What follows belongs to an exercise in optimizing a design on an open flow for small area, a short achievable clock period and few clock cycles; a production flow would make more cautious choices.
The RTL was checked by simulation tests, not by an equivalence proof against the original design.
The series may have gaps, and a smaller design here may also do less where the tests do not look.

==> design.v <==
module sqrt
  #( parameter I_WIDTH = 16,
               F_WIDTH = 16)
  (input [I_WIDTH+F_WIDTH-1:0] N_in,
   output [I_WIDTH+F_WIDTH-1:0] out,
   input clk, rst, in_valid,
   output reg out_valid, ready
  );
  reg st_i, st_m, st_t, st_s, st_f;
  reg [31:0] N;
  reg        nsmall;            
  reg [24:0] X;
  reg [17:0] R_old;
  reg [31:0] ma;
  reg [12:0] mb_one, mb_two;    
  reg [11:0] mb_neg;
  reg [3:0] j;
  always @ (*) begin
    if      (N > 32'h4000_0000) j = 4'd15;
    else if (N > 32'h1000_0000) j = 4'd14;
    else if (N > 32'h0400_0000) j = 4'd13;
    else if (N > 32'h0100_0000) j = 4'd12;
    else if (N > 32'h0040_0000) j = 4'd11;
    else if (N > 32'h0010_0000) j = 4'd10;
    else if (N > 32'h0004_0000) j = 4'd9;
    else if (N > 32'h0001_0000) j = 4'd8;
    else if (N > 32'h0000_4000) j = 4'd7;
    else if (N > 32'h0000_1000) j = 4'd6;
    else if (N > 32'h0000_0400) j = 4'd5;
    else if (N > 32'h0000_0100) j = 4'd4;
    else if (N > 32'h0000_0040) j = 4'd3;
    else if (N > 32'h0000_0010) j = 4'd2;
    else if (N > 32'h0000_0004) j = 4'd1;
    else                        j = 4'd0;
  end
  wire [45:0] n_sh  = {N, 14'd0} >> {j, 1'b0};
  wire [17:0] R0    = 18'h3_0000 - n_sh[17:0];
  wire [23:0] x1_sh = {R0, 6'd0} >> j;
  wire [24:0] x0    = 25'h080_0000 >> j;
  wire [17:0] R      = ma[17:0];
  wire        cont   = (R <= R_old);
  wire        same   = (ma == {7'd0, X});
  assign out = ma;
  wire [47:0] prod;
  mul32x25 mul (.a(ma), .one(mb_one), .two(mb_two), .neg(mb_neg), .m(st_m), .p(prod));
  function [37:0] booth;
    input [24:0] v;
    input        n;
    reg [26:0] w;
    integer k;
    begin
      w = {1'b0, v, 1'b0};
      for (k = 0; k < 13; k = k + 1) begin
        booth[k]      = w[2*k+1] ^ w[2*k];
        booth[13 + k] = (w[2*k+2] & ~w[2*k+1] & ~w[2*k]) | (~w[2*k+2] & w[2*k+1] & w[2*k]);
        if (k < 12)
          booth[26 + k] = n ? (~w[2*k+2] & (w[2*k+1] | w[2*k])) : (w[2*k+2] & ~(w[2*k+1] & w[2*k]));
      end
    end
  endfunction
  wire fin = ~(st_i | st_m | st_t | st_s);    
  wire acc = fin & in_valid;
  wire a_prod  = (st_t & cont) | (st_s & ~same & nsmall) | st_f;
  wire a_nprod = st_m;
  wire nzero   = (N == 32'd0);
  wire a_n     = (st_t & ~cont) | (st_s & (same | ~nsmall)) | (st_i & nzero);
  wire b_prod  = (st_t & cont) | (st_s & ~same & ~nsmall);
  wire b_h     = st_m;
  wire b_x     = (st_t & ~cont) | (st_s & same);
  wire b_n     = st_s & ~same & nsmall;
  wire [31:0] ma_early = ({32{a_n}} & N) | ({32{st_i & ~nzero}} & {8'd0, x1_sh});
  wire [31:0] ma_next  = ({32{a_prod}} & prod[47:16]) | ({32{a_nprod}} & {14'd0, prod[33:16]}) | ma_early;
  wire [24:0] mb_early = ({25{b_h}} & {1'b0, X[24:1]}) | ({25{b_x}} & X) | ({25{b_n}} & N[24:0])
                       | ({25{st_i}} & {1'b0, x1_sh});
  wire        b_neg    = st_s & ~same;      
  wire [37:0] bd_early = booth(mb_early, b_neg);
  wire [37:0] bd_prod  = booth(prod[40:16], b_neg);
  wire [37:0] bd_next  = ({38{b_prod}} & bd_prod) | bd_early;
  always @ (posedge clk) begin
    ma     <= ma_next;
    mb_one <= bd_next[12:0];
    mb_two <= bd_next[25:13];
    mb_neg <= bd_next[37:26];
    if (st_t && cont) R_old <= R;
    if (st_s) X <= ma[24:0];
    if (st_i) begin
      X     <= x0;
      R_old <= R0;
    end
    if (fin) begin
      N      <= N_in;
      nsmall <= (N_in[31:23] == 9'd0);
    end
  end
  reg ni, nm, nt, ns, nf;
  always @ (*) begin
    ni = 1'b0; nm = 1'b0; nt = 1'b0; ns = 1'b0; nf = 1'b0;
    if (st_i) begin if (nzero) nf = 1'b1; else ns = 1'b1; end
    if (st_m) nt = 1'b1;
    if (st_t) begin if (cont) ns = 1'b1; else nf = 1'b1; end
    if (st_s) begin if (same) nf = 1'b1; else nm = 1'b1; end
    if (acc) ni = 1'b1;
  end
  always @ (posedge clk) begin
    if (rst) begin
      st_i <= 1'b0; st_m <= 1'b0; st_t <= 1'b0; st_s <= 1'b0; st_f <= 1'b0;
      ready     <= 1'b1;
      out_valid <= 1'b0;
    end else begin
      st_i <= ni; st_m <= nm; st_t <= nt; st_s <= ns; st_f <= nf;
      ready <= ~(ni | nm | nt | ns);
      out_valid <= st_f;
    end
  end
endmodule
module mul32x25(input [31:0] a, input [12:0] one, input [12:0] two, input [11:0] neg, input m, output [47:0] p);
  wire one0 = one[0];
  wire two0 = two[0];
  wire neg0 = neg[0];
  wire [32:0] xa0 = {1'b0, a} ^ {33{neg0}};
  wire p1 = (one0 & xa0[0]) | (two0 & neg0);
  wire p2 = (one0 & xa0[1]) | (two0 & xa0[0]);
  wire p3 = (one0 & xa0[2]) | (two0 & xa0[1]);
  wire p4 = (one0 & xa0[3]) | (two0 & xa0[2]);
  wire p5 = (one0 & xa0[4]) | (two0 & xa0[3]);
  wire p6 = (one0 & xa0[5]) | (two0 & xa0[4]);
  wire p7 = (one0 & xa0[6]) | (two0 & xa0[5]);
  wire p8 = (one0 & xa0[7]) | (two0 & xa0[6]);
  wire p9 = (one0 & xa0[8]) | (two0 & xa0[7]);
  wire p10 = (one0 & xa0[9]) | (two0 & xa0[8]);
  wire p11 = (one0 & xa0[10]) | (two0 & xa0[9]);
  wire p12 = (one0 & xa0[11]) | (two0 & xa0[10]);
  wire p13 = (one0 & xa0[12]) | (two0 & xa0[11]);
  wire p14 = (one0 & xa0[13]) | (two0 & xa0[12]);
  wire p15 = (one0 & xa0[14]) | (two0 & xa0[13]);
  wire p16 = (one0 & xa0[15]) | (two0 & xa0[14]);
  wire p17 = (one0 & xa0[16]) | (two0 & xa0[15]);
  wire p18 = (one0 & xa0[17]) | (two0 & xa0[16]);
  wire p19 = (one0 & xa0[18]) | (two0 & xa0[17]);
  wire p20 = (one0 & xa0[19]) | (two0 & xa0[18]);
  wire p21 = (one0 & xa0[20]) | (two0 & xa0[19]);
  wire p22 = (one0 & xa0[21]) | (two0 & xa0[20]);
  wire p23 = (one0 & xa0[22]) | (two0 & xa0[21]);
  wire p24 = (one0 & xa0[23]) | (two0 & xa0[22]);
  wire p25 = (one0 & xa0[24]) | (two0 & xa0[23]);
  wire p26 = (one0 & xa0[25]) | (two0 & xa0[24]);
  wire p27 = (one0 & xa0[26]) | (two0 & xa0[25]);
  wire p28 = (one0 & xa0[27]) | (two0 & xa0[26]);
  wire p29 = (one0 & xa0[28]) | (two0 & xa0[27]);
  wire p30 = (one0 & xa0[29]) | (two0 & xa0[28]);
  wire p31 = (one0 & xa0[30]) | (two0 & xa0[29]);
  wire p32 = (one0 & xa0[31]) | (two0 & xa0[30]);
  wire p33 = (one0 & xa0[32]) | (two0 & xa0[31]);
  wire s34 = ~neg0;
  wire one1 = one[1];
  wire two1 = two[1];
  wire neg1 = neg[1];
  wire [32:0] xa1 = {1'b0, a} ^ {33{neg1}};
  wire p35 = (one1 & xa1[0]) | (two1 & neg1);
  wire p36 = (one1 & xa1[1]) | (two1 & xa1[0]);
  wire p37 = (one1 & xa1[2]) | (two1 & xa1[1]);
  wire p38 = (one1 & xa1[3]) | (two1 & xa1[2]);
  wire p39 = (one1 & xa1[4]) | (two1 & xa1[3]);
  wire p40 = (one1 & xa1[5]) | (two1 & xa1[4]);
  wire p41 = (one1 & xa1[6]) | (two1 & xa1[5]);
  wire p42 = (one1 & xa1[7]) | (two1 & xa1[6]);
  wire p43 = (one1 & xa1[8]) | (two1 & xa1[7]);
  wire p44 = (one1 & xa1[9]) | (two1 & xa1[8]);
  wire p45 = (one1 & xa1[10]) | (two1 & xa1[9]);
  wire p46 = (one1 & xa1[11]) | (two1 & xa1[10]);
  wire p47 = (one1 & xa1[12]) | (two1 & xa1[11]);
  wire p48 = (one1 & xa1[13]) | (two1 & xa1[12]);
  wire p49 = (one1 & xa1[14]) | (two1 & xa1[13]);
  wire p50 = (one1 & xa1[15]) | (two1 & xa1[14]);
  wire p51 = (one1 & xa1[16]) | (two1 & xa1[15]);
  wire p52 = (one1 & xa1[17]) | (two1 & xa1[16]);
  wire p53 = (one1 & xa1[18]) | (two1 & xa1[17]);
  wire p54 = (one1 & xa1[19]) | (two1 & xa1[18]);
  wire p55 = (one1 & xa1[20]) | (two1 & xa1[19]);
  wire p56 = (one1 & xa1[21]) | (two1 & xa1[20]);
  wire p57 = (one1 & xa1[22]) | (two1 & xa1[21]);
  wire p58 = (one1 & xa1[23]) | (two1 & xa1[22]);
  wire p59 = (one1 & xa1[24]) | (two1 & xa1[23]);
  wire p60 = (one1 & xa1[25]) | (two1 & xa1[24]);
  wire p61 = (one1 & xa1[26]) | (two1 & xa1[25]);
  wire p62 = (one1 & xa1[27]) | (two1 & xa1[26]);
  wire p63 = (one1 & xa1[28]) | (two1 & xa1[27]);
  wire p64 = (one1 & xa1[29]) | (two1 & xa1[28]);
  wire p65 = (one1 & xa1[30]) | (two1 & xa1[29]);
  wire p66 = (one1 & xa1[31]) | (two1 & xa1[30]);
  wire p67 = (one1 & xa1[32]) | (two1 & xa1[31]);
  wire s68 = ~neg1;
  wire one2 = one[2];
  wire two2 = two[2];
  wire neg2 = neg[2];
  wire [32:0] xa2 = {1'b0, a} ^ {33{neg2}};
  wire p69 = (one2 & xa2[0]) | (two2 & neg2);
  wire p70 = (one2 & xa2[1]) | (two2 & xa2[0]);
  wire p71 = (one2 & xa2[2]) | (two2 & xa2[1]);
  wire p72 = (one2 & xa2[3]) | (two2 & xa2[2]);
  wire p73 = (one2 & xa2[4]) | (two2 & xa2[3]);
  wire p74 = (one2 & xa2[5]) | (two2 & xa2[4]);
  wire p75 = (one2 & xa2[6]) | (two2 & xa2[5]);
  wire p76 = (one2 & xa2[7]) | (two2 & xa2[6]);
  wire p77 = (one2 & xa2[8]) | (two2 & xa2[7]);
  wire p78 = (one2 & xa2[9]) | (two2 & xa2[8]);
  wire p79 = (one2 & xa2[10]) | (two2 & xa2[9]);
  wire p80 = (one2 & xa2[11]) | (two2 & xa2[10]);
  wire p81 = (one2 & xa2[12]) | (two2 & xa2[11]);
  wire p82 = (one2 & xa2[13]) | (two2 & xa2[12]);
  wire p83 = (one2 & xa2[14]) | (two2 & xa2[13]);
  wire p84 = (one2 & xa2[15]) | (two2 & xa2[14]);
  wire p85 = (one2 & xa2[16]) | (two2 & xa2[15]);
  wire p86 = (one2 & xa2[17]) | (two2 & xa2[16]);
  wire p87 = (one2 & xa2[18]) | (two2 & xa2[17]);
  wire p88 = (one2 & xa2[19]) | (two2 & xa2[18]);
  wire p89 = (one2 & xa2[20]) | (two2 & xa2[19]);
  wire p90 = (one2 & xa2[21]) | (two2 & xa2[20]);
  wire p91 = (one2 & xa2[22]) | (two2 & xa2[21]);
  wire p92 = (one2 & xa2[23]) | (two2 & xa2[22]);
  wire p93 = (one2 & xa2[24]) | (two2 & xa2[23]);
  wire p94 = (one2 & xa2[25]) | (two2 & xa2[24]);
  wire p95 = (one2 & xa2[26]) | (two2 & xa2[25]);
  wire p96 = (one2 & xa2[27]) | (two2 & xa2[26]);
  wire p97 = (one2 & xa2[28]) | (two2 & xa2[27]);
  wire p98 = (one2 & xa2[29]) | (two2 & xa2[28]);
  wire p99 = (one2 & xa2[30]) | (two2 & xa2[29]);
  wire p100 = (one2 & xa2[31]) | (two2 & xa2[30]);
  wire p101 = (one2 & xa2[32]) | (two2 & xa2[31]);
  wire s102 = ~neg2;
  wire one3 = one[3];
  wire two3 = two[3];
  wire neg3 = neg[3];
  wire [32:0] xa3 = {1'b0, a} ^ {33{neg3}};
  wire p103 = (one3 & xa3[0]) | (two3 & neg3);
  wire p104 = (one3 & xa3[1]) | (two3 & xa3[0]);
  wire p105 = (one3 & xa3[2]) | (two3 & xa3[1]);
  wire p106 = (one3 & xa3[3]) | (two3 & xa3[2]);
  wire p107 = (one3 & xa3[4]) | (two3 & xa3[3]);
  wire p108 = (one3 & xa3[5]) | (two3 & xa3[4]);
  wire p109 = (one3 & xa3[6]) | (two3 & xa3[5]);
  wire p110 = (one3 & xa3[7]) | (two3 & xa3[6]);
  wire p111 = (one3 & xa3[8]) | (two3 & xa3[7]);
  wire p112 = (one3 & xa3[9]) | (two3 & xa3[8]);
  wire p113 = (one3 & xa3[10]) | (two3 & xa3[9]);
  wire p114 = (one3 & xa3[11]) | (two3 & xa3[10]);
  wire p115 = (one3 & xa3[12]) | (two3 & xa3[11]);
  wire p116 = (one3 & xa3[13]) | (two3 & xa3[12]);
  wire p117 = (one3 & xa3[14]) | (two3 & xa3[13]);
  wire p118 = (one3 & xa3[15]) | (two3 & xa3[14]);
  wire p119 = (one3 & xa3[16]) | (two3 & xa3[15]);
  wire p120 = (one3 & xa3[17]) | (two3 & xa3[16]);
  wire p121 = (one3 & xa3[18]) | (two3 & xa3[17]);
  wire p122 = (one3 & xa3[19]) | (two3 & xa3[18]);
  wire p123 = (one3 & xa3[20]) | (two3 & xa3[19]);
  wire p124 = (one3 & xa3[21]) | (two3 & xa3[20]);
  wire p125 = (one3 & xa3[22]) | (two3 & xa3[21]);
  wire p126 = (one3 & xa3[23]) | (two3 & xa3[22]);
  wire p127 = (one3 & xa3[24]) | (two3 & xa3[23]);
  wire p128 = (one3 & xa3[25]) | (two3 & xa3[24]);
  wire p129 = (one3 & xa3[26]) | (two3 & xa3[25]);
  wire p130 = (one3 & xa3[27]) | (two3 & xa3[26]);
  wire p131 = (one3 & xa3[28]) | (two3 & xa3[27]);
  wire p132 = (one3 & xa3[29]) | (two3 & xa3[28]);
  wire p133 = (one3 & xa3[30]) | (two3 & xa3[29]);
  wire p134 = (one3 & xa3[31]) | (two3 & xa3[30]);
  wire p135 = (one3 & xa3[32]) | (two3 & xa3[31]);
  wire s136 = ~neg3;
  wire one4 = one[4];
  wire two4 = two[4];
  wire neg4 = neg[4];
  wire [32:0] xa4 = {1'b0, a} ^ {33{neg4}};
  wire p137 = (one4 & xa4[0]) | (two4 & neg4);
  wire p138 = (one4 & xa4[1]) | (two4 & xa4[0]);
  wire p139 = (one4 & xa4[2]) | (two4 & xa4[1]);
  wire p140 = (one4 & xa4[3]) | (two4 & xa4[2]);
  wire p141 = (one4 & xa4[4]) | (two4 & xa4[3]);
  wire p142 = (one4 & xa4[5]) | (two4 & xa4[4]);
  wire p143 = (one4 & xa4[6]) | (two4 & xa4[5]);
  wire p144 = (one4 & xa4[7]) | (two4 & xa4[6]);
  wire p145 = (one4 & xa4[8]) | (two4 & xa4[7]);
  wire p146 = (one4 & xa4[9]) | (two4 & xa4[8]);
  wire p147 = (one4 & xa4[10]) | (two4 & xa4[9]);
  wire p148 = (one4 & xa4[11]) | (two4 & xa4[10]);
  wire p149 = (one4 & xa4[12]) | (two4 & xa4[11]);
  wire p150 = (one4 & xa4[13]) | (two4 & xa4[12]);
  wire p151 = (one4 & xa4[14]) | (two4 & xa4[13]);
  wire p152 = (one4 & xa4[15]) | (two4 & xa4[14]);
  wire p153 = (one4 & xa4[16]) | (two4 & xa4[15]);
  wire p154 = (one4 & xa4[17]) | (two4 & xa4[16]);
  wire p155 = (one4 & xa4[18]) | (two4 & xa4[17]);
  wire p156 = (one4 & xa4[19]) | (two4 & xa4[18]);
  wire p157 = (one4 & xa4[20]) | (two4 & xa4[19]);
  wire p158 = (one4 & xa4[21]) | (two4 & xa4[20]);
  wire p159 = (one4 & xa4[22]) | (two4 & xa4[21]);
  wire p160 = (one4 & xa4[23]) | (two4 & xa4[22]);
  wire p161 = (one4 & xa4[24]) | (two4 & xa4[23]);
  wire p162 = (one4 & xa4[25]) | (two4 & xa4[24]);
  wire p163 = (one4 & xa4[26]) | (two4 & xa4[25]);
  wire p164 = (one4 & xa4[27]) | (two4 & xa4[26]);
  wire p165 = (one4 & xa4[28]) | (two4 & xa4[27]);
  wire p166 = (one4 & xa4[29]) | (two4 & xa4[28]);
  wire p167 = (one4 & xa4[30]) | (two4 & xa4[29]);
  wire p168 = (one4 & xa4[31]) | (two4 & xa4[30]);
  wire p169 = (one4 & xa4[32]) | (two4 & xa4[31]);
  wire s170 = ~neg4;
  wire one5 = one[5];
  wire two5 = two[5];
  wire neg5 = neg[5];
  wire [32:0] xa5 = {1'b0, a} ^ {33{neg5}};
  wire p171 = (one5 & xa5[0]) | (two5 & neg5);
  wire p172 = (one5 & xa5[1]) | (two5 & xa5[0]);
  wire p173 = (one5 & xa5[2]) | (two5 & xa5[1]);
  wire p174 = (one5 & xa5[3]) | (two5 & xa5[2]);
  wire p175 = (one5 & xa5[4]) | (two5 & xa5[3]);
  wire p176 = (one5 & xa5[5]) | (two5 & xa5[4]);
  wire p177 = (one5 & xa5[6]) | (two5 & xa5[5]);
  wire p178 = (one5 & xa5[7]) | (two5 & xa5[6]);
  wire p179 = (one5 & xa5[8]) | (two5 & xa5[7]);
  wire p180 = (one5 & xa5[9]) | (two5 & xa5[8]);
  wire p181 = (one5 & xa5[10]) | (two5 & xa5[9]);
  wire p182 = (one5 & xa5[11]) | (two5 & xa5[10]);
  wire p183 = (one5 & xa5[12]) | (two5 & xa5[11]);
  wire p184 = (one5 & xa5[13]) | (two5 & xa5[12]);
  wire p185 = (one5 & xa5[14]) | (two5 & xa5[13]);
  wire p186 = (one5 & xa5[15]) | (two5 & xa5[14]);
  wire p187 = (one5 & xa5[16]) | (two5 & xa5[15]);
  wire p188 = (one5 & xa5[17]) | (two5 & xa5[16]);
  wire p189 = (one5 & xa5[18]) | (two5 & xa5[17]);
  wire p190 = (one5 & xa5[19]) | (two5 & xa5[18]);
  wire p191 = (one5 & xa5[20]) | (two5 & xa5[19]);
  wire p192 = (one5 & xa5[21]) | (two5 & xa5[20]);
  wire p193 = (one5 & xa5[22]) | (two5 & xa5[21]);
  wire p194 = (one5 & xa5[23]) | (two5 & xa5[22]);
  wire p195 = (one5 & xa5[24]) | (two5 & xa5[23]);
  wire p196 = (one5 & xa5[25]) | (two5 & xa5[24]);
  wire p197 = (one5 & xa5[26]) | (two5 & xa5[25]);
  wire p198 = (one5 & xa5[27]) | (two5 & xa5[26]);
  wire p199 = (one5 & xa5[28]) | (two5 & xa5[27]);
  wire p200 = (one5 & xa5[29]) | (two5 & xa5[28]);
  wire p201 = (one5 & xa5[30]) | (two5 & xa5[29]);
  wire p202 = (one5 & xa5[31]) | (two5 & xa5[30]);
  wire p203 = (one5 & xa5[32]) | (two5 & xa5[31]);
  wire s204 = ~neg5;
  wire one6 = one[6];
  wire two6 = two[6];
  wire neg6 = neg[6];
  wire [32:0] xa6 = {1'b0, a} ^ {33{neg6}};
  wire p205 = (one6 & xa6[0]) | (two6 & neg6);
  wire p206 = (one6 & xa6[1]) | (two6 & xa6[0]);
  wire p207 = (one6 & xa6[2]) | (two6 & xa6[1]);
  wire p208 = (one6 & xa6[3]) | (two6 & xa6[2]);
  wire p209 = (one6 & xa6[4]) | (two6 & xa6[3]);
  wire p210 = (one6 & xa6[5]) | (two6 & xa6[4]);
  wire p211 = (one6 & xa6[6]) | (two6 & xa6[5]);
  wire p212 = (one6 & xa6[7]) | (two6 & xa6[6]);
  wire p213 = (one6 & xa6[8]) | (two6 & xa6[7]);
  wire p214 = (one6 & xa6[9]) | (two6 & xa6[8]);
  wire p215 = (one6 & xa6[10]) | (two6 & xa6[9]);
  wire p216 = (one6 & xa6[11]) | (two6 & xa6[10]);
  wire p217 = (one6 & xa6[12]) | (two6 & xa6[11]);
  wire p218 = (one6 & xa6[13]) | (two6 & xa6[12]);
  wire p219 = (one6 & xa6[14]) | (two6 & xa6[13]);
  wire p220 = (one6 & xa6[15]) | (two6 & xa6[14]);
  wire p221 = (one6 & xa6[16]) | (two6 & xa6[15]);
  wire p222 = (one6 & xa6[17]) | (two6 & xa6[16]);
  wire p223 = (one6 & xa6[18]) | (two6 & xa6[17]);
  wire p224 = (one6 & xa6[19]) | (two6 & xa6[18]);
  wire p225 = (one6 & xa6[20]) | (two6 & xa6[19]);
  wire p226 = (one6 & xa6[21]) | (two6 & xa6[20]);
  wire p227 = (one6 & xa6[22]) | (two6 & xa6[21]);
  wire p228 = (one6 & xa6[23]) | (two6 & xa6[22]);
  wire p229 = (one6 & xa6[24]) | (two6 & xa6[23]);
  wire p230 = (one6 & xa6[25]) | (two6 & xa6[24]);
  wire p231 = (one6 & xa6[26]) | (two6 & xa6[25]);
  wire p232 = (one6 & xa6[27]) | (two6 & xa6[26]);
  wire p233 = (one6 & xa6[28]) | (two6 & xa6[27]);
  wire p234 = (one6 & xa6[29]) | (two6 & xa6[28]);
  wire p235 = (one6 & xa6[30]) | (two6 & xa6[29]);
  wire p236 = (one6 & xa6[31]) | (two6 & xa6[30]);
  wire p237 = (one6 & xa6[32]) | (two6 & xa6[31]);
  wire s238 = ~neg6;
  wire one7 = one[7];
  wire two7 = two[7];
  wire neg7 = neg[7];
  wire [32:0] xa7 = {1'b0, a} ^ {33{neg7}};
  wire p239 = (one7 & xa7[0]) | (two7 & neg7);
  wire p240 = (one7 & xa7[1]) | (two7 & xa7[0]);
  wire p241 = (one7 & xa7[2]) | (two7 & xa7[1]);
  wire p242 = (one7 & xa7[3]) | (two7 & xa7[2]);
  wire p243 = (one7 & xa7[4]) | (two7 & xa7[3]);
  wire p244 = (one7 & xa7[5]) | (two7 & xa7[4]);
  wire p245 = (one7 & xa7[6]) | (two7 & xa7[5]);
  wire p246 = (one7 & xa7[7]) | (two7 & xa7[6]);
  wire p247 = (one7 & xa7[8]) | (two7 & xa7[7]);
  wire p248 = (one7 & xa7[9]) | (two7 & xa7[8]);
  wire p249 = (one7 & xa7[10]) | (two7 & xa7[9]);
  wire p250 = (one7 & xa7[11]) | (two7 & xa7[10]);
  wire p251 = (one7 & xa7[12]) | (two7 & xa7[11]);
  wire p252 = (one7 & xa7[13]) | (two7 & xa7[12]);
  wire p253 = (one7 & xa7[14]) | (two7 & xa7[13]);
  wire p254 = (one7 & xa7[15]) | (two7 & xa7[14]);
  wire p255 = (one7 & xa7[16]) | (two7 & xa7[15]);
  wire p256 = (one7 & xa7[17]) | (two7 & xa7[16]);
  wire p257 = (one7 & xa7[18]) | (two7 & xa7[17]);
  wire p258 = (one7 & xa7[19]) | (two7 & xa7[18]);
  wire p259 = (one7 & xa7[20]) | (two7 & xa7[19]);
  wire p260 = (one7 & xa7[21]) | (two7 & xa7[20]);
  wire p261 = (one7 & xa7[22]) | (two7 & xa7[21]);
  wire p262 = (one7 & xa7[23]) | (two7 & xa7[22]);
  wire p263 = (one7 & xa7[24]) | (two7 & xa7[23]);
  wire p264 = (one7 & xa7[25]) | (two7 & xa7[24]);
  wire p265 = (one7 & xa7[26]) | (two7 & xa7[25]);
  wire p266 = (one7 & xa7[27]) | (two7 & xa7[26]);
  wire p267 = (one7 & xa7[28]) | (two7 & xa7[27]);
  wire p268 = (one7 & xa7[29]) | (two7 & xa7[28]);
  wire p269 = (one7 & xa7[30]) | (two7 & xa7[29]);
  wire p270 = (one7 & xa7[31]) | (two7 & xa7[30]);
  wire p271 = (one7 & xa7[32]) | (two7 & xa7[31]);
  wire s272 = ~neg7;
  wire one8 = one[8];
  wire two8 = two[8];
  wire neg8 = neg[8];
  wire [32:0] xa8 = {1'b0, a} ^ {33{neg8}};
  wire p273 = (one8 & xa8[0]) | (two8 & neg8);
  wire p274 = (one8 & xa8[1]) | (two8 & xa8[0]);
  wire p275 = (one8 & xa8[2]) | (two8 & xa8[1]);
  wire p276 = (one8 & xa8[3]) | (two8 & xa8[2]);
  wire p277 = (one8 & xa8[4]) | (two8 & xa8[3]);
  wire p278 = (one8 & xa8[5]) | (two8 & xa8[4]);
  wire p279 = (one8 & xa8[6]) | (two8 & xa8[5]);
  wire p280 = (one8 & xa8[7]) | (two8 & xa8[6]);
  wire p281 = (one8 & xa8[8]) | (two8 & xa8[7]);
  wire p282 = (one8 & xa8[9]) | (two8 & xa8[8]);
  wire p283 = (one8 & xa8[10]) | (two8 & xa8[9]);
  wire p284 = (one8 & xa8[11]) | (two8 & xa8[10]);
  wire p285 = (one8 & xa8[12]) | (two8 & xa8[11]);
  wire p286 = (one8 & xa8[13]) | (two8 & xa8[12]);
  wire p287 = (one8 & xa8[14]) | (two8 & xa8[13]);
  wire p288 = (one8 & xa8[15]) | (two8 & xa8[14]);
  wire p289 = (one8 & xa8[16]) | (two8 & xa8[15]);
  wire p290 = (one8 & xa8[17]) | (two8 & xa8[16]);
  wire p291 = (one8 & xa8[18]) | (two8 & xa8[17]);
  wire p292 = (one8 & xa8[19]) | (two8 & xa8[18]);
  wire p293 = (one8 & xa8[20]) | (two8 & xa8[19]);
  wire p294 = (one8 & xa8[21]) | (two8 & xa8[20]);
  wire p295 = (one8 & xa8[22]) | (two8 & xa8[21]);
  wire p296 = (one8 & xa8[23]) | (two8 & xa8[22]);
  wire p297 = (one8 & xa8[24]) | (two8 & xa8[23]);
  wire p298 = (one8 & xa8[25]) | (two8 & xa8[24]);
  wire p299 = (one8 & xa8[26]) | (two8 & xa8[25]);
  wire p300 = (one8 & xa8[27]) | (two8 & xa8[26]);
  wire p301 = (one8 & xa8[28]) | (two8 & xa8[27]);
  wire p302 = (one8 & xa8[29]) | (two8 & xa8[28]);
  wire p303 = (one8 & xa8[30]) | (two8 & xa8[29]);
  wire p304 = (one8 & xa8[31]) | (two8 & xa8[30]);
  wire one9 = one[9];
  wire two9 = two[9];
  wire neg9 = neg[9];
  wire [32:0] xa9 = {1'b0, a} ^ {33{neg9}};
  wire p305 = (one9 & xa9[0]) | (two9 & neg9);
  wire p306 = (one9 & xa9[1]) | (two9 & xa9[0]);
  wire p307 = (one9 & xa9[2]) | (two9 & xa9[1]);
  wire p308 = (one9 & xa9[3]) | (two9 & xa9[2]);
  wire p309 = (one9 & xa9[4]) | (two9 & xa9[3]);
  wire p310 = (one9 & xa9[5]) | (two9 & xa9[4]);
  wire p311 = (one9 & xa9[6]) | (two9 & xa9[5]);
  wire p312 = (one9 & xa9[7]) | (two9 & xa9[6]);
  wire p313 = (one9 & xa9[8]) | (two9 & xa9[7]);
  wire p314 = (one9 & xa9[9]) | (two9 & xa9[8]);
  wire p315 = (one9 & xa9[10]) | (two9 & xa9[9]);
  wire p316 = (one9 & xa9[11]) | (two9 & xa9[10]);
  wire p317 = (one9 & xa9[12]) | (two9 & xa9[11]);
  wire p318 = (one9 & xa9[13]) | (two9 & xa9[12]);
  wire p319 = (one9 & xa9[14]) | (two9 & xa9[13]);
  wire p320 = (one9 & xa9[15]) | (two9 & xa9[14]);
  wire p321 = (one9 & xa9[16]) | (two9 & xa9[15]);
  wire p322 = (one9 & xa9[17]) | (two9 & xa9[16]);
  wire p323 = (one9 & xa9[18]) | (two9 & xa9[17]);
  wire p324 = (one9 & xa9[19]) | (two9 & xa9[18]);
  wire p325 = (one9 & xa9[20]) | (two9 & xa9[19]);
  wire p326 = (one9 & xa9[21]) | (two9 & xa9[20]);
  wire p327 = (one9 & xa9[22]) | (two9 & xa9[21]);
  wire p328 = (one9 & xa9[23]) | (two9 & xa9[22]);
  wire p329 = (one9 & xa9[24]) | (two9 & xa9[23]);
  wire p330 = (one9 & xa9[25]) | (two9 & xa9[24]);
  wire p331 = (one9 & xa9[26]) | (two9 & xa9[25]);
  wire p332 = (one9 & xa9[27]) | (two9 & xa9[26]);
  wire p333 = (one9 & xa9[28]) | (two9 & xa9[27]);
  wire p334 = (one9 & xa9[29]) | (two9 & xa9[28]);
  wire one10 = one[10];
  wire two10 = two[10];
  wire neg10 = neg[10];
  wire [32:0] xa10 = {1'b0, a} ^ {33{neg10}};
  wire p335 = (one10 & xa10[0]) | (two10 & neg10);
  wire p336 = (one10 & xa10[1]) | (two10 & xa10[0]);
  wire p337 = (one10 & xa10[2]) | (two10 & xa10[1]);
  wire p338 = (one10 & xa10[3]) | (two10 & xa10[2]);
  wire p339 = (one10 & xa10[4]) | (two10 & xa10[3]);
  wire p340 = (one10 & xa10[5]) | (two10 & xa10[4]);
  wire p341 = (one10 & xa10[6]) | (two10 & xa10[5]);
  wire p342 = (one10 & xa10[7]) | (two10 & xa10[6]);
  wire p343 = (one10 & xa10[8]) | (two10 & xa10[7]);
  wire p344 = (one10 & xa10[9]) | (two10 & xa10[8]);
  wire p345 = (one10 & xa10[10]) | (two10 & xa10[9]);
  wire p346 = (one10 & xa10[11]) | (two10 & xa10[10]);
  wire p347 = (one10 & xa10[12]) | (two10 & xa10[11]);
  wire p348 = (one10 & xa10[13]) | (two10 & xa10[12]);
  wire p349 = (one10 & xa10[14]) | (two10 & xa10[13]);
  wire p350 = (one10 & xa10[15]) | (two10 & xa10[14]);
  wire p351 = (one10 & xa10[16]) | (two10 & xa10[15]);
  wire p352 = (one10 & xa10[17]) | (two10 & xa10[16]);
  wire p353 = (one10 & xa10[18]) | (two10 & xa10[17]);
  wire p354 = (one10 & xa10[19]) | (two10 & xa10[18]);
  wire p355 = (one10 & xa10[20]) | (two10 & xa10[19]);
  wire p356 = (one10 & xa10[21]) | (two10 & xa10[20]);
  wire p357 = (one10 & xa10[22]) | (two10 & xa10[21]);
  wire p358 = (one10 & xa10[23]) | (two10 & xa10[22]);
  wire p359 = (one10 & xa10[24]) | (two10 & xa10[23]);
  wire p360 = (one10 & xa10[25]) | (two10 & xa10[24]);
  wire p361 = (one10 & xa10[26]) | (two10 & xa10[25]);
  wire p362 = (one10 & xa10[27]) | (two10 & xa10[26]);
  wire one11 = one[11];
  wire two11 = two[11];
  wire neg11 = neg[11];
  wire [32:0] xa11 = {1'b0, a} ^ {33{neg11}};
  wire p363 = (one11 & xa11[0]) | (two11 & neg11);
  wire p364 = (one11 & xa11[1]) | (two11 & xa11[0]);
  wire p365 = (one11 & xa11[2]) | (two11 & xa11[1]);
  wire p366 = (one11 & xa11[3]) | (two11 & xa11[2]);
  wire p367 = (one11 & xa11[4]) | (two11 & xa11[3]);
  wire p368 = (one11 & xa11[5]) | (two11 & xa11[4]);
  wire p369 = (one11 & xa11[6]) | (two11 & xa11[5]);
  wire p370 = (one11 & xa11[7]) | (two11 & xa11[6]);
  wire p371 = (one11 & xa11[8]) | (two11 & xa11[7]);
  wire p372 = (one11 & xa11[9]) | (two11 & xa11[8]);
  wire p373 = (one11 & xa11[10]) | (two11 & xa11[9]);
  wire p374 = (one11 & xa11[11]) | (two11 & xa11[10]);
  wire p375 = (one11 & xa11[12]) | (two11 & xa11[11]);
  wire p376 = (one11 & xa11[13]) | (two11 & xa11[12]);
  wire p377 = (one11 & xa11[14]) | (two11 & xa11[13]);
  wire p378 = (one11 & xa11[15]) | (two11 & xa11[14]);
  wire p379 = (one11 & xa11[16]) | (two11 & xa11[15]);
  wire p380 = (one11 & xa11[17]) | (two11 & xa11[16]);
  wire p381 = (one11 & xa11[18]) | (two11 & xa11[17]);
  wire p382 = (one11 & xa11[19]) | (two11 & xa11[18]);
  wire p383 = (one11 & xa11[20]) | (two11 & xa11[19]);
  wire p384 = (one11 & xa11[21]) | (two11 & xa11[20]);
  wire p385 = (one11 & xa11[22]) | (two11 & xa11[21]);
  wire p386 = (one11 & xa11[23]) | (two11 & xa11[22]);
  wire p387 = (one11 & xa11[24]) | (two11 & xa11[23]);
  wire p388 = (one11 & xa11[25]) | (two11 & xa11[24]);
  wire one12 = one[12];
  wire two12 = two[12];
  wire neg12 = 1'b0;
  wire [32:0] xa12 = {1'b0, a};
  wire p389 = (one12 & xa12[0]) | (two12 & neg12);
  wire p390 = (one12 & xa12[1]) | (two12 & xa12[0]);
  wire p391 = (one12 & xa12[2]) | (two12 & xa12[1]);
  wire p392 = (one12 & xa12[3]) | (two12 & xa12[2]);
  wire p393 = (one12 & xa12[4]) | (two12 & xa12[3]);
  wire p394 = (one12 & xa12[5]) | (two12 & xa12[4]);
  wire p395 = (one12 & xa12[6]) | (two12 & xa12[5]);
  wire p396 = (one12 & xa12[7]) | (two12 & xa12[6]);
  wire p397 = (one12 & xa12[8]) | (two12 & xa12[7]);
  wire p398 = (one12 & xa12[9]) | (two12 & xa12[8]);
  wire p399 = (one12 & xa12[10]) | (two12 & xa12[9]);
  wire p400 = (one12 & xa12[11]) | (two12 & xa12[10]);
  wire p401 = (one12 & xa12[12]) | (two12 & xa12[11]);
  wire p402 = (one12 & xa12[13]) | (two12 & xa12[12]);
  wire p403 = (one12 & xa12[14]) | (two12 & xa12[13]);
  wire p404 = (one12 & xa12[15]) | (two12 & xa12[14]);
  wire p405 = (one12 & xa12[16]) | (two12 & xa12[15]);
  wire p406 = (one12 & xa12[17]) | (two12 & xa12[16]);
  wire p407 = (one12 & xa12[18]) | (two12 & xa12[17]);
  wire p408 = (one12 & xa12[19]) | (two12 & xa12[18]);
  wire p409 = (one12 & xa12[20]) | (two12 & xa12[19]);
  wire p410 = (one12 & xa12[21]) | (two12 & xa12[20]);
  wire p411 = (one12 & xa12[22]) | (two12 & xa12[21]);
  wire p412 = (one12 & xa12[23]) | (two12 & xa12[22]);
  wire k413 = ~m;
  wire k414 = ~m;
  wire hs415 = m ^ p33;
  wire hc416 = m & p33;
  wire fs417 = s34 ^ k413 ^ p66;
  wire fc418 = (s34 & k413) | (s34 & p66) | (k413 & p66);
  wire hs419 = k414 ^ p67;
  wire hc420 = k414 & p67;
  wire hs421 = s68 ^ m;
  wire hc422 = s68 & m;
  wire hs423 = neg7 ^ m;
  wire hc424 = neg7 & m;
  wire hs425 = m ^ p16;
  wire hc426 = m & p16;
  wire fs427 = neg8 ^ p17 ^ p49;
  wire fc428 = (neg8 & p17) | (neg8 & p49) | (p17 & p49);
  wire hs429 = p18 ^ p50;
  wire hc430 = p18 & p50;
  wire fs431 = neg9 ^ p19 ^ p51;
  wire fc432 = (neg9 & p19) | (neg9 & p51) | (p19 & p51);
  wire hs433 = p83 ^ p115;
  wire hc434 = p83 & p115;
  wire fs435 = p20 ^ p52 ^ p84;
  wire fc436 = (p20 & p52) | (p20 & p84) | (p52 & p84);
  wire hs437 = p116 ^ p148;
  wire hc438 = p116 & p148;
  wire fs439 = neg10 ^ p21 ^ p53;
  wire fc440 = (neg10 & p21) | (neg10 & p53) | (p21 & p53);
  wire fs441 = p85 ^ p117 ^ p149;
  wire fc442 = (p85 & p117) | (p85 & p149) | (p117 & p149);
  wire hs443 = p181 ^ p213;
  wire hc444 = p181 & p213;
  wire fs445 = p22 ^ p54 ^ p86;
  wire fc446 = (p22 & p54) | (p22 & p86) | (p54 & p86);
  wire fs447 = p118 ^ p150 ^ p182;
  wire fc448 = (p118 & p150) | (p118 & p182) | (p150 & p182);
  wire hs449 = p214 ^ p246;
  wire hc450 = p214 & p246;
  wire fs451 = neg11 ^ p23 ^ p55;
  wire fc452 = (neg11 & p23) | (neg11 & p55) | (p23 & p55);
  wire fs453 = p87 ^ p119 ^ p151;
  wire fc454 = (p87 & p119) | (p87 & p151) | (p119 & p151);
  wire fs455 = p183 ^ p215 ^ p247;
  wire fc456 = (p183 & p215) | (p183 & p247) | (p215 & p247);
  wire hs457 = p279 ^ p309;
  wire hc458 = p279 & p309;
  wire fs459 = p24 ^ p56 ^ p88;
  wire fc460 = (p24 & p56) | (p24 & p88) | (p56 & p88);
  wire fs461 = p120 ^ p152 ^ p184;
  wire fc462 = (p120 & p152) | (p120 & p184) | (p152 & p184);
  wire fs463 = p216 ^ p248 ^ p280;
  wire fc464 = (p216 & p248) | (p216 & p280) | (p248 & p280);
  wire hs465 = p310 ^ p338;
  wire hc466 = p310 & p338;
  wire fs467 = p25 ^ p57 ^ p89;
  wire fc468 = (p25 & p57) | (p25 & p89) | (p57 & p89);
  wire fs469 = p121 ^ p153 ^ p185;
  wire fc470 = (p121 & p153) | (p121 & p185) | (p153 & p185);
  wire fs471 = p217 ^ p249 ^ p281;
  wire fc472 = (p217 & p249) | (p217 & p281) | (p249 & p281);
  wire fs473 = p311 ^ p339 ^ p365;
  wire fc474 = (p311 & p339) | (p311 & p365) | (p339 & p365);
  wire fs475 = p26 ^ p58 ^ p90;
  wire fc476 = (p26 & p58) | (p26 & p90) | (p58 & p90);
  wire fs477 = p122 ^ p154 ^ p186;
  wire fc478 = (p122 & p154) | (p122 & p186) | (p154 & p186);
  wire fs479 = p218 ^ p250 ^ p282;
  wire fc480 = (p218 & p250) | (p218 & p282) | (p250 & p282);
  wire fs481 = p312 ^ p340 ^ p366;
  wire fc482 = (p312 & p340) | (p312 & p366) | (p340 & p366);
  wire fs483 = p27 ^ p59 ^ p91;
  wire fc484 = (p27 & p59) | (p27 & p91) | (p59 & p91);
  wire fs485 = p123 ^ p155 ^ p187;
  wire fc486 = (p123 & p155) | (p123 & p187) | (p155 & p187);
  wire fs487 = p219 ^ p251 ^ p283;
  wire fc488 = (p219 & p251) | (p219 & p283) | (p251 & p283);
  wire fs489 = p313 ^ p341 ^ p367;
  wire fc490 = (p313 & p341) | (p313 & p367) | (p341 & p367);
  wire fs491 = p28 ^ p60 ^ p92;
  wire fc492 = (p28 & p60) | (p28 & p92) | (p60 & p92);
  wire fs493 = p124 ^ p156 ^ p188;
  wire fc494 = (p124 & p156) | (p124 & p188) | (p156 & p188);
  wire fs495 = p220 ^ p252 ^ p284;
  wire fc496 = (p220 & p252) | (p220 & p284) | (p252 & p284);
  wire fs497 = p314 ^ p342 ^ p368;
  wire fc498 = (p314 & p342) | (p314 & p368) | (p342 & p368);
  wire fs499 = p29 ^ p61 ^ p93;
  wire fc500 = (p29 & p61) | (p29 & p93) | (p61 & p93);
  wire fs501 = p125 ^ p157 ^ p189;
  wire fc502 = (p125 & p157) | (p125 & p189) | (p157 & p189);
  wire fs503 = p221 ^ p253 ^ p285;
  wire fc504 = (p221 & p253) | (p221 & p285) | (p253 & p285);
  wire fs505 = p315 ^ p343 ^ p369;
  wire fc506 = (p315 & p343) | (p315 & p369) | (p343 & p369);
  wire fs507 = p30 ^ p62 ^ p94;
  wire fc508 = (p30 & p62) | (p30 & p94) | (p62 & p94);
  wire fs509 = p126 ^ p158 ^ p190;
  wire fc510 = (p126 & p158) | (p126 & p190) | (p158 & p190);
  wire fs511 = p222 ^ p254 ^ p286;
  wire fc512 = (p222 & p254) | (p222 & p286) | (p254 & p286);
  wire fs513 = p316 ^ p344 ^ p370;
  wire fc514 = (p316 & p344) | (p316 & p370) | (p344 & p370);
  wire fs515 = p31 ^ p63 ^ p95;
  wire fc516 = (p31 & p63) | (p31 & p95) | (p63 & p95);
  wire fs517 = p127 ^ p159 ^ p191;
  wire fc518 = (p127 & p159) | (p127 & p191) | (p159 & p191);
  wire fs519 = p223 ^ p255 ^ p287;
  wire fc520 = (p223 & p255) | (p223 & p287) | (p255 & p287);
  wire fs521 = p317 ^ p345 ^ p371;
  wire fc522 = (p317 & p345) | (p317 & p371) | (p345 & p371);
  wire fs523 = p32 ^ p64 ^ p96;
  wire fc524 = (p32 & p64) | (p32 & p96) | (p64 & p96);
  wire fs525 = p128 ^ p160 ^ p192;
  wire fc526 = (p128 & p160) | (p128 & p192) | (p160 & p192);
  wire fs527 = p224 ^ p256 ^ p288;
  wire fc528 = (p224 & p256) | (p224 & p288) | (p256 & p288);
  wire fs529 = p318 ^ p346 ^ p372;
  wire fc530 = (p318 & p346) | (p318 & p372) | (p346 & p372);
  wire fs531 = p65 ^ p97 ^ p129;
  wire fc532 = (p65 & p97) | (p65 & p129) | (p97 & p129);
  wire fs533 = p161 ^ p193 ^ p225;
  wire fc534 = (p161 & p193) | (p161 & p225) | (p193 & p225);
  wire fs535 = p257 ^ p289 ^ p319;
  wire fc536 = (p257 & p289) | (p257 & p319) | (p289 & p319);
  wire fs537 = p347 ^ p373 ^ p397;
  wire fc538 = (p347 & p373) | (p347 & p397) | (p373 & p397);
  wire fs539 = p98 ^ p130 ^ p162;
  wire fc540 = (p98 & p130) | (p98 & p162) | (p130 & p162);
  wire fs541 = p194 ^ p226 ^ p258;
  wire fc542 = (p194 & p226) | (p194 & p258) | (p226 & p258);
  wire fs543 = p290 ^ p320 ^ p348;
  wire fc544 = (p290 & p320) | (p290 & p348) | (p320 & p348);
  wire fs545 = p374 ^ p398 ^ hc416;
  wire fc546 = (p374 & p398) | (p374 & hc416) | (p398 & hc416);
  wire fs547 = p99 ^ p131 ^ p163;
  wire fc548 = (p99 & p131) | (p99 & p163) | (p131 & p163);
  wire fs549 = p195 ^ p227 ^ p259;
  wire fc550 = (p195 & p227) | (p195 & p259) | (p227 & p259);
  wire fs551 = p291 ^ p321 ^ p349;
  wire fc552 = (p291 & p321) | (p291 & p349) | (p321 & p349);
  wire fs553 = p375 ^ p399 ^ hs419;
  wire fc554 = (p375 & p399) | (p375 & hs419) | (p399 & hs419);
  wire fs555 = hs421 ^ p100 ^ p132;
  wire fc556 = (hs421 & p100) | (hs421 & p132) | (p100 & p132);
  wire fs557 = p164 ^ p196 ^ p228;
  wire fc558 = (p164 & p196) | (p164 & p228) | (p196 & p228);
  wire fs559 = p260 ^ p292 ^ p322;
  wire fc560 = (p260 & p292) | (p260 & p322) | (p292 & p322);
  wire fs561 = p350 ^ p376 ^ p400;
  wire fc562 = (p350 & p376) | (p350 & p400) | (p376 & p400);
  wire fs563 = 1'b1 ^ hc422 ^ p101;
  wire fc564 = (1'b1 & hc422) | (1'b1 & p101) | (hc422 & p101);
  wire fs565 = p133 ^ p165 ^ p197;
  wire fc566 = (p133 & p165) | (p133 & p197) | (p165 & p197);
  wire fs567 = p229 ^ p261 ^ p293;
  wire fc568 = (p229 & p261) | (p229 & p293) | (p261 & p293);
  wire fs569 = p323 ^ p351 ^ p377;
  wire fc570 = (p323 & p351) | (p323 & p377) | (p351 & p377);
  wire fs571 = s102 ^ p134 ^ p166;
  wire fc572 = (s102 & p134) | (s102 & p166) | (p134 & p166);
  wire fs573 = p198 ^ p230 ^ p262;
  wire fc574 = (p198 & p230) | (p198 & p262) | (p230 & p262);
  wire fs575 = p294 ^ p324 ^ p352;
  wire fc576 = (p294 & p324) | (p294 & p352) | (p324 & p352);
  wire fs577 = 1'b1 ^ p135 ^ p167;
  wire fc578 = (1'b1 & p135) | (1'b1 & p167) | (p135 & p167);
  wire fs579 = p199 ^ p231 ^ p263;
  wire fc580 = (p199 & p231) | (p199 & p263) | (p231 & p263);
  wire hs581 = p295 ^ p325;
  wire hc582 = p295 & p325;
  wire fs583 = s136 ^ p168 ^ p200;
  wire fc584 = (s136 & p168) | (s136 & p200) | (p168 & p200);
  wire fs585 = p232 ^ p264 ^ p296;
  wire fc586 = (p232 & p264) | (p232 & p296) | (p264 & p296);
  wire fs587 = 1'b1 ^ p169 ^ p201;
  wire fc588 = (1'b1 & p169) | (1'b1 & p201) | (p169 & p201);
  wire hs589 = p233 ^ p265;
  wire hc590 = p233 & p265;
  wire fs591 = s170 ^ p202 ^ p234;
  wire fc592 = (s170 & p202) | (s170 & p234) | (p202 & p234);
  wire hs593 = 1'b1 ^ p203;
  wire hc594 = 1'b1 & p203;
  wire hs595 = neg4 ^ m;
  wire hc596 = neg4 & m;
  wire hs597 = m ^ p10;
  wire hc598 = m & p10;
  wire fs599 = neg5 ^ m ^ p11;
  wire fc600 = (neg5 & m) | (neg5 & p11) | (m & p11);
  wire hs601 = p43 ^ p75;
  wire hc602 = p43 & p75;
  wire fs603 = m ^ p12 ^ p44;
  wire fc604 = (m & p12) | (m & p44) | (p12 & p44);
  wire hs605 = p76 ^ p108;
  wire hc606 = p76 & p108;
  wire fs607 = neg6 ^ m ^ p13;
  wire fc608 = (neg6 & m) | (neg6 & p13) | (m & p13);
  wire fs609 = p45 ^ p77 ^ p109;
  wire fc610 = (p45 & p77) | (p45 & p109) | (p77 & p109);
  wire hs611 = p141 ^ p173;
  wire hc612 = p141 & p173;
  wire fs613 = m ^ p14 ^ p46;
  wire fc614 = (m & p14) | (m & p46) | (p14 & p46);
  wire fs615 = p78 ^ p110 ^ p142;
  wire fc616 = (p78 & p110) | (p78 & p142) | (p110 & p142);
  wire hs617 = p174 ^ p206;
  wire hc618 = p174 & p206;
  wire fs619 = hs423 ^ p15 ^ p47;
  wire fc620 = (hs423 & p15) | (hs423 & p47) | (p15 & p47);
  wire fs621 = p79 ^ p111 ^ p143;
  wire fc622 = (p79 & p111) | (p79 & p143) | (p111 & p143);
  wire fs623 = p175 ^ p207 ^ p239;
  wire fc624 = (p175 & p207) | (p175 & p239) | (p207 & p239);
  wire fs625 = hc424 ^ p48 ^ p80;
  wire fc626 = (hc424 & p48) | (hc424 & p80) | (p48 & p80);
  wire fs627 = p112 ^ p144 ^ p176;
  wire fc628 = (p112 & p144) | (p112 & p176) | (p144 & p176);
  wire fs629 = p208 ^ p240 ^ hs425;
  wire fc630 = (p208 & p240) | (p208 & hs425) | (p240 & hs425);
  wire fs631 = p81 ^ p113 ^ p145;
  wire fc632 = (p81 & p113) | (p81 & p145) | (p113 & p145);
  wire fs633 = p177 ^ p209 ^ p241;
  wire fc634 = (p177 & p209) | (p177 & p241) | (p209 & p241);
  wire fs635 = p273 ^ hc426 ^ fs427;
  wire fc636 = (p273 & hc426) | (p273 & fs427) | (hc426 & fs427);
  wire fs637 = p82 ^ p114 ^ p146;
  wire fc638 = (p82 & p114) | (p82 & p146) | (p114 & p146);
  wire fs639 = p178 ^ p210 ^ p242;
  wire fc640 = (p178 & p210) | (p178 & p242) | (p210 & p242);
  wire fs641 = p274 ^ hs429 ^ fc428;
  wire fc642 = (p274 & hs429) | (p274 & fc428) | (hs429 & fc428);
  wire fs643 = p147 ^ p179 ^ p211;
  wire fc644 = (p147 & p179) | (p147 & p211) | (p179 & p211);
  wire fs645 = p243 ^ p275 ^ p305;
  wire fc646 = (p243 & p275) | (p243 & p305) | (p275 & p305);
  wire fs647 = hc430 ^ hs433 ^ fs431;
  wire fc648 = (hc430 & hs433) | (hc430 & fs431) | (hs433 & fs431);
  wire fs649 = p180 ^ p212 ^ p244;
  wire fc650 = (p180 & p212) | (p180 & p244) | (p212 & p244);
  wire fs651 = p276 ^ p306 ^ hc434;
  wire fc652 = (p276 & p306) | (p276 & hc434) | (p306 & hc434);
  wire fs653 = hs437 ^ fc432 ^ fs435;
  wire fc654 = (hs437 & fc432) | (hs437 & fs435) | (fc432 & fs435);
  wire fs655 = p245 ^ p277 ^ p307;
  wire fc656 = (p245 & p277) | (p245 & p307) | (p277 & p307);
  wire fs657 = p335 ^ hc438 ^ hs443;
  wire fc658 = (p335 & hc438) | (p335 & hs443) | (hc438 & hs443);
  wire fs659 = fc436 ^ fs439 ^ fs441;
  wire fc660 = (fc436 & fs439) | (fc436 & fs441) | (fs439 & fs441);
  wire fs661 = p278 ^ p308 ^ p336;
  wire fc662 = (p278 & p308) | (p278 & p336) | (p308 & p336);
  wire fs663 = hc444 ^ hs449 ^ fc440;
  wire fc664 = (hc444 & hs449) | (hc444 & fc440) | (hs449 & fc440);
  wire fs665 = fc442 ^ fs445 ^ fs447;
  wire fc666 = (fc442 & fs445) | (fc442 & fs447) | (fs445 & fs447);
  wire fs667 = p337 ^ p363 ^ hc450;
  wire fc668 = (p337 & p363) | (p337 & hc450) | (p363 & hc450);
  wire fs669 = hs457 ^ fc446 ^ fc448;
  wire fc670 = (hs457 & fc446) | (hs457 & fc448) | (fc446 & fc448);
  wire fs671 = fs451 ^ fs453 ^ fs455;
  wire fc672 = (fs451 & fs453) | (fs451 & fs455) | (fs453 & fs455);
  wire fs673 = p364 ^ hc458 ^ hs465;
  wire fc674 = (p364 & hc458) | (p364 & hs465) | (hc458 & hs465);
  wire fs675 = fc452 ^ fc454 ^ fc456;
  wire fc676 = (fc452 & fc454) | (fc452 & fc456) | (fc454 & fc456);
  wire fs677 = fs459 ^ fs461 ^ fs463;
  wire fc678 = (fs459 & fs461) | (fs459 & fs463) | (fs461 & fs463);
  wire fs679 = p389 ^ hc466 ^ fc460;
  wire fc680 = (p389 & hc466) | (p389 & fc460) | (hc466 & fc460);
  wire fs681 = fc462 ^ fc464 ^ fs467;
  wire fc682 = (fc462 & fc464) | (fc462 & fs467) | (fc464 & fs467);
  wire fs683 = fs469 ^ fs471 ^ fs473;
  wire fc684 = (fs469 & fs471) | (fs469 & fs473) | (fs471 & fs473);
  wire fs685 = p390 ^ fc468 ^ fc470;
  wire fc686 = (p390 & fc468) | (p390 & fc470) | (fc468 & fc470);
  wire fs687 = fc472 ^ fc474 ^ fs475;
  wire fc688 = (fc472 & fc474) | (fc472 & fs475) | (fc474 & fs475);
  wire fs689 = fs477 ^ fs479 ^ fs481;
  wire fc690 = (fs477 & fs479) | (fs477 & fs481) | (fs479 & fs481);
  wire fs691 = p391 ^ fc476 ^ fc478;
  wire fc692 = (p391 & fc476) | (p391 & fc478) | (fc476 & fc478);
  wire fs693 = fc480 ^ fc482 ^ fs483;
  wire fc694 = (fc480 & fc482) | (fc480 & fs483) | (fc482 & fs483);
  wire fs695 = fs485 ^ fs487 ^ fs489;
  wire fc696 = (fs485 & fs487) | (fs485 & fs489) | (fs487 & fs489);
  wire fs697 = p392 ^ fc484 ^ fc486;
  wire fc698 = (p392 & fc484) | (p392 & fc486) | (fc484 & fc486);
  wire fs699 = fc488 ^ fc490 ^ fs491;
  wire fc700 = (fc488 & fc490) | (fc488 & fs491) | (fc490 & fs491);
  wire fs701 = fs493 ^ fs495 ^ fs497;
  wire fc702 = (fs493 & fs495) | (fs493 & fs497) | (fs495 & fs497);
  wire fs703 = p393 ^ fc492 ^ fc494;
  wire fc704 = (p393 & fc492) | (p393 & fc494) | (fc492 & fc494);
  wire fs705 = fc496 ^ fc498 ^ fs499;
  wire fc706 = (fc496 & fc498) | (fc496 & fs499) | (fc498 & fs499);
  wire fs707 = fs501 ^ fs503 ^ fs505;
  wire fc708 = (fs501 & fs503) | (fs501 & fs505) | (fs503 & fs505);
  wire fs709 = p394 ^ fc500 ^ fc502;
  wire fc710 = (p394 & fc500) | (p394 & fc502) | (fc500 & fc502);
  wire fs711 = fc504 ^ fc506 ^ fs507;
  wire fc712 = (fc504 & fc506) | (fc504 & fs507) | (fc506 & fs507);
  wire fs713 = fs509 ^ fs511 ^ fs513;
  wire fc714 = (fs509 & fs511) | (fs509 & fs513) | (fs511 & fs513);
  wire fs715 = p395 ^ fc508 ^ fc510;
  wire fc716 = (p395 & fc508) | (p395 & fc510) | (fc508 & fc510);
  wire fs717 = fc512 ^ fc514 ^ fs515;
  wire fc718 = (fc512 & fc514) | (fc512 & fs515) | (fc514 & fs515);
  wire fs719 = fs517 ^ fs519 ^ fs521;
  wire fc720 = (fs517 & fs519) | (fs517 & fs521) | (fs519 & fs521);
  wire fs721 = p396 ^ fc516 ^ fc518;
  wire fc722 = (p396 & fc516) | (p396 & fc518) | (fc516 & fc518);
  wire fs723 = fc520 ^ fc522 ^ fs523;
  wire fc724 = (fc520 & fc522) | (fc520 & fs523) | (fc522 & fs523);
  wire fs725 = fs525 ^ fs527 ^ fs529;
  wire fc726 = (fs525 & fs527) | (fs525 & fs529) | (fs527 & fs529);
  wire fs727 = hs415 ^ fc524 ^ fc526;
  wire fc728 = (hs415 & fc524) | (hs415 & fc526) | (fc524 & fc526);
  wire fs729 = fc528 ^ fc530 ^ fs531;
  wire fc730 = (fc528 & fc530) | (fc528 & fs531) | (fc530 & fs531);
  wire fs731 = fs533 ^ fs535 ^ fs537;
  wire fc732 = (fs533 & fs535) | (fs533 & fs537) | (fs535 & fs537);
  wire fs733 = fc532 ^ fc534 ^ fc536;
  wire fc734 = (fc532 & fc534) | (fc532 & fc536) | (fc534 & fc536);
  wire fs735 = fc538 ^ fs539 ^ fs541;
  wire fc736 = (fc538 & fs539) | (fc538 & fs541) | (fs539 & fs541);
  wire fs737 = fs543 ^ fs417 ^ fs545;
  wire fc738 = (fs543 & fs417) | (fs543 & fs545) | (fs417 & fs545);
  wire fs739 = fc540 ^ fc542 ^ fc544;
  wire fc740 = (fc540 & fc542) | (fc540 & fc544) | (fc542 & fc544);
  wire fs741 = fc418 ^ fs547 ^ fs549;
  wire fc742 = (fc418 & fs547) | (fc418 & fs549) | (fs547 & fs549);
  wire fs743 = fs551 ^ fc546 ^ fs553;
  wire fc744 = (fs551 & fc546) | (fs551 & fs553) | (fc546 & fs553);
  wire fs745 = hc420 ^ fc548 ^ fc550;
  wire fc746 = (hc420 & fc548) | (hc420 & fc550) | (fc548 & fc550);
  wire fs747 = fc552 ^ fs555 ^ fs557;
  wire fc748 = (fc552 & fs555) | (fc552 & fs557) | (fs555 & fs557);
  wire fs749 = fs559 ^ fs561 ^ fc554;
  wire fc750 = (fs559 & fs561) | (fs559 & fc554) | (fs561 & fc554);
  wire fs751 = p401 ^ fc556 ^ fc558;
  wire fc752 = (p401 & fc556) | (p401 & fc558) | (fc556 & fc558);
  wire fs753 = fc560 ^ fc562 ^ fs563;
  wire fc754 = (fc560 & fc562) | (fc560 & fs563) | (fc562 & fs563);
  wire fs755 = fs565 ^ fs567 ^ fs569;
  wire fc756 = (fs565 & fs567) | (fs565 & fs569) | (fs567 & fs569);
  wire fs757 = p378 ^ p402 ^ fc564;
  wire fc758 = (p378 & p402) | (p378 & fc564) | (p402 & fc564);
  wire fs759 = fc566 ^ fc568 ^ fc570;
  wire fc760 = (fc566 & fc568) | (fc566 & fc570) | (fc568 & fc570);
  wire fs761 = fs571 ^ fs573 ^ fs575;
  wire fc762 = (fs571 & fs573) | (fs571 & fs575) | (fs573 & fs575);
  wire fs763 = p353 ^ p379 ^ p403;
  wire fc764 = (p353 & p379) | (p353 & p403) | (p379 & p403);
  wire fs765 = hs581 ^ fc572 ^ fc574;
  wire fc766 = (hs581 & fc572) | (hs581 & fc574) | (fc572 & fc574);
  wire fs767 = fc576 ^ fs577 ^ fs579;
  wire fc768 = (fc576 & fs577) | (fc576 & fs579) | (fs577 & fs579);
  wire fs769 = p326 ^ p354 ^ p380;
  wire fc770 = (p326 & p354) | (p326 & p380) | (p354 & p380);
  wire fs771 = p404 ^ hc582 ^ fc578;
  wire fc772 = (p404 & hc582) | (p404 & fc578) | (hc582 & fc578);
  wire fs773 = fc580 ^ fs583 ^ fs585;
  wire fc774 = (fc580 & fs583) | (fc580 & fs585) | (fs583 & fs585);
  wire fs775 = p297 ^ p327 ^ p355;
  wire fc776 = (p297 & p327) | (p297 & p355) | (p327 & p355);
  wire fs777 = p381 ^ p405 ^ hs589;
  wire fc778 = (p381 & p405) | (p381 & hs589) | (p405 & hs589);
  wire fs779 = fc584 ^ fc586 ^ fs587;
  wire fc780 = (fc584 & fc586) | (fc584 & fs587) | (fc586 & fs587);
  wire fs781 = p266 ^ p298 ^ p328;
  wire fc782 = (p266 & p298) | (p266 & p328) | (p298 & p328);
  wire fs783 = p356 ^ p382 ^ p406;
  wire fc784 = (p356 & p382) | (p356 & p406) | (p382 & p406);
  wire fs785 = hc590 ^ fc588 ^ fs591;
  wire fc786 = (hc590 & fc588) | (hc590 & fs591) | (fc588 & fs591);
  wire fs787 = p235 ^ p267 ^ p299;
  wire fc788 = (p235 & p267) | (p235 & p299) | (p267 & p299);
  wire fs789 = p329 ^ p357 ^ p383;
  wire fc790 = (p329 & p357) | (p329 & p383) | (p357 & p383);
  wire fs791 = p407 ^ hs593 ^ fc592;
  wire fc792 = (p407 & hs593) | (p407 & fc592) | (hs593 & fc592);
  wire fs793 = s204 ^ p236 ^ p268;
  wire fc794 = (s204 & p236) | (s204 & p268) | (p236 & p268);
  wire fs795 = p300 ^ p330 ^ p358;
  wire fc796 = (p300 & p330) | (p300 & p358) | (p330 & p358);
  wire fs797 = p384 ^ p408 ^ hc594;
  wire fc798 = (p384 & p408) | (p384 & hc594) | (p408 & hc594);
  wire fs799 = 1'b1 ^ p237 ^ p269;
  wire fc800 = (1'b1 & p237) | (1'b1 & p269) | (p237 & p269);
  wire fs801 = p301 ^ p331 ^ p359;
  wire fc802 = (p301 & p331) | (p301 & p359) | (p331 & p359);
  wire hs803 = p385 ^ p409;
  wire hc804 = p385 & p409;
  wire fs805 = s238 ^ p270 ^ p302;
  wire fc806 = (s238 & p270) | (s238 & p302) | (p270 & p302);
  wire fs807 = p332 ^ p360 ^ p386;
  wire fc808 = (p332 & p360) | (p332 & p386) | (p360 & p386);
  wire fs809 = 1'b1 ^ p271 ^ p303;
  wire fc810 = (1'b1 & p271) | (1'b1 & p303) | (p271 & p303);
  wire hs811 = p333 ^ p361;
  wire hc812 = p333 & p361;
  wire fs813 = s272 ^ p304 ^ p334;
  wire fc814 = (s272 & p304) | (s272 & p334) | (p304 & p334);
  wire hs815 = neg2 ^ m;
  wire hc816 = neg2 & m;
  wire hs817 = m ^ p6;
  wire hc818 = m & p6;
  wire fs819 = neg3 ^ m ^ p7;
  wire fc820 = (neg3 & m) | (neg3 & p7) | (m & p7);
  wire hs821 = p39 ^ p71;
  wire hc822 = p39 & p71;
  wire fs823 = m ^ p8 ^ p40;
  wire fc824 = (m & p8) | (m & p40) | (p8 & p40);
  wire hs825 = p72 ^ p104;
  wire hc826 = p72 & p104;
  wire fs827 = hs595 ^ p9 ^ p41;
  wire fc828 = (hs595 & p9) | (hs595 & p41) | (p9 & p41);
  wire fs829 = p73 ^ p105 ^ p137;
  wire fc830 = (p73 & p105) | (p73 & p137) | (p105 & p137);
  wire fs831 = hc596 ^ p42 ^ p74;
  wire fc832 = (hc596 & p42) | (hc596 & p74) | (p42 & p74);
  wire fs833 = p106 ^ p138 ^ hs597;
  wire fc834 = (p106 & p138) | (p106 & hs597) | (p138 & hs597);
  wire fs835 = p107 ^ p139 ^ p171;
  wire fc836 = (p107 & p139) | (p107 & p171) | (p139 & p171);
  wire fs837 = hc598 ^ hs601 ^ fs599;
  wire fc838 = (hc598 & hs601) | (hc598 & fs599) | (hs601 & fs599);
  wire fs839 = p140 ^ p172 ^ hc602;
  wire fc840 = (p140 & p172) | (p140 & hc602) | (p172 & hc602);
  wire fs841 = hs605 ^ fc600 ^ fs603;
  wire fc842 = (hs605 & fc600) | (hs605 & fs603) | (fc600 & fs603);
  wire fs843 = p205 ^ hc606 ^ hs611;
  wire fc844 = (p205 & hc606) | (p205 & hs611) | (hc606 & hs611);
  wire fs845 = fc604 ^ fs607 ^ fs609;
  wire fc846 = (fc604 & fs607) | (fc604 & fs609) | (fs607 & fs609);
  wire fs847 = hc612 ^ hs617 ^ fc608;
  wire fc848 = (hc612 & hs617) | (hc612 & fc608) | (hs617 & fc608);
  wire fs849 = fc610 ^ fs613 ^ fs615;
  wire fc850 = (fc610 & fs613) | (fc610 & fs615) | (fs613 & fs615);
  wire fs851 = hc618 ^ fc614 ^ fc616;
  wire fc852 = (hc618 & fc614) | (hc618 & fc616) | (fc614 & fc616);
  wire fs853 = fs619 ^ fs621 ^ fs623;
  wire fc854 = (fs619 & fs621) | (fs619 & fs623) | (fs621 & fs623);
  wire fs855 = fc620 ^ fc622 ^ fc624;
  wire fc856 = (fc620 & fc622) | (fc620 & fc624) | (fc622 & fc624);
  wire fs857 = fs625 ^ fs627 ^ fs629;
  wire fc858 = (fs625 & fs627) | (fs625 & fs629) | (fs627 & fs629);
  wire fs859 = fc626 ^ fc628 ^ fs631;
  wire fc860 = (fc626 & fc628) | (fc626 & fs631) | (fc628 & fs631);
  wire fs861 = fs633 ^ fc630 ^ fs635;
  wire fc862 = (fs633 & fc630) | (fs633 & fs635) | (fc630 & fs635);
  wire fs863 = fc632 ^ fc634 ^ fs637;
  wire fc864 = (fc632 & fc634) | (fc632 & fs637) | (fc634 & fs637);
  wire fs865 = fs639 ^ fc636 ^ fs641;
  wire fc866 = (fs639 & fc636) | (fs639 & fs641) | (fc636 & fs641);
  wire fs867 = fc638 ^ fc640 ^ fs643;
  wire fc868 = (fc638 & fc640) | (fc638 & fs643) | (fc640 & fs643);
  wire fs869 = fs645 ^ fc642 ^ fs647;
  wire fc870 = (fs645 & fc642) | (fs645 & fs647) | (fc642 & fs647);
  wire fs871 = fc644 ^ fc646 ^ fs649;
  wire fc872 = (fc644 & fc646) | (fc644 & fs649) | (fc646 & fs649);
  wire fs873 = fs651 ^ fc648 ^ fs653;
  wire fc874 = (fs651 & fc648) | (fs651 & fs653) | (fc648 & fs653);
  wire fs875 = fc650 ^ fs655 ^ fc652;
  wire fc876 = (fc650 & fs655) | (fc650 & fc652) | (fs655 & fc652);
  wire fs877 = fs657 ^ fc654 ^ fs659;
  wire fc878 = (fs657 & fc654) | (fs657 & fs659) | (fc654 & fs659);
  wire fs879 = fc656 ^ fs661 ^ fc658;
  wire fc880 = (fc656 & fs661) | (fc656 & fc658) | (fs661 & fc658);
  wire fs881 = fc660 ^ fs663 ^ fs665;
  wire fc882 = (fc660 & fs663) | (fc660 & fs665) | (fs663 & fs665);
  wire fs883 = fc662 ^ fs667 ^ fc664;
  wire fc884 = (fc662 & fs667) | (fc662 & fc664) | (fs667 & fc664);
  wire fs885 = fc666 ^ fs669 ^ fs671;
  wire fc886 = (fc666 & fs669) | (fc666 & fs671) | (fs669 & fs671);
  wire fs887 = fc668 ^ fs673 ^ fc670;
  wire fc888 = (fc668 & fs673) | (fc668 & fc670) | (fs673 & fc670);
  wire fs889 = fc672 ^ fs675 ^ fs677;
  wire fc890 = (fc672 & fs675) | (fc672 & fs677) | (fs675 & fs677);
  wire fs891 = fc674 ^ fc676 ^ fc678;
  wire fc892 = (fc674 & fc676) | (fc674 & fc678) | (fc676 & fc678);
  wire fs893 = fs679 ^ fs681 ^ fs683;
  wire fc894 = (fs679 & fs681) | (fs679 & fs683) | (fs681 & fs683);
  wire fs895 = fc680 ^ fc682 ^ fc684;
  wire fc896 = (fc680 & fc682) | (fc680 & fc684) | (fc682 & fc684);
  wire fs897 = fs685 ^ fs687 ^ fs689;
  wire fc898 = (fs685 & fs687) | (fs685 & fs689) | (fs687 & fs689);
  wire fs899 = fc686 ^ fc688 ^ fc690;
  wire fc900 = (fc686 & fc688) | (fc686 & fc690) | (fc688 & fc690);
  wire fs901 = fs691 ^ fs693 ^ fs695;
  wire fc902 = (fs691 & fs693) | (fs691 & fs695) | (fs693 & fs695);
  wire fs903 = fc692 ^ fc694 ^ fc696;
  wire fc904 = (fc692 & fc694) | (fc692 & fc696) | (fc694 & fc696);
  wire fs905 = fs697 ^ fs699 ^ fs701;
  wire fc906 = (fs697 & fs699) | (fs697 & fs701) | (fs699 & fs701);
  wire fs907 = fc698 ^ fc700 ^ fc702;
  wire fc908 = (fc698 & fc700) | (fc698 & fc702) | (fc700 & fc702);
  wire fs909 = fs703 ^ fs705 ^ fs707;
  wire fc910 = (fs703 & fs705) | (fs703 & fs707) | (fs705 & fs707);
  wire fs911 = fc704 ^ fc706 ^ fc708;
  wire fc912 = (fc704 & fc706) | (fc704 & fc708) | (fc706 & fc708);
  wire fs913 = fs709 ^ fs711 ^ fs713;
  wire fc914 = (fs709 & fs711) | (fs709 & fs713) | (fs711 & fs713);
  wire fs915 = fc710 ^ fc712 ^ fc714;
  wire fc916 = (fc710 & fc712) | (fc710 & fc714) | (fc712 & fc714);
  wire fs917 = fs715 ^ fs717 ^ fs719;
  wire fc918 = (fs715 & fs717) | (fs715 & fs719) | (fs717 & fs719);
  wire fs919 = fc716 ^ fc718 ^ fc720;
  wire fc920 = (fc716 & fc718) | (fc716 & fc720) | (fc718 & fc720);
  wire fs921 = fs721 ^ fs723 ^ fs725;
  wire fc922 = (fs721 & fs723) | (fs721 & fs725) | (fs723 & fs725);
  wire fs923 = fc722 ^ fc724 ^ fc726;
  wire fc924 = (fc722 & fc724) | (fc722 & fc726) | (fc724 & fc726);
  wire fs925 = fs727 ^ fs729 ^ fs731;
  wire fc926 = (fs727 & fs729) | (fs727 & fs731) | (fs729 & fs731);
  wire fs927 = fc728 ^ fc730 ^ fc732;
  wire fc928 = (fc728 & fc730) | (fc728 & fc732) | (fc730 & fc732);
  wire fs929 = fs733 ^ fs735 ^ fs737;
  wire fc930 = (fs733 & fs735) | (fs733 & fs737) | (fs735 & fs737);
  wire fs931 = fc734 ^ fc736 ^ fs739;
  wire fc932 = (fc734 & fc736) | (fc734 & fs739) | (fc736 & fs739);
  wire fs933 = fs741 ^ fc738 ^ fs743;
  wire fc934 = (fs741 & fc738) | (fs741 & fs743) | (fc738 & fs743);
  wire fs935 = fc740 ^ fc742 ^ fs745;
  wire fc936 = (fc740 & fc742) | (fc740 & fs745) | (fc742 & fs745);
  wire fs937 = fs747 ^ fc744 ^ fs749;
  wire fc938 = (fs747 & fc744) | (fs747 & fs749) | (fc744 & fs749);
  wire fs939 = fc746 ^ fc748 ^ fs751;
  wire fc940 = (fc746 & fc748) | (fc746 & fs751) | (fc748 & fs751);
  wire fs941 = fs753 ^ fs755 ^ fc750;
  wire fc942 = (fs753 & fs755) | (fs753 & fc750) | (fs755 & fc750);
  wire fs943 = fc752 ^ fc754 ^ fc756;
  wire fc944 = (fc752 & fc754) | (fc752 & fc756) | (fc754 & fc756);
  wire fs945 = fs757 ^ fs759 ^ fs761;
  wire fc946 = (fs757 & fs759) | (fs757 & fs761) | (fs759 & fs761);
  wire fs947 = fs763 ^ fc758 ^ fc760;
  wire fc948 = (fs763 & fc758) | (fs763 & fc760) | (fc758 & fc760);
  wire fs949 = fc762 ^ fs765 ^ fs767;
  wire fc950 = (fc762 & fs765) | (fc762 & fs767) | (fs765 & fs767);
  wire fs951 = fc764 ^ fs769 ^ fc766;
  wire fc952 = (fc764 & fs769) | (fc764 & fc766) | (fs769 & fc766);
  wire fs953 = fc768 ^ fs771 ^ fs773;
  wire fc954 = (fc768 & fs771) | (fc768 & fs773) | (fs771 & fs773);
  wire fs955 = fc770 ^ fs775 ^ fs777;
  wire fc956 = (fc770 & fs775) | (fc770 & fs777) | (fs775 & fs777);
  wire fs957 = fc772 ^ fc774 ^ fs779;
  wire fc958 = (fc772 & fc774) | (fc772 & fs779) | (fc774 & fs779);
  wire fs959 = fc776 ^ fs781 ^ fs783;
  wire fc960 = (fc776 & fs781) | (fc776 & fs783) | (fs781 & fs783);
  wire fs961 = fc778 ^ fc780 ^ fs785;
  wire fc962 = (fc778 & fc780) | (fc778 & fs785) | (fc780 & fs785);
  wire fs963 = fc782 ^ fc784 ^ fs787;
  wire fc964 = (fc782 & fc784) | (fc782 & fs787) | (fc784 & fs787);
  wire fs965 = fs789 ^ fc786 ^ fs791;
  wire fc966 = (fs789 & fc786) | (fs789 & fs791) | (fc786 & fs791);
  wire fs967 = fc788 ^ fc790 ^ fs793;
  wire fc968 = (fc788 & fc790) | (fc788 & fs793) | (fc790 & fs793);
  wire fs969 = fs795 ^ fs797 ^ fc792;
  wire fc970 = (fs795 & fs797) | (fs795 & fc792) | (fs797 & fc792);
  wire fs971 = hs803 ^ fc794 ^ fc796;
  wire fc972 = (hs803 & fc794) | (hs803 & fc796) | (fc794 & fc796);
  wire fs973 = fs799 ^ fs801 ^ fc798;
  wire fc974 = (fs799 & fs801) | (fs799 & fc798) | (fs801 & fc798);
  wire fs975 = p410 ^ hc804 ^ fc800;
  wire fc976 = (p410 & hc804) | (p410 & fc800) | (hc804 & fc800);
  wire fs977 = fc802 ^ fs805 ^ fs807;
  wire fc978 = (fc802 & fs805) | (fc802 & fs807) | (fs805 & fs807);
  wire fs979 = p387 ^ p411 ^ hs811;
  wire fc980 = (p387 & p411) | (p387 & hs811) | (p411 & hs811);
  wire fs981 = fc806 ^ fc808 ^ fs809;
  wire fc982 = (fc806 & fc808) | (fc806 & fs809) | (fc808 & fs809);
  wire fs983 = p362 ^ p388 ^ p412;
  wire fc984 = (p362 & p388) | (p362 & p412) | (p388 & p412);
  wire fs985 = hc812 ^ fc810 ^ fs813;
  wire fc986 = (hc812 & fc810) | (hc812 & fs813) | (fc810 & fs813);
  wire hs987 = neg1 ^ m;
  wire hc988 = neg1 & m;
  wire hs989 = m ^ p4;
  wire hc990 = m & p4;
  wire fs991 = hs815 ^ p5 ^ p37;
  wire fc992 = (hs815 & p5) | (hs815 & p37) | (p5 & p37);
  wire fs993 = hc816 ^ p38 ^ p70;
  wire fc994 = (hc816 & p38) | (hc816 & p70) | (p38 & p70);
  wire fs995 = p103 ^ hc818 ^ hs821;
  wire fc996 = (p103 & hc818) | (p103 & hs821) | (hc818 & hs821);
  wire fs997 = hc822 ^ hs825 ^ fc820;
  wire fc998 = (hc822 & hs825) | (hc822 & fc820) | (hs825 & fc820);
  wire fs999 = hc826 ^ fc824 ^ fs827;
  wire fc1000 = (hc826 & fc824) | (hc826 & fs827) | (fc824 & fs827);
  wire fs1001 = fc828 ^ fc830 ^ fs831;
  wire fc1002 = (fc828 & fc830) | (fc828 & fs831) | (fc830 & fs831);
  wire fs1003 = fc832 ^ fs835 ^ fc834;
  wire fc1004 = (fc832 & fs835) | (fc832 & fc834) | (fs835 & fc834);
  wire fs1005 = fc836 ^ fs839 ^ fc838;
  wire fc1006 = (fc836 & fs839) | (fc836 & fc838) | (fs839 & fc838);
  wire fs1007 = fc840 ^ fs843 ^ fc842;
  wire fc1008 = (fc840 & fs843) | (fc840 & fc842) | (fs843 & fc842);
  wire fs1009 = fc844 ^ fc846 ^ fs847;
  wire fc1010 = (fc844 & fc846) | (fc844 & fs847) | (fc846 & fs847);
  wire fs1011 = fc848 ^ fc850 ^ fs851;
  wire fc1012 = (fc848 & fc850) | (fc848 & fs851) | (fc850 & fs851);
  wire fs1013 = fc852 ^ fc854 ^ fs855;
  wire fc1014 = (fc852 & fc854) | (fc852 & fs855) | (fc854 & fs855);
  wire fs1015 = fc856 ^ fs859 ^ fc858;
  wire fc1016 = (fc856 & fs859) | (fc856 & fc858) | (fs859 & fc858);
  wire fs1017 = fc860 ^ fs863 ^ fc862;
  wire fc1018 = (fc860 & fs863) | (fc860 & fc862) | (fs863 & fc862);
  wire fs1019 = fc864 ^ fs867 ^ fc866;
  wire fc1020 = (fc864 & fs867) | (fc864 & fc866) | (fs867 & fc866);
  wire fs1021 = fc868 ^ fs871 ^ fc870;
  wire fc1022 = (fc868 & fs871) | (fc868 & fc870) | (fs871 & fc870);
  wire fs1023 = fc872 ^ fs875 ^ fc874;
  wire fc1024 = (fc872 & fs875) | (fc872 & fc874) | (fs875 & fc874);
  wire fs1025 = fc876 ^ fs879 ^ fc878;
  wire fc1026 = (fc876 & fs879) | (fc876 & fc878) | (fs879 & fc878);
  wire fs1027 = fc880 ^ fs883 ^ fc882;
  wire fc1028 = (fc880 & fs883) | (fc880 & fc882) | (fs883 & fc882);
  wire fs1029 = fc884 ^ fs887 ^ fc886;
  wire fc1030 = (fc884 & fs887) | (fc884 & fc886) | (fs887 & fc886);
  wire fs1031 = fc888 ^ fc890 ^ fs891;
  wire fc1032 = (fc888 & fc890) | (fc888 & fs891) | (fc890 & fs891);
  wire fs1033 = fc892 ^ fc894 ^ fs895;
  wire fc1034 = (fc892 & fc894) | (fc892 & fs895) | (fc894 & fs895);
  wire fs1035 = fc896 ^ fc898 ^ fs899;
  wire fc1036 = (fc896 & fc898) | (fc896 & fs899) | (fc898 & fs899);
  wire fs1037 = fc900 ^ fc902 ^ fs903;
  wire fc1038 = (fc900 & fc902) | (fc900 & fs903) | (fc902 & fs903);
  wire fs1039 = fc904 ^ fc906 ^ fs907;
  wire fc1040 = (fc904 & fc906) | (fc904 & fs907) | (fc906 & fs907);
  wire fs1041 = fc908 ^ fc910 ^ fs911;
  wire fc1042 = (fc908 & fc910) | (fc908 & fs911) | (fc910 & fs911);
  wire fs1043 = fc912 ^ fc914 ^ fs915;
  wire fc1044 = (fc912 & fc914) | (fc912 & fs915) | (fc914 & fs915);
  wire fs1045 = fc916 ^ fc918 ^ fs919;
  wire fc1046 = (fc916 & fc918) | (fc916 & fs919) | (fc918 & fs919);
  wire fs1047 = fc920 ^ fc922 ^ fs923;
  wire fc1048 = (fc920 & fc922) | (fc920 & fs923) | (fc922 & fs923);
  wire fs1049 = fc924 ^ fc926 ^ fs927;
  wire fc1050 = (fc924 & fc926) | (fc924 & fs927) | (fc926 & fs927);
  wire fs1051 = fc928 ^ fs931 ^ fc930;
  wire fc1052 = (fc928 & fs931) | (fc928 & fc930) | (fs931 & fc930);
  wire fs1053 = fc932 ^ fs935 ^ fc934;
  wire fc1054 = (fc932 & fs935) | (fc932 & fc934) | (fs935 & fc934);
  wire fs1055 = fc936 ^ fs939 ^ fc938;
  wire fc1056 = (fc936 & fs939) | (fc936 & fc938) | (fs939 & fc938);
  wire fs1057 = fc940 ^ fs943 ^ fs945;
  wire fc1058 = (fc940 & fs943) | (fc940 & fs945) | (fs943 & fs945);
  wire fs1059 = fc944 ^ fs947 ^ fc946;
  wire fc1060 = (fc944 & fs947) | (fc944 & fc946) | (fs947 & fc946);
  wire fs1061 = fc948 ^ fs951 ^ fc950;
  wire fc1062 = (fc948 & fs951) | (fc948 & fc950) | (fs951 & fc950);
  wire fs1063 = fs955 ^ fc952 ^ fc954;
  wire fc1064 = (fs955 & fc952) | (fs955 & fc954) | (fc952 & fc954);
  wire fs1065 = fs959 ^ fc956 ^ fc958;
  wire fc1066 = (fs959 & fc956) | (fs959 & fc958) | (fc956 & fc958);
  wire fs1067 = fc960 ^ fs963 ^ fc962;
  wire fc1068 = (fc960 & fs963) | (fc960 & fc962) | (fs963 & fc962);
  wire fs1069 = fc964 ^ fs967 ^ fc966;
  wire fc1070 = (fc964 & fs967) | (fc964 & fc966) | (fs967 & fc966);
  wire fs1071 = fc968 ^ fs971 ^ fs973;
  wire fc1072 = (fc968 & fs971) | (fc968 & fs973) | (fs971 & fs973);
  wire fs1073 = fc972 ^ fs975 ^ fs977;
  wire fc1074 = (fc972 & fs975) | (fc972 & fs977) | (fs975 & fs977);
  wire fs1075 = fs979 ^ fc976 ^ fc978;
  wire fc1076 = (fs979 & fc976) | (fs979 & fc978) | (fc976 & fc978);
  wire fs1077 = fs983 ^ fc980 ^ fc982;
  wire fc1078 = (fs983 & fc980) | (fs983 & fc982) | (fc980 & fc982);
  wire hs1079 = neg0 ^ m;
  wire hc1080 = neg0 & m;
  wire hs1081 = m ^ p2;
  wire hc1082 = m & p2;
  wire fs1083 = hs987 ^ p3 ^ p35;
  wire fc1084 = (hs987 & p3) | (hs987 & p35) | (p3 & p35);
  wire fs1085 = hc988 ^ p36 ^ hs989;
  wire fc1086 = (hc988 & p36) | (hc988 & hs989) | (p36 & hs989);
  wire fs1087 = p69 ^ hc990 ^ fs991;
  wire fc1088 = (p69 & hc990) | (p69 & fs991) | (hc990 & fs991);
  wire fs1089 = hs817 ^ fc992 ^ fs993;
  wire fc1090 = (hs817 & fc992) | (hs817 & fs993) | (fc992 & fs993);
  wire fs1091 = fc994 ^ fs819 ^ fs995;
  wire fc1092 = (fc994 & fs819) | (fc994 & fs995) | (fs819 & fs995);
  wire fs1093 = fs823 ^ fc996 ^ fs997;
  wire fc1094 = (fs823 & fc996) | (fs823 & fs997) | (fc996 & fs997);
  wire fs1095 = fs829 ^ fc998 ^ fs999;
  wire fc1096 = (fs829 & fc998) | (fs829 & fs999) | (fc998 & fs999);
  wire fs1097 = fs833 ^ fc1000 ^ fs1001;
  wire fc1098 = (fs833 & fc1000) | (fs833 & fs1001) | (fc1000 & fs1001);
  wire fs1099 = fc1002 ^ fs837 ^ fs1003;
  wire fc1100 = (fc1002 & fs837) | (fc1002 & fs1003) | (fs837 & fs1003);
  wire fs1101 = fs841 ^ fc1004 ^ fs1005;
  wire fc1102 = (fs841 & fc1004) | (fs841 & fs1005) | (fc1004 & fs1005);
  wire fs1103 = fs845 ^ fc1006 ^ fs1007;
  wire fc1104 = (fs845 & fc1006) | (fs845 & fs1007) | (fc1006 & fs1007);
  wire fs1105 = fs849 ^ fc1008 ^ fs1009;
  wire fc1106 = (fs849 & fc1008) | (fs849 & fs1009) | (fc1008 & fs1009);
  wire fs1107 = fs853 ^ fc1010 ^ fs1011;
  wire fc1108 = (fs853 & fc1010) | (fs853 & fs1011) | (fc1010 & fs1011);
  wire fs1109 = fs857 ^ fc1012 ^ fs1013;
  wire fc1110 = (fs857 & fc1012) | (fs857 & fs1013) | (fc1012 & fs1013);
  wire fs1111 = fc1014 ^ fs861 ^ fs1015;
  wire fc1112 = (fc1014 & fs861) | (fc1014 & fs1015) | (fs861 & fs1015);
  wire fs1113 = fs865 ^ fc1016 ^ fs1017;
  wire fc1114 = (fs865 & fc1016) | (fs865 & fs1017) | (fc1016 & fs1017);
  wire fs1115 = fs869 ^ fc1018 ^ fs1019;
  wire fc1116 = (fs869 & fc1018) | (fs869 & fs1019) | (fc1018 & fs1019);
  wire fs1117 = fs873 ^ fc1020 ^ fs1021;
  wire fc1118 = (fs873 & fc1020) | (fs873 & fs1021) | (fc1020 & fs1021);
  wire fs1119 = fs877 ^ fc1022 ^ fs1023;
  wire fc1120 = (fs877 & fc1022) | (fs877 & fs1023) | (fc1022 & fs1023);
  wire fs1121 = fs881 ^ fc1024 ^ fs1025;
  wire fc1122 = (fs881 & fc1024) | (fs881 & fs1025) | (fc1024 & fs1025);
  wire fs1123 = fs885 ^ fc1026 ^ fs1027;
  wire fc1124 = (fs885 & fc1026) | (fs885 & fs1027) | (fc1026 & fs1027);
  wire fs1125 = fs889 ^ fc1028 ^ fs1029;
  wire fc1126 = (fs889 & fc1028) | (fs889 & fs1029) | (fc1028 & fs1029);
  wire fs1127 = fs893 ^ fc1030 ^ fs1031;
  wire fc1128 = (fs893 & fc1030) | (fs893 & fs1031) | (fc1030 & fs1031);
  wire fs1129 = fs897 ^ fc1032 ^ fs1033;
  wire fc1130 = (fs897 & fc1032) | (fs897 & fs1033) | (fc1032 & fs1033);
  wire fs1131 = fs901 ^ fc1034 ^ fs1035;
  wire fc1132 = (fs901 & fc1034) | (fs901 & fs1035) | (fc1034 & fs1035);
  wire fs1133 = fs905 ^ fc1036 ^ fs1037;
  wire fc1134 = (fs905 & fc1036) | (fs905 & fs1037) | (fc1036 & fs1037);
  wire fs1135 = fs909 ^ fc1038 ^ fs1039;
  wire fc1136 = (fs909 & fc1038) | (fs909 & fs1039) | (fc1038 & fs1039);
  wire fs1137 = fs913 ^ fc1040 ^ fs1041;
  wire fc1138 = (fs913 & fc1040) | (fs913 & fs1041) | (fc1040 & fs1041);
  wire fs1139 = fs917 ^ fc1042 ^ fs1043;
  wire fc1140 = (fs917 & fc1042) | (fs917 & fs1043) | (fc1042 & fs1043);
  wire fs1141 = fs921 ^ fc1044 ^ fs1045;
  wire fc1142 = (fs921 & fc1044) | (fs921 & fs1045) | (fc1044 & fs1045);
  wire fs1143 = fs925 ^ fc1046 ^ fs1047;
  wire fc1144 = (fs925 & fc1046) | (fs925 & fs1047) | (fc1046 & fs1047);
  wire fs1145 = fs929 ^ fc1048 ^ fs1049;
  wire fc1146 = (fs929 & fc1048) | (fs929 & fs1049) | (fc1048 & fs1049);
  wire fs1147 = fs933 ^ fc1050 ^ fs1051;
  wire fc1148 = (fs933 & fc1050) | (fs933 & fs1051) | (fc1050 & fs1051);
  wire fs1149 = fs937 ^ fc1052 ^ fs1053;
  wire fc1150 = (fs937 & fc1052) | (fs937 & fs1053) | (fc1052 & fs1053);
  wire fs1151 = fs941 ^ fc1054 ^ fs1055;
  wire fc1152 = (fs941 & fc1054) | (fs941 & fs1055) | (fc1054 & fs1055);
  wire fs1153 = fc942 ^ fs1057 ^ fc1056;
  wire fc1154 = (fc942 & fs1057) | (fc942 & fc1056) | (fs1057 & fc1056);
  wire fs1155 = fs949 ^ fc1058 ^ fs1059;
  wire fc1156 = (fs949 & fc1058) | (fs949 & fs1059) | (fc1058 & fs1059);
  wire fs1157 = fs953 ^ fc1060 ^ fs1061;
  wire fc1158 = (fs953 & fc1060) | (fs953 & fs1061) | (fc1060 & fs1061);
  wire fs1159 = fs957 ^ fc1062 ^ fs1063;
  wire fc1160 = (fs957 & fc1062) | (fs957 & fs1063) | (fc1062 & fs1063);
  wire fs1161 = fs961 ^ fc1064 ^ fs1065;
  wire fc1162 = (fs961 & fc1064) | (fs961 & fs1065) | (fc1064 & fs1065);
  wire fs1163 = fs965 ^ fc1066 ^ fs1067;
  wire fc1164 = (fs965 & fc1066) | (fs965 & fs1067) | (fc1066 & fs1067);
  wire fs1165 = fs969 ^ fc1068 ^ fs1069;
  wire fc1166 = (fs969 & fc1068) | (fs969 & fs1069) | (fc1068 & fs1069);
  wire fs1167 = fc970 ^ fs1071 ^ fc1070;
  wire fc1168 = (fc970 & fs1071) | (fc970 & fc1070) | (fs1071 & fc1070);
  wire fs1169 = fc974 ^ fs1073 ^ fc1072;
  wire fc1170 = (fc974 & fs1073) | (fc974 & fc1072) | (fs1073 & fc1072);
  wire fs1171 = fs981 ^ fc1074 ^ fs1075;
  wire fc1172 = (fs981 & fc1074) | (fs981 & fs1075) | (fc1074 & fs1075);
  wire fs1173 = fs985 ^ fc1076 ^ fs1077;
  wire fc1174 = (fs985 & fc1076) | (fs985 & fs1077) | (fc1076 & fs1077);
  wire [47:0] ra = {fc1172, fc1170, fc1168, fc1166, fc1164, fc1162, fc1160, fc1158, fc1156, fc1154, fc1152, fc1150, fc1148, fc1146, fc1144, fc1142, fc1140, fc1138, fc1136, fc1134, fc1132, fc1130, fc1128, fc1126, fc1124, fc1122, fc1120, fc1118, fc1116, fc1114, fc1112, fc1110, fc1108, fc1106, fc1104, fc1102, fc1100, fc1098, fc1096, fc1094, fc1092, fc1090, fc1088, fc1086, fc1084, hc1082, hc1080, hs1079};
  wire [47:0] rb = {fs1173, fs1171, fs1169, fs1167, fs1165, fs1163, fs1161, fs1159, fs1157, fs1155, fs1153, fs1151, fs1149, fs1147, fs1145, fs1143, fs1141, fs1139, fs1137, fs1135, fs1133, fs1131, fs1129, fs1127, fs1125, fs1123, fs1121, fs1119, fs1117, fs1115, fs1113, fs1111, fs1109, fs1107, fs1105, fs1103, fs1101, fs1099, fs1097, fs1095, fs1093, fs1091, fs1089, fs1087, fs1085, fs1083, hs1081, p1};
  wire [47:0] kg0 = ra & rb;
  wire [47:0] kp0 = ra ^ rb;
  wire [47:0] kg1, kp1;
  assign kg1[0] = kg0[0];
  assign kp1[0] = kp0[0];
  assign kg1[1] = kg0[1] | (kp0[1] & kg0[0]);
  assign kp1[1] = kp0[1] & kp0[0];
  assign kg1[2] = kg0[2] | (kp0[2] & kg0[1]);
  assign kp1[2] = kp0[2] & kp0[1];
  assign kg1[3] = kg0[3] | (kp0[3] & kg0[2]);
  assign kp1[3] = kp0[3] & kp0[2];
  assign kg1[4] = kg0[4] | (kp0[4] & kg0[3]);
  assign kp1[4] = kp0[4] & kp0[3];
  assign kg1[5] = kg0[5] | (kp0[5] & kg0[4]);
  assign kp1[5] = kp0[5] & kp0[4];
  assign kg1[6] = kg0[6] | (kp0[6] & kg0[5]);
  assign kp1[6] = kp0[6] & kp0[5];
  assign kg1[7] = kg0[7] | (kp0[7] & kg0[6]);
  assign kp1[7] = kp0[7] & kp0[6];
  assign kg1[8] = kg0[8] | (kp0[8] & kg0[7]);
  assign kp1[8] = kp0[8] & kp0[7];
  assign kg1[9] = kg0[9] | (kp0[9] & kg0[8]);
  assign kp1[9] = kp0[9] & kp0[8];
  assign kg1[10] = kg0[10] | (kp0[10] & kg0[9]);
  assign kp1[10] = kp0[10] & kp0[9];
  assign kg1[11] = kg0[11] | (kp0[11] & kg0[10]);
  assign kp1[11] = kp0[11] & kp0[10];
  assign kg1[12] = kg0[12] | (kp0[12] & kg0[11]);
  assign kp1[12] = kp0[12] & kp0[11];
  assign kg1[13] = kg0[13] | (kp0[13] & kg0[12]);
  assign kp1[13] = kp0[13] & kp0[12];
  assign kg1[14] = kg0[14] | (kp0[14] & kg0[13]);
  assign kp1[14] = kp0[14] & kp0[13];
  assign kg1[15] = kg0[15] | (kp0[15] & kg0[14]);
  assign kp1[15] = kp0[15] & kp0[14];
  assign kg1[16] = kg0[16] | (kp0[16] & kg0[15]);
  assign kp1[16] = kp0[16] & kp0[15];
  assign kg1[17] = kg0[17] | (kp0[17] & kg0[16]);
  assign kp1[17] = kp0[17] & kp0[16];
  assign kg1[18] = kg0[18] | (kp0[18] & kg0[17]);
  assign kp1[18] = kp0[18] & kp0[17];
  assign kg1[19] = kg0[19] | (kp0[19] & kg0[18]);
  assign kp1[19] = kp0[19] & kp0[18];
  assign kg1[20] = kg0[20] | (kp0[20] & kg0[19]);
  assign kp1[20] = kp0[20] & kp0[19];
  assign kg1[21] = kg0[21] | (kp0[21] & kg0[20]);
  assign kp1[21] = kp0[21] & kp0[20];
  assign kg1[22] = kg0[22] | (kp0[22] & kg0[21]);
  assign kp1[22] = kp0[22] & kp0[21];
  assign kg1[23] = kg0[23] | (kp0[23] & kg0[22]);
  assign kp1[23] = kp0[23] & kp0[22];
  assign kg1[24] = kg0[24] | (kp0[24] & kg0[23]);
  assign kp1[24] = kp0[24] & kp0[23];
  assign kg1[25] = kg0[25] | (kp0[25] & kg0[24]);
  assign kp1[25] = kp0[25] & kp0[24];
  assign kg1[26] = kg0[26] | (kp0[26] & kg0[25]);
  assign kp1[26] = kp0[26] & kp0[25];
  assign kg1[27] = kg0[27] | (kp0[27] & kg0[26]);
  assign kp1[27] = kp0[27] & kp0[26];
  assign kg1[28] = kg0[28] | (kp0[28] & kg0[27]);
  assign kp1[28] = kp0[28] & kp0[27];
  assign kg1[29] = kg0[29] | (kp0[29] & kg0[28]);
  assign kp1[29] = kp0[29] & kp0[28];
  assign kg1[30] = kg0[30] | (kp0[30] & kg0[29]);
  assign kp1[30] = kp0[30] & kp0[29];
  assign kg1[31] = kg0[31] | (kp0[31] & kg0[30]);
  assign kp1[31] = kp0[31] & kp0[30];
  assign kg1[32] = kg0[32] | (kp0[32] & kg0[31]);
  assign kp1[32] = kp0[32] & kp0[31];
  assign kg1[33] = kg0[33] | (kp0[33] & kg0[32]);
  assign kp1[33] = kp0[33] & kp0[32];
  assign kg1[34] = kg0[34] | (kp0[34] & kg0[33]);
  assign kp1[34] = kp0[34] & kp0[33];
  assign kg1[35] = kg0[35] | (kp0[35] & kg0[34]);
  assign kp1[35] = kp0[35] & kp0[34];
  assign kg1[36] = kg0[36] | (kp0[36] & kg0[35]);
  assign kp1[36] = kp0[36] & kp0[35];
  assign kg1[37] = kg0[37] | (kp0[37] & kg0[36]);
  assign kp1[37] = kp0[37] & kp0[36];
  assign kg1[38] = kg0[38] | (kp0[38] & kg0[37]);
  assign kp1[38] = kp0[38] & kp0[37];
  assign kg1[39] = kg0[39] | (kp0[39] & kg0[38]);
  assign kp1[39] = kp0[39] & kp0[38];
  assign kg1[40] = kg0[40] | (kp0[40] & kg0[39]);
  assign kp1[40] = kp0[40] & kp0[39];
  assign kg1[41] = kg0[41] | (kp0[41] & kg0[40]);
  assign kp1[41] = kp0[41] & kp0[40];
  assign kg1[42] = kg0[42] | (kp0[42] & kg0[41]);
  assign kp1[42] = kp0[42] & kp0[41];
  assign kg1[43] = kg0[43] | (kp0[43] & kg0[42]);
  assign kp1[43] = kp0[43] & kp0[42];
  assign kg1[44] = kg0[44] | (kp0[44] & kg0[43]);
  assign kp1[44] = kp0[44] & kp0[43];
  assign kg1[45] = kg0[45] | (kp0[45] & kg0[44]);
  assign kp1[45] = kp0[45] & kp0[44];
  assign kg1[46] = kg0[46] | (kp0[46] & kg0[45]);
  assign kp1[46] = kp0[46] & kp0[45];
  assign kg1[47] = kg0[47] | (kp0[47] & kg0[46]);
  assign kp1[47] = kp0[47] & kp0[46];
  wire [47:0] kg2, kp2;
  assign kg2[0] = kg1[0];
  assign kp2[0] = kp1[0];
  assign kg2[1] = kg1[1];
  assign kp2[1] = kp1[1];
  assign kg2[2] = kg1[2] | (kp1[2] & kg1[0]);
  assign kp2[2] = kp1[2] & kp1[0];
  assign kg2[3] = kg1[3] | (kp1[3] & kg1[1]);
  assign kp2[3] = kp1[3] & kp1[1];
  assign kg2[4] = kg1[4] | (kp1[4] & kg1[2]);
  assign kp2[4] = kp1[4] & kp1[2];
  assign kg2[5] = kg1[5] | (kp1[5] & kg1[3]);
  assign kp2[5] = kp1[5] & kp1[3];
  assign kg2[6] = kg1[6] | (kp1[6] & kg1[4]);
  assign kp2[6] = kp1[6] & kp1[4];
  assign kg2[7] = kg1[7] | (kp1[7] & kg1[5]);
  assign kp2[7] = kp1[7] & kp1[5];
  assign kg2[8] = kg1[8] | (kp1[8] & kg1[6]);
  assign kp2[8] = kp1[8] & kp1[6];
  assign kg2[9] = kg1[9] | (kp1[9] & kg1[7]);
  assign kp2[9] = kp1[9] & kp1[7];
  assign kg2[10] = kg1[10] | (kp1[10] & kg1[8]);
  assign kp2[10] = kp1[10] & kp1[8];
  assign kg2[11] = kg1[11] | (kp1[11] & kg1[9]);
  assign kp2[11] = kp1[11] & kp1[9];
  assign kg2[12] = kg1[12] | (kp1[12] & kg1[10]);
  assign kp2[12] = kp1[12] & kp1[10];
  assign kg2[13] = kg1[13] | (kp1[13] & kg1[11]);
  assign kp2[13] = kp1[13] & kp1[11];
  assign kg2[14] = kg1[14] | (kp1[14] & kg1[12]);
  assign kp2[14] = kp1[14] & kp1[12];
  assign kg2[15] = kg1[15] | (kp1[15] & kg1[13]);
  assign kp2[15] = kp1[15] & kp1[13];
  assign kg2[16] = kg1[16] | (kp1[16] & kg1[14]);
  assign kp2[16] = kp1[16] & kp1[14];
  assign kg2[17] = kg1[17] | (kp1[17] & kg1[15]);
  assign kp2[17] = kp1[17] & kp1[15];
  assign kg2[18] = kg1[18] | (kp1[18] & kg1[16]);
  assign kp2[18] = kp1[18] & kp1[16];
  assign kg2[19] = kg1[19] | (kp1[19] & kg1[17]);
  assign kp2[19] = kp1[19] & kp1[17];
  assign kg2[20] = kg1[20] | (kp1[20] & kg1[18]);
  assign kp2[20] = kp1[20] & kp1[18];
  assign kg2[21] = kg1[21] | (kp1[21] & kg1[19]);
  assign kp2[21] = kp1[21] & kp1[19];
  assign kg2[22] = kg1[22] | (kp1[22] & kg1[20]);
  assign kp2[22] = kp1[22] & kp1[20];
  assign kg2[23] = kg1[23] | (kp1[23] & kg1[21]);
  assign kp2[23] = kp1[23] & kp1[21];
  assign kg2[24] = kg1[24] | (kp1[24] & kg1[22]);
  assign kp2[24] = kp1[24] & kp1[22];
  assign kg2[25] = kg1[25] | (kp1[25] & kg1[23]);
  assign kp2[25] = kp1[25] & kp1[23];
  assign kg2[26] = kg1[26] | (kp1[26] & kg1[24]);
  assign kp2[26] = kp1[26] & kp1[24];
  assign kg2[27] = kg1[27] | (kp1[27] & kg1[25]);
  assign kp2[27] = kp1[27] & kp1[25];
  assign kg2[28] = kg1[28] | (kp1[28] & kg1[26]);
  assign kp2[28] = kp1[28] & kp1[26];
  assign kg2[29] = kg1[29] | (kp1[29] & kg1[27]);
  assign kp2[29] = kp1[29] & kp1[27];
  assign kg2[30] = kg1[30] | (kp1[30] & kg1[28]);
  assign kp2[30] = kp1[30] & kp1[28];
  assign kg2[31] = kg1[31] | (kp1[31] & kg1[29]);
  assign kp2[31] = kp1[31] & kp1[29];
  assign kg2[32] = kg1[32] | (kp1[32] & kg1[30]);
  assign kp2[32] = kp1[32] & kp1[30];
  assign kg2[33] = kg1[33] | (kp1[33] & kg1[31]);
  assign kp2[33] = kp1[33] & kp1[31];
  assign kg2[34] = kg1[34] | (kp1[34] & kg1[32]);
  assign kp2[34] = kp1[34] & kp1[32];
  assign kg2[35] = kg1[35] | (kp1[35] & kg1[33]);
  assign kp2[35] = kp1[35] & kp1[33];
  assign kg2[36] = kg1[36] | (kp1[36] & kg1[34]);
  assign kp2[36] = kp1[36] & kp1[34];
  assign kg2[37] = kg1[37] | (kp1[37] & kg1[35]);
  assign kp2[37] = kp1[37] & kp1[35];
  assign kg2[38] = kg1[38] | (kp1[38] & kg1[36]);
  assign kp2[38] = kp1[38] & kp1[36];
  assign kg2[39] = kg1[39] | (kp1[39] & kg1[37]);
  assign kp2[39] = kp1[39] & kp1[37];
  assign kg2[40] = kg1[40] | (kp1[40] & kg1[38]);
  assign kp2[40] = kp1[40] & kp1[38];
  assign kg2[41] = kg1[41] | (kp1[41] & kg1[39]);
  assign kp2[41] = kp1[41] & kp1[39];
  assign kg2[42] = kg1[42] | (kp1[42] & kg1[40]);
  assign kp2[42] = kp1[42] & kp1[40];
  assign kg2[43] = kg1[43] | (kp1[43] & kg1[41]);
  assign kp2[43] = kp1[43] & kp1[41];
  assign kg2[44] = kg1[44] | (kp1[44] & kg1[42]);
  assign kp2[44] = kp1[44] & kp1[42];
  assign kg2[45] = kg1[45] | (kp1[45] & kg1[43]);
  assign kp2[45] = kp1[45] & kp1[43];
  assign kg2[46] = kg1[46] | (kp1[46] & kg1[44]);
  assign kp2[46] = kp1[46] & kp1[44];
  assign kg2[47] = kg1[47] | (kp1[47] & kg1[45]);
  assign kp2[47] = kp1[47] & kp1[45];
  wire [47:0] kg3, kp3;
  assign kg3[0] = kg2[0];
  assign kp3[0] = kp2[0];
  assign kg3[1] = kg2[1];
  assign kp3[1] = kp2[1];
  assign kg3[2] = kg2[2];
  assign kp3[2] = kp2[2];
  assign kg3[3] = kg2[3];
  assign kp3[3] = kp2[3];
  assign kg3[4] = kg2[4] | (kp2[4] & kg2[0]);
  assign kp3[4] = kp2[4] & kp2[0];
  assign kg3[5] = kg2[5] | (kp2[5] & kg2[1]);
  assign kp3[5] = kp2[5] & kp2[1];
  assign kg3[6] = kg2[6] | (kp2[6] & kg2[2]);
  assign kp3[6] = kp2[6] & kp2[2];
  assign kg3[7] = kg2[7] | (kp2[7] & kg2[3]);
  assign kp3[7] = kp2[7] & kp2[3];
  assign kg3[8] = kg2[8] | (kp2[8] & kg2[4]);
  assign kp3[8] = kp2[8] & kp2[4];
  assign kg3[9] = kg2[9] | (kp2[9] & kg2[5]);
  assign kp3[9] = kp2[9] & kp2[5];
  assign kg3[10] = kg2[10] | (kp2[10] & kg2[6]);
  assign kp3[10] = kp2[10] & kp2[6];
  assign kg3[11] = kg2[11] | (kp2[11] & kg2[7]);
  assign kp3[11] = kp2[11] & kp2[7];
  assign kg3[12] = kg2[12] | (kp2[12] & kg2[8]);
  assign kp3[12] = kp2[12] & kp2[8];
  assign kg3[13] = kg2[13] | (kp2[13] & kg2[9]);
  assign kp3[13] = kp2[13] & kp2[9];
  assign kg3[14] = kg2[14] | (kp2[14] & kg2[10]);
  assign kp3[14] = kp2[14] & kp2[10];
  assign kg3[15] = kg2[15] | (kp2[15] & kg2[11]);
  assign kp3[15] = kp2[15] & kp2[11];
  assign kg3[16] = kg2[16] | (kp2[16] & kg2[12]);
  assign kp3[16] = kp2[16] & kp2[12];
  assign kg3[17] = kg2[17] | (kp2[17] & kg2[13]);
  assign kp3[17] = kp2[17] & kp2[13];
  assign kg3[18] = kg2[18] | (kp2[18] & kg2[14]);
  assign kp3[18] = kp2[18] & kp2[14];
  assign kg3[19] = kg2[19] | (kp2[19] & kg2[15]);
  assign kp3[19] = kp2[19] & kp2[15];
  assign kg3[20] = kg2[20] | (kp2[20] & kg2[16]);
  assign kp3[20] = kp2[20] & kp2[16];
  assign kg3[21] = kg2[21] | (kp2[21] & kg2[17]);
  assign kp3[21] = kp2[21] & kp2[17];
  assign kg3[22] = kg2[22] | (kp2[22] & kg2[18]);
  assign kp3[22] = kp2[22] & kp2[18];
  assign kg3[23] = kg2[23] | (kp2[23] & kg2[19]);
  assign kp3[23] = kp2[23] & kp2[19];
  assign kg3[24] = kg2[24] | (kp2[24] & kg2[20]);
  assign kp3[24] = kp2[24] & kp2[20];
  assign kg3[25] = kg2[25] | (kp2[25] & kg2[21]);
  assign kp3[25] = kp2[25] & kp2[21];
  assign kg3[26] = kg2[26] | (kp2[26] & kg2[22]);
  assign kp3[26] = kp2[26] & kp2[22];
  assign kg3[27] = kg2[27] | (kp2[27] & kg2[23]);
  assign kp3[27] = kp2[27] & kp2[23];
  assign kg3[28] = kg2[28] | (kp2[28] & kg2[24]);
  assign kp3[28] = kp2[28] & kp2[24];
  assign kg3[29] = kg2[29] | (kp2[29] & kg2[25]);
  assign kp3[29] = kp2[29] & kp2[25];
  assign kg3[30] = kg2[30] | (kp2[30] & kg2[26]);
  assign kp3[30] = kp2[30] & kp2[26];
  assign kg3[31] = kg2[31] | (kp2[31] & kg2[27]);
  assign kp3[31] = kp2[31] & kp2[27];
  assign kg3[32] = kg2[32] | (kp2[32] & kg2[28]);
  assign kp3[32] = kp2[32] & kp2[28];
  assign kg3[33] = kg2[33] | (kp2[33] & kg2[29]);
  assign kp3[33] = kp2[33] & kp2[29];
  assign kg3[34] = kg2[34] | (kp2[34] & kg2[30]);
  assign kp3[34] = kp2[34] & kp2[30];
  assign kg3[35] = kg2[35] | (kp2[35] & kg2[31]);
  assign kp3[35] = kp2[35] & kp2[31];
  assign kg3[36] = kg2[36] | (kp2[36] & kg2[32]);
  assign kp3[36] = kp2[36] & kp2[32];
  assign kg3[37] = kg2[37] | (kp2[37] & kg2[33]);
  assign kp3[37] = kp2[37] & kp2[33];
  assign kg3[38] = kg2[38] | (kp2[38] & kg2[34]);
  assign kp3[38] = kp2[38] & kp2[34];
  assign kg3[39] = kg2[39] | (kp2[39] & kg2[35]);
  assign kp3[39] = kp2[39] & kp2[35];
  assign kg3[40] = kg2[40] | (kp2[40] & kg2[36]);
  assign kp3[40] = kp2[40] & kp2[36];
  assign kg3[41] = kg2[41] | (kp2[41] & kg2[37]);
  assign kp3[41] = kp2[41] & kp2[37];
  assign kg3[42] = kg2[42] | (kp2[42] & kg2[38]);
  assign kp3[42] = kp2[42] & kp2[38];
  assign kg3[43] = kg2[43] | (kp2[43] & kg2[39]);
  assign kp3[43] = kp2[43] & kp2[39];
  assign kg3[44] = kg2[44] | (kp2[44] & kg2[40]);
  assign kp3[44] = kp2[44] & kp2[40];
  assign kg3[45] = kg2[45] | (kp2[45] & kg2[41]);
  assign kp3[45] = kp2[45] & kp2[41];
  assign kg3[46] = kg2[46] | (kp2[46] & kg2[42]);
  assign kp3[46] = kp2[46] & kp2[42];
  assign kg3[47] = kg2[47] | (kp2[47] & kg2[43]);
  assign kp3[47] = kp2[47] & kp2[43];
  wire [47:0] kg4, kp4;
  assign kg4[0] = kg3[0];
  assign kp4[0] = kp3[0];
  assign kg4[1] = kg3[1];
  assign kp4[1] = kp3[1];
  assign kg4[2] = kg3[2];
  assign kp4[2] = kp3[2];
  assign kg4[3] = kg3[3];
  assign kp4[3] = kp3[3];
  assign kg4[4] = kg3[4];
  assign kp4[4] = kp3[4];
  assign kg4[5] = kg3[5];
  assign kp4[5] = kp3[5];
  assign kg4[6] = kg3[6];
  assign kp4[6] = kp3[6];
  assign kg4[7] = kg3[7];
  assign kp4[7] = kp3[7];
  assign kg4[8] = kg3[8] | (kp3[8] & kg3[0]);
  assign kp4[8] = kp3[8] & kp3[0];
  assign kg4[9] = kg3[9] | (kp3[9] & kg3[1]);
  assign kp4[9] = kp3[9] & kp3[1];
  assign kg4[10] = kg3[10] | (kp3[10] & kg3[2]);
  assign kp4[10] = kp3[10] & kp3[2];
  assign kg4[11] = kg3[11] | (kp3[11] & kg3[3]);
  assign kp4[11] = kp3[11] & kp3[3];
  assign kg4[12] = kg3[12] | (kp3[12] & kg3[4]);
  assign kp4[12] = kp3[12] & kp3[4];
  assign kg4[13] = kg3[13] | (kp3[13] & kg3[5]);
  assign kp4[13] = kp3[13] & kp3[5];
  assign kg4[14] = kg3[14] | (kp3[14] & kg3[6]);
  assign kp4[14] = kp3[14] & kp3[6];
  assign kg4[15] = kg3[15] | (kp3[15] & kg3[7]);
  assign kp4[15] = kp3[15] & kp3[7];
  assign kg4[16] = kg3[16] | (kp3[16] & kg3[8]);
  assign kp4[16] = kp3[16] & kp3[8];
  assign kg4[17] = kg3[17] | (kp3[17] & kg3[9]);
  assign kp4[17] = kp3[17] & kp3[9];
  assign kg4[18] = kg3[18] | (kp3[18] & kg3[10]);
  assign kp4[18] = kp3[18] & kp3[10];
  assign kg4[19] = kg3[19] | (kp3[19] & kg3[11]);
  assign kp4[19] = kp3[19] & kp3[11];
  assign kg4[20] = kg3[20] | (kp3[20] & kg3[12]);
  assign kp4[20] = kp3[20] & kp3[12];
  assign kg4[21] = kg3[21] | (kp3[21] & kg3[13]);
  assign kp4[21] = kp3[21] & kp3[13];
  assign kg4[22] = kg3[22] | (kp3[22] & kg3[14]);
  assign kp4[22] = kp3[22] & kp3[14];
  assign kg4[23] = kg3[23] | (kp3[23] & kg3[15]);
  assign kp4[23] = kp3[23] & kp3[15];
  assign kg4[24] = kg3[24] | (kp3[24] & kg3[16]);
  assign kp4[24] = kp3[24] & kp3[16];
  assign kg4[25] = kg3[25] | (kp3[25] & kg3[17]);
  assign kp4[25] = kp3[25] & kp3[17];
  assign kg4[26] = kg3[26] | (kp3[26] & kg3[18]);
  assign kp4[26] = kp3[26] & kp3[18];
  assign kg4[27] = kg3[27] | (kp3[27] & kg3[19]);
  assign kp4[27] = kp3[27] & kp3[19];
  assign kg4[28] = kg3[28] | (kp3[28] & kg3[20]);
  assign kp4[28] = kp3[28] & kp3[20];
  assign kg4[29] = kg3[29] | (kp3[29] & kg3[21]);
  assign kp4[29] = kp3[29] & kp3[21];
  assign kg4[30] = kg3[30] | (kp3[30] & kg3[22]);
  assign kp4[30] = kp3[30] & kp3[22];
  assign kg4[31] = kg3[31] | (kp3[31] & kg3[23]);
  assign kp4[31] = kp3[31] & kp3[23];
  assign kg4[32] = kg3[32] | (kp3[32] & kg3[24]);
  assign kp4[32] = kp3[32] & kp3[24];
  assign kg4[33] = kg3[33] | (kp3[33] & kg3[25]);
  assign kp4[33] = kp3[33] & kp3[25];
  assign kg4[34] = kg3[34] | (kp3[34] & kg3[26]);
  assign kp4[34] = kp3[34] & kp3[26];
  assign kg4[35] = kg3[35] | (kp3[35] & kg3[27]);
  assign kp4[35] = kp3[35] & kp3[27];
  assign kg4[36] = kg3[36] | (kp3[36] & kg3[28]);
  assign kp4[36] = kp3[36] & kp3[28];
  assign kg4[37] = kg3[37] | (kp3[37] & kg3[29]);
  assign kp4[37] = kp3[37] & kp3[29];
  assign kg4[38] = kg3[38] | (kp3[38] & kg3[30]);
  assign kp4[38] = kp3[38] & kp3[30];
  assign kg4[39] = kg3[39] | (kp3[39] & kg3[31]);
  assign kp4[39] = kp3[39] & kp3[31];
  assign kg4[40] = kg3[40] | (kp3[40] & kg3[32]);
  assign kp4[40] = kp3[40] & kp3[32];
  assign kg4[41] = kg3[41] | (kp3[41] & kg3[33]);
  assign kp4[41] = kp3[41] & kp3[33];
  assign kg4[42] = kg3[42] | (kp3[42] & kg3[34]);
  assign kp4[42] = kp3[42] & kp3[34];
  assign kg4[43] = kg3[43] | (kp3[43] & kg3[35]);
  assign kp4[43] = kp3[43] & kp3[35];
  assign kg4[44] = kg3[44] | (kp3[44] & kg3[36]);
  assign kp4[44] = kp3[44] & kp3[36];
  assign kg4[45] = kg3[45] | (kp3[45] & kg3[37]);
  assign kp4[45] = kp3[45] & kp3[37];
  assign kg4[46] = kg3[46] | (kp3[46] & kg3[38]);
  assign kp4[46] = kp3[46] & kp3[38];
  assign kg4[47] = kg3[47] | (kp3[47] & kg3[39]);
  assign kp4[47] = kp3[47] & kp3[39];
  wire [47:0] kg5, kp5;
  assign kg5[0] = kg4[0];
  assign kp5[0] = kp4[0];
  assign kg5[1] = kg4[1];
  assign kp5[1] = kp4[1];
  assign kg5[2] = kg4[2];
  assign kp5[2] = kp4[2];
  assign kg5[3] = kg4[3];
  assign kp5[3] = kp4[3];
  assign kg5[4] = kg4[4];
  assign kp5[4] = kp4[4];
  assign kg5[5] = kg4[5];
  assign kp5[5] = kp4[5];
  assign kg5[6] = kg4[6];
  assign kp5[6] = kp4[6];
  assign kg5[7] = kg4[7];
  assign kp5[7] = kp4[7];
  assign kg5[8] = kg4[8];
  assign kp5[8] = kp4[8];
  assign kg5[9] = kg4[9];
  assign kp5[9] = kp4[9];
  assign kg5[10] = kg4[10];
  assign kp5[10] = kp4[10];
  assign kg5[11] = kg4[11];
  assign kp5[11] = kp4[11];
  assign kg5[12] = kg4[12];
  assign kp5[12] = kp4[12];
  assign kg5[13] = kg4[13];
  assign kp5[13] = kp4[13];
  assign kg5[14] = kg4[14];
  assign kp5[14] = kp4[14];
  assign kg5[15] = kg4[15];
  assign kp5[15] = kp4[15];
  assign kg5[16] = kg4[16] | (kp4[16] & kg4[0]);
  assign kp5[16] = kp4[16] & kp4[0];
  assign kg5[17] = kg4[17] | (kp4[17] & kg4[1]);
  assign kp5[17] = kp4[17] & kp4[1];
  assign kg5[18] = kg4[18] | (kp4[18] & kg4[2]);
  assign kp5[18] = kp4[18] & kp4[2];
  assign kg5[19] = kg4[19] | (kp4[19] & kg4[3]);
  assign kp5[19] = kp4[19] & kp4[3];
  assign kg5[20] = kg4[20] | (kp4[20] & kg4[4]);
  assign kp5[20] = kp4[20] & kp4[4];
  assign kg5[21] = kg4[21] | (kp4[21] & kg4[5]);
  assign kp5[21] = kp4[21] & kp4[5];
  assign kg5[22] = kg4[22] | (kp4[22] & kg4[6]);
  assign kp5[22] = kp4[22] & kp4[6];
  assign kg5[23] = kg4[23] | (kp4[23] & kg4[7]);
  assign kp5[23] = kp4[23] & kp4[7];
  assign kg5[24] = kg4[24] | (kp4[24] & kg4[8]);
  assign kp5[24] = kp4[24] & kp4[8];
  assign kg5[25] = kg4[25] | (kp4[25] & kg4[9]);
  assign kp5[25] = kp4[25] & kp4[9];
  assign kg5[26] = kg4[26] | (kp4[26] & kg4[10]);
  assign kp5[26] = kp4[26] & kp4[10];
  assign kg5[27] = kg4[27] | (kp4[27] & kg4[11]);
  assign kp5[27] = kp4[27] & kp4[11];
  assign kg5[28] = kg4[28] | (kp4[28] & kg4[12]);
  assign kp5[28] = kp4[28] & kp4[12];
  assign kg5[29] = kg4[29] | (kp4[29] & kg4[13]);
  assign kp5[29] = kp4[29] & kp4[13];
  assign kg5[30] = kg4[30] | (kp4[30] & kg4[14]);
  assign kp5[30] = kp4[30] & kp4[14];
  assign kg5[31] = kg4[31] | (kp4[31] & kg4[15]);
  assign kp5[31] = kp4[31] & kp4[15];
  assign kg5[32] = kg4[32] | (kp4[32] & kg4[16]);
  assign kp5[32] = kp4[32] & kp4[16];
  assign kg5[33] = kg4[33] | (kp4[33] & kg4[17]);
  assign kp5[33] = kp4[33] & kp4[17];
  assign kg5[34] = kg4[34] | (kp4[34] & kg4[18]);
  assign kp5[34] = kp4[34] & kp4[18];
  assign kg5[35] = kg4[35] | (kp4[35] & kg4[19]);
  assign kp5[35] = kp4[35] & kp4[19];
  assign kg5[36] = kg4[36] | (kp4[36] & kg4[20]);
  assign kp5[36] = kp4[36] & kp4[20];
  assign kg5[37] = kg4[37] | (kp4[37] & kg4[21]);
  assign kp5[37] = kp4[37] & kp4[21];
  assign kg5[38] = kg4[38] | (kp4[38] & kg4[22]);
  assign kp5[38] = kp4[38] & kp4[22];
  assign kg5[39] = kg4[39] | (kp4[39] & kg4[23]);
  assign kp5[39] = kp4[39] & kp4[23];
  assign kg5[40] = kg4[40] | (kp4[40] & kg4[24]);
  assign kp5[40] = kp4[40] & kp4[24];
  assign kg5[41] = kg4[41] | (kp4[41] & kg4[25]);
  assign kp5[41] = kp4[41] & kp4[25];
  assign kg5[42] = kg4[42] | (kp4[42] & kg4[26]);
  assign kp5[42] = kp4[42] & kp4[26];
  assign kg5[43] = kg4[43] | (kp4[43] & kg4[27]);
  assign kp5[43] = kp4[43] & kp4[27];
  assign kg5[44] = kg4[44] | (kp4[44] & kg4[28]);
  assign kp5[44] = kp4[44] & kp4[28];
  assign kg5[45] = kg4[45] | (kp4[45] & kg4[29]);
  assign kp5[45] = kp4[45] & kp4[29];
  assign kg5[46] = kg4[46] | (kp4[46] & kg4[30]);
  assign kp5[46] = kp4[46] & kp4[30];
  assign kg5[47] = kg4[47] | (kp4[47] & kg4[31]);
  assign kp5[47] = kp4[47] & kp4[31];
  wire [47:0] kg6, kp6;
  assign kg6[0] = kg5[0];
  assign kp6[0] = kp5[0];
  assign kg6[1] = kg5[1];
  assign kp6[1] = kp5[1];
  assign kg6[2] = kg5[2];
  assign kp6[2] = kp5[2];
  assign kg6[3] = kg5[3];
  assign kp6[3] = kp5[3];
  assign kg6[4] = kg5[4];
  assign kp6[4] = kp5[4];
  assign kg6[5] = kg5[5];
  assign kp6[5] = kp5[5];
  assign kg6[6] = kg5[6];
  assign kp6[6] = kp5[6];
  assign kg6[7] = kg5[7];
  assign kp6[7] = kp5[7];
  assign kg6[8] = kg5[8];
  assign kp6[8] = kp5[8];
  assign kg6[9] = kg5[9];
  assign kp6[9] = kp5[9];
  assign kg6[10] = kg5[10];
  assign kp6[10] = kp5[10];
  assign kg6[11] = kg5[11];
  assign kp6[11] = kp5[11];
  assign kg6[12] = kg5[12];
  assign kp6[12] = kp5[12];
  assign kg6[13] = kg5[13];
  assign kp6[13] = kp5[13];
  assign kg6[14] = kg5[14];
  assign kp6[14] = kp5[14];
  assign kg6[15] = kg5[15];
  assign kp6[15] = kp5[15];
  assign kg6[16] = kg5[16];
  assign kp6[16] = kp5[16];
  assign kg6[17] = kg5[17];
  assign kp6[17] = kp5[17];
  assign kg6[18] = kg5[18];
  assign kp6[18] = kp5[18];
  assign kg6[19] = kg5[19];
  assign kp6[19] = kp5[19];
  assign kg6[20] = kg5[20];
  assign kp6[20] = kp5[20];
  assign kg6[21] = kg5[21];
  assign kp6[21] = kp5[21];
  assign kg6[22] = kg5[22];
  assign kp6[22] = kp5[22];
  assign kg6[23] = kg5[23];
  assign kp6[23] = kp5[23];
  assign kg6[24] = kg5[24];
  assign kp6[24] = kp5[24];
  assign kg6[25] = kg5[25];
  assign kp6[25] = kp5[25];
  assign kg6[26] = kg5[26];
  assign kp6[26] = kp5[26];
  assign kg6[27] = kg5[27];
  assign kp6[27] = kp5[27];
  assign kg6[28] = kg5[28];
  assign kp6[28] = kp5[28];
  assign kg6[29] = kg5[29];
  assign kp6[29] = kp5[29];
  assign kg6[30] = kg5[30];
  assign kp6[30] = kp5[30];
  assign kg6[31] = kg5[31];
  assign kp6[31] = kp5[31];
  assign kg6[32] = kg5[32] | (kp5[32] & kg5[0]);
  assign kp6[32] = kp5[32] & kp5[0];
  assign kg6[33] = kg5[33] | (kp5[33] & kg5[1]);
  assign kp6[33] = kp5[33] & kp5[1];
  assign kg6[34] = kg5[34] | (kp5[34] & kg5[2]);
  assign kp6[34] = kp5[34] & kp5[2];
  assign kg6[35] = kg5[35] | (kp5[35] & kg5[3]);
  assign kp6[35] = kp5[35] & kp5[3];
  assign kg6[36] = kg5[36] | (kp5[36] & kg5[4]);
  assign kp6[36] = kp5[36] & kp5[4];
  assign kg6[37] = kg5[37] | (kp5[37] & kg5[5]);
  assign kp6[37] = kp5[37] & kp5[5];
  assign kg6[38] = kg5[38] | (kp5[38] & kg5[6]);
  assign kp6[38] = kp5[38] & kp5[6];
  assign kg6[39] = kg5[39] | (kp5[39] & kg5[7]);
  assign kp6[39] = kp5[39] & kp5[7];
  assign kg6[40] = kg5[40] | (kp5[40] & kg5[8]);
  assign kp6[40] = kp5[40] & kp5[8];
  assign kg6[41] = kg5[41] | (kp5[41] & kg5[9]);
  assign kp6[41] = kp5[41] & kp5[9];
  assign kg6[42] = kg5[42] | (kp5[42] & kg5[10]);
  assign kp6[42] = kp5[42] & kp5[10];
  assign kg6[43] = kg5[43] | (kp5[43] & kg5[11]);
  assign kp6[43] = kp5[43] & kp5[11];
  assign kg6[44] = kg5[44] | (kp5[44] & kg5[12]);
  assign kp6[44] = kp5[44] & kp5[12];
  assign kg6[45] = kg5[45] | (kp5[45] & kg5[13]);
  assign kp6[45] = kp5[45] & kp5[13];
  assign kg6[46] = kg5[46] | (kp5[46] & kg5[14]);
  assign kp6[46] = kp5[46] & kp5[14];
  assign kg6[47] = kg5[47] | (kp5[47] & kg5[15]);
  assign kp6[47] = kp5[47] & kp5[15];
  assign p = kp0 ^ {kg6[46:0], 1'b0};
endmodule
==> run.sh <==
#!/bin/bash
# synth_recipe.tcl (not shown) runs the flow's synth.tcl, then flattens the netlist and writes it again
# the make line also repeats each setting of config.mk as NAME=value (left out here)
make -C /OpenROAD-flow-scripts/flow DESIGN_CONFIG=/design/flow/config.mk WORK_HOME=/design/flow/orfs CLKGATE_MAP_FILE= SYNTH_SCRIPT=/design/flow/synth_recipe.tcl finish
==> config.mk <==
export PLATFORM = sky130hd
export DESIGN_NAME = sqrt
export DESIGN_NICKNAME = sqrt
export VERILOG_FILES = /design/flow/design.v
export SDC_FILE = /design/flow/constraint.sdc
export NUM_CORES = 4
export LEC_CHECK = 0
export CAP_MARGIN = 50
export CORE_MARGIN = 2
export CORE_UTILIZATION = 40
export CTS_CLUSTER_DIAMETER = 60
export CTS_CLUSTER_SIZE = 20
export PLACE_DENSITY = 0.6
export SLEW_MARGIN = 60
==> constraint.sdc <==
create_clock -name core_clock -period 30.0 [get_ports {clk}]
set_input_delay 6.0000 -clock core_clock [delete_from_list [all_inputs] [get_ports {clk}]]
set_output_delay 6.0000 -clock core_clock [all_outputs]
set_load 0.01 [all_outputs]
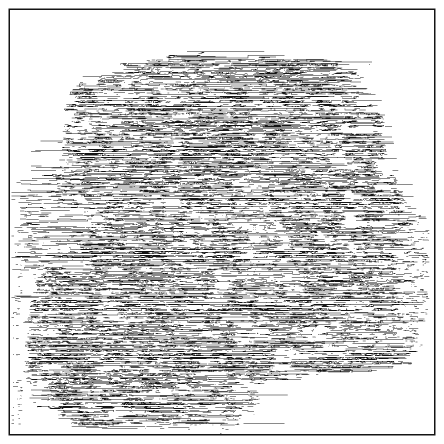
Run 1: M1 wires
Drawn at 1.5 px/um.
longest straight run	85.6 um
main direction	horizontal
wire length on this layer	50.7 mm
global-route track usage on met1: 42.8%
vias post-DR: 30,300
Post-Route WL: 128,000 um

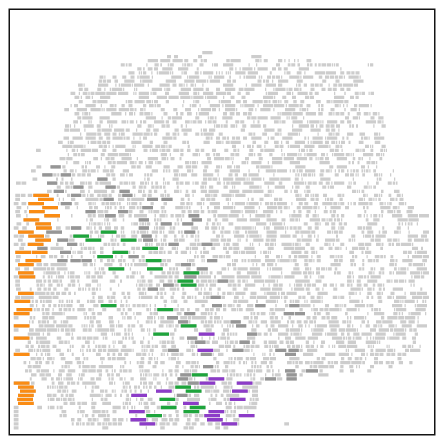
Run 1: register map, names as in the netlist
Drawn at 1.5 px/um. Other sequential cells in the stronger gray, the rest of the logic in the fainter gray.
netlist name	color	flops
X	green	25
N	orange	32
R_old	purple	18
not colored	78
FF/Latch Area: 0.00387 mm2

==> report_table.html, run 1 <==
<table>
<tr><th>Metric</th><th>Value</th></tr>
<tr><th colspan="2">Critical path</th></tr>
<tr><td>Sequence of cells on the critical path</td><td>buf_4 -&gt; clkdlybuf4s50_1</td></tr>
<tr><td>Count of buffering cells on the critical path with inverters included</td><td>2</td></tr>
<tr><td>Endpoint of the most critical setup path</td><td>out[21]</td></tr>
<tr><td>Type of element launching the critical path</td><td>flop</td></tr>
<tr><td>FF-to-FF setup slack</td><td>22.03 ns</td></tr>
<tr><td>Launch point of the critical path</td><td>ma[21]$_DFF_P_</td></tr>
<tr><td>Data arrival at the endpoint of the critical path</td><td>2.34 ns</td></tr>
<tr><td>Req. time, crit path</td><td>24.00 ns</td></tr>
<tr><td>Worst-path fanout max</td><td>22</td></tr>
<tr><td>Longest individual stage delay on the worst path</td><td>0.68 ns</td></tr>
<tr><th colspan="2">Finish</th></tr>
<tr><td>Multi-In Gates</td><td>2,633</td></tr>
<tr><td>Fraction of standard cell area that is sequential</td><td>11.6%</td></tr>
<tr><td>Clock buffers and inverters, area share</td><td>approximately 1.7%</td></tr>
<tr><td>Non-clock buffer share of cell area</td><td>5.37%</td></tr>
<tr><td>Net total in the final layout</td><td>just under 4,000</td></tr>
<tr><td>Filler instances</td><td>~7,600</td></tr>
<tr><td>Share of cells above drive strength 1</td><td>10.2%</td></tr>
<tr><td>Non-clock inverter count in the final layout</td><td>roughly 450</td></tr>
<tr><td>Top flop regs</td><td>N x32, ma x32, X x25</td></tr>
<tr><td>Commonest cells after routing, fill and taps aside</td><td>417 x sky130_fd_sc_hd__inv_1, 339 x sky130_fd_sc_hd__fa_1, 208 x sky130_fd_sc_hd__nand2_1</td></tr>
<tr><th colspan="2">STA</th></tr>
<tr><td>Hold slack</td><td>0.502 ns</td></tr>
<tr><td>Tightest Pin Transition</td><td>between 0.6 and 0.7 ns</td></tr>
<tr><td>Final worst slack</td><td>21.66 ns</td></tr>
<tr><td>Worst slew margin relative to its limit</td><td>55.3%</td></tr>
<tr><th colspan="2">Global routing</th></tr>
<tr><td>Total congestion overflow</td><td>0</td></tr>
<tr><td>Wire length of the first global-routing pass</td><td>190,000 um</td></tr>
<tr><td>Met3 usage in global routing</td><td>8.11%</td></tr>
<tr><th colspan="2">Drt</th></tr>
<tr><td>Remaining DRCs</td><td>0</td></tr>
<tr><td>Routed met3 length</td><td>15,800 um</td></tr>
<tr><td>ANT nets after route</td><td>0</td></tr>
<tr><td>DR vias/cell</td><td>6.74</td></tr>
<tr><th colspan="2">Synthesis</th></tr>
<tr><td>Synth Net Count</td><td>~4,200</td></tr>
<tr><td>Number of flops mapped to enable cells by yosys</td><td>76</td></tr>
<tr><td>Fraction of the yosys area taken by sequential cells</td><td>12.3%</td></tr>
<tr><td>Synthesized netlist cell count</td><td>roughly 3,700</td></tr>
<tr><td>Share of synthesized cell area in and, or, nand and nor gates</td><td>between 10% and 20%</td></tr>
<tr><td>Ys async rst share</td><td>0%</td></tr>
<tr><td>Ranking of synthesized cells by area</td><td>sky130_fd_sc_hd__fa_1 22%, sky130_fd_sc_hd__edfxtp_1 7.3%, sky130_fd_sc_hd__ha_1 5.9%</td></tr>
<tr><td>Synthesized-area fraction occupied by adder cells</td><td>27.8%</td></tr>
<tr><td>Top FF cell, synth</td><td>sky130_fd_sc_hd__dfxtp_1</td></tr>
<tr><td>Combinational family with the most area after synthesis</td><td>compound AO/OA/AOI/OAI gates</td></tr>
<tr><td>Most frequently used cell type in the post-synthesis netlist</td><td>sky130_fd_sc_hd__inv_1</td></tr>
<tr><td>Fraction of synthesized cell area taken by the top area cell type</td><td>21.8%</td></tr>
<tr><td>Total of flip-flops plus latches after synthesis</td><td>between 150 and 200</td></tr>
<tr><th colspan="2">Clock tree</th></tr>
<tr><td>CTS tree</td><td>yes</td></tr>
<tr><td>Clock latency on the worst-skew pair</td><td>roughly 0.45 ns</td></tr>
<tr><th colspan="2">Floorplan</th></tr>
<tr><td>Chip Height</td><td>283 um</td></tr>
<tr><td>Starting density of the core</td><td>40.2%</td></tr>
<tr><td>Boundary pin count</td><td>69</td></tr>
<tr><th colspan="2">Placement</th></tr>
<tr><td>Pre-CTS WS</td><td>roughly 22 ns</td></tr>
<tr><td>Dpl hpwl</td><td>88,900 um</td></tr>
<tr><th colspan="2">Min path</th></tr>
<tr><td>Endpoint of the worst hold path</td><td>out_valid$_SDFF_PP0_</td></tr>
<tr><th colspan="2">Run</th></tr>
<tr><td>Max_cap viols</td><td>0</td></tr>
<tr><th colspan="2">Run status</th></tr>
<tr><td>Outcome</td><td>timing/DRC/antenna clean</td></tr>
</table>
Testbench counts for the RTL of run 1, summed over its fixed seeds: cycles 35,140.
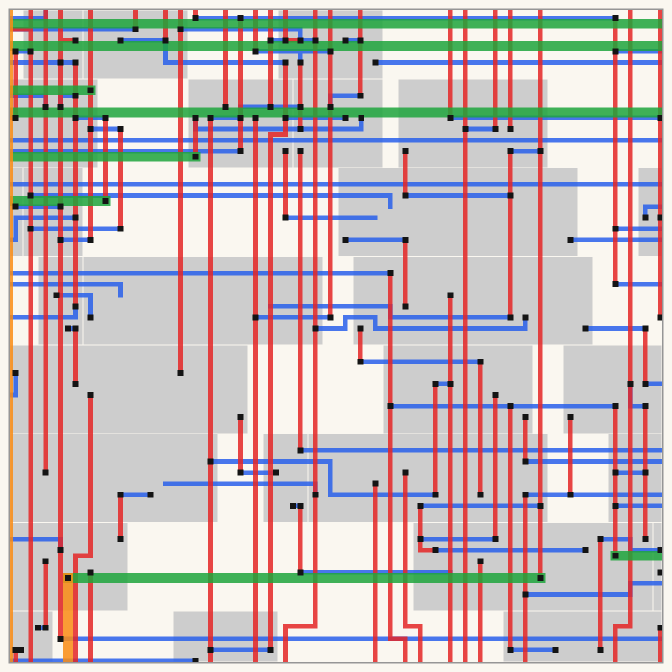
Run 1: close-up of the layout
Region (202, 61) to (222, 81) um. Cells in gray, sequential cells in the stronger gray; small squares are vias.
layer	color
metal 4	orange
metal 1	blue
metal 3	green
metal 2	red
cells with their middle in the window	23
most frequent	fa_1 (7), inv_1 (3), ha_1 (3)
sequential cells in the window	0

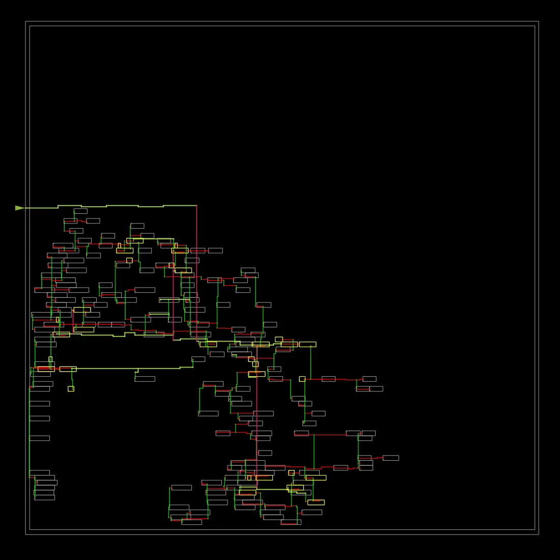
Run 1: clock wiring as the flow saved it
TritonCTS Buffers: 17
CTS sink count: 153
Setup Skew: 0.0143 ns

Run 1, metal 2:
Drawn at 1.5 px/um.
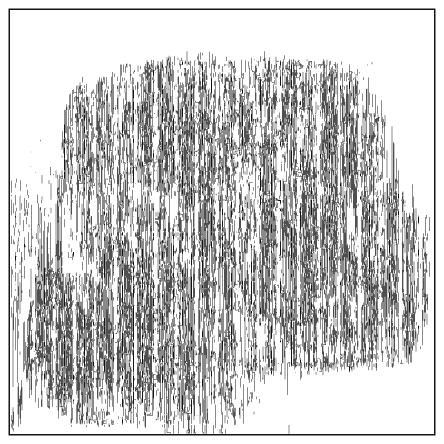

## Run 2: large edit since run 1, in outline
design.v: 1930 -> 1605 lines; modules unchanged: 1
  mul32x25: edited, 1815 -> 1490 lines
--- a/config.mk
+++ b/config.mk
@@ -8,7 +8,7 @@
 export CAP_MARGIN = 50
 export CORE_MARGIN = 2
-export CORE_UTILIZATION = 40
+export CORE_UTILIZATION = 50
 export CTS_CLUSTER_DIAMETER = 60
 export CTS_CLUSTER_SIZE = 20
-export PLACE_DENSITY = 0.6
+export PLACE_DENSITY = 0.72
 export SLEW_MARGIN = 60
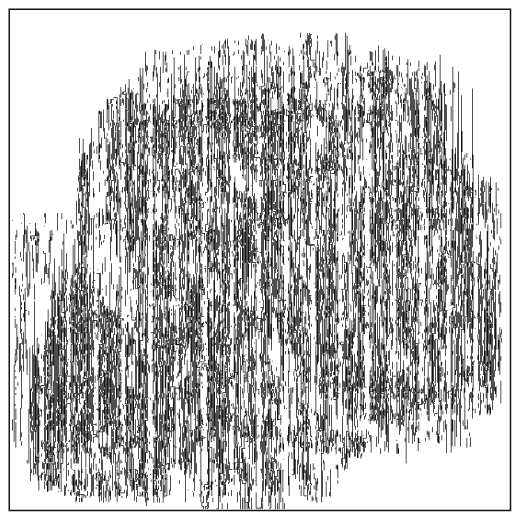
Run 2: metal 2
Drawn at 2 px/um.
longest straight run	73.4 um
share of all routed wire	42%
GR Layer Usage met2: 53.1%
Post-Route WL: 114,000 um
vias post-DR: 28,800

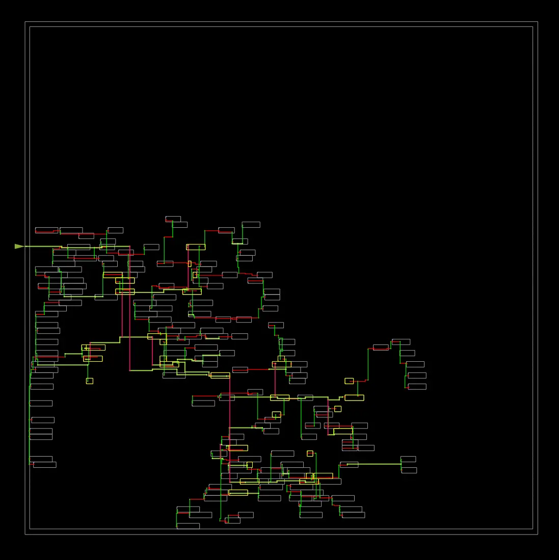
Run 2: clock wiring as the flow saved it
clock buffer count in the final layout: 19
Setup Skew: 0.0135 ns
clock latency on the worst-skew pair: 0.45 ns
seq_cells: 153

==> run 2 against run 1 <==
  * Still clean on timing, DRC and antenna
  * Register-to-register slack got worse by 0.22 ns
  * Sequential cell count did not move
  * Fmax rose by 0.50%
  * Critical endpoint is now out[22]
  * Largest cell class unchanged
==> report_table.html, run 2 <==
<table>
<tr><th>Metric</th><th>Value</th></tr>
<tr><th colspan="2">Placement</th></tr>
<tr><td>Number of placed cells counting well taps</td><td>4,035</td></tr>
<tr><td>Pre-CTS WS</td><td>21.85 ns (-0.404 ns)</td></tr>
<tr><td>Dpl hpwl</td><td>82,500 um (-7.2%)</td></tr>
<tr><th colspan="2">Finish</th></tr>
<tr><td>Area added between synthesis and finish</td><td>6.53%</td></tr>
<tr><td>Fraction of standard cell area that is sequential</td><td>12.0% (+0.42 points)</td></tr>
<tr><td>Net total in the final layout</td><td>3,801 (-4.1%)</td></tr>
<tr><td>Share of cells above drive strength 1</td><td>10.1% (-0.033 points)</td></tr>
<tr><td>Multi-In Gates</td><td>2,482 (-5.7%)</td></tr>
<tr><td>Footprint of the multi-input gates</td><td>about 0.024 mm2</td></tr>
<tr><td>Non-clock inverter count in the final layout</td><td>447 (+0.22%)</td></tr>
<tr><td>Post-route design area</td><td>between 0.03 and 0.04 mm2</td></tr>
<tr><td>Clock buffers and inverters, area share</td><td>1.80% (+0.069 points)</td></tr>
<tr><td>Filler instances</td><td>5,503 (-28%)</td></tr>
<tr><td>Non-clock buffer share of cell area</td><td>4.81% (-0.56 points)</td></tr>
<tr><td>Commonest cells after routing, fill and taps aside</td><td>429 x sky130_fd_sc_hd__inv_1, 341 x sky130_fd_sc_hd__fa_1, 247 x sky130_fd_sc_hd__xor2_1</td></tr>
<tr><td>Top flop regs</td><td>N x32, ma x32, X x25</td></tr>
<tr><th colspan="2">Synthesis</th></tr>
<tr><td>Top cells by count, synth</td><td>435 x sky130_fd_sc_hd__inv_1, 341 x sky130_fd_sc_hd__fa_1, 288 x sky130_fd_sc_hd__clkbuf_1</td></tr>
<tr><td>Share of synthesized cell area in and, or, nand and nor gates</td><td>9.59% (-1.2 points)</td></tr>
<tr><td>Fraction of the yosys area taken by sequential cells</td><td>12.6% (+0.34 points)</td></tr>
<tr><td>Number of flops mapped to enable cells by yosys</td><td>76 (unchanged)</td></tr>
<tr><td>Total of flip-flops plus latches after synthesis</td><td>153 (unchanged)</td></tr>
<tr><td>Fraction of synthesized cell area taken by the top area cell type</td><td>22.6% (+0.73 points)</td></tr>
<tr><td>Synthesized-area fraction occupied by adder cells</td><td>28.7% (+0.89 points)</td></tr>
<tr><td>Most frequently used cell type in the post-synthesis netlist</td><td>sky130_fd_sc_hd__inv_1</td></tr>
<tr><td>Ys async rst share</td><td>0% (unchanged)</td></tr>
<tr><td>Combinational family with the most area after synthesis</td><td>adder cells</td></tr>
<tr><td>Top FF cell, synth</td><td>sky130_fd_sc_hd__dfxtp_1</td></tr>
<tr><td>Synth Net Count</td><td>3,977 (-4.7%)</td></tr>
<tr><td>Synthesized netlist cell count</td><td>3,454 (-5.4%)</td></tr>
<tr><th colspan="2">Global routing</th></tr>
<tr><td>Global-route track usage on met1</td><td>47.8% (+5.0 points)</td></tr>
<tr><td>Wire length of the first global-routing pass</td><td>172,000 um (-9.4%)</td></tr>
<tr><td>Met3 usage in global routing</td><td>10.7% (+2.6 points)</td></tr>
<tr><td>Total congestion overflow</td><td>0 (unchanged)</td></tr>
<tr><th colspan="2">STA</th></tr>
<tr><td>Number of setup violations in the final report</td><td>0</td></tr>
<tr><td>Worst slew margin relative to its limit</td><td>55.6% (+0.26 points)</td></tr>
<tr><td>Hold slack</td><td>0.504 ns (+0.00125 ns)</td></tr>
<tr><td>Final worst slack</td><td>21.70 ns (+0.0417 ns)</td></tr>
<tr><td>RSZ-0062 raised after global routing</td><td>false</td></tr>
<tr><td>Tightest Pin Transition</td><td>0.664 ns (+0.00220 ns)</td></tr>
<tr><th colspan="2">Critical path</th></tr>
<tr><td>Worst-path fanout max</td><td>20 (-9.1%)</td></tr>
<tr><td>Req. time, crit path</td><td>24.00 ns (about the same)</td></tr>
<tr><td>Launch point of the critical path</td><td>ma[22]$_DFF_P_</td></tr>
<tr><td>Crit path kind</td><td>flop to primary output</td></tr>
<tr><td>Endpoint of the most critical setup path</td><td>out[22]</td></tr>
<tr><td>FF-to-FF setup slack</td><td>21.81 ns (-0.22 ns)</td></tr>
<tr><td>Sequence of cells on the critical path</td><td>buf_4 -&gt; clkdlybuf4s50_1</td></tr>
<tr><td>Data arrival at the endpoint of the critical path</td><td>2.30 ns (-0.04 ns)</td></tr>
<tr><td>Type of element launching the critical path</td><td>flop</td></tr>
<tr><td>Count of buffering cells on the critical path with inverters included</td><td>2 (unchanged)</td></tr>
<tr><td>Longest individual stage delay on the worst path</td><td>0.69 ns (about the same)</td></tr>
<tr><th colspan="2">Floorplan</th></tr>
<tr><td>Starting density of the core</td><td>50.4% (+10 points)</td></tr>
<tr><td>Chip Height</td><td>250 um (-12%)</td></tr>
<tr><td>Boundary pin count</td><td>69 (unchanged)</td></tr>
<tr><th colspan="2">Clock tree</th></tr>
<tr><td>CTS sink count</td><td>153 (unchanged)</td></tr>
<tr><td>CTS tree</td><td>yes</td></tr>
<tr><td>TritonCTS Buffers</td><td>17 (unchanged)</td></tr>
<tr><th colspan="2">Run</th></tr>
<tr><td>Max_cap viols</td><td>0 (unchanged)</td></tr>
<tr><th colspan="2">Drt</th></tr>
<tr><td>DR WL/cell</td><td>27.9 um</td></tr>
<tr><td>DR vias/cell</td><td>7.07 (+4.9%)</td></tr>
<tr><td>ANT nets after route</td><td>0 (unchanged)</td></tr>
<tr><td>Remaining DRCs</td><td>0 (unchanged)</td></tr>
<tr><th colspan="2">Min path</th></tr>
<tr><td>Endpoint of the worst hold path</td><td>out_valid$_SDFF_PP0_</td></tr>
<tr><th colspan="2">Run status</th></tr>
<tr><td>Outcome</td><td>timing/DRC/antenna clean</td></tr>
</table>
Testbench counts for the RTL of run 2, summed over its fixed seeds: cycles 35,140.
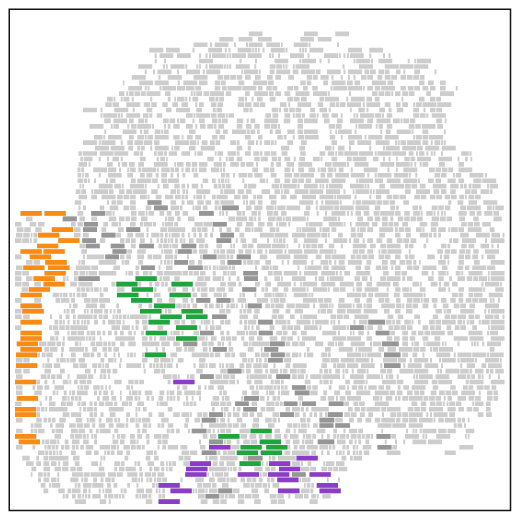
Run 2: register map, names as in the netlist
Drawn at 2 px/um. Other sequential cells in the stronger gray, the rest of the logic in the fainter gray.
netlist name	color	flops
N	orange	32
R_old	purple	18
X	green	25
final core utilization: 53.7%
FF/Latch Area: 0.00387 mm2

Run 2, close-up of the layout:
Region (177, 52) to (197, 72) um. Cells in gray, sequential cells in the stronger gray; small squares are vias.
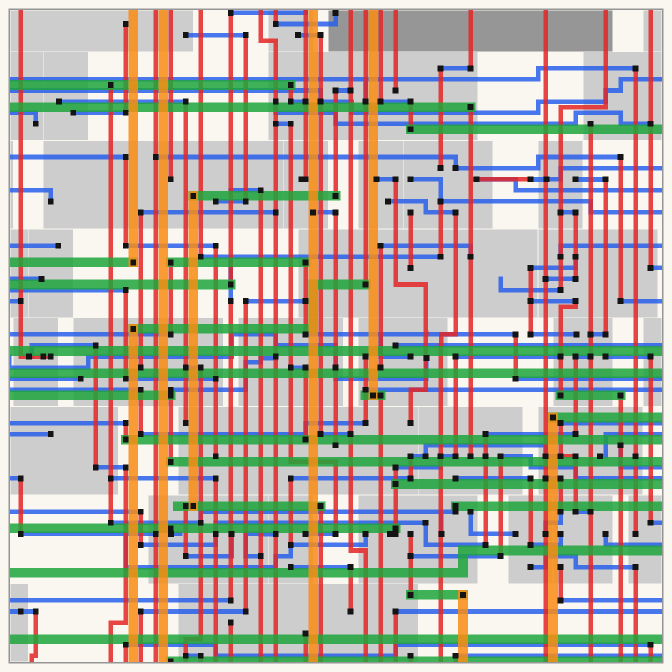

==> run 2 -> run 3 <==
--- a/config.mk
+++ b/config.mk
@@ -7,8 +7,8 @@
 export LEC_CHECK = 0
 export CAP_MARGIN = 50
 export CORE_MARGIN = 2
-export CORE_UTILIZATION = 50
+export CORE_UTILIZATION = 40
 export CTS_CLUSTER_DIAMETER = 60
 export CTS_CLUSTER_SIZE = 20
-export PLACE_DENSITY = 0.72
+export PLACE_DENSITY = 0.6
 export SLEW_MARGIN = 60
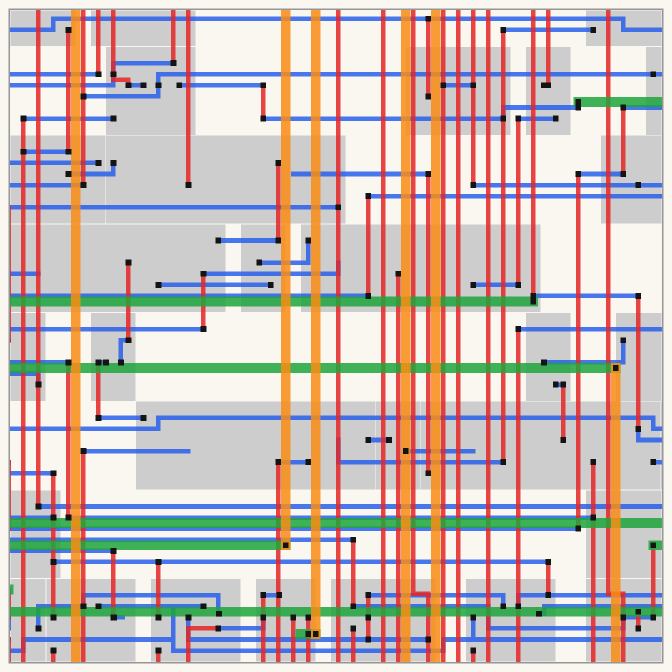
Run 3: close-up of the layout
Region (199, 60) to (219, 80) um. Cells in gray, sequential cells in the stronger gray; small squares are vias.
layer	color
metal 3	green
metal 1	blue
metal 2	red
metal 4	orange
sequential cells in the window	0
cells with their middle in the window	20
most frequent	inv_1 (5), fa_1 (5)

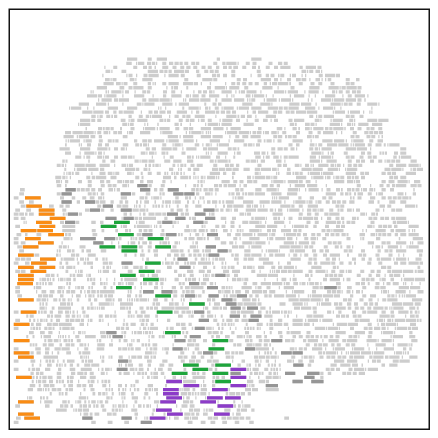
Run 3: register map, names as in the netlist
Drawn at 1.5 px/um. Other sequential cells in the stronger gray, the rest of the logic in the fainter gray.
netlist name	color	flops
X	green	25
N	orange	32
R_old	purple	18
not colored	78

==> run 3 against run 2 <==
  * Wire length rose by 5.5%
  * Area after synthesis stayed put
  * Utilization shrank 10 points
  * Highest routed layer unchanged
  * Count of clock-buffer cells in the layout fell by 1
  * Worst setup slack improved by 0.033 ns
==> report_table.html, run 3 <==
<table>
<tr><th>Metric</th><th>Value</th></tr>
<tr><th colspan="2">Synthesis</th></tr>
<tr><td>Mean post-synth cell area</td><td>8.76 um2</td></tr>
<tr><td>Most frequently used cell type in the post-synthesis netlist</td><td>sky130_fd_sc_hd__inv_1</td></tr>
<tr><td>Synthesized netlist cell count</td><td>3,454 (unchanged)</td></tr>
<tr><td>Number of flops mapped to enable cells by yosys</td><td>76 (unchanged)</td></tr>
<tr><td>Area fraction in compound gates after synthesis</td><td>between 20 and 30%</td></tr>
<tr><td>Total of flip-flops plus latches after synthesis</td><td>153 (unchanged)</td></tr>
<tr><td>Fraction of the yosys area taken by sequential cells</td><td>12.6% (unchanged)</td></tr>
<tr><td>Synth Net Count</td><td>3,977 (unchanged)</td></tr>
<tr><td>Top FF cell, synth</td><td>sky130_fd_sc_hd__dfxtp_1</td></tr>
<tr><td>Synthesized-area fraction occupied by adder cells</td><td>28.7% (unchanged)</td></tr>
<tr><td>Combinational family with the most area after synthesis</td><td>adder cells</td></tr>
<tr><td>Fraction of synthesized cell area taken by the top area cell type</td><td>22.6% (unchanged)</td></tr>
<tr><td>Top cells by count, synth</td><td>435 x sky130_fd_sc_hd__inv_1, 341 x sky130_fd_sc_hd__fa_1, 288 x sky130_fd_sc_hd__clkbuf_1</td></tr>
<tr><td>Area leader, netlist</td><td>sky130_fd_sc_hd__fa_1</td></tr>
<tr><td>Ys async rst share</td><td>0% (unchanged)</td></tr>
<tr><td>Share of synthesized cell area in and, or, nand and nor gates</td><td>9.59% (unchanged)</td></tr>
<tr><th colspan="2">Global routing</th></tr>
<tr><td>Vias in the first global route</td><td>~28,000</td></tr>
<tr><td>Global-route track usage on met1</td><td>41.4% (-6.4 points)</td></tr>
<tr><td>Wire length of the first global-routing pass</td><td>180,000 um (+4.4%)</td></tr>
<tr><td>Met3 usage in global routing</td><td>7.82% (-2.9 points)</td></tr>
<tr><td>Total congestion overflow</td><td>0 (unchanged)</td></tr>
<tr><th colspan="2">STA</th></tr>
<tr><td>Number of setup violations in the final report</td><td>0 (unchanged)</td></tr>
<tr><td>Slew Limit Fails</td><td>0</td></tr>
<tr><td>Setup Skew</td><td>0.0218 ns (+0.00830 ns)</td></tr>
<tr><td>Fmax</td><td>0.121 GHz</td></tr>
<tr><td>Hold slack</td><td>0.545 ns (+0.0412 ns)</td></tr>
<tr><td>Tightest Pin Transition</td><td>0.620 ns (-0.0440 ns)</td></tr>
<tr><td>Final worst slack</td><td>21.73 ns (+0.0331 ns)</td></tr>
<tr><td>Minimum clock period after layout</td><td>8.27 ns</td></tr>
<tr><td>Worst slew margin relative to its limit</td><td>58.5% (+2.9 points)</td></tr>
<tr><td>Post-route setup TNS</td><td>0 ns</td></tr>
<tr><td>Share of the clock period used by the worst path</td><td>27.6%</td></tr>
<tr><td>RSZ-0062 raised after global routing</td><td>false</td></tr>
<tr><th colspan="2">Finish</th></tr>
<tr><td>Final core utilization</td><td>43.4% (-10 points)</td></tr>
<tr><td>Post-route design area</td><td>0.0324 mm2 (+0.70%)</td></tr>
<tr><td>Non-clock inverter count in the final layout</td><td>447 (unchanged)</td></tr>
<tr><td>FF/Latch Area</td><td>0.00387 mm2 (unchanged)</td></tr>
<tr><td>Non-clock buffer share of cell area</td><td>4.91% (+0.10 points)</td></tr>
<tr><td>Multi-In Gates</td><td>2,482 (unchanged)</td></tr>
<tr><td>Fraction of standard cell area that is sequential</td><td>11.9% (-0.084 points)</td></tr>
<tr><td>Share of cells above drive strength 1</td><td>10.4% (+0.26 points)</td></tr>
<tr><td>Footprint of the multi-input gates</td><td>0.0235 mm2 (-0.14%)</td></tr>
<tr><td>Commonest non-fill, non-tap cell in the layout</td><td>sky130_fd_sc_hd__inv_1</td></tr>
<tr><td>Net total in the final layout</td><td>3,805 (+0.11%)</td></tr>
<tr><td>Commonest cells after routing, fill and taps aside</td><td>428 x sky130_fd_sc_hd__inv_1, 341 x sky130_fd_sc_hd__fa_1, 248 x sky130_fd_sc_hd__xor2_1</td></tr>
<tr><td>Area added between synthesis and finish</td><td>7.28%</td></tr>
<tr><td>Post-route insts no fill</td><td>between 4,000 and 5,000</td></tr>
<tr><td>Inserted Diodes</td><td>1</td></tr>
<tr><td>Clock buffers and inverters, area share</td><td>1.73% (-0.074 points)</td></tr>
<tr><td>Top flop regs</td><td>N x32, ma x32, X x25</td></tr>
<tr><td>Seq_cells</td><td>153 (unchanged)</td></tr>
<tr><td>Clock buffer count in the final layout</td><td>18 (-1)</td></tr>
<tr><td>Filler instances</td><td>7,379 (+34%)</td></tr>
<tr><td>Max-area cell class</td><td>multi-input gates</td></tr>
<tr><th colspan="2">Drt</th></tr>
<tr><td>Detailed-routed wire length on met2</td><td>approximately 52,000 um</td></tr>
<tr><td>DR WL/cell</td><td>28.1 um (+0.76%)</td></tr>
<tr><td>ANT nets after route</td><td>0 (unchanged)</td></tr>
<tr><td>Remaining DRCs</td><td>0 (unchanged)</td></tr>
<tr><td>Wire length the detailed router placed on met1</td><td>slightly below 50,000 um</td></tr>
<tr><td>DR vias/cell</td><td>6.64 (-6.1%)</td></tr>
<tr><td>Routed met3 length</td><td>roughly 14,000 um</td></tr>
<tr><th colspan="2">Min path</th></tr>
<tr><td>Endpoint of the worst hold path</td><td>out_valid$_SDFF_PP0_</td></tr>
<tr><td>Min-delay worst type</td><td>flop to flop</td></tr>
<tr><th colspan="2">Clock tree</th></tr>
<tr><td>CTS tree</td><td>yes</td></tr>
<tr><td>TritonCTS Buffers</td><td>17 (unchanged)</td></tr>
<tr><td>Clock latency on the worst-skew pair</td><td>0.46 ns (about the same)</td></tr>
<tr><td>CTS sink count</td><td>153 (unchanged)</td></tr>
<tr><td>Maximum root-to-sink buffer count</td><td>2</td></tr>
<tr><th colspan="2">Run status</th></tr>
<tr><td>Outcome</td><td>timing/DRC/antenna clean</td></tr>
<tr><th colspan="2">Critical path</th></tr>
<tr><td>Count of buffering cells on the critical path with inverters included</td><td>2 (unchanged)</td></tr>
<tr><td>Worst-path fanout max</td><td>22 (+10%)</td></tr>
<tr><td>Critical register-to-register path startpoint</td><td>ma[14]$_DFF_P_</td></tr>
<tr><td>Endpoint of the most critical setup path</td><td>out[22]</td></tr>
<tr><td>Crit path kind</td><td>flop to primary output</td></tr>
<tr><td>Worst reg2reg path endpoint</td><td>mb_neg[11]$_DFF_P_</td></tr>
<tr><td>Data arrival at the endpoint of the critical path</td><td>2.27 ns (-0.03 ns)</td></tr>
<tr><td>FF-to-FF setup slack</td><td>21.76 ns (-0.05 ns)</td></tr>
<tr><td>Req. time, crit path</td><td>24.00 ns (about the same)</td></tr>
<tr><td>Sequence of cells on the critical path</td><td>buf_4 -&gt; clkdlybuf4s50_1</td></tr>
<tr><td>Launch point of the critical path</td><td>ma[22]$_DFF_P_</td></tr>
<tr><td>Longest individual stage delay on the worst path</td><td>0.70 ns (about the same)</td></tr>
<tr><td>Number of logic stages on the critical path including buffering</td><td>2</td></tr>
<tr><td>Type of element launching the critical path</td><td>flop</td></tr>
<tr><th colspan="2">Floorplan</th></tr>
<tr><td>Chip Height</td><td>279 um (+12%)</td></tr>
<tr><td>Core ar.</td><td>0.0747 mm2</td></tr>
<tr><td>Boundary pin count</td><td>69 (unchanged)</td></tr>
<tr><td>Starting density of the core</td><td>40.5% (-9.9 points)</td></tr>
<tr><th colspan="2">Placement</th></tr>
<tr><td>Pre-CTS WS</td><td>22.00 ns (+0.153 ns)</td></tr>
<tr><td># port buffers</td><td>68</td></tr>
<tr><td>Dpl hpwl</td><td>85,900 um (+4.1%)</td></tr>
<tr><td>Placement-stage cell area</td><td>0.0318 mm2</td></tr>
<tr><td>Final Wtd Congestion</td><td>0.964</td></tr>
<tr><td>Number of placed cells counting well taps</td><td>4,226 (+4.7%)</td></tr>
<tr><th colspan="2">Run</th></tr>
<tr><td>Max_cap viols</td><td>0 (unchanged)</td></tr>
</table>
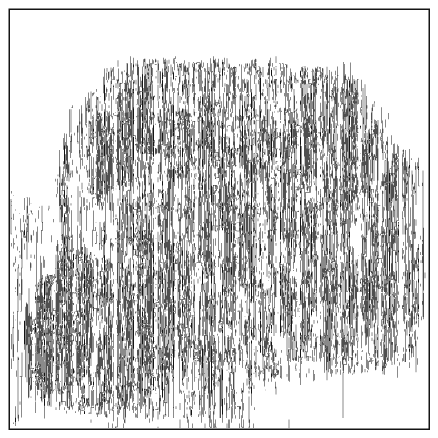
Run 3: metal 2
Drawn at 1.5 px/um.
share of all routed wire	44%
main direction	vertical
Post-Route WL: 120,000 um
GR Layer Usage met2: 46.6%
vias post-DR: 28,300

Run 3, routing view:
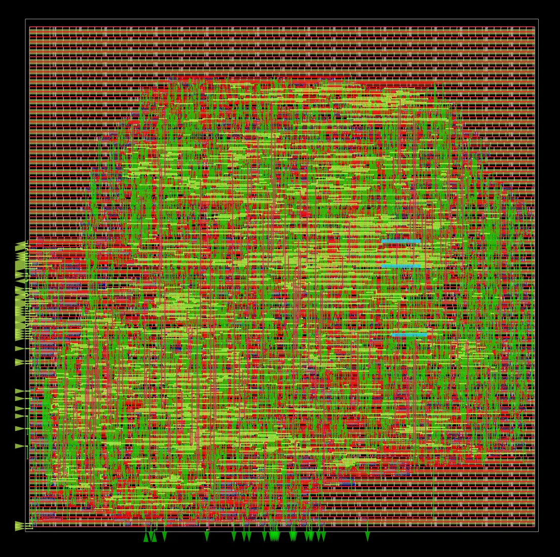

==> run 3 -> run 4 <==
==> flow/run.sh (new file) <==
#!/bin/bash
# The standard layout, with one change to synthesis: Yosys's synth runs without its quick
# abc pass (SYNTH_ARGS = -noabc). The full adders that extract_fa then finds in the multiplier's
# carry-save tree keep the polarity the RTL gives them, which saves the inverters that otherwise
# sit between them. Everything else (the final abc, registers, floorplan, power grid, placement,
# clock tree, routing) is the standard flow's.
set -euo pipefail
work="$(cd "$(dirname "$0")/.." && pwd)"
cd "$work"
echo 'export SYNTH_ARGS = -noabc' >> config.mk
bash standard.sh > "$work/standard.log" 2>&1
==> standard.sh (new file) <==
#!/bin/bash
# synth_recipe.tcl (not shown) runs the flow's synth.tcl, then flattens the netlist and writes it again
# the make line also repeats each setting of config.mk as NAME=value (left out here)
make -C /OpenROAD-flow-scripts/flow DESIGN_CONFIG=/design/flow/config.mk WORK_HOME=/design/flow/orfs CLKGATE_MAP_FILE= SYNTH_SCRIPT=/design/flow/synth_recipe.tcl "${@:-finish}"
--- a/config.mk
+++ b/config.mk
@@ -12,3 +12,4 @@
 export CTS_CLUSTER_SIZE = 20
 export PLACE_DENSITY = 0.6
 export SLEW_MARGIN = 60
+export SYNTH_ARGS = -noabc
removed: run.sh
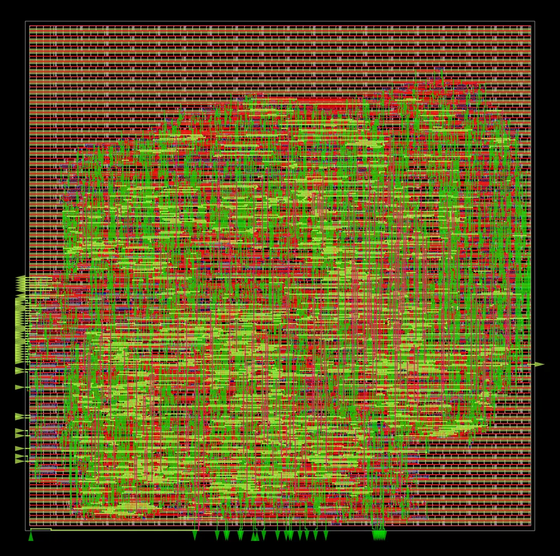
Run 4: routing view
vias post-DR: 27,300
DR WL/cell: 29.3 um
global routing usage summed across all routing layers: 30.8%

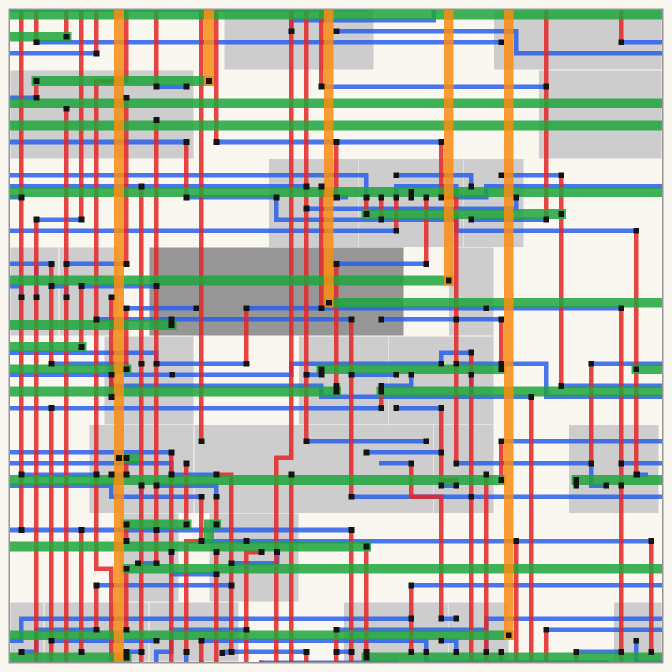
Run 4: close-up of the layout
Region (194, 58) to (214, 78) um. Cells in gray, sequential cells in the stronger gray; small squares are vias.
layer	color
metal 1	blue
metal 2	red
metal 4	orange
metal 3	green
sequential cells in the window	1
most frequent	a22oi_1 (6), a21oi_1 (5)
netlist names of flops here include	ma (1)
cells with their middle in the window	24

==> run 4 against run 3 <==
  * Clock skew is 0.0060 ns lower
  * Critical path type is now flop to flop
  * Register-to-register slack worse by 0.25 ns
  * Still clean
  * First-iteration DRC count is 7.0% lower
  * Synthesized cell count is 10% lower
  * Worst hold slack worse by 0.043 ns
  * Critical endpoint is now ma[31]$_DFF_P_
  * Global-route usage is 0.36 points higher
  * Design area is 4.0% lower
==> report_table.html, run 4 <==
<table>
<tr><th>Metric</th><th>Value</th></tr>
<tr><th colspan="2">Global routing</th></tr>
<tr><td>Total congestion overflow</td><td>0 (unchanged)</td></tr>
<tr><td>Wire length of the first global-routing pass</td><td>175,000 um (-2.7%)</td></tr>
<tr><td>Vias in the first global route</td><td>27,800 (+0.79%)</td></tr>
<tr><td>GR Layer Usage met2</td><td>46.9% (+0.29 points)</td></tr>
<tr><th colspan="2">Finish</th></tr>
<tr><td>Inserted Diodes</td><td>1 (unchanged)</td></tr>
<tr><td>Footprint of the multi-input gates</td><td>0.0233 mm2 (-0.72%)</td></tr>
<tr><td>Clock buffers and inverters, area share</td><td>1.78% (+0.051 points)</td></tr>
<tr><td>Commonest non-fill, non-tap cell in the layout</td><td>sky130_fd_sc_hd__fa_1</td></tr>
<tr><td>Area added between synthesis and finish</td><td>8.68%</td></tr>
<tr><td>Non-clock buffer share of cell area</td><td>5.37% (+0.46 points)</td></tr>
<tr><td>FF/Latch Area</td><td>0.00387 mm2 (about the same)</td></tr>
<tr><td>Fraction of standard cell area that is sequential</td><td>12.4% (+0.48 points)</td></tr>
<tr><td>Post-route insts no fill</td><td>3,934 (-7.8%)</td></tr>
<tr><td>Multi-In Gates</td><td>2,473 (-0.36%)</td></tr>
<tr><th colspan="2">Drt</th></tr>
<tr><td>Detailed-routed wire length on met2</td><td>50,800 um (-3.0%)</td></tr>
<tr><td>Remaining DRCs</td><td>0 (unchanged)</td></tr>
<tr><td>ANT nets after route</td><td>0 (unchanged)</td></tr>
<tr><th colspan="2">Min path</th></tr>
<tr><td>Endpoint of the worst hold path</td><td>out_valid$_SDFF_PP0_</td></tr>
<tr><th colspan="2">Clock tree</th></tr>
<tr><td>CTS tree</td><td>yes</td></tr>
<tr><th colspan="2">STA</th></tr>
<tr><td>Worst slew margin relative to its limit</td><td>57.5% (-0.97 points)</td></tr>
<tr><td>Final worst slack</td><td>21.51 ns (-0.215 ns)</td></tr>
<tr><td>RSZ-0062 raised after global routing</td><td>false</td></tr>
<tr><td>Number of setup violations in the final report</td><td>0 (unchanged)</td></tr>
<tr><td>Fmax</td><td>0.118 GHz (-2.5%)</td></tr>
<tr><td>Minimum clock period after layout</td><td>8.49 ns (+0.215 ns)</td></tr>
<tr><th colspan="2">Synthesis</th></tr>
<tr><td>Fraction of synthesized cell area taken by the top area cell type</td><td>23.8% (+1.2 points)</td></tr>
<tr><td>Fraction of the yosys area taken by sequential cells</td><td>13.3% (+0.69 points)</td></tr>
<tr><td>Combinational family with the most area after synthesis</td><td>adder cells</td></tr>
<tr><td>Number of flops mapped to enable cells by yosys</td><td>76 (unchanged)</td></tr>
<tr><td>Share of synthesized cell area in and, or, nand and nor gates</td><td>9.49% (-0.094 points)</td></tr>
<tr><td>Synthesized-area fraction occupied by adder cells</td><td>30.2% (+1.6 points)</td></tr>
<tr><td>Top FF cell, synth</td><td>sky130_fd_sc_hd__dfxtp_1</td></tr>
<tr><td>Synthesized netlist cell count</td><td>3,097 (-10%)</td></tr>
<tr><td>Total of flip-flops plus latches after synthesis</td><td>153 (unchanged)</td></tr>
<tr><td>Top cells by count, synth</td><td>341 x sky130_fd_sc_hd__fa_1, 286 x sky130_fd_sc_hd__xor2_1, 275 x sky130_fd_sc_hd__a22o_1</td></tr>
<tr><td>Area fraction in compound gates after synthesis</td><td>29.2% (+0.90 points)</td></tr>
<tr><th colspan="2">Placement</th></tr>
<tr><td>Number of placed cells counting well taps</td><td>3,897 (-7.8%)</td></tr>
<tr><td>Final Wtd Congestion</td><td>0.966 (+0.26%)</td></tr>
<tr><th colspan="2">Critical path</th></tr>
<tr><td>Data arrival at the endpoint of the critical path</td><td>8.83 ns (+6.56 ns)</td></tr>
<tr><td>Critical register-to-register path startpoint</td><td>ma[8]$_DFF_P_</td></tr>
<tr><td>Longest individual stage delay on the worst path</td><td>0.62 ns (-0.08 ns)</td></tr>
<tr><th colspan="2">Run</th></tr>
<tr><td>Max_cap viols</td><td>0 (unchanged)</td></tr>
<tr><th colspan="2">Run status</th></tr>
<tr><td>Outcome</td><td>timing/DRC/antenna clean</td></tr>
</table>
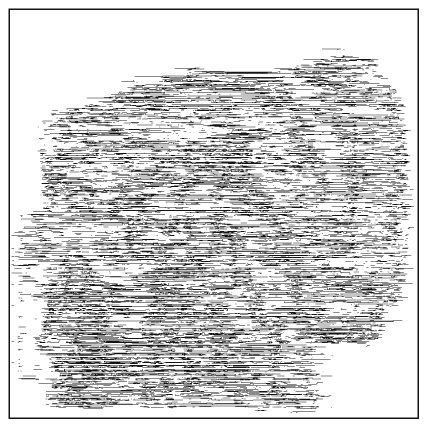
Run 4: M1 wires
Drawn at 1.5 px/um.
share of all routed wire	39%
wire length on this layer	44.9 mm
main direction	horizontal
Post-Route WL: 115,000 um
global-route track usage on met1: 41.1%

Run 4, clock wiring as the flow saved it:
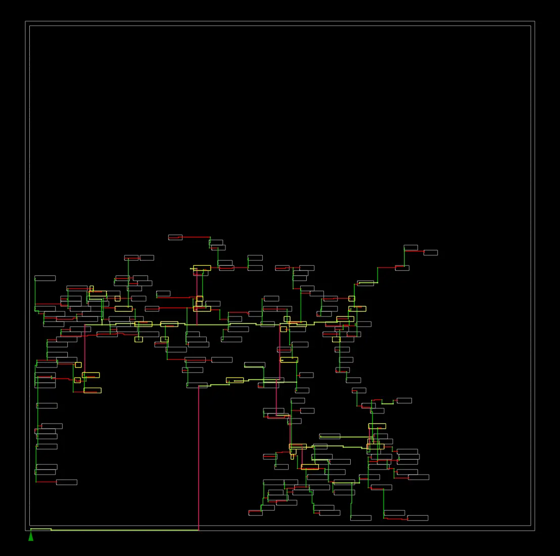

==> run 4 -> run 5 <==
--- a/design.v
+++ b/design.v
@@ -39,10 +39,11 @@
   wire [24:0] x0    = 25'h080_0000 >> j;
   wire [17:0] R      = ma[17:0];
   wire        cont   = (R <= R_old);
-  wire        same   = (ma == {7'd0, X});
   assign out = ma;
   wire [47:0] prod;
-  mul32x25 mul (.a(ma), .one(mb_one), .two(mb_two), .neg(mb_neg), .m(st_m), .p(prod));
+  wire        same;
+  mul32x25 mul (.a(ma), .one(mb_one), .two(mb_two), .neg(mb_neg), .m(st_m), .k({7'd0, X}),
+                .p(prod), .eq(same));
   function [37:0] booth;
     input [24:0] v;
     input        n;
@@ -60,19 +61,22 @@
   endfunction
   wire fin = ~(st_i | st_m | st_t | st_s);    
   wire acc = fin & in_valid;
-  wire a_prod  = (st_t & cont) | (st_s & ~same & nsmall) | st_f;
+  wire a_prod  = (st_s & nsmall) | st_f;
+  wire a_t     = st_t & cont;           
   wire a_nprod = st_m;
   wire nzero   = (N == 32'd0);
-  wire a_n     = (st_t & ~cont) | (st_s & (same | ~nsmall)) | (st_i & nzero);
-  wire b_prod  = (st_t & cont) | (st_s & ~same & ~nsmall);
+  wire a_n     = (st_t & ~cont) | (st_s & ~nsmall) | (st_i & nzero);
+  wire b_prod  = (st_t & cont) | (st_s & ~nsmall);
   wire b_h     = st_m;
-  wire b_x     = (st_t & ~cont) | (st_s & same);
-  wire b_n     = st_s & ~same & nsmall;
+  wire b_x     = st_t & ~cont;
+  wire b_n     = st_s & nsmall;
   wire [31:0] ma_early = ({32{a_n}} & N) | ({32{st_i & ~nzero}} & {8'd0, x1_sh});
-  wire [31:0] ma_next  = ({32{a_prod}} & prod[47:16]) | ({32{a_nprod}} & {14'd0, prod[33:16]}) | ma_early;
+  wire [31:0] ma_t     = same ? N : prod[47:16];
+  wire [31:0] ma_next  = ({32{a_t}} & ma_t) | ({32{a_prod}} & prod[47:16])
+                       | ({32{a_nprod}} & {14'd0, prod[33:16]}) | ma_early;
   wire [24:0] mb_early = ({25{b_h}} & {1'b0, X[24:1]}) | ({25{b_x}} & X) | ({25{b_n}} & N[24:0])
                        | ({25{st_i}} & {1'b0, x1_sh});
-  wire        b_neg    = st_s & ~same;      
+  wire        b_neg    = st_s;              
   wire [37:0] bd_early = booth(mb_early, b_neg);
   wire [37:0] bd_prod  = booth(prod[40:16], b_neg);
   wire [37:0] bd_next  = ({38{b_prod}} & bd_prod) | bd_early;
@@ -97,8 +101,8 @@
     ni = 1'b0; nm = 1'b0; nt = 1'b0; ns = 1'b0; nf = 1'b0;
     if (st_i) begin if (nzero) nf = 1'b1; else ns = 1'b1; end
     if (st_m) nt = 1'b1;
-    if (st_t) begin if (cont) ns = 1'b1; else nf = 1'b1; end
-    if (st_s) begin if (same) nf = 1'b1; else nm = 1'b1; end
+    if (st_t) begin if (cont && !same) ns = 1'b1; else nf = 1'b1; end
+    if (st_s) nm = 1'b1;
     if (acc) ni = 1'b1;
   end
   always @ (posedge clk) begin
@@ -113,7 +117,7 @@
     end
   end
 endmodule
-module mul32x25(input [31:0] a, input [12:0] one, input [12:0] two, input [11:0] neg, input m, output [47:0] p);
+module mul32x25(input [31:0] a, input [12:0] one, input [12:0] two, input [11:0] neg, input m, input [31:0] k, output [47:0] p, output eq);
   wire one0 = one[0];
   wire two0 = two[0];
   wire neg0 = neg[0];
@@ -1602,4 +1606,7 @@
   wire cp128 = cp96 & cp112;
   wire [47:0] cy = {cg128, cg127, cg126, cg125, cg124, cg123, cg122, cg121, cg120, cg119, cg118, cg117, cg116, cg115, cg114, cg113, cg112, cg111, cg110, cg109, cg108, cg107, cg106, cg105, cg104, cg103, cg102, cg101, cg100, cg99, cg98, cg97, cg80, cg79, cg78, cg77, cg76, cg75, cg74, cg73, cg52, cg51, cg50, cg49, cg26, cg25, cg1, kg0[0]};
   assign p = kp0 ^ {cy[46:0], 1'b0};
+  wire [31:0] ez = kp0[47:16] ^ k;
+  wire [30:0] et = kg0[46:16] | (kp0[46:16] & ~k[30:0]);
+  assign eq = (ez[0] == cy[15]) & (ez[31:1] == et);
 endmodule
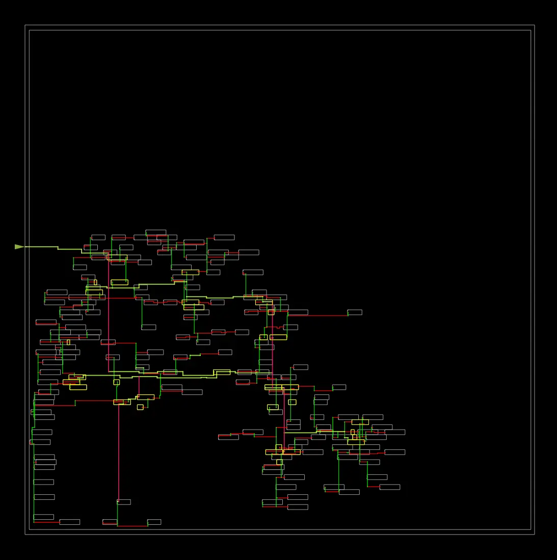
Run 5: clock wiring as the flow saved it
clock latency on the worst-skew pair: 0.46 ns
Setup Skew: 0.0193 ns

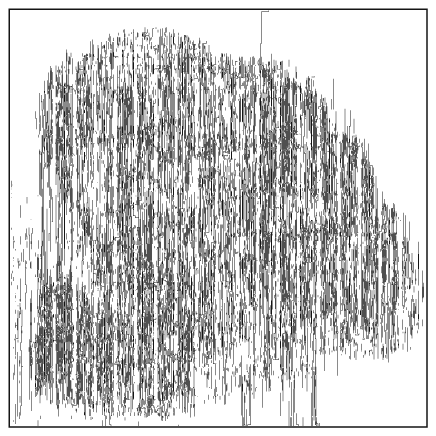
Run 5: metal 2
Drawn at 1.5 px/um.
wire length on this layer	53.3 mm
main direction	vertical

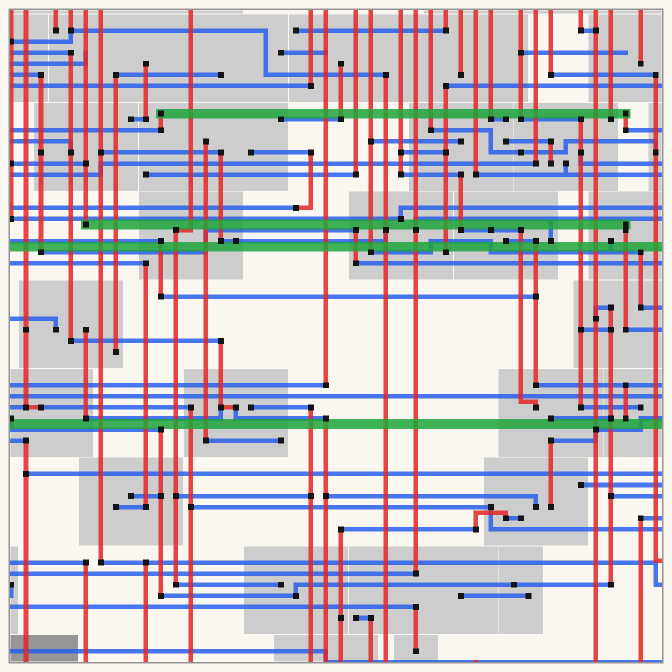
Run 5: close-up of the layout
Region (198, 59) to (218, 79) um. Cells in gray, sequential cells in the stronger gray; small squares are vias.
layer	color
metal 3	green
metal 2	red
metal 1	blue
sequential cells in the window	0
cells with their middle in the window	21
most frequent	xor2_1 (10), a22o_1 (6)

==> run 5 against run 4 <==
  * Global-route usage shrank 0.41 points
  * Worst setup slack lost 0.45 ns
  * Non-clock buffer count grew 5
  * Wire length grew 3.2%
==> report_table.html, run 5 <==
<table>
<tr><th>Metric</th><th>Value</th></tr>
<tr><th colspan="2">Finish</th></tr>
<tr><td>Area added between synthesis and finish</td><td>8.70% (about the same)</td></tr>
<tr><td>Commonest cells after routing, fill and taps aside</td><td>366 x sky130_fd_sc_hd__fa_1, 285 x sky130_fd_sc_hd__xor2_1, 270 x sky130_fd_sc_hd__a22o_1</td></tr>
<tr><td>Net total in the final layout</td><td>3,666</td></tr>
<tr><td>Non-clock buffer share of cell area</td><td>5.32% (-0.051 points)</td></tr>
<tr><td>Non-clock inverter count in the final layout</td><td>188</td></tr>
<tr><td>Fraction of standard cell area that is sequential</td><td>11.8% (-0.57 points)</td></tr>
<tr><td>Clock buffer count in the final layout</td><td>20</td></tr>
<tr><td>Post-route insts no fill</td><td>4,094 (+4.1%)</td></tr>
<tr><td>Seq_cells</td><td>153</td></tr>
<tr><td>Footprint of the multi-input gates</td><td>0.0244 mm2 (+4.6%)</td></tr>
<tr><td>Post-route design area</td><td>0.0325 mm2</td></tr>
<tr><td>Clock buffers and inverters, area share</td><td>1.88% (+0.10 points)</td></tr>
<tr><td>Inserted Diodes</td><td>0 (-1)</td></tr>
<tr><td>Multi-In Gates</td><td>2,560 (+3.5%)</td></tr>
<tr><td>FF/Latch Area</td><td>0.00385 mm2 (-0.36%)</td></tr>
<tr><td>Max-area cell class</td><td>multi-input gates</td></tr>
<tr><td>Commonest non-fill, non-tap cell in the layout</td><td>sky130_fd_sc_hd__fa_1</td></tr>
<tr><th colspan="2">Placement</th></tr>
<tr><td>Pre-CTS WS</td><td>between 20 and 25 ns</td></tr>
<tr><td>Number of placed cells counting well taps</td><td>4,051 (+4.0%)</td></tr>
<tr><td>Final Wtd Congestion</td><td>0.978 (+1.2%)</td></tr>
<tr><td># port buffers</td><td>68</td></tr>
<tr><th colspan="2">Floorplan</th></tr>
<tr><td>Core ar.</td><td>roughly 0.074 mm2</td></tr>
<tr><td>Count of inserted tapcells</td><td>969</td></tr>
<tr><td>Number of placement rows</td><td>100</td></tr>
<tr><td>Die Footprint</td><td>0.0770 mm2</td></tr>
<tr><td>Horizontal die dimension</td><td>278 um</td></tr>
<tr><td>Chip Height</td><td>278 um</td></tr>
<tr><td>Boundary pin count</td><td>69</td></tr>
<tr><th colspan="2">Clock tree</th></tr>
<tr><td>Root cell of the clock tree</td><td>sky130_fd_sc_hd__clkbuf_16</td></tr>
<tr><td>CTS tree</td><td>yes</td></tr>
<tr><td>Post-CTS Setup Inserts</td><td>0</td></tr>
<tr><td>CTS hold repair buffers</td><td>0</td></tr>
<tr><th colspan="2">STA</th></tr>
<tr><td>Number of setup violations in the final report</td><td>0 (unchanged)</td></tr>
<tr><td>Post-route setup TNS</td><td>0 ns</td></tr>
<tr><td>Hold slack</td><td>approximately 0.56 ns</td></tr>
<tr><td>Worst slew margin relative to its limit</td><td>57.2% (-0.32 points)</td></tr>
<tr><td>Share of the clock period used by the worst path</td><td>29.8%</td></tr>
<tr><td>Fmax</td><td>0.112 GHz (-5.0%)</td></tr>
<tr><td>Minimum clock period after layout</td><td>8.94 ns (+0.451 ns)</td></tr>
<tr><td>Tightest Pin Transition</td><td>0.636 ns</td></tr>
<tr><td>Final worst slack</td><td>21.06 ns (-0.451 ns)</td></tr>
<tr><td>RSZ-0062 raised after global routing</td><td>false</td></tr>
<tr><th colspan="2">Synthesis</th></tr>
<tr><td>Share of synthesized cell area in and, or, nand and nor gates</td><td>9.51% (+0.012 points)</td></tr>
<tr><td>Synth Net Count</td><td>roughly 3,800</td></tr>
<tr><td>Area fraction in compound gates after synthesis</td><td>29.1% (-0.10 points)</td></tr>
<tr><td>Number of flops mapped to enable cells by yosys</td><td>76 (unchanged)</td></tr>
<tr><td>Synthesized netlist cell count</td><td>3,235 (+4.5%)</td></tr>
<tr><td>Top cells by count, synth</td><td>366 x sky130_fd_sc_hd__fa_1, 288 x sky130_fd_sc_hd__xor2_1, 273 x sky130_fd_sc_hd__clkbuf_1</td></tr>
<tr><td>Ys async rst share</td><td>0%</td></tr>
<tr><td>Fraction of synthesized cell area taken by the top area cell type</td><td>24.5% (+0.66 points)</td></tr>
<tr><td>Total of flip-flops plus latches after synthesis</td><td>153 (unchanged)</td></tr>
<tr><td>Number of synthesis warnings</td><td>1</td></tr>
<tr><td>Fraction of the yosys area taken by sequential cells</td><td>12.8% (-0.56 points)</td></tr>
<tr><td>Synthesized-area fraction occupied by adder cells</td><td>30.9% (+0.64 points)</td></tr>
<tr><td>Fraction of synthesized area in multiplexers</td><td>approximately 1.5%</td></tr>
<tr><td>Combinational family with the most area after synthesis</td><td>adder cells</td></tr>
<tr><td>Top FF cell, synth</td><td>sky130_fd_sc_hd__dfxtp_1</td></tr>
<tr><th colspan="2">Global routing</th></tr>
<tr><td>GR Layer Usage met2</td><td>47.1% (+0.24 points)</td></tr>
<tr><td>Vias in the first global route</td><td>27,600 (-0.87%)</td></tr>
<tr><td>Global-route track usage on met1</td><td>41.4% (+0.32 points)</td></tr>
<tr><td>Total congestion overflow</td><td>0 (unchanged)</td></tr>
<tr><td>Wire length of the first global-routing pass</td><td>179,000 um (+2.2%)</td></tr>
<tr><td>Global routing usage summed across all routing layers</td><td>30.4% (-0.41 points)</td></tr>
<tr><th colspan="2">Critical path</th></tr>
<tr><td>Cell family with the largest share of critical-path delay</td><td>compound AO/OA/AOI/OAI gates</td></tr>
<tr><td>Req. time, crit path</td><td>around 30 ns</td></tr>
<tr><td>Crit path max-delay cell type</td><td>sky130_fd_sc_hd__a2111oi_0</td></tr>
<tr><td>Crit path capture type</td><td>flop</td></tr>
<tr><td>Critical register-to-register path startpoint</td><td>ma[5]$_DFF_P_</td></tr>
<tr><td>Data arrival at the endpoint of the critical path</td><td>9.28 ns (+0.45 ns)</td></tr>
<tr><td>Type of element launching the critical path</td><td>flop</td></tr>
<tr><td>Longest individual stage delay on the worst path</td><td>0.59 ns (-0.03 ns)</td></tr>
<tr><td>Number of logic stages on the critical path including buffering</td><td>27</td></tr>
<tr><th colspan="2">Min path</th></tr>
<tr><td>Min-delay worst type</td><td>flop to flop</td></tr>
<tr><td>Min-delay src</td><td>st_f$_SDFF_PP0_</td></tr>
<tr><td>Hold path cells</td><td>1</td></tr>
<tr><td>Endpoint of the worst hold path</td><td>out_valid$_SDFF_PP0_</td></tr>
<tr><th colspan="2">Drt</th></tr>
<tr><td>DR WL/cell</td><td>29.1 um (-0.79%)</td></tr>
<tr><td>ANT nets after route</td><td>0 (unchanged)</td></tr>
<tr><td>Vias post-DR</td><td>28,000 (+2.5%)</td></tr>
<tr><td>Routed met3 length</td><td>approximately 13,000 um</td></tr>
<tr><td>Post-Route WL</td><td>119,000 um (+3.2%)</td></tr>
<tr><td>Detailed-routed wire length on met2</td><td>53,300 um (+5.0%)</td></tr>
<tr><td>DR vias/cell</td><td>6.84</td></tr>
<tr><td>Remaining DRCs</td><td>0 (unchanged)</td></tr>
<tr><td>Top layer used by detailed routing</td><td>met5</td></tr>
<tr><td>Wire length the detailed router placed on met1</td><td>around 48,000 um</td></tr>
<tr><th colspan="2">Run</th></tr>
<tr><td>Max_cap viols</td><td>0 (unchanged)</td></tr>
<tr><th colspan="2">Run status</th></tr>
<tr><td>Outcome</td><td>timing/DRC/antenna clean</td></tr>
</table>
Testbench counts for the RTL of run 5, summed over its fixed seeds: cycles 34,118.
Run 5, routing view:
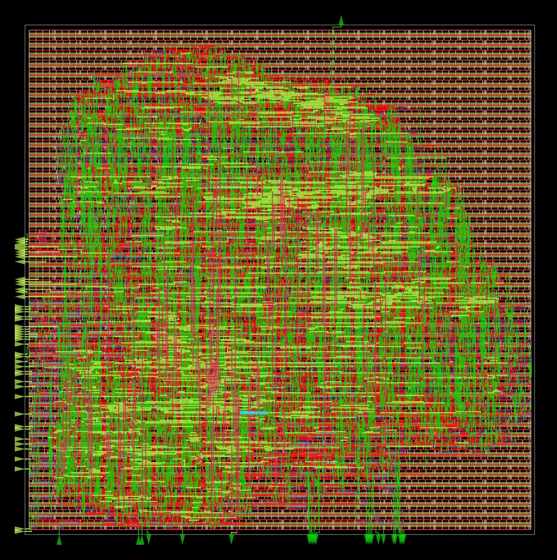

==> run 5 -> run 6 <==
==> run.sh (new file) <==
#!/bin/bash
# synth_recipe.tcl (not shown) runs the flow's synth.tcl, then flattens the netlist and writes it again
# the make line also repeats each setting of config.mk as NAME=value (left out here)
make -C /OpenROAD-flow-scripts/flow DESIGN_CONFIG=/design/flow/config.mk WORK_HOME=/design/flow/orfs CLKGATE_MAP_FILE= SYNTH_SCRIPT=/design/flow/synth_recipe.tcl finish
--- a/config.mk
+++ b/config.mk
@@ -12,4 +12,3 @@
 export CTS_CLUSTER_SIZE = 20
 export PLACE_DENSITY = 0.6
 export SLEW_MARGIN = 60
-export SYNTH_ARGS = -noabc
removed: flow/run.sh
removed: standard.sh
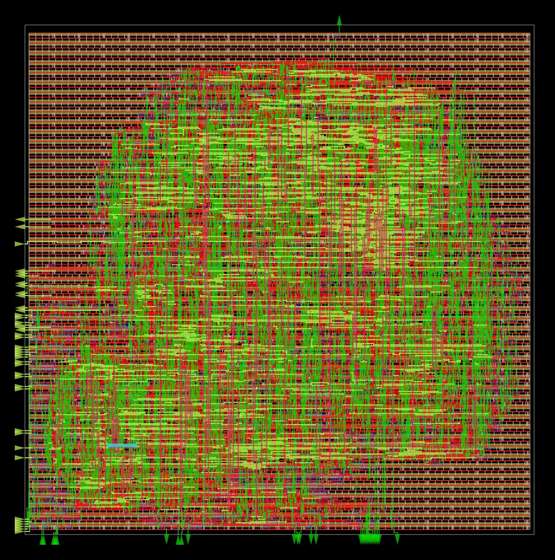
Run 6: routing view
DR WL/cell: 28.1 um
Post-Route WL: 125,000 um
detailed-routed wire length on met2: 54,400 um

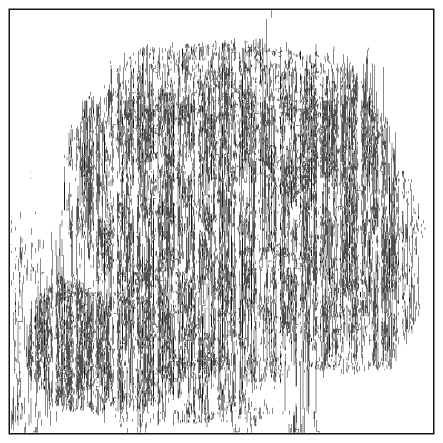
Run 6: metal 2
Drawn at 1.5 px/um.
wire length on this layer	54.4 mm
share of all routed wire	44%
longest straight run	89.8 um
main direction	vertical
GR Layer Usage met2: 47.5%
vias post-DR: 29,000

==> run 6 against run 5 <==
  * Synthesized cell count grew 9.6%
  * Worst hold slack improved by 0.018 ns
  * Still clean on timing, DRC and antenna
  * Clock skew grew 0.0048 ns
  * Fmax grew 8.3%
==> report_table.html, run 6 <==
<table>
<tr><th>Metric</th><th>Value</th></tr>
<tr><th colspan="2">Synthesis</th></tr>
<tr><td>Top cells by count, synth</td><td>467 x sky130_fd_sc_hd__inv_1, 366 x sky130_fd_sc_hd__fa_1, 271 x sky130_fd_sc_hd__clkbuf_1</td></tr>
<tr><td>Ys async rst share</td><td>0% (unchanged)</td></tr>
<tr><td>Number of synthesis warnings</td><td>1 (unchanged)</td></tr>
<tr><td>Top FF cell, synth</td><td>sky130_fd_sc_hd__dfxtp_1</td></tr>
<tr><td>Number of flops mapped to enable cells by yosys</td><td>76 (unchanged)</td></tr>
<tr><td>Area fraction in compound gates after synthesis</td><td>27.6% (-1.5 points)</td></tr>
<tr><td>Fraction of synthesized area in multiplexers</td><td>1.01% (-0.44 points)</td></tr>
<tr><td>Share of synthesized cell area in and, or, nand and nor gates</td><td>9.95% (+0.44 points)</td></tr>
<tr><td>Combinational family with the most area after synthesis</td><td>adder cells</td></tr>
<tr><td>Total of flip-flops plus latches after synthesis</td><td>153 (unchanged)</td></tr>
<tr><td>Synthesized netlist cell count</td><td>3,544 (+9.6%)</td></tr>
<tr><td>Synthesized-area fraction occupied by adder cells</td><td>29.9% (-0.98 points)</td></tr>
<tr><th colspan="2">Finish</th></tr>
<tr><td>Non-clock buffer share of cell area</td><td>4.68% (-0.65 points)</td></tr>
<tr><td>Net total in the final layout</td><td>3,937 (+7.4%)</td></tr>
<tr><td>Footprint of the multi-input gates</td><td>0.0240 mm2 (-1.8%)</td></tr>
<tr><td>Max-area cell class</td><td>multi-input gates</td></tr>
<tr><td>Multi-In Gates</td><td>2,550 (-0.39%)</td></tr>
<tr><td>Clock buffer count in the final layout</td><td>18 (-10%)</td></tr>
<tr><td>Seq_cells</td><td>153 (unchanged)</td></tr>
<tr><td>Post-route insts no fill</td><td>4,427 (+8.1%)</td></tr>
<tr><td>Commonest cells after routing, fill and taps aside</td><td>462 x sky130_fd_sc_hd__inv_1, 366 x sky130_fd_sc_hd__fa_1, 259 x sky130_fd_sc_hd__xor2_1</td></tr>
<tr><td>Post-route design area</td><td>0.0331 mm2 (+1.9%)</td></tr>
<tr><td>FF/Latch Area</td><td>0.00386 mm2 (about the same)</td></tr>
<tr><td>Inserted Diodes</td><td>1 (+1)</td></tr>
<tr><td>Clock buffers and inverters, area share</td><td>1.85% (-0.035 points)</td></tr>
<tr><td>Non-clock inverter count in the final layout</td><td>487 (+160%)</td></tr>
<tr><td>Commonest non-fill, non-tap cell in the layout</td><td>sky130_fd_sc_hd__inv_1</td></tr>
<tr><td>Fraction of standard cell area that is sequential</td><td>11.6% (-0.21 points)</td></tr>
<tr><th colspan="2">STA</th></tr>
<tr><td>Tightest Pin Transition</td><td>0.645 ns (+0.00878 ns)</td></tr>
<tr><td>Worst slew margin relative to its limit</td><td>56.9% (-0.27 points)</td></tr>
<tr><td>RSZ-0062 raised after global routing</td><td>false</td></tr>
<tr><td>Fmax</td><td>0.121 GHz (+8.3%)</td></tr>
<tr><td>Number of setup violations in the final report</td><td>0 (unchanged)</td></tr>
<tr><td>Minimum clock period after layout</td><td>8.25 ns (-0.688 ns)</td></tr>
<tr><td>Post-route setup TNS</td><td>0 ns (unchanged)</td></tr>
<tr><td>Setup Skew</td><td>0.0241 ns (+0.00479 ns)</td></tr>
<tr><td>Hold slack</td><td>0.575 ns (+0.0176 ns)</td></tr>
<tr><td>Final worst slack</td><td>21.75 ns (+0.688 ns)</td></tr>
<tr><th colspan="2">Run</th></tr>
<tr><td>Max_cap viols</td><td>0 (unchanged)</td></tr>
<tr><th colspan="2">Placement</th></tr>
<tr><td># port buffers</td><td>68 (unchanged)</td></tr>
<tr><td>Final Wtd Congestion</td><td>0.985 (+0.78%)</td></tr>
<tr><td>Number of placed cells counting well taps</td><td>4,389 (+8.3%)</td></tr>
<tr><td>Pre-CTS WS</td><td>22.01 ns (+0.978 ns)</td></tr>
<tr><th colspan="2">Min path</th></tr>
<tr><td>Hold path cells</td><td>1 (unchanged)</td></tr>
<tr><td>Min-delay src</td><td>st_f$_SDFF_PP0_</td></tr>
<tr><th colspan="2">Critical path</th></tr>
<tr><td>Number of logic stages on the critical path including buffering</td><td>2 (-93%)</td></tr>
<tr><td>Req. time, crit path</td><td>24.00 ns (-6.35 ns)</td></tr>
<tr><td>Crit path max-delay cell type</td><td>sky130_fd_sc_hd__dfxtp_1</td></tr>
<tr><td>Longest individual stage delay on the worst path</td><td>0.68 ns (+0.09 ns)</td></tr>
<tr><td>Type of element launching the critical path</td><td>flop</td></tr>
<tr><td>Critical register-to-register path startpoint</td><td>ma[13]$_DFF_P_</td></tr>
<tr><td>Cell family with the largest share of critical-path delay</td><td>buffers and inverters</td></tr>
<tr><td>Crit path capture type</td><td>primary output</td></tr>
<tr><th colspan="2">Floorplan</th></tr>
<tr><td>Chip Height</td><td>282 um (+1.6%)</td></tr>
<tr><td>Die Footprint</td><td>0.0795 mm2 (+3.2%)</td></tr>
<tr><td>Boundary pin count</td><td>69 (unchanged)</td></tr>
<tr><td>Core ar.</td><td>0.0762 mm2 (+2.5%)</td></tr>
<tr><td>Horizontal die dimension</td><td>282 um (+1.6%)</td></tr>
<tr><td>Number of placement rows</td><td>101 (+1.0%)</td></tr>
<tr><th colspan="2">Clock tree</th></tr>
<tr><td>Post-CTS Setup Inserts</td><td>0 (unchanged)</td></tr>
<tr><td>Root cell of the clock tree</td><td>sky130_fd_sc_hd__clkbuf_16</td></tr>
<tr><td>Clock latency on the worst-skew pair</td><td>0.46 ns (about the same)</td></tr>
<tr><td>CTS tree</td><td>yes</td></tr>
<tr><td>CTS hold repair buffers</td><td>0 (unchanged)</td></tr>
<tr><th colspan="2">Run status</th></tr>
<tr><td>Outcome</td><td>timing/DRC/antenna clean</td></tr>
<tr><th colspan="2">Global routing</th></tr>
<tr><td>Total congestion overflow</td><td>0 (unchanged)</td></tr>
<tr><td>Global routing usage summed across all routing layers</td><td>31.2% (+0.83 points)</td></tr>
<tr><td>Global-route track usage on met1</td><td>41.9% (+0.43 points)</td></tr>
<tr><td>Vias in the first global route</td><td>28,300 (+2.8%)</td></tr>
<tr><th colspan="2">Drt</th></tr>
<tr><td>ANT nets after route</td><td>0 (unchanged)</td></tr>
<tr><td>Top layer used by detailed routing</td><td>met5</td></tr>
<tr><td>DR vias/cell</td><td>6.55 (-4.1%)</td></tr>
<tr><td>Routed met3 length</td><td>14,300 um (+11%)</td></tr>
<tr><td>Remaining DRCs</td><td>0 (unchanged)</td></tr>
<tr><td>Wire length the detailed router placed on met1</td><td>49,100 um (+3.3%)</td></tr>
</table>
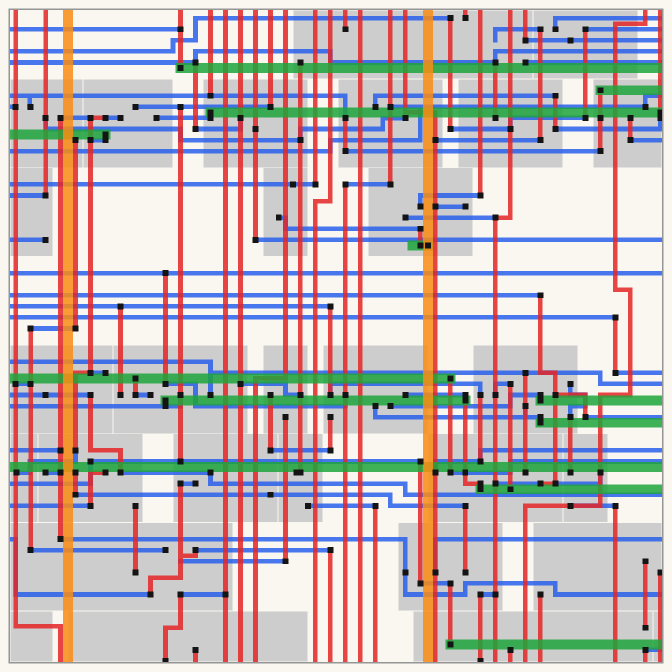
Run 6: close-up of the layout
Region (202, 61) to (222, 81) um. Cells in gray, sequential cells in the stronger gray; small squares are vias.
layer	color
metal 4	orange
metal 3	green
metal 1	blue
metal 2	red
sequential cells in the window	0
most frequent	xor2_1 (6), a22o_1 (5), fa_1 (5)
cells with their middle in the window	25

Run 6, clock wiring as the flow saved it:
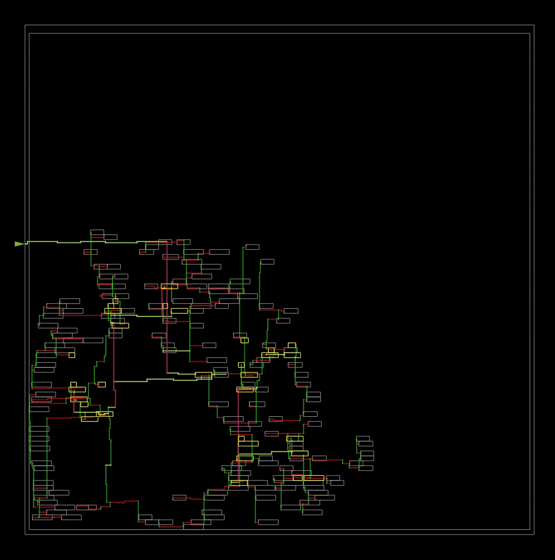

==> run 6 -> run 7 <==
--- a/config.mk
+++ b/config.mk
@@ -7,8 +7,8 @@
 export LEC_CHECK = 0
 export CAP_MARGIN = 50
 export CORE_MARGIN = 2
-export CORE_UTILIZATION = 40
+export CORE_UTILIZATION = 50
 export CTS_CLUSTER_DIAMETER = 60
 export CTS_CLUSTER_SIZE = 20
-export PLACE_DENSITY = 0.6
+export PLACE_DENSITY = 0.72
 export SLEW_MARGIN = 60
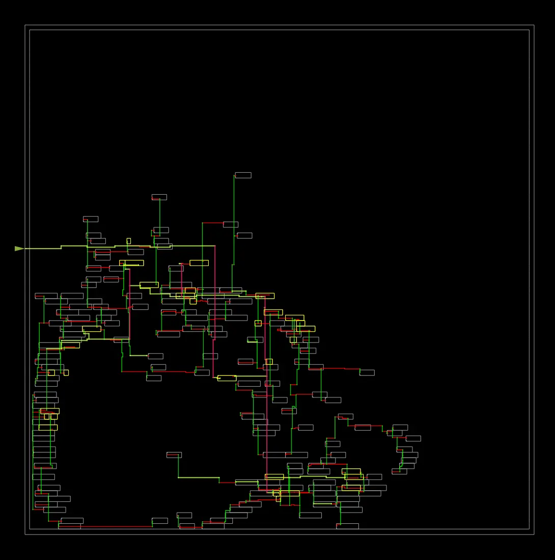
Run 7: clock wiring as the flow saved it
Setup Skew: 0.0128 ns
clock latency on the worst-skew pair: 0.45 ns

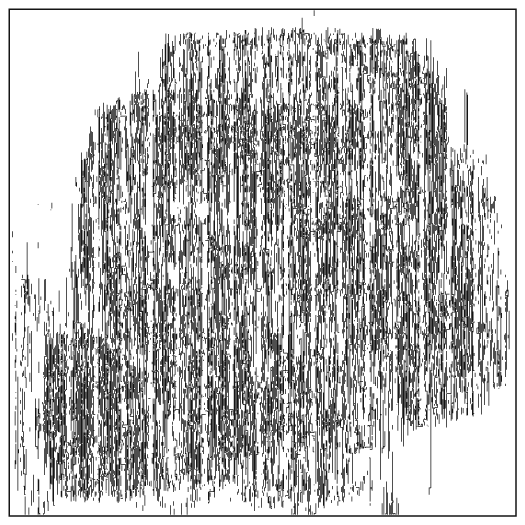
Run 7: metal 2
Drawn at 2 px/um.
nets with wire on the layer	3,214
share of all routed wire	43%
longest straight run	83.3 um
wire length on this layer	49.3 mm
GR Layer Usage met2: 53.5%
vias post-DR: 29,000
Post-Route WL: 114,000 um

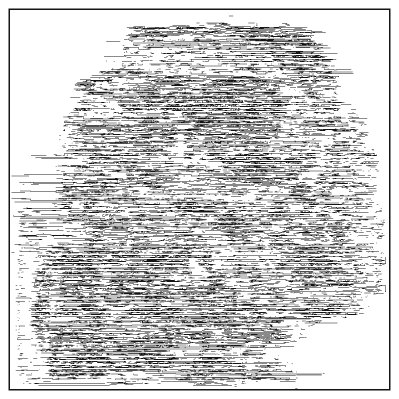
Run 7: M1 wires
Drawn at 1.5 px/um.
longest straight run	54.7 um
main direction	horizontal

==> run 7 against run 6 <==
  * Worst setup slack lost 0.0026 ns
  * Area after synthesis unchanged
  * Largest cell class unchanged
  * Still clean
  * Clock skew fell by 0.011 ns
==> report_table.html, run 7 <==
<table>
<tr><th>Metric</th><th>Value</th></tr>
<tr><th colspan="2">Drt</th></tr>
<tr><td>DR vias/cell</td><td>6.94 (+5.8%)</td></tr>
<tr><td>DR WL/cell</td><td>27.2 um (-3.3%)</td></tr>
<tr><td>Remaining DRCs</td><td>0 (unchanged)</td></tr>
<tr><td>Wire length the detailed router placed on met1</td><td>42,100 um (-14%)</td></tr>
<tr><th colspan="2">Clock tree</th></tr>
<tr><td>CTS hold repair buffers</td><td>0 (unchanged)</td></tr>
<tr><td>CTS tree</td><td>yes</td></tr>
<tr><td>Root cell of the clock tree</td><td>sky130_fd_sc_hd__clkbuf_16</td></tr>
<tr><td>Post-CTS Setup Inserts</td><td>0 (unchanged)</td></tr>
<tr><th colspan="2">Synthesis</th></tr>
<tr><td>Synthesized-area fraction occupied by adder cells</td><td>29.9% (unchanged)</td></tr>
<tr><td>Total of flip-flops plus latches after synthesis</td><td>153 (unchanged)</td></tr>
<tr><td>Number of synthesis warnings</td><td>1 (unchanged)</td></tr>
<tr><td>Combinational family with the most area after synthesis</td><td>adder cells</td></tr>
<tr><td>Top FF cell, synth</td><td>sky130_fd_sc_hd__dfxtp_1</td></tr>
<tr><td>Ys async rst share</td><td>0% (unchanged)</td></tr>
<tr><th colspan="2">Critical path</th></tr>
<tr><td>Type of element launching the critical path</td><td>flop</td></tr>
<tr><td>Cell family with the largest share of critical-path delay</td><td>buffers and inverters</td></tr>
<tr><td>Number of logic stages on the critical path including buffering</td><td>2 (unchanged)</td></tr>
<tr><td>Req. time, crit path</td><td>24.00 ns (about the same)</td></tr>
<tr><td>Crit path capture type</td><td>primary output</td></tr>
<tr><td>Longest individual stage delay on the worst path</td><td>0.74 ns (+0.06 ns)</td></tr>
<tr><th colspan="2">STA</th></tr>
<tr><td>Tightest Pin Transition</td><td>0.646 ns (+0.000662 ns)</td></tr>
<tr><td>Minimum clock period after layout</td><td>8.25 ns (+0.00260 ns)</td></tr>
<tr><td>Fmax</td><td>0.121 GHz (about the same)</td></tr>
<tr><td>Hold slack</td><td>0.560 ns (-0.0151 ns)</td></tr>
<tr><td>RSZ-0062 raised after global routing</td><td>false</td></tr>
<tr><th colspan="2">Finish</th></tr>
<tr><td>Post-route insts no fill</td><td>4,180 (-5.6%)</td></tr>
<tr><td>Footprint of the multi-input gates</td><td>0.0240 mm2 (+0.16%)</td></tr>
<tr><td>Clock buffers and inverters, area share</td><td>1.74% (-0.11 points)</td></tr>
<tr><td>Commonest non-fill, non-tap cell in the layout</td><td>sky130_fd_sc_hd__inv_1</td></tr>
<tr><td>Multi-In Gates</td><td>2,550 (unchanged)</td></tr>
<tr><td>Non-clock inverter count in the final layout</td><td>487 (unchanged)</td></tr>
<tr><td>FF/Latch Area</td><td>0.00384 mm2 (-0.36%)</td></tr>
<tr><td>Seq_cells</td><td>153 (unchanged)</td></tr>
<tr><td>Non-clock buffer share of cell area</td><td>4.50% (-0.18 points)</td></tr>
<tr><td>Net total in the final layout</td><td>3,931 (-0.15%)</td></tr>
<tr><th colspan="2">Floorplan</th></tr>
<tr><td>Core ar.</td><td>0.0614 mm2 (-19%)</td></tr>
<tr><td>Chip Height</td><td>253 um (-10%)</td></tr>
<tr><td>Boundary pin count</td><td>69 (unchanged)</td></tr>
<tr><td>Horizontal die dimension</td><td>253 um (-10%)</td></tr>
<tr><th colspan="2">Global routing</th></tr>
<tr><td>Vias in the first global route</td><td>28,100 (-0.89%)</td></tr>
<tr><td>Global routing usage summed across all routing layers</td><td>35.6% (+4.3 points)</td></tr>
<tr><th colspan="2">Placement</th></tr>
<tr><td>Final Wtd Congestion</td><td>1.03 (+4.2%)</td></tr>
<tr><td>Number of placed cells counting well taps</td><td>4,144 (-5.6%)</td></tr>
<tr><th colspan="2">Run status</th></tr>
<tr><td>Outcome</td><td>timing/DRC/antenna clean</td></tr>
<tr><th colspan="2">Min path</th></tr>
<tr><td>Min-delay src</td><td>st_f$_SDFF_PP0_</td></tr>
<tr><td>Hold path cells</td><td>1 (unchanged)</td></tr>
</table>
Run 7, register map, names as in the netlist:
Drawn at 2 px/um. Other sequential cells in the stronger gray, the rest of the logic in the fainter gray.
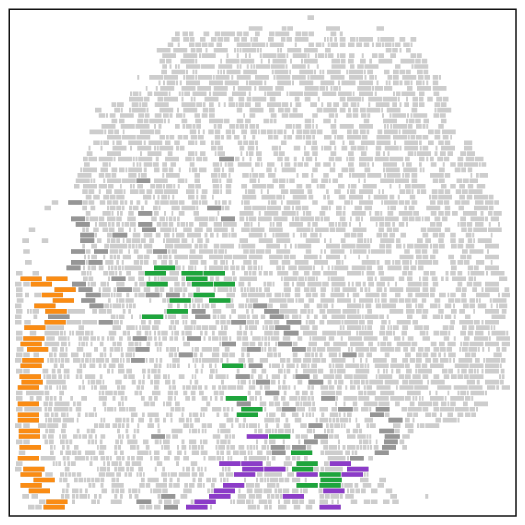

==> run 7 -> run 8 <==
--- a/config.mk
+++ b/config.mk
@@ -7,8 +7,8 @@
 export LEC_CHECK = 0
 export CAP_MARGIN = 50
 export CORE_MARGIN = 2
-export CORE_UTILIZATION = 50
+export CORE_UTILIZATION = 55
 export CTS_CLUSTER_DIAMETER = 60
 export CTS_CLUSTER_SIZE = 20
-export PLACE_DENSITY = 0.72
+export PLACE_DENSITY = 0.8
 export SLEW_MARGIN = 60
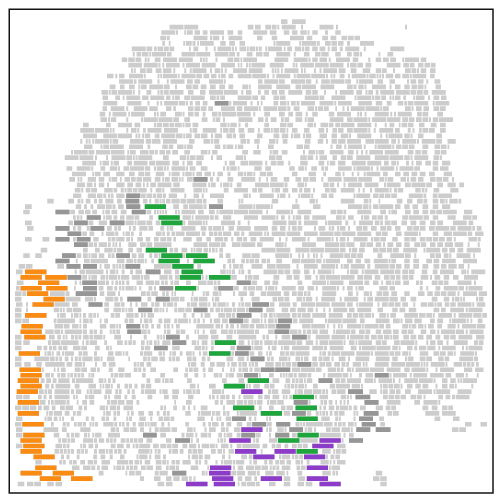
Run 8: register map, names as in the netlist
Drawn at 2 px/um. Other sequential cells in the stronger gray, the rest of the logic in the fainter gray.
netlist name	color	flops
N	orange	32
X	green	25
R_old	purple	18
not colored	78
FF/Latch Area: 0.00384 mm2
final core utilization: 59.1%

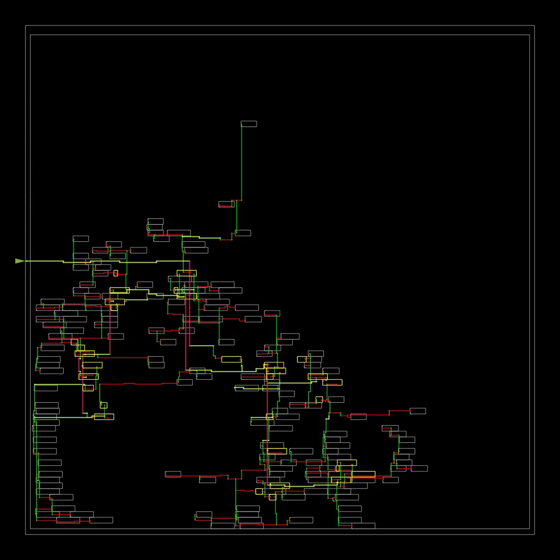
Run 8: clock wiring as the flow saved it
Setup Skew: 0.0220 ns
clock buffer count in the final layout: 18

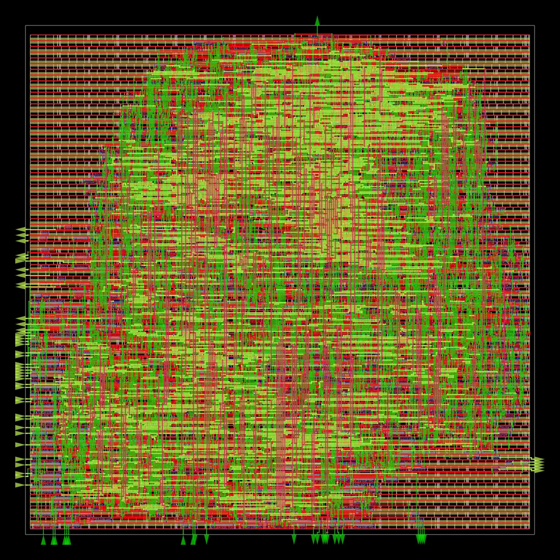
Run 8: routing view
Post-Route WL: 114,000 um
wire length the detailed router placed on met1: 40,200 um
DR WL/cell: 27.6 um

==> run 8 against run 7 <==
  * Synthesized cell count is the same
  * Area after synthesis unchanged
  * Die area decreased by 9.0%
  * Via count grew 1.4%
  * Largest cell class unchanged
  * Worst hold slack lost 0.0089 ns
  * Clock skew rose by 0.0092 ns
  * Global-route usage rose by 3.7 points
  * Sequential share of layout area barely moved
  * Wire length grew 0.35%
  * Critical path depth is 21 higher
==> report_table.html, run 8 <==
<table>
<tr><th>Metric</th><th>Value</th></tr>
<tr><th colspan="2">Finish</th></tr>
<tr><td>Non-clock buffer share of cell area</td><td>4.56% (+0.062 points)</td></tr>
<tr><td>Commonest non-fill, non-tap cell in the layout</td><td>sky130_fd_sc_hd__inv_1</td></tr>
<tr><td>Fraction of standard cell area that is sequential</td><td>11.8%</td></tr>
<tr><td>Clock buffers and inverters, area share</td><td>1.75% (+0.017 points)</td></tr>
<tr><td>Inserted Diodes</td><td>1</td></tr>
<tr><td>Multi-In Gates</td><td>2,550 (unchanged)</td></tr>
<tr><td>Non-clock inverter count in the final layout</td><td>487 (unchanged)</td></tr>
<tr><td>Area added between synthesis and finish</td><td>5.78%</td></tr>
<tr><td>Post-route insts no fill</td><td>4,140 (-0.96%)</td></tr>
<tr><td>Top flop regs</td><td>N x32, ma x32, X x25</td></tr>
<tr><td>Seq_cells</td><td>153 (unchanged)</td></tr>
<tr><td>Footprint of the multi-input gates</td><td>0.0240 mm2 (about the same)</td></tr>
<tr><td>Net total in the final layout</td><td>3,932 (+0.025%)</td></tr>
<tr><td>Commonest cells after routing, fill and taps aside</td><td>462 x sky130_fd_sc_hd__inv_1, 366 x sky130_fd_sc_hd__fa_1, 259 x sky130_fd_sc_hd__xor2_1</td></tr>
<tr><td>Post-route design area</td><td>0.0327 mm2</td></tr>
<tr><th colspan="2">Critical path</th></tr>
<tr><td>Number of logic stages on the critical path including buffering</td><td>23 (+21)</td></tr>
<tr><td>Worst reg2reg path endpoint</td><td>ma[14]$_DFF_P_</td></tr>
<tr><td>Launch point of the critical path</td><td>ma[21]$_DFF_P_</td></tr>
<tr><td>Worst-path fanout max</td><td>23</td></tr>
<tr><td>Crit path max-delay cell type</td><td>sky130_fd_sc_hd__clkinv_1</td></tr>
<tr><td>Longest individual stage delay on the worst path</td><td>0.62 ns (-0.12 ns)</td></tr>
<tr><td>Req. time, crit path</td><td>30.21 ns (+6.21 ns)</td></tr>
<tr><td>Type of element launching the critical path</td><td>flop</td></tr>
<tr><td>Crit path capture type</td><td>flop</td></tr>
<tr><td>Sequence of cells on the critical path</td><td>buf_4 -&gt; clkinv_1 -&gt; a22oi_1 -&gt; a21oi_1 -&gt; fa_1 -&gt; inv_1 -&gt; fa_1 -&gt; fa_1 -&gt; inv_1 -&gt; fa_1 -&gt; inv_1 -&gt; fa_1 -&gt; inv_1 -&gt; fa_1 -&gt; xor2_1 -&gt; nand4_1 -&gt; nor4_1 -&gt; nand4_1 -&gt; nor3_1 -&gt; nor2_1 -&gt; or3_1 -&gt; nor2_2 -&gt; o221ai_1</td></tr>
<tr><td>Most common cell on crit path</td><td>sky130_fd_sc_hd__fa_1</td></tr>
<tr><td>FF-to-FF setup slack</td><td>between 20 and 25 ns</td></tr>
<tr><td>Crit path kind</td><td>flop to flop</td></tr>
<tr><td>Cell family with the largest share of critical-path delay</td><td>adder cells</td></tr>
<tr><th colspan="2">Clock tree</th></tr>
<tr><td>Root cell of the clock tree</td><td>sky130_fd_sc_hd__clkbuf_16</td></tr>
<tr><td>CTS tree</td><td>yes</td></tr>
<tr><td>CTS hold repair buffers</td><td>0 (unchanged)</td></tr>
<tr><td>Maximum root-to-sink buffer count</td><td>2</td></tr>
<tr><td>Resized Gates After CTS</td><td>0</td></tr>
<tr><td>TritonCTS Buffers</td><td>17</td></tr>
<tr><td>H-Tree Depth</td><td>4</td></tr>
<tr><td>Post-CTS Setup Inserts</td><td>0 (unchanged)</td></tr>
<tr><td>Clock latency on the worst-skew pair</td><td>0.45 ns (about the same)</td></tr>
<tr><th colspan="2">Synthesis</th></tr>
<tr><td>Synthesized-area fraction occupied by adder cells</td><td>29.9% (unchanged)</td></tr>
<tr><td>Total of flip-flops plus latches after synthesis</td><td>153 (unchanged)</td></tr>
<tr><td>Top cells by count, synth</td><td>467 x sky130_fd_sc_hd__inv_1, 366 x sky130_fd_sc_hd__fa_1, 271 x sky130_fd_sc_hd__clkbuf_1</td></tr>
<tr><td>Combinational family with the most area after synthesis</td><td>adder cells</td></tr>
<tr><td>Most frequently used cell type in the post-synthesis netlist</td><td>sky130_fd_sc_hd__inv_1</td></tr>
<tr><td>Synthesized netlist cell count</td><td>between 3,000 and 4,000</td></tr>
<tr><td>Top FF cell, synth</td><td>sky130_fd_sc_hd__dfxtp_1</td></tr>
<tr><td>Ranking of synthesized cells by area</td><td>sky130_fd_sc_hd__fa_1 24%, sky130_fd_sc_hd__edfxtp_1 7.4%, sky130_fd_sc_hd__xor2_1 7.3%</td></tr>
<tr><td>Mean post-synth cell area</td><td>8.72 um2</td></tr>
<tr><td>Fraction of synthesized cell area taken by the top area cell type</td><td>between 20% and 30%</td></tr>
<tr><td>Area fraction in compound gates after synthesis</td><td>27.6%</td></tr>
<tr><td>Number of synthesis warnings</td><td>1 (unchanged)</td></tr>
<tr><td>Fraction of synthesized area in multiplexers</td><td>1.01%</td></tr>
<tr><td>Post-synthesis cell area</td><td>0.0309 mm2</td></tr>
<tr><td>Ys async rst share</td><td>0% (unchanged)</td></tr>
<tr><th colspan="2">Drt</th></tr>
<tr><td>Top layer used by detailed routing</td><td>met4</td></tr>
<tr><td>Remaining DRCs</td><td>0 (unchanged)</td></tr>
<tr><td>ANT nets after route</td><td>0</td></tr>
<tr><td>Vias post-DR</td><td>29,400 (+1.4%)</td></tr>
<tr><td>Routed met3 length</td><td>17,400 um</td></tr>
<tr><td>Count of routing violations after the opening detailed-route iteration</td><td>5,089</td></tr>
<tr><td>DR vias/cell</td><td>7.10 (+2.3%)</td></tr>
<tr><th colspan="2">Floorplan</th></tr>
<tr><td>Count of inserted tapcells</td><td>748</td></tr>
<tr><td>Core ar.</td><td>0.0553 mm2 (-9.9%)</td></tr>
<tr><td>Number of placement rows</td><td>86</td></tr>
<tr><td>Boundary pin count</td><td>69 (unchanged)</td></tr>
<tr><td>Chip Height</td><td>241 um (-4.6%)</td></tr>
<tr><td>Horizontal die dimension</td><td>241 um (-4.6%)</td></tr>
<tr><td>Starting density of the core</td><td>55.9%</td></tr>
<tr><th colspan="2">Min path</th></tr>
<tr><td>Hold path cells</td><td>1 (unchanged)</td></tr>
<tr><td>Min-delay src</td><td>st_f$_SDFF_PP0_</td></tr>
<tr><th colspan="2">Run status</th></tr>
<tr><td>Outcome</td><td>timing/DRC/antenna clean</td></tr>
<tr><th colspan="2">STA</th></tr>
<tr><td>Tightest Pin Transition</td><td>0.636 ns (-0.00962 ns)</td></tr>
<tr><td>Slew Limit Fails</td><td>0</td></tr>
<tr><td>Hold slack</td><td>0.551 ns (-0.00893 ns)</td></tr>
<tr><td>Minimum clock period after layout</td><td>8.34 ns (+0.0908 ns)</td></tr>
<tr><td>Share of the clock period used by the worst path</td><td>27.8%</td></tr>
<tr><td>RSZ-0062 raised after global routing</td><td>false</td></tr>
<tr><td>Fmax</td><td>0.120 GHz (-1.1%)</td></tr>
<tr><th colspan="2">Placement</th></tr>
<tr><td>Pre-CTS WS</td><td>22.06 ns</td></tr>
<tr><td>Number of placed cells counting well taps</td><td>4,105 (-0.94%)</td></tr>
<tr><td>Placement-stage cell area</td><td>0.0320 mm2</td></tr>
<tr><td># port buffers</td><td>just under 70</td></tr>
<tr><td>Final Wtd Congestion</td><td>1.06 (+2.9%)</td></tr>
<tr><td>Dpl hpwl</td><td>83,500 um</td></tr>
<tr><th colspan="2">Global routing</th></tr>
<tr><td>Global routing usage summed across all routing layers</td><td>39.2% (+3.7 points)</td></tr>
<tr><td>GR Layer Usage met2</td><td>57.4% (+3.9 points)</td></tr>
<tr><td>Met3 usage in global routing</td><td>13.6%</td></tr>
<tr><td>Vias in the first global route</td><td>28,400 (+1.1%)</td></tr>
<tr><td>Wire length of the first global-routing pass</td><td>172,000 um</td></tr>
<tr><td>Maximum number of pins on one net before global-route repair</td><td>69</td></tr>
<tr><td>Total congestion overflow</td><td>0</td></tr>
<tr><th colspan="2">Run</th></tr>
<tr><td>Max_cap viols</td><td>0</td></tr>
</table>
Run 8, close-up of the layout:
Region (171, 50) to (191, 70) um. Cells in gray, sequential cells in the stronger gray; small squares are vias.
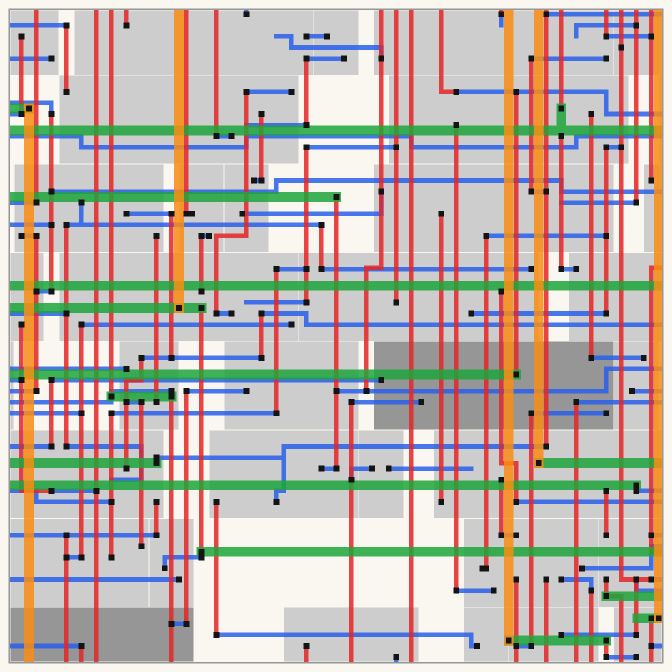

==> run 8 -> run 9 <==
--- a/config.mk
+++ b/config.mk
@@ -7,8 +7,8 @@
 export LEC_CHECK = 0
 export CAP_MARGIN = 50
 export CORE_MARGIN = 2
-export CORE_UTILIZATION = 55
-export CTS_CLUSTER_DIAMETER = 60
-export CTS_CLUSTER_SIZE = 20
-export PLACE_DENSITY = 0.8
+export CORE_UTILIZATION = 50
+export CTS_CLUSTER_DIAMETER = 100
+export CTS_CLUSTER_SIZE = 30
+export PLACE_DENSITY = 0.72
 export SLEW_MARGIN = 60
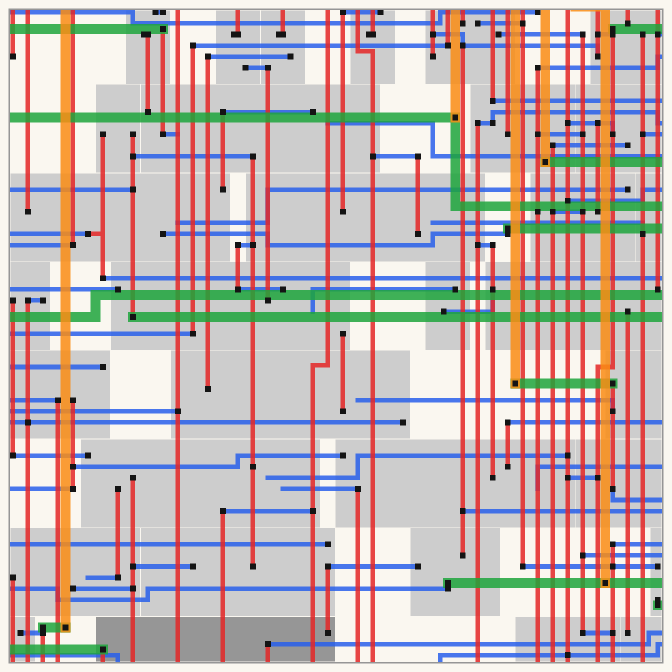
Run 9: close-up of the layout
Region (180, 53) to (200, 73) um. Cells in gray, sequential cells in the stronger gray; small squares are vias.
layer	color
metal 4	orange
metal 2	red
metal 3	green
metal 1	blue
cells with their middle in the window	27
sequential cells in the window	1
netlist names of flops here include	mb_one (1)
most frequent	fa_1 (9), inv_1 (6)

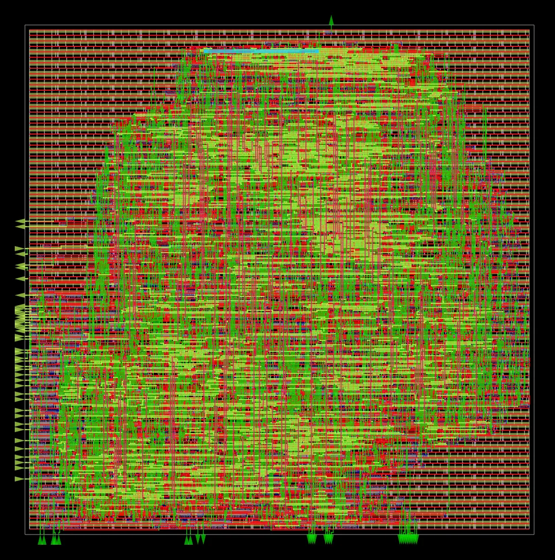
Run 9: routing view
top layer used by detailed routing: met5
DR WL/cell: 27.2 um
Routed met3 length: 16,000 um

==> run 9 against run 8 <==
  * Fmax increased by 1.1%
  * Largest cell class unchanged
  * Clock skew down 0.0092 ns
  * Worst setup slack improved by 0.091 ns
==> report_table.html, run 9 <==
<table>
<tr><th>Metric</th><th>Value</th></tr>
<tr><th colspan="2">Run status</th></tr>
<tr><td>Outcome</td><td>timing/DRC/antenna clean</td></tr>
<tr><th colspan="2">Drt</th></tr>
<tr><td>Post-Route WL</td><td>114,000 um (-0.35%)</td></tr>
<tr><td>DR vias/cell</td><td>6.94 (-2.3%)</td></tr>
<tr><td>ANT nets after route</td><td>0 (unchanged)</td></tr>
<tr><th colspan="2">Synthesis</th></tr>
<tr><td>Combinational family with the most area after synthesis</td><td>adder cells</td></tr>
<tr><td>Fraction of synthesized area in multiplexers</td><td>1.01% (unchanged)</td></tr>
<tr><td>Synthesized netlist cell count</td><td>3,544 (unchanged)</td></tr>
<tr><td>Mean post-synth cell area</td><td>8.72 um2 (unchanged)</td></tr>
<tr><td>Fraction of synthesized cell area taken by the top area cell type</td><td>23.7% (unchanged)</td></tr>
<tr><td>Top cells by count, synth</td><td>467 x sky130_fd_sc_hd__inv_1, 366 x sky130_fd_sc_hd__fa_1, 271 x sky130_fd_sc_hd__clkbuf_1</td></tr>
<tr><td>Post-synthesis cell area</td><td>0.0309 mm2 (unchanged)</td></tr>
<tr><td>Area fraction in compound gates after synthesis</td><td>27.6% (unchanged)</td></tr>
<tr><th colspan="2">Clock tree</th></tr>
<tr><td>Maximum root-to-sink buffer count</td><td>2 (unchanged)</td></tr>
<tr><td>TritonCTS Buffers</td><td>17 (unchanged)</td></tr>
<tr><td>CTS hold repair buffers</td><td>0 (unchanged)</td></tr>
<tr><th colspan="2">Floorplan</th></tr>
<tr><td>Starting density of the core</td><td>50.4% (-5.5 points)</td></tr>
<tr><td>Boundary pin count</td><td>69 (unchanged)</td></tr>
<tr><td>Core ar.</td><td>0.0614 mm2 (+11%)</td></tr>
<tr><th colspan="2">STA</th></tr>
<tr><td>Tightest Pin Transition</td><td>0.646 ns (+0.00962 ns)</td></tr>
<tr><td>Hold slack</td><td>0.560 ns (+0.00893 ns)</td></tr>
<tr><td>Setup Skew</td><td>0.0128 ns (-0.00916 ns)</td></tr>
<tr><td>Slew Limit Fails</td><td>0 (unchanged)</td></tr>
<tr><td>Share of the clock period used by the worst path</td><td>27.5% (-0.30 points)</td></tr>
<tr><th colspan="2">Critical path</th></tr>
<tr><td>Cell family with the largest share of critical-path delay</td><td>buffers and inverters</td></tr>
<tr><td>FF-to-FF setup slack</td><td>21.82 ns (+0.16 ns)</td></tr>
<tr><td>Worst-path fanout max</td><td>20 (-13%)</td></tr>
<tr><td>Longest individual stage delay on the worst path</td><td>0.74 ns (+0.12 ns)</td></tr>
<tr><td>Crit path max-delay cell type</td><td>sky130_fd_sc_hd__dfxtp_1</td></tr>
<tr><td>Sequence of cells on the critical path</td><td>buf_4 -&gt; clkdlybuf4s50_1</td></tr>
<tr><td>Type of element launching the critical path</td><td>flop</td></tr>
<tr><th colspan="2">Finish</th></tr>
<tr><td>Post-route design area</td><td>0.0327 mm2 (about the same)</td></tr>
<tr><td>Inserted Diodes</td><td>0 (-1)</td></tr>
<tr><td>Commonest cells after routing, fill and taps aside</td><td>462 x sky130_fd_sc_hd__inv_1, 366 x sky130_fd_sc_hd__fa_1, 258 x sky130_fd_sc_hd__xor2_1</td></tr>
<tr><td>Non-clock buffer share of cell area</td><td>4.50% (-0.062 points)</td></tr>
<tr><td>Clock buffers and inverters, area share</td><td>1.74% (-0.017 points)</td></tr>
<tr><td>Fraction of standard cell area that is sequential</td><td>11.7% (-0.019 points)</td></tr>
<tr><td>Non-clock inverter count in the final layout</td><td>487 (unchanged)</td></tr>
<tr><td>Top flop regs</td><td>N x32, ma x32, X x25</td></tr>
<tr><td>Commonest non-fill, non-tap cell in the layout</td><td>sky130_fd_sc_hd__inv_1</td></tr>
<tr><td>Final core utilization</td><td>53.3% (-5.8 points)</td></tr>
<tr><td>Multi-In Gates</td><td>2,550 (unchanged)</td></tr>
<tr><th colspan="2">Global routing</th></tr>
<tr><td>Vias in the first global route</td><td>28,100 (-1.1%)</td></tr>
<tr><td>Global routing usage summed across all routing layers</td><td>35.6% (-3.7 points)</td></tr>
<tr><td>Maximum number of pins on one net before global-route repair</td><td>69 (unchanged)</td></tr>
<tr><td>Total congestion overflow</td><td>0 (unchanged)</td></tr>
<tr><td>Wire length of the first global-routing pass</td><td>172,000 um (+0.33%)</td></tr>
<tr><th colspan="2">Min path</th></tr>
<tr><td>Hold path cells</td><td>1 (unchanged)</td></tr>
<tr><th colspan="2">Placement</th></tr>
<tr><td># port buffers</td><td>68 (unchanged)</td></tr>
<tr><td>Final Wtd Congestion</td><td>1.03 (-2.8%)</td></tr>
</table>
==> run 9 -> run 10 <==
--- a/design.v
+++ b/design.v
@@ -37,13 +37,11 @@
   wire [17:0] R0    = 18'h3_0000 - n_sh[17:0];
   wire [23:0] x1_sh = {R0, 6'd0} >> j;
   wire [24:0] x0    = 25'h080_0000 >> j;
-  wire [17:0] R      = ma[17:0];
-  wire        cont   = (R <= R_old);
   assign out = ma;
   wire [47:0] prod;
-  wire        same;
+  wire        same, cont;
   mul32x25 mul (.a(ma), .one(mb_one), .two(mb_two), .neg(mb_neg), .m(st_m), .k({7'd0, X}),
-                .p(prod), .eq(same));
+                .r(R_old), .p(prod), .eq(same), .le(cont));
   function [37:0] booth;
     input [24:0] v;
     input        n;
@@ -62,30 +60,29 @@
   wire fin = ~(st_i | st_m | st_t | st_s);    
   wire acc = fin & in_valid;
   wire a_prod  = (st_s & nsmall) | st_f;
-  wire a_t     = st_t & cont;           
-  wire a_nprod = st_m;
   wire nzero   = (N == 32'd0);
-  wire a_n     = (st_t & ~cont) | (st_s & ~nsmall) | (st_i & nzero);
-  wire b_prod  = (st_t & cont) | (st_s & ~nsmall);
-  wire b_h     = st_m;
-  wire b_x     = st_t & ~cont;
+  wire a_n     = (st_s & ~nsmall) | (st_i & nzero);
+  wire b_prod  = st_t | (st_s & ~nsmall);
   wire b_n     = st_s & nsmall;
   wire [31:0] ma_early = ({32{a_n}} & N) | ({32{st_i & ~nzero}} & {8'd0, x1_sh});
   wire [31:0] ma_t     = same ? N : prod[47:16];
-  wire [31:0] ma_next  = ({32{a_t}} & ma_t) | ({32{a_prod}} & prod[47:16])
-                       | ({32{a_nprod}} & {14'd0, prod[33:16]}) | ma_early;
-  wire [24:0] mb_early = ({25{b_h}} & {1'b0, X[24:1]}) | ({25{b_x}} & X) | ({25{b_n}} & N[24:0])
-                       | ({25{st_i}} & {1'b0, x1_sh});
+  wire [31:0] ma_m     = cont ? {14'd0, prod[33:16]} : N;
+  wire [31:0] ma_next  = ({32{st_t}} & ma_t) | ({32{st_m}} & ma_m) | ({32{a_prod}} & prod[47:16])
+                       | ma_early;
+  wire [24:0] mb_early = ({25{b_n}} & N[24:0]) | ({25{st_i}} & {1'b0, x1_sh});
   wire        b_neg    = st_s;              
   wire [37:0] bd_early = booth(mb_early, b_neg);
   wire [37:0] bd_prod  = booth(prod[40:16], b_neg);
-  wire [37:0] bd_next  = ({38{b_prod}} & bd_prod) | bd_early;
+  wire [37:0] bd_h     = booth({1'b0, X[24:1]}, 1'b0);
+  wire [37:0] bd_x     = booth(X, 1'b0);
+  wire [37:0] bd_next  = ({38{b_prod}} & bd_prod) | bd_early
+                       | ({38{st_m & cont}} & bd_h) | ({38{st_m & ~cont}} & bd_x);
   always @ (posedge clk) begin
     ma     <= ma_next;
     mb_one <= bd_next[12:0];
     mb_two <= bd_next[25:13];
     mb_neg <= bd_next[37:26];
-    if (st_t && cont) R_old <= R;
+    if (st_m && cont) R_old <= prod[33:16];
     if (st_s) X <= ma[24:0];
     if (st_i) begin
       X     <= x0;
@@ -100,8 +97,8 @@
   always @ (*) begin
     ni = 1'b0; nm = 1'b0; nt = 1'b0; ns = 1'b0; nf = 1'b0;
     if (st_i) begin if (nzero) nf = 1'b1; else ns = 1'b1; end
-    if (st_m) nt = 1'b1;
-    if (st_t) begin if (cont && !same) ns = 1'b1; else nf = 1'b1; end
+    if (st_m) begin if (cont) nt = 1'b1; else nf = 1'b1; end
+    if (st_t) begin if (same) nf = 1'b1; else ns = 1'b1; end
     if (st_s) nm = 1'b1;
     if (acc) ni = 1'b1;
   end
@@ -117,7 +114,7 @@
     end
   end
 endmodule
-module mul32x25(input [31:0] a, input [12:0] one, input [12:0] two, input [11:0] neg, input m, input [31:0] k, output [47:0] p, output eq);
+module mul32x25(input [31:0] a, input [12:0] one, input [12:0] two, input [11:0] neg, input m, input [31:0] k, input [17:0] r, output [47:0] p, output eq, output le);
   wire one0 = one[0];
   wire two0 = two[0];
   wire neg0 = neg[0];
@@ -1609,4 +1606,45 @@
   wire [31:0] ez = kp0[47:16] ^ k;
   wire [30:0] et = kg0[46:16] | (kp0[46:16] & ~k[30:0]);
   assign eq = (ez[0] == cy[15]) & (ez[31:1] == et);
+  wire [17:0] lx = r ^ ~ra[33:16] ^ ~rb[33:16];
+  wire [17:0] ly = (r & ~ra[33:16]) | (r & ~rb[33:16]) | (~ra[33:16] & ~rb[33:16]);
+  wire [17:0] lb = {ly[16:0], 1'b1};
+  wire [17:0] lg = lx & lb;
+  wire [17:0] lp = lx ^ lb;
+  wire tg1 = lg[17] | (lp[17] & lg[16]);
+  wire tp1 = lp[17] & lp[16];
+  wire tg2 = tg1 | (tp1 & lg[15]);
+  wire tp2 = tp1 & lp[15];
+  wire tg3 = lg[14] | (lp[14] & lg[13]);
+  wire tp3 = lp[14] & lp[13];
+  wire tg4 = tg2 | (tp2 & tg3);
+  wire tp4 = tp2 & tp3;
+  wire tg5 = lg[12] | (lp[12] & lg[11]);
+  wire tp5 = lp[12] & lp[11];
+  wire tg6 = lg[10] | (lp[10] & lg[9]);
+  wire tp6 = lp[10] & lp[9];
+  wire tg7 = tg5 | (tp5 & tg6);
+  wire tp7 = tp5 & tp6;
+  wire tg8 = tg4 | (tp4 & tg7);
+  wire tp8 = tp4 & tp7;
+  wire tg9 = lg[8] | (lp[8] & lg[7]);
+  wire tp9 = lp[8] & lp[7];
+  wire tg10 = tg9 | (tp9 & lg[6]);
+  wire tp10 = tp9 & lp[6];
+  wire tg11 = lg[5] | (lp[5] & lg[4]);
+  wire tp11 = lp[5] & lp[4];
+  wire tg12 = tg10 | (tp10 & tg11);
+  wire tp12 = tp10 & tp11;
+  wire tg13 = lg[3] | (lp[3] & lg[2]);
+  wire tp13 = lp[3] & lp[2];
+  wire tg14 = lg[1] | (lp[1] & lg[0]);
+  wire tp14 = lp[1] & lp[0];
+  wire tg15 = tg13 | (tp13 & tg14);
+  wire tp15 = tp13 & tp14;
+  wire tg16 = tg12 | (tp12 & tg15);
+  wire tp16 = tp12 & tp15;
+  wire tg17 = tg8 | (tp8 & tg16);
+  wire tp17 = tp8 & tp16;
+  wire c18 = tg17 | (tp17 & ~cy[15]);
+  assign le = (ly[17] & c18) | (cy[33] & (ly[17] ^ c18));
 endmodule
--- a/config.mk
+++ b/config.mk
@@ -7,8 +7,8 @@
 export LEC_CHECK = 0
 export CAP_MARGIN = 50
 export CORE_MARGIN = 2
-export CORE_UTILIZATION = 50
-export CTS_CLUSTER_DIAMETER = 100
-export CTS_CLUSTER_SIZE = 30
-export PLACE_DENSITY = 0.72
+export CORE_UTILIZATION = 40
+export CTS_CLUSTER_DIAMETER = 60
+export CTS_CLUSTER_SIZE = 20
+export PLACE_DENSITY = 0.6
 export SLEW_MARGIN = 60
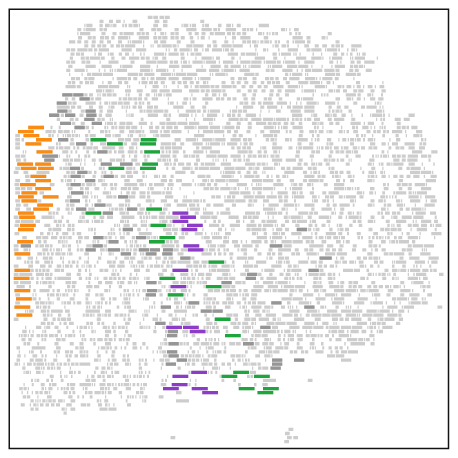
Run 10: register map, names as in the netlist
Drawn at 1.5 px/um. Other sequential cells in the stronger gray, the rest of the logic in the fainter gray.
netlist name	color	flops
N	orange	32
R_old	purple	18
X	green	25
not colored	78
FF/Latch Area: 0.00385 mm2
final core utilization: 43.5%
fraction of standard cell area that is sequential: 10.8%

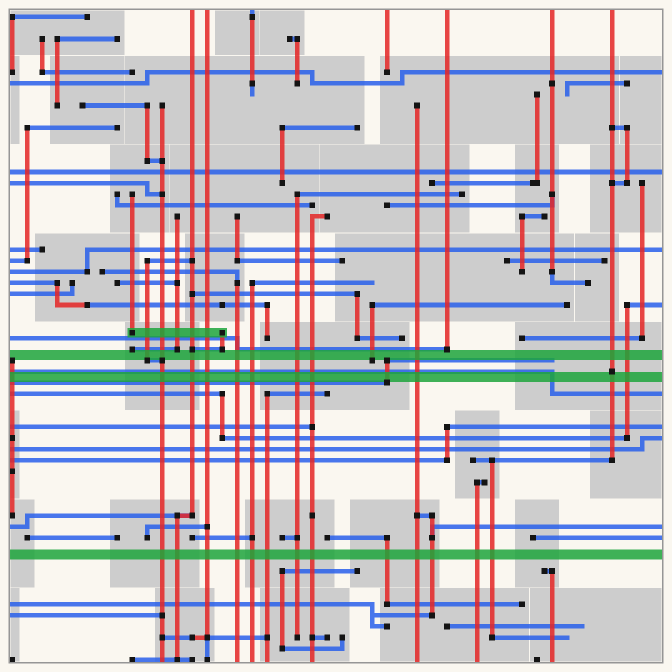
Run 10: close-up of the layout
Region (209, 63) to (229, 83) um. Cells in gray, sequential cells in the stronger gray; small squares are vias.
layer	color
metal 1	blue
metal 2	red
metal 3	green
sequential cells in the window	0
cells with their middle in the window	26
most frequent	inv_1 (6), fa_1 (5), ha_1 (5)

==> run 10 against run 9 <==
  * Highest routed layer unchanged
  * Non-clock buffer count is 33 higher
  * Sequential cell count unchanged
==> report_table.html, run 10 <==
<table>
<tr><th>Metric</th><th>Value</th></tr>
<tr><th colspan="2">Placement</th></tr>
<tr><td>Dpl hpwl</td><td>approximately 100,000 um</td></tr>
<tr><td>Placement-stage cell area</td><td>0.0350 mm2</td></tr>
<tr><td>Final Wtd Congestion</td><td>0.957 (-6.7%)</td></tr>
<tr><td># port buffers</td><td>68 (unchanged)</td></tr>
<tr><td>Number of placed cells counting well taps</td><td>4,719</td></tr>
<tr><th colspan="2">Global routing</th></tr>
<tr><td>Maximum number of pins on one net before global-route repair</td><td>69 (unchanged)</td></tr>
<tr><td>Total congestion overflow</td><td>0 (unchanged)</td></tr>
<tr><td>Global routing usage summed across all routing layers</td><td>30.4% (-5.2 points)</td></tr>
<tr><td>Wire length of the first global-routing pass</td><td>196,000 um (+14%)</td></tr>
<tr><td>Global-route track usage on met1</td><td>41.6%</td></tr>
<tr><td>Vias in the first global route</td><td>29,500 (+5.2%)</td></tr>
<tr><th colspan="2">Synthesis</th></tr>
<tr><td>Area fraction in compound gates after synthesis</td><td>26.8% (-0.83 points)</td></tr>
<tr><td>Fraction of synthesized area in multiplexers</td><td>2.02% (+1.0 points)</td></tr>
<tr><td>Fraction of synthesized cell area taken by the top area cell type</td><td>23.2% (-0.50 points)</td></tr>
<tr><td>Mean post-synth cell area</td><td>8.63 um2 (-1.1%)</td></tr>
<tr><td>Area share of xor/xnor cells in the synthesized design</td><td>roughly 7.7%</td></tr>
<tr><td>Top FF cell, synth</td><td>sky130_fd_sc_hd__dfxtp_1</td></tr>
<tr><td>Number of flops mapped to enable cells by yosys</td><td>76</td></tr>
<tr><td>Number of synthesis warnings</td><td>1</td></tr>
<tr><td>Top cells by count, synth</td><td>476 x sky130_fd_sc_hd__inv_1, 384 x sky130_fd_sc_hd__fa_1, 310 x sky130_fd_sc_hd__clkbuf_1</td></tr>
<tr><td>Synthesized netlist cell count</td><td>3,840 (+8.4%)</td></tr>
<tr><td>Post-synthesis cell area</td><td>0.0331 mm2 (+7.2%)</td></tr>
<tr><td>Synth Net Count</td><td>4,480</td></tr>
<tr><td>Combinational family with the most area after synthesis</td><td>adder cells</td></tr>
<tr><td>Ranking of synthesized cells by area</td><td>sky130_fd_sc_hd__fa_1 23%, sky130_fd_sc_hd__ha_1 8.3%, sky130_fd_sc_hd__edfxtp_1 6.9%</td></tr>
<tr><th colspan="2">Drt</th></tr>
<tr><td>ANT nets after route</td><td>0 (unchanged)</td></tr>
<tr><td>Remaining DRCs</td><td>0</td></tr>
<tr><td>DR WL/cell</td><td>27.6 um (+1.4%)</td></tr>
<tr><td>Post-Route WL</td><td>131,000 um (+15%)</td></tr>
<tr><td>Routed met3 length</td><td>14,700 um (-8.2%)</td></tr>
<tr><td>Top layer used by detailed routing</td><td>met5</td></tr>
<tr><td>DR vias/cell</td><td>6.51 (-6.2%)</td></tr>
<tr><th colspan="2">Floorplan</th></tr>
<tr><td>Core ar.</td><td>0.0821 mm2 (+34%)</td></tr>
<tr><td>Boundary pin count</td><td>69 (unchanged)</td></tr>
<tr><td>Chip Height</td><td>292 um</td></tr>
<tr><td>Starting density of the core</td><td>40.4% (-10 points)</td></tr>
<tr><td>Die Footprint</td><td>0.0852 mm2</td></tr>
<tr><th colspan="2">Finish</th></tr>
<tr><td>Number of signal-net buffers in the layout</td><td>~200</td></tr>
<tr><td>Post-route design area</td><td>0.0357 mm2 (+9.1%)</td></tr>
<tr><td>Seq_cells</td><td>153</td></tr>
<tr><td>Inserted Diodes</td><td>0 (unchanged)</td></tr>
<tr><td>Footprint of the multi-input gates</td><td>approximately 0.026 mm2</td></tr>
<tr><td>Commonest non-fill, non-tap cell in the layout</td><td>sky130_fd_sc_hd__inv_1</td></tr>
<tr><td>Commonest cells after routing, fill and taps aside</td><td>471 x sky130_fd_sc_hd__inv_1, 384 x sky130_fd_sc_hd__fa_1, 232 x sky130_fd_sc_hd__xor2_1</td></tr>
<tr><td>Non-clock buffer share of cell area</td><td>4.86% (+0.36 points)</td></tr>
<tr><td>Top flop regs</td><td>N x32, ma x32, X x25</td></tr>
<tr><td>Clock buffers and inverters, area share</td><td>1.72% (-0.012 points)</td></tr>
<tr><td>Share of cells above drive strength 1</td><td>8.87%</td></tr>
<tr><td>Filler instances</td><td>about 8,100</td></tr>
<tr><td>Clock buffer count in the final layout</td><td>17</td></tr>
<tr><td>Non-clock inverter count in the final layout</td><td>489 (+0.41%)</td></tr>
<tr><td>Multi-In Gates</td><td>2,812 (+10%)</td></tr>
<tr><th colspan="2">STA</th></tr>
<tr><td>Hold slack</td><td>0.493 ns (-0.0671 ns)</td></tr>
<tr><td>Share of the clock period used by the worst path</td><td>30.3% (+2.8 points)</td></tr>
<tr><td>Worst slew margin relative to its limit</td><td>around 58%</td></tr>
<tr><td>RSZ-0062 raised after global routing</td><td>false</td></tr>
<tr><td>Tightest Pin Transition</td><td>0.627 ns (-0.0191 ns)</td></tr>
<tr><td>Slew Limit Fails</td><td>0 (unchanged)</td></tr>
<tr><td>Number of setup violations in the final report</td><td>0</td></tr>
<tr><td>Post-route setup TNS</td><td>0 ns</td></tr>
<tr><td>Setup Skew</td><td>0.0159 ns (+0.00313 ns)</td></tr>
<tr><th colspan="2">Run status</th></tr>
<tr><td>Outcome</td><td>timing/DRC/antenna clean</td></tr>
<tr><th colspan="2">Run</th></tr>
<tr><td>Max_cap viols</td><td>0</td></tr>
<tr><th colspan="2">Min path</th></tr>
<tr><td>Hold path cells</td><td>1 (unchanged)</td></tr>
<tr><td>Min-delay src</td><td>st_f$_SDFF_PP0_</td></tr>
<tr><td>Min-delay worst type</td><td>flop to flop</td></tr>
<tr><th colspan="2">Clock tree</th></tr>
<tr><td>CTS hold repair buffers</td><td>0 (unchanged)</td></tr>
<tr><td>TritonCTS Buffers</td><td>17 (unchanged)</td></tr>
<tr><td>Root cell of the clock tree</td><td>sky130_fd_sc_hd__clkbuf_16</td></tr>
<tr><td>Maximum root-to-sink buffer count</td><td>2 (unchanged)</td></tr>
<tr><th colspan="2">Critical path</th></tr>
<tr><td>Worst-path fanout max</td><td>53 (+170%)</td></tr>
<tr><td>Cell family with the largest share of critical-path delay</td><td>adder cells</td></tr>
<tr><td>Crit path kind</td><td>flop to flop</td></tr>
<tr><td>Launch point of the critical path</td><td>mb_two[4]$_DFF_P_</td></tr>
<tr><td>Crit path capture type</td><td>flop</td></tr>
<tr><td>Req. time, crit path</td><td>~30 ns</td></tr>
<tr><td>Crit path max-delay cell type</td><td>sky130_fd_sc_hd__fa_1</td></tr>
<tr><td>Type of element launching the critical path</td><td>flop</td></tr>
<tr><td>FF-to-FF setup slack</td><td>20.91 ns (-0.91 ns)</td></tr>
<tr><td>Longest individual stage delay on the worst path</td><td>0.61 ns (-0.13 ns)</td></tr>
<tr><td>Count of buffering cells on the critical path with inverters included</td><td>5</td></tr>
<tr><td>Number of cells on the worst reg-to-reg path</td><td>34</td></tr>
</table>
Testbench counts for the RTL of run 10, summed over its fixed seeds: cycles 33,216.
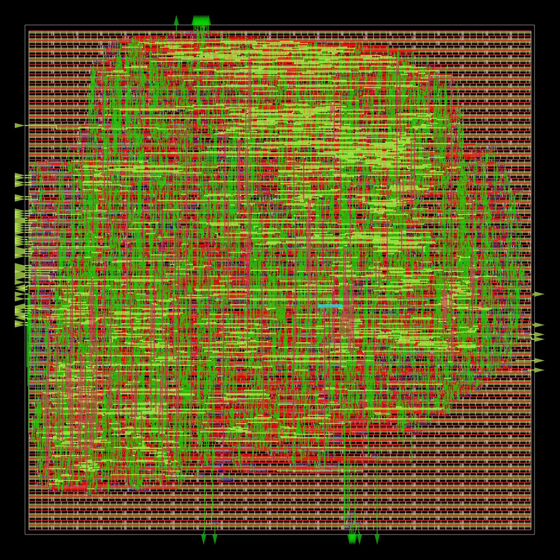
Run 10: routing view
vias post-DR: 30,900
wire length the detailed router placed on met1: 53,100 um

Run 10, clock wiring as the flow saved it:
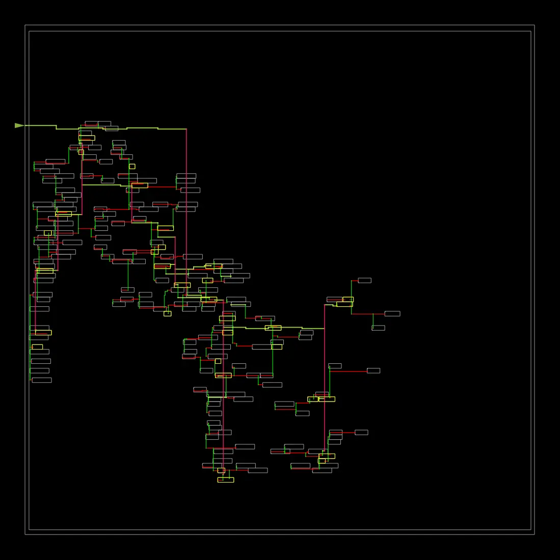

==> run 11: too many edits to list; what changed since run 10 <==
design.v: 1650 -> 1614 lines; modules unchanged: 0
  sqrt: edited, 116 -> 121 lines
  mul32x25: edited, 1534 -> 1493 lines
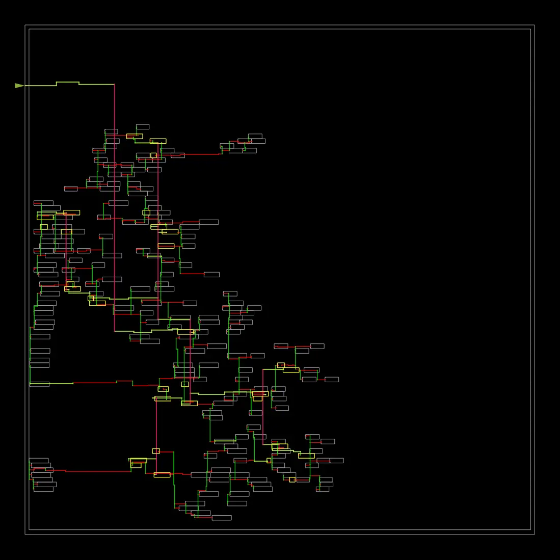
Run 11: clock wiring as the flow saved it
CTS sink count: 185
Setup Skew: 0.0162 ns
clock buffer count in the final layout: 19
seq_cells: 185

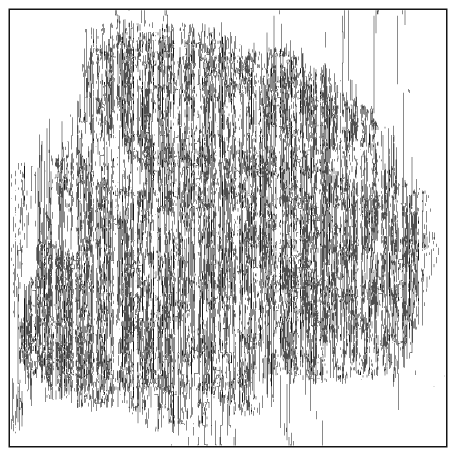
Run 11: metal 2
Drawn at 1.5 px/um.
nets with wire on the layer	3,354
main direction	vertical
share of all routed wire	44%
longest straight run	81.6 um
vias post-DR: 31,100
GR Layer Usage met2: 48.4%

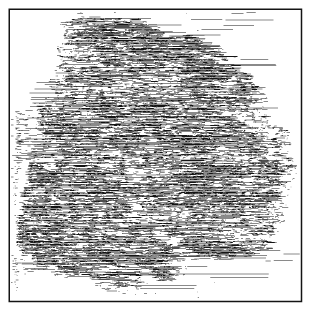
Run 11: M1 wires
Drawn at 1 px/um.
longest straight run	111 um
nets with wire on the layer	3,917
share of all routed wire	40%
wire length on this layer	53.3 mm
main direction	horizontal
global-route track usage on met1: 41.7%
Post-Route WL: 135,000 um

==> run 11 against run 10 <==
  * Critical path type unchanged
  * Non-clock buffer count fell by 19
  * Die area is 0.83% lower
  * Count of clock-buffer cells in the layout grew 2
  * Fmax up 8.0%
  * Global-route usage grew 0.96 points
  * Utilization shrank 0.28 points
  * Clock skew hardly changed
  * Critical endpoint is now mb_neg[9]$_DFF_P_
  * Design area is 1.1% lower
  * Via count increased by 0.52%
  * Highest routed layer unchanged
  * Area after synthesis down 0.84%
==> report_table.html, run 11 <==
<table>
<tr><th>Metric</th><th>Value</th></tr>
<tr><th colspan="2">Placement</th></tr>
<tr><td>Final Wtd Congestion</td><td>0.976 (+2.0%)</td></tr>
<tr><td>Placement-stage cell area</td><td>0.0345 mm2 (-1.2%)</td></tr>
<tr><td>Number of placed cells counting well taps</td><td>4,689 (-0.64%)</td></tr>
<tr><td>Dpl hpwl</td><td>97,300 um (about the same)</td></tr>
<tr><td># port buffers</td><td>68 (unchanged)</td></tr>
<tr><th colspan="2">Global routing</th></tr>
<tr><td>Total congestion overflow</td><td>0 (unchanged)</td></tr>
<tr><td>Global routing usage summed across all routing layers</td><td>31.3% (+0.96 points)</td></tr>
<tr><td>Wire length of the first global-routing pass</td><td>200,000 um (+2.0%)</td></tr>
<tr><td>Maximum number of pins on one net before global-route repair</td><td>68 (-1.4%)</td></tr>
<tr><td>Vias in the first global route</td><td>30,200 (+2.2%)</td></tr>
<tr><th colspan="2">Finish</th></tr>
<tr><td>Post-route insts no fill</td><td>~4,700</td></tr>
<tr><td>Non-clock inverter count in the final layout</td><td>494 (+1.0%)</td></tr>
<tr><td>Top flop regs</td><td>N x32, ma x32, man x32</td></tr>
<tr><td>Commonest cells after routing, fill and taps aside</td><td>472 x sky130_fd_sc_hd__inv_1, 366 x sky130_fd_sc_hd__fa_1, 292 x sky130_fd_sc_hd__nand2_1</td></tr>
<tr><td>Fraction of standard cell area that is sequential</td><td>12.8% (+2.0 points)</td></tr>
<tr><td>Share of cells above drive strength 1</td><td>13.8% (+4.9 points)</td></tr>
<tr><td>Number of signal-net buffers in the layout</td><td>182 (-9.5%)</td></tr>
<tr><td>Clock buffers and inverters, area share</td><td>1.74% (+0.012 points)</td></tr>
<tr><td>FF/Latch Area</td><td>0.00453 mm2 (+18%)</td></tr>
<tr><td>Footprint of the multi-input gates</td><td>0.0253 mm2 (-4.0%)</td></tr>
<tr><td>Post-route design area</td><td>0.0353 mm2 (-1.1%)</td></tr>
<tr><td>Commonest non-fill, non-tap cell in the layout</td><td>sky130_fd_sc_hd__inv_1</td></tr>
<tr><td>Filler instances</td><td>8,214 (+1.7%)</td></tr>
<tr><td>Final core utilization</td><td>43.2% (-0.28 points)</td></tr>
<tr><td>Area added between synthesis and finish</td><td>7.48%</td></tr>
<tr><td>Multi-In Gates</td><td>2,765 (-1.7%)</td></tr>
<tr><td>Non-clock buffer share of cell area</td><td>4.84% (-0.027 points)</td></tr>
<tr><td>Inserted Diodes</td><td>1 (+1)</td></tr>
<tr><td>Multi-input gate share of total cell area</td><td>about 72%</td></tr>
<tr><th colspan="2">Synthesis</th></tr>
<tr><td>Number of synthesis warnings</td><td>1 (unchanged)</td></tr>
<tr><td>Mean post-synth cell area</td><td>8.56 um2 (-0.82%)</td></tr>
<tr><td>Area share of xor/xnor cells in the synthesized design</td><td>2.03% (-5.6 points)</td></tr>
<tr><td>Number of flops mapped to enable cells by yosys</td><td>76 (unchanged)</td></tr>
<tr><td>Top FF cell, synth</td><td>sky130_fd_sc_hd__dfxtp_1</td></tr>
<tr><td>Area fraction in compound gates after synthesis</td><td>28.0% (+1.2 points)</td></tr>
<tr><td>Post-synthesis cell area</td><td>0.0329 mm2 (-0.84%)</td></tr>
<tr><td>Fraction of synthesized area in multiplexers</td><td>7.66% (+5.6 points)</td></tr>
<tr><td>Combinational family with the most area after synthesis</td><td>adder cells</td></tr>
<tr><td>Synthesized netlist cell count</td><td>3,839 (-0.026%)</td></tr>
<tr><td>Fraction of synthesized cell area taken by the top area cell type</td><td>22.3% (-0.90 points)</td></tr>
<tr><td>Ys async rst share</td><td>0%</td></tr>
<tr><td>Ranking of synthesized cells by area</td><td>sky130_fd_sc_hd__fa_1 22%, sky130_fd_sc_hd__edfxtp_1 6.9%, sky130_fd_sc_hd__dfxtp_1 6.6%</td></tr>
<tr><td>Top cells by count, synth</td><td>484 x sky130_fd_sc_hd__inv_1, 366 x sky130_fd_sc_hd__fa_1, 335 x sky130_fd_sc_hd__clkbuf_1</td></tr>
<tr><td>Synth Net Count</td><td>4,393 (-1.9%)</td></tr>
<tr><th colspan="2">STA</th></tr>
<tr><td>Worst slew margin relative to its limit</td><td>58.2% (+0.28 points)</td></tr>
<tr><td>Number of setup violations in the final report</td><td>0 (unchanged)</td></tr>
<tr><td>Post-route setup TNS</td><td>0 ns (unchanged)</td></tr>
<tr><td>Hold slack</td><td>0.493 ns (-0.000354 ns)</td></tr>
<tr><td>Minimum clock period after layout</td><td>8.42 ns</td></tr>
<tr><td>Slew Limit Fails</td><td>0 (unchanged)</td></tr>
<tr><td>RSZ-0062 raised after global routing</td><td>false</td></tr>
<tr><td>Fmax</td><td>0.119 GHz</td></tr>
<tr><td>Share of the clock period used by the worst path</td><td>28.1% (-2.2 points)</td></tr>
<tr><td>Tightest Pin Transition</td><td>0.626 ns (-0.000505 ns)</td></tr>
<tr><th colspan="2">Critical path</th></tr>
<tr><td>Crit path kind</td><td>flop to flop</td></tr>
<tr><td>Count of buffering cells on the critical path with inverters included</td><td>5 (unchanged)</td></tr>
<tr><td>Worst-path fanout max</td><td>43 (-19%)</td></tr>
<tr><td>Crit path capture type</td><td>flop</td></tr>
<tr><td>Worst reg2reg path endpoint</td><td>mb_neg[9]$_DFF_P_</td></tr>
<tr><td>Crit path max-delay cell type</td><td>sky130_fd_sc_hd__fa_1</td></tr>
<tr><td>Cell family with the largest share of critical-path delay</td><td>adder cells</td></tr>
<tr><td>Type of element launching the critical path</td><td>flop</td></tr>
<tr><td>Launch point of the critical path</td><td>mb_neg[5]$_DFF_P_</td></tr>
<tr><td>Number of cells on the worst reg-to-reg path</td><td>27 (-21%)</td></tr>
<tr><td>FF-to-FF setup slack</td><td>21.58 ns (+0.67 ns)</td></tr>
<tr><td>Req. time, crit path</td><td>30.37 ns (about the same)</td></tr>
<tr><td>Longest individual stage delay on the worst path</td><td>0.68 ns (+0.07 ns)</td></tr>
<tr><th colspan="2">Clock tree</th></tr>
<tr><td>CTS hold repair buffers</td><td>0 (unchanged)</td></tr>
<tr><td>Maximum root-to-sink buffer count</td><td>2 (unchanged)</td></tr>
<tr><td>CTS tree</td><td>yes</td></tr>
<tr><td>Post-CTS Setup Inserts</td><td>0</td></tr>
<tr><td>TritonCTS Buffers</td><td>17 (unchanged)</td></tr>
<tr><td>Clock transition at the registers of the reported paths</td><td>0.08 ns</td></tr>
<tr><td>Root cell of the clock tree</td><td>sky130_fd_sc_hd__clkbuf_16</td></tr>
<tr><td>H-Tree Depth</td><td>4</td></tr>
<tr><th colspan="2">Drt</th></tr>
<tr><td>Routed met3 length</td><td>15,200 um (+3.7%)</td></tr>
<tr><td>Top layer used by detailed routing</td><td>met5</td></tr>
<tr><td>Remaining DRCs</td><td>0 (unchanged)</td></tr>
<tr><td>DR vias/cell</td><td>6.58 (+1.1%)</td></tr>
<tr><td>ANT nets after route</td><td>0 (unchanged)</td></tr>
<tr><td>Wire length the detailed router placed on met1</td><td>53,300 um (+0.44%)</td></tr>
<tr><td>Count of routing violations after the opening detailed-route iteration</td><td>4,439</td></tr>
<tr><td>DR WL/cell</td><td>28.5 um (+3.4%)</td></tr>
<tr><th colspan="2">Floorplan</th></tr>
<tr><td>Number of placement rows</td><td>105</td></tr>
<tr><td>Chip Height</td><td>291 um (-0.42%)</td></tr>
<tr><td>Core ar.</td><td>0.0817 mm2 (-0.48%)</td></tr>
<tr><td>Die Footprint</td><td>0.0845 mm2 (-0.83%)</td></tr>
<tr><td>Starting density of the core</td><td>40.2% (-0.15 points)</td></tr>
<tr><td>Horizontal die dimension</td><td>291 um</td></tr>
<tr><td>Boundary pin count</td><td>69 (unchanged)</td></tr>
<tr><th colspan="2">Run status</th></tr>
<tr><td>Outcome</td><td>timing/DRC/antenna clean</td></tr>
<tr><th colspan="2">Min path</th></tr>
<tr><td>Min-delay worst type</td><td>flop to flop</td></tr>
<tr><td>Min-delay src</td><td>st_f$_SDFF_PP0_</td></tr>
<tr><td>Hold path cells</td><td>1 (unchanged)</td></tr>
<tr><th colspan="2">Run</th></tr>
<tr><td>Max_cap viols</td><td>0 (unchanged)</td></tr>
</table>
Testbench counts for the RTL of run 11, summed over its fixed seeds: cycles 34,118.

==> notes/layouts.md <==
Pictures saved along the way, in no particular order.

Metal 2.
Drawn at 1.5 px/um.
(a)
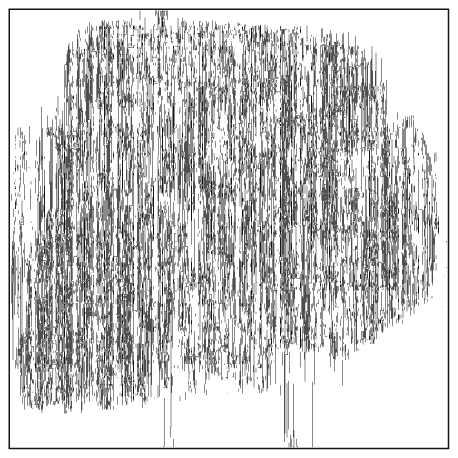
(b)
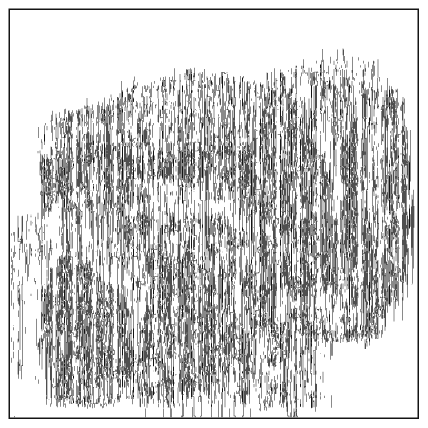
The one with the largest die is (a).
run 4 -> (b)
run 10 -> (a)

Key to (a):
longest straight run	101 um
nets with wire on the layer	3,426
main direction	vertical
wire length on this layer	57.7 mm

separate check: timing with driven ports:
No port has a modelled driver above. Below, the same layouts with a new extraction and two added sets of constraints. Step 1 (the two cells are an assumption about what drives the block):
set clk [get_ports {clk}]
set_driving_cell -lib_cell sky130_fd_sc_hd__clkbuf_16 $clk
set_driving_cell -lib_cell sky130_fd_sc_hd__buf_2 [delete_from_list [all_inputs] $clk]
Step 2 times the ports against the registers' clock, not the clock port: input delays grow and output delays shrink by t, the midpoint of the rising clock arrivals with the driver on. Three values: ideal, step 1, step 2; two values: the first two.
run | t (ns) | slack for setup (ns) | hold slack, ns | slew at the worst register clock pin (ns)
run 1 | 0.496 | 21.655 / 21.602 / 22.028 | 0.502 / 0.502 / 0.502 | 0.08 / 0.08
run 2 | 0.495 | 21.697 / 21.646 / 21.814 | 0.504 / 0.504 / 0.504 | 0.07 / 0.07
run 3 | 0.507 | 21.730 / 21.673 / 21.762 | 0.545 / 0.545 / 0.545 | 0.08 / 0.08
run 4 | 0.502 | 21.514 / 21.514 / 21.514 | 0.502 / 0.502 / 0.502 | 0.08 / 0.08
run 5 | 0.506 | 21.064 / 21.064 / 21.064 | 0.558 / 0.558 / 0.558 | 0.08 / 0.08
run 6 | 0.499 | 21.752 / 21.700 / 21.808 | 0.575 / 0.575 / 0.575 | 0.09 / 0.09
run 7 | 0.496 | 21.749 / 21.695 / 21.821 | 0.560 / 0.560 / 0.560 | 0.08 / 0.08
run 8 | 0.489 | 21.658 / 21.658 / 21.658 | 0.551 / 0.551 / 0.551 | 0.08 / 0.08
run 9 | 0.496 | 21.749 / 21.695 / 21.821 | 0.560 / 0.560 / 0.560 | 0.08 / 0.08
run 10 | 0.535 | 20.906 / 20.906 / 20.906 | 0.493 / 0.493 / 0.493 | 0.08 / 0.08
run 11 | 0.538 | 21.580 / 21.580 / 21.580 | 0.493 / 0.493 / 0.493 | 0.09 / 0.09
After both steps every run listed still meets setup and hold.
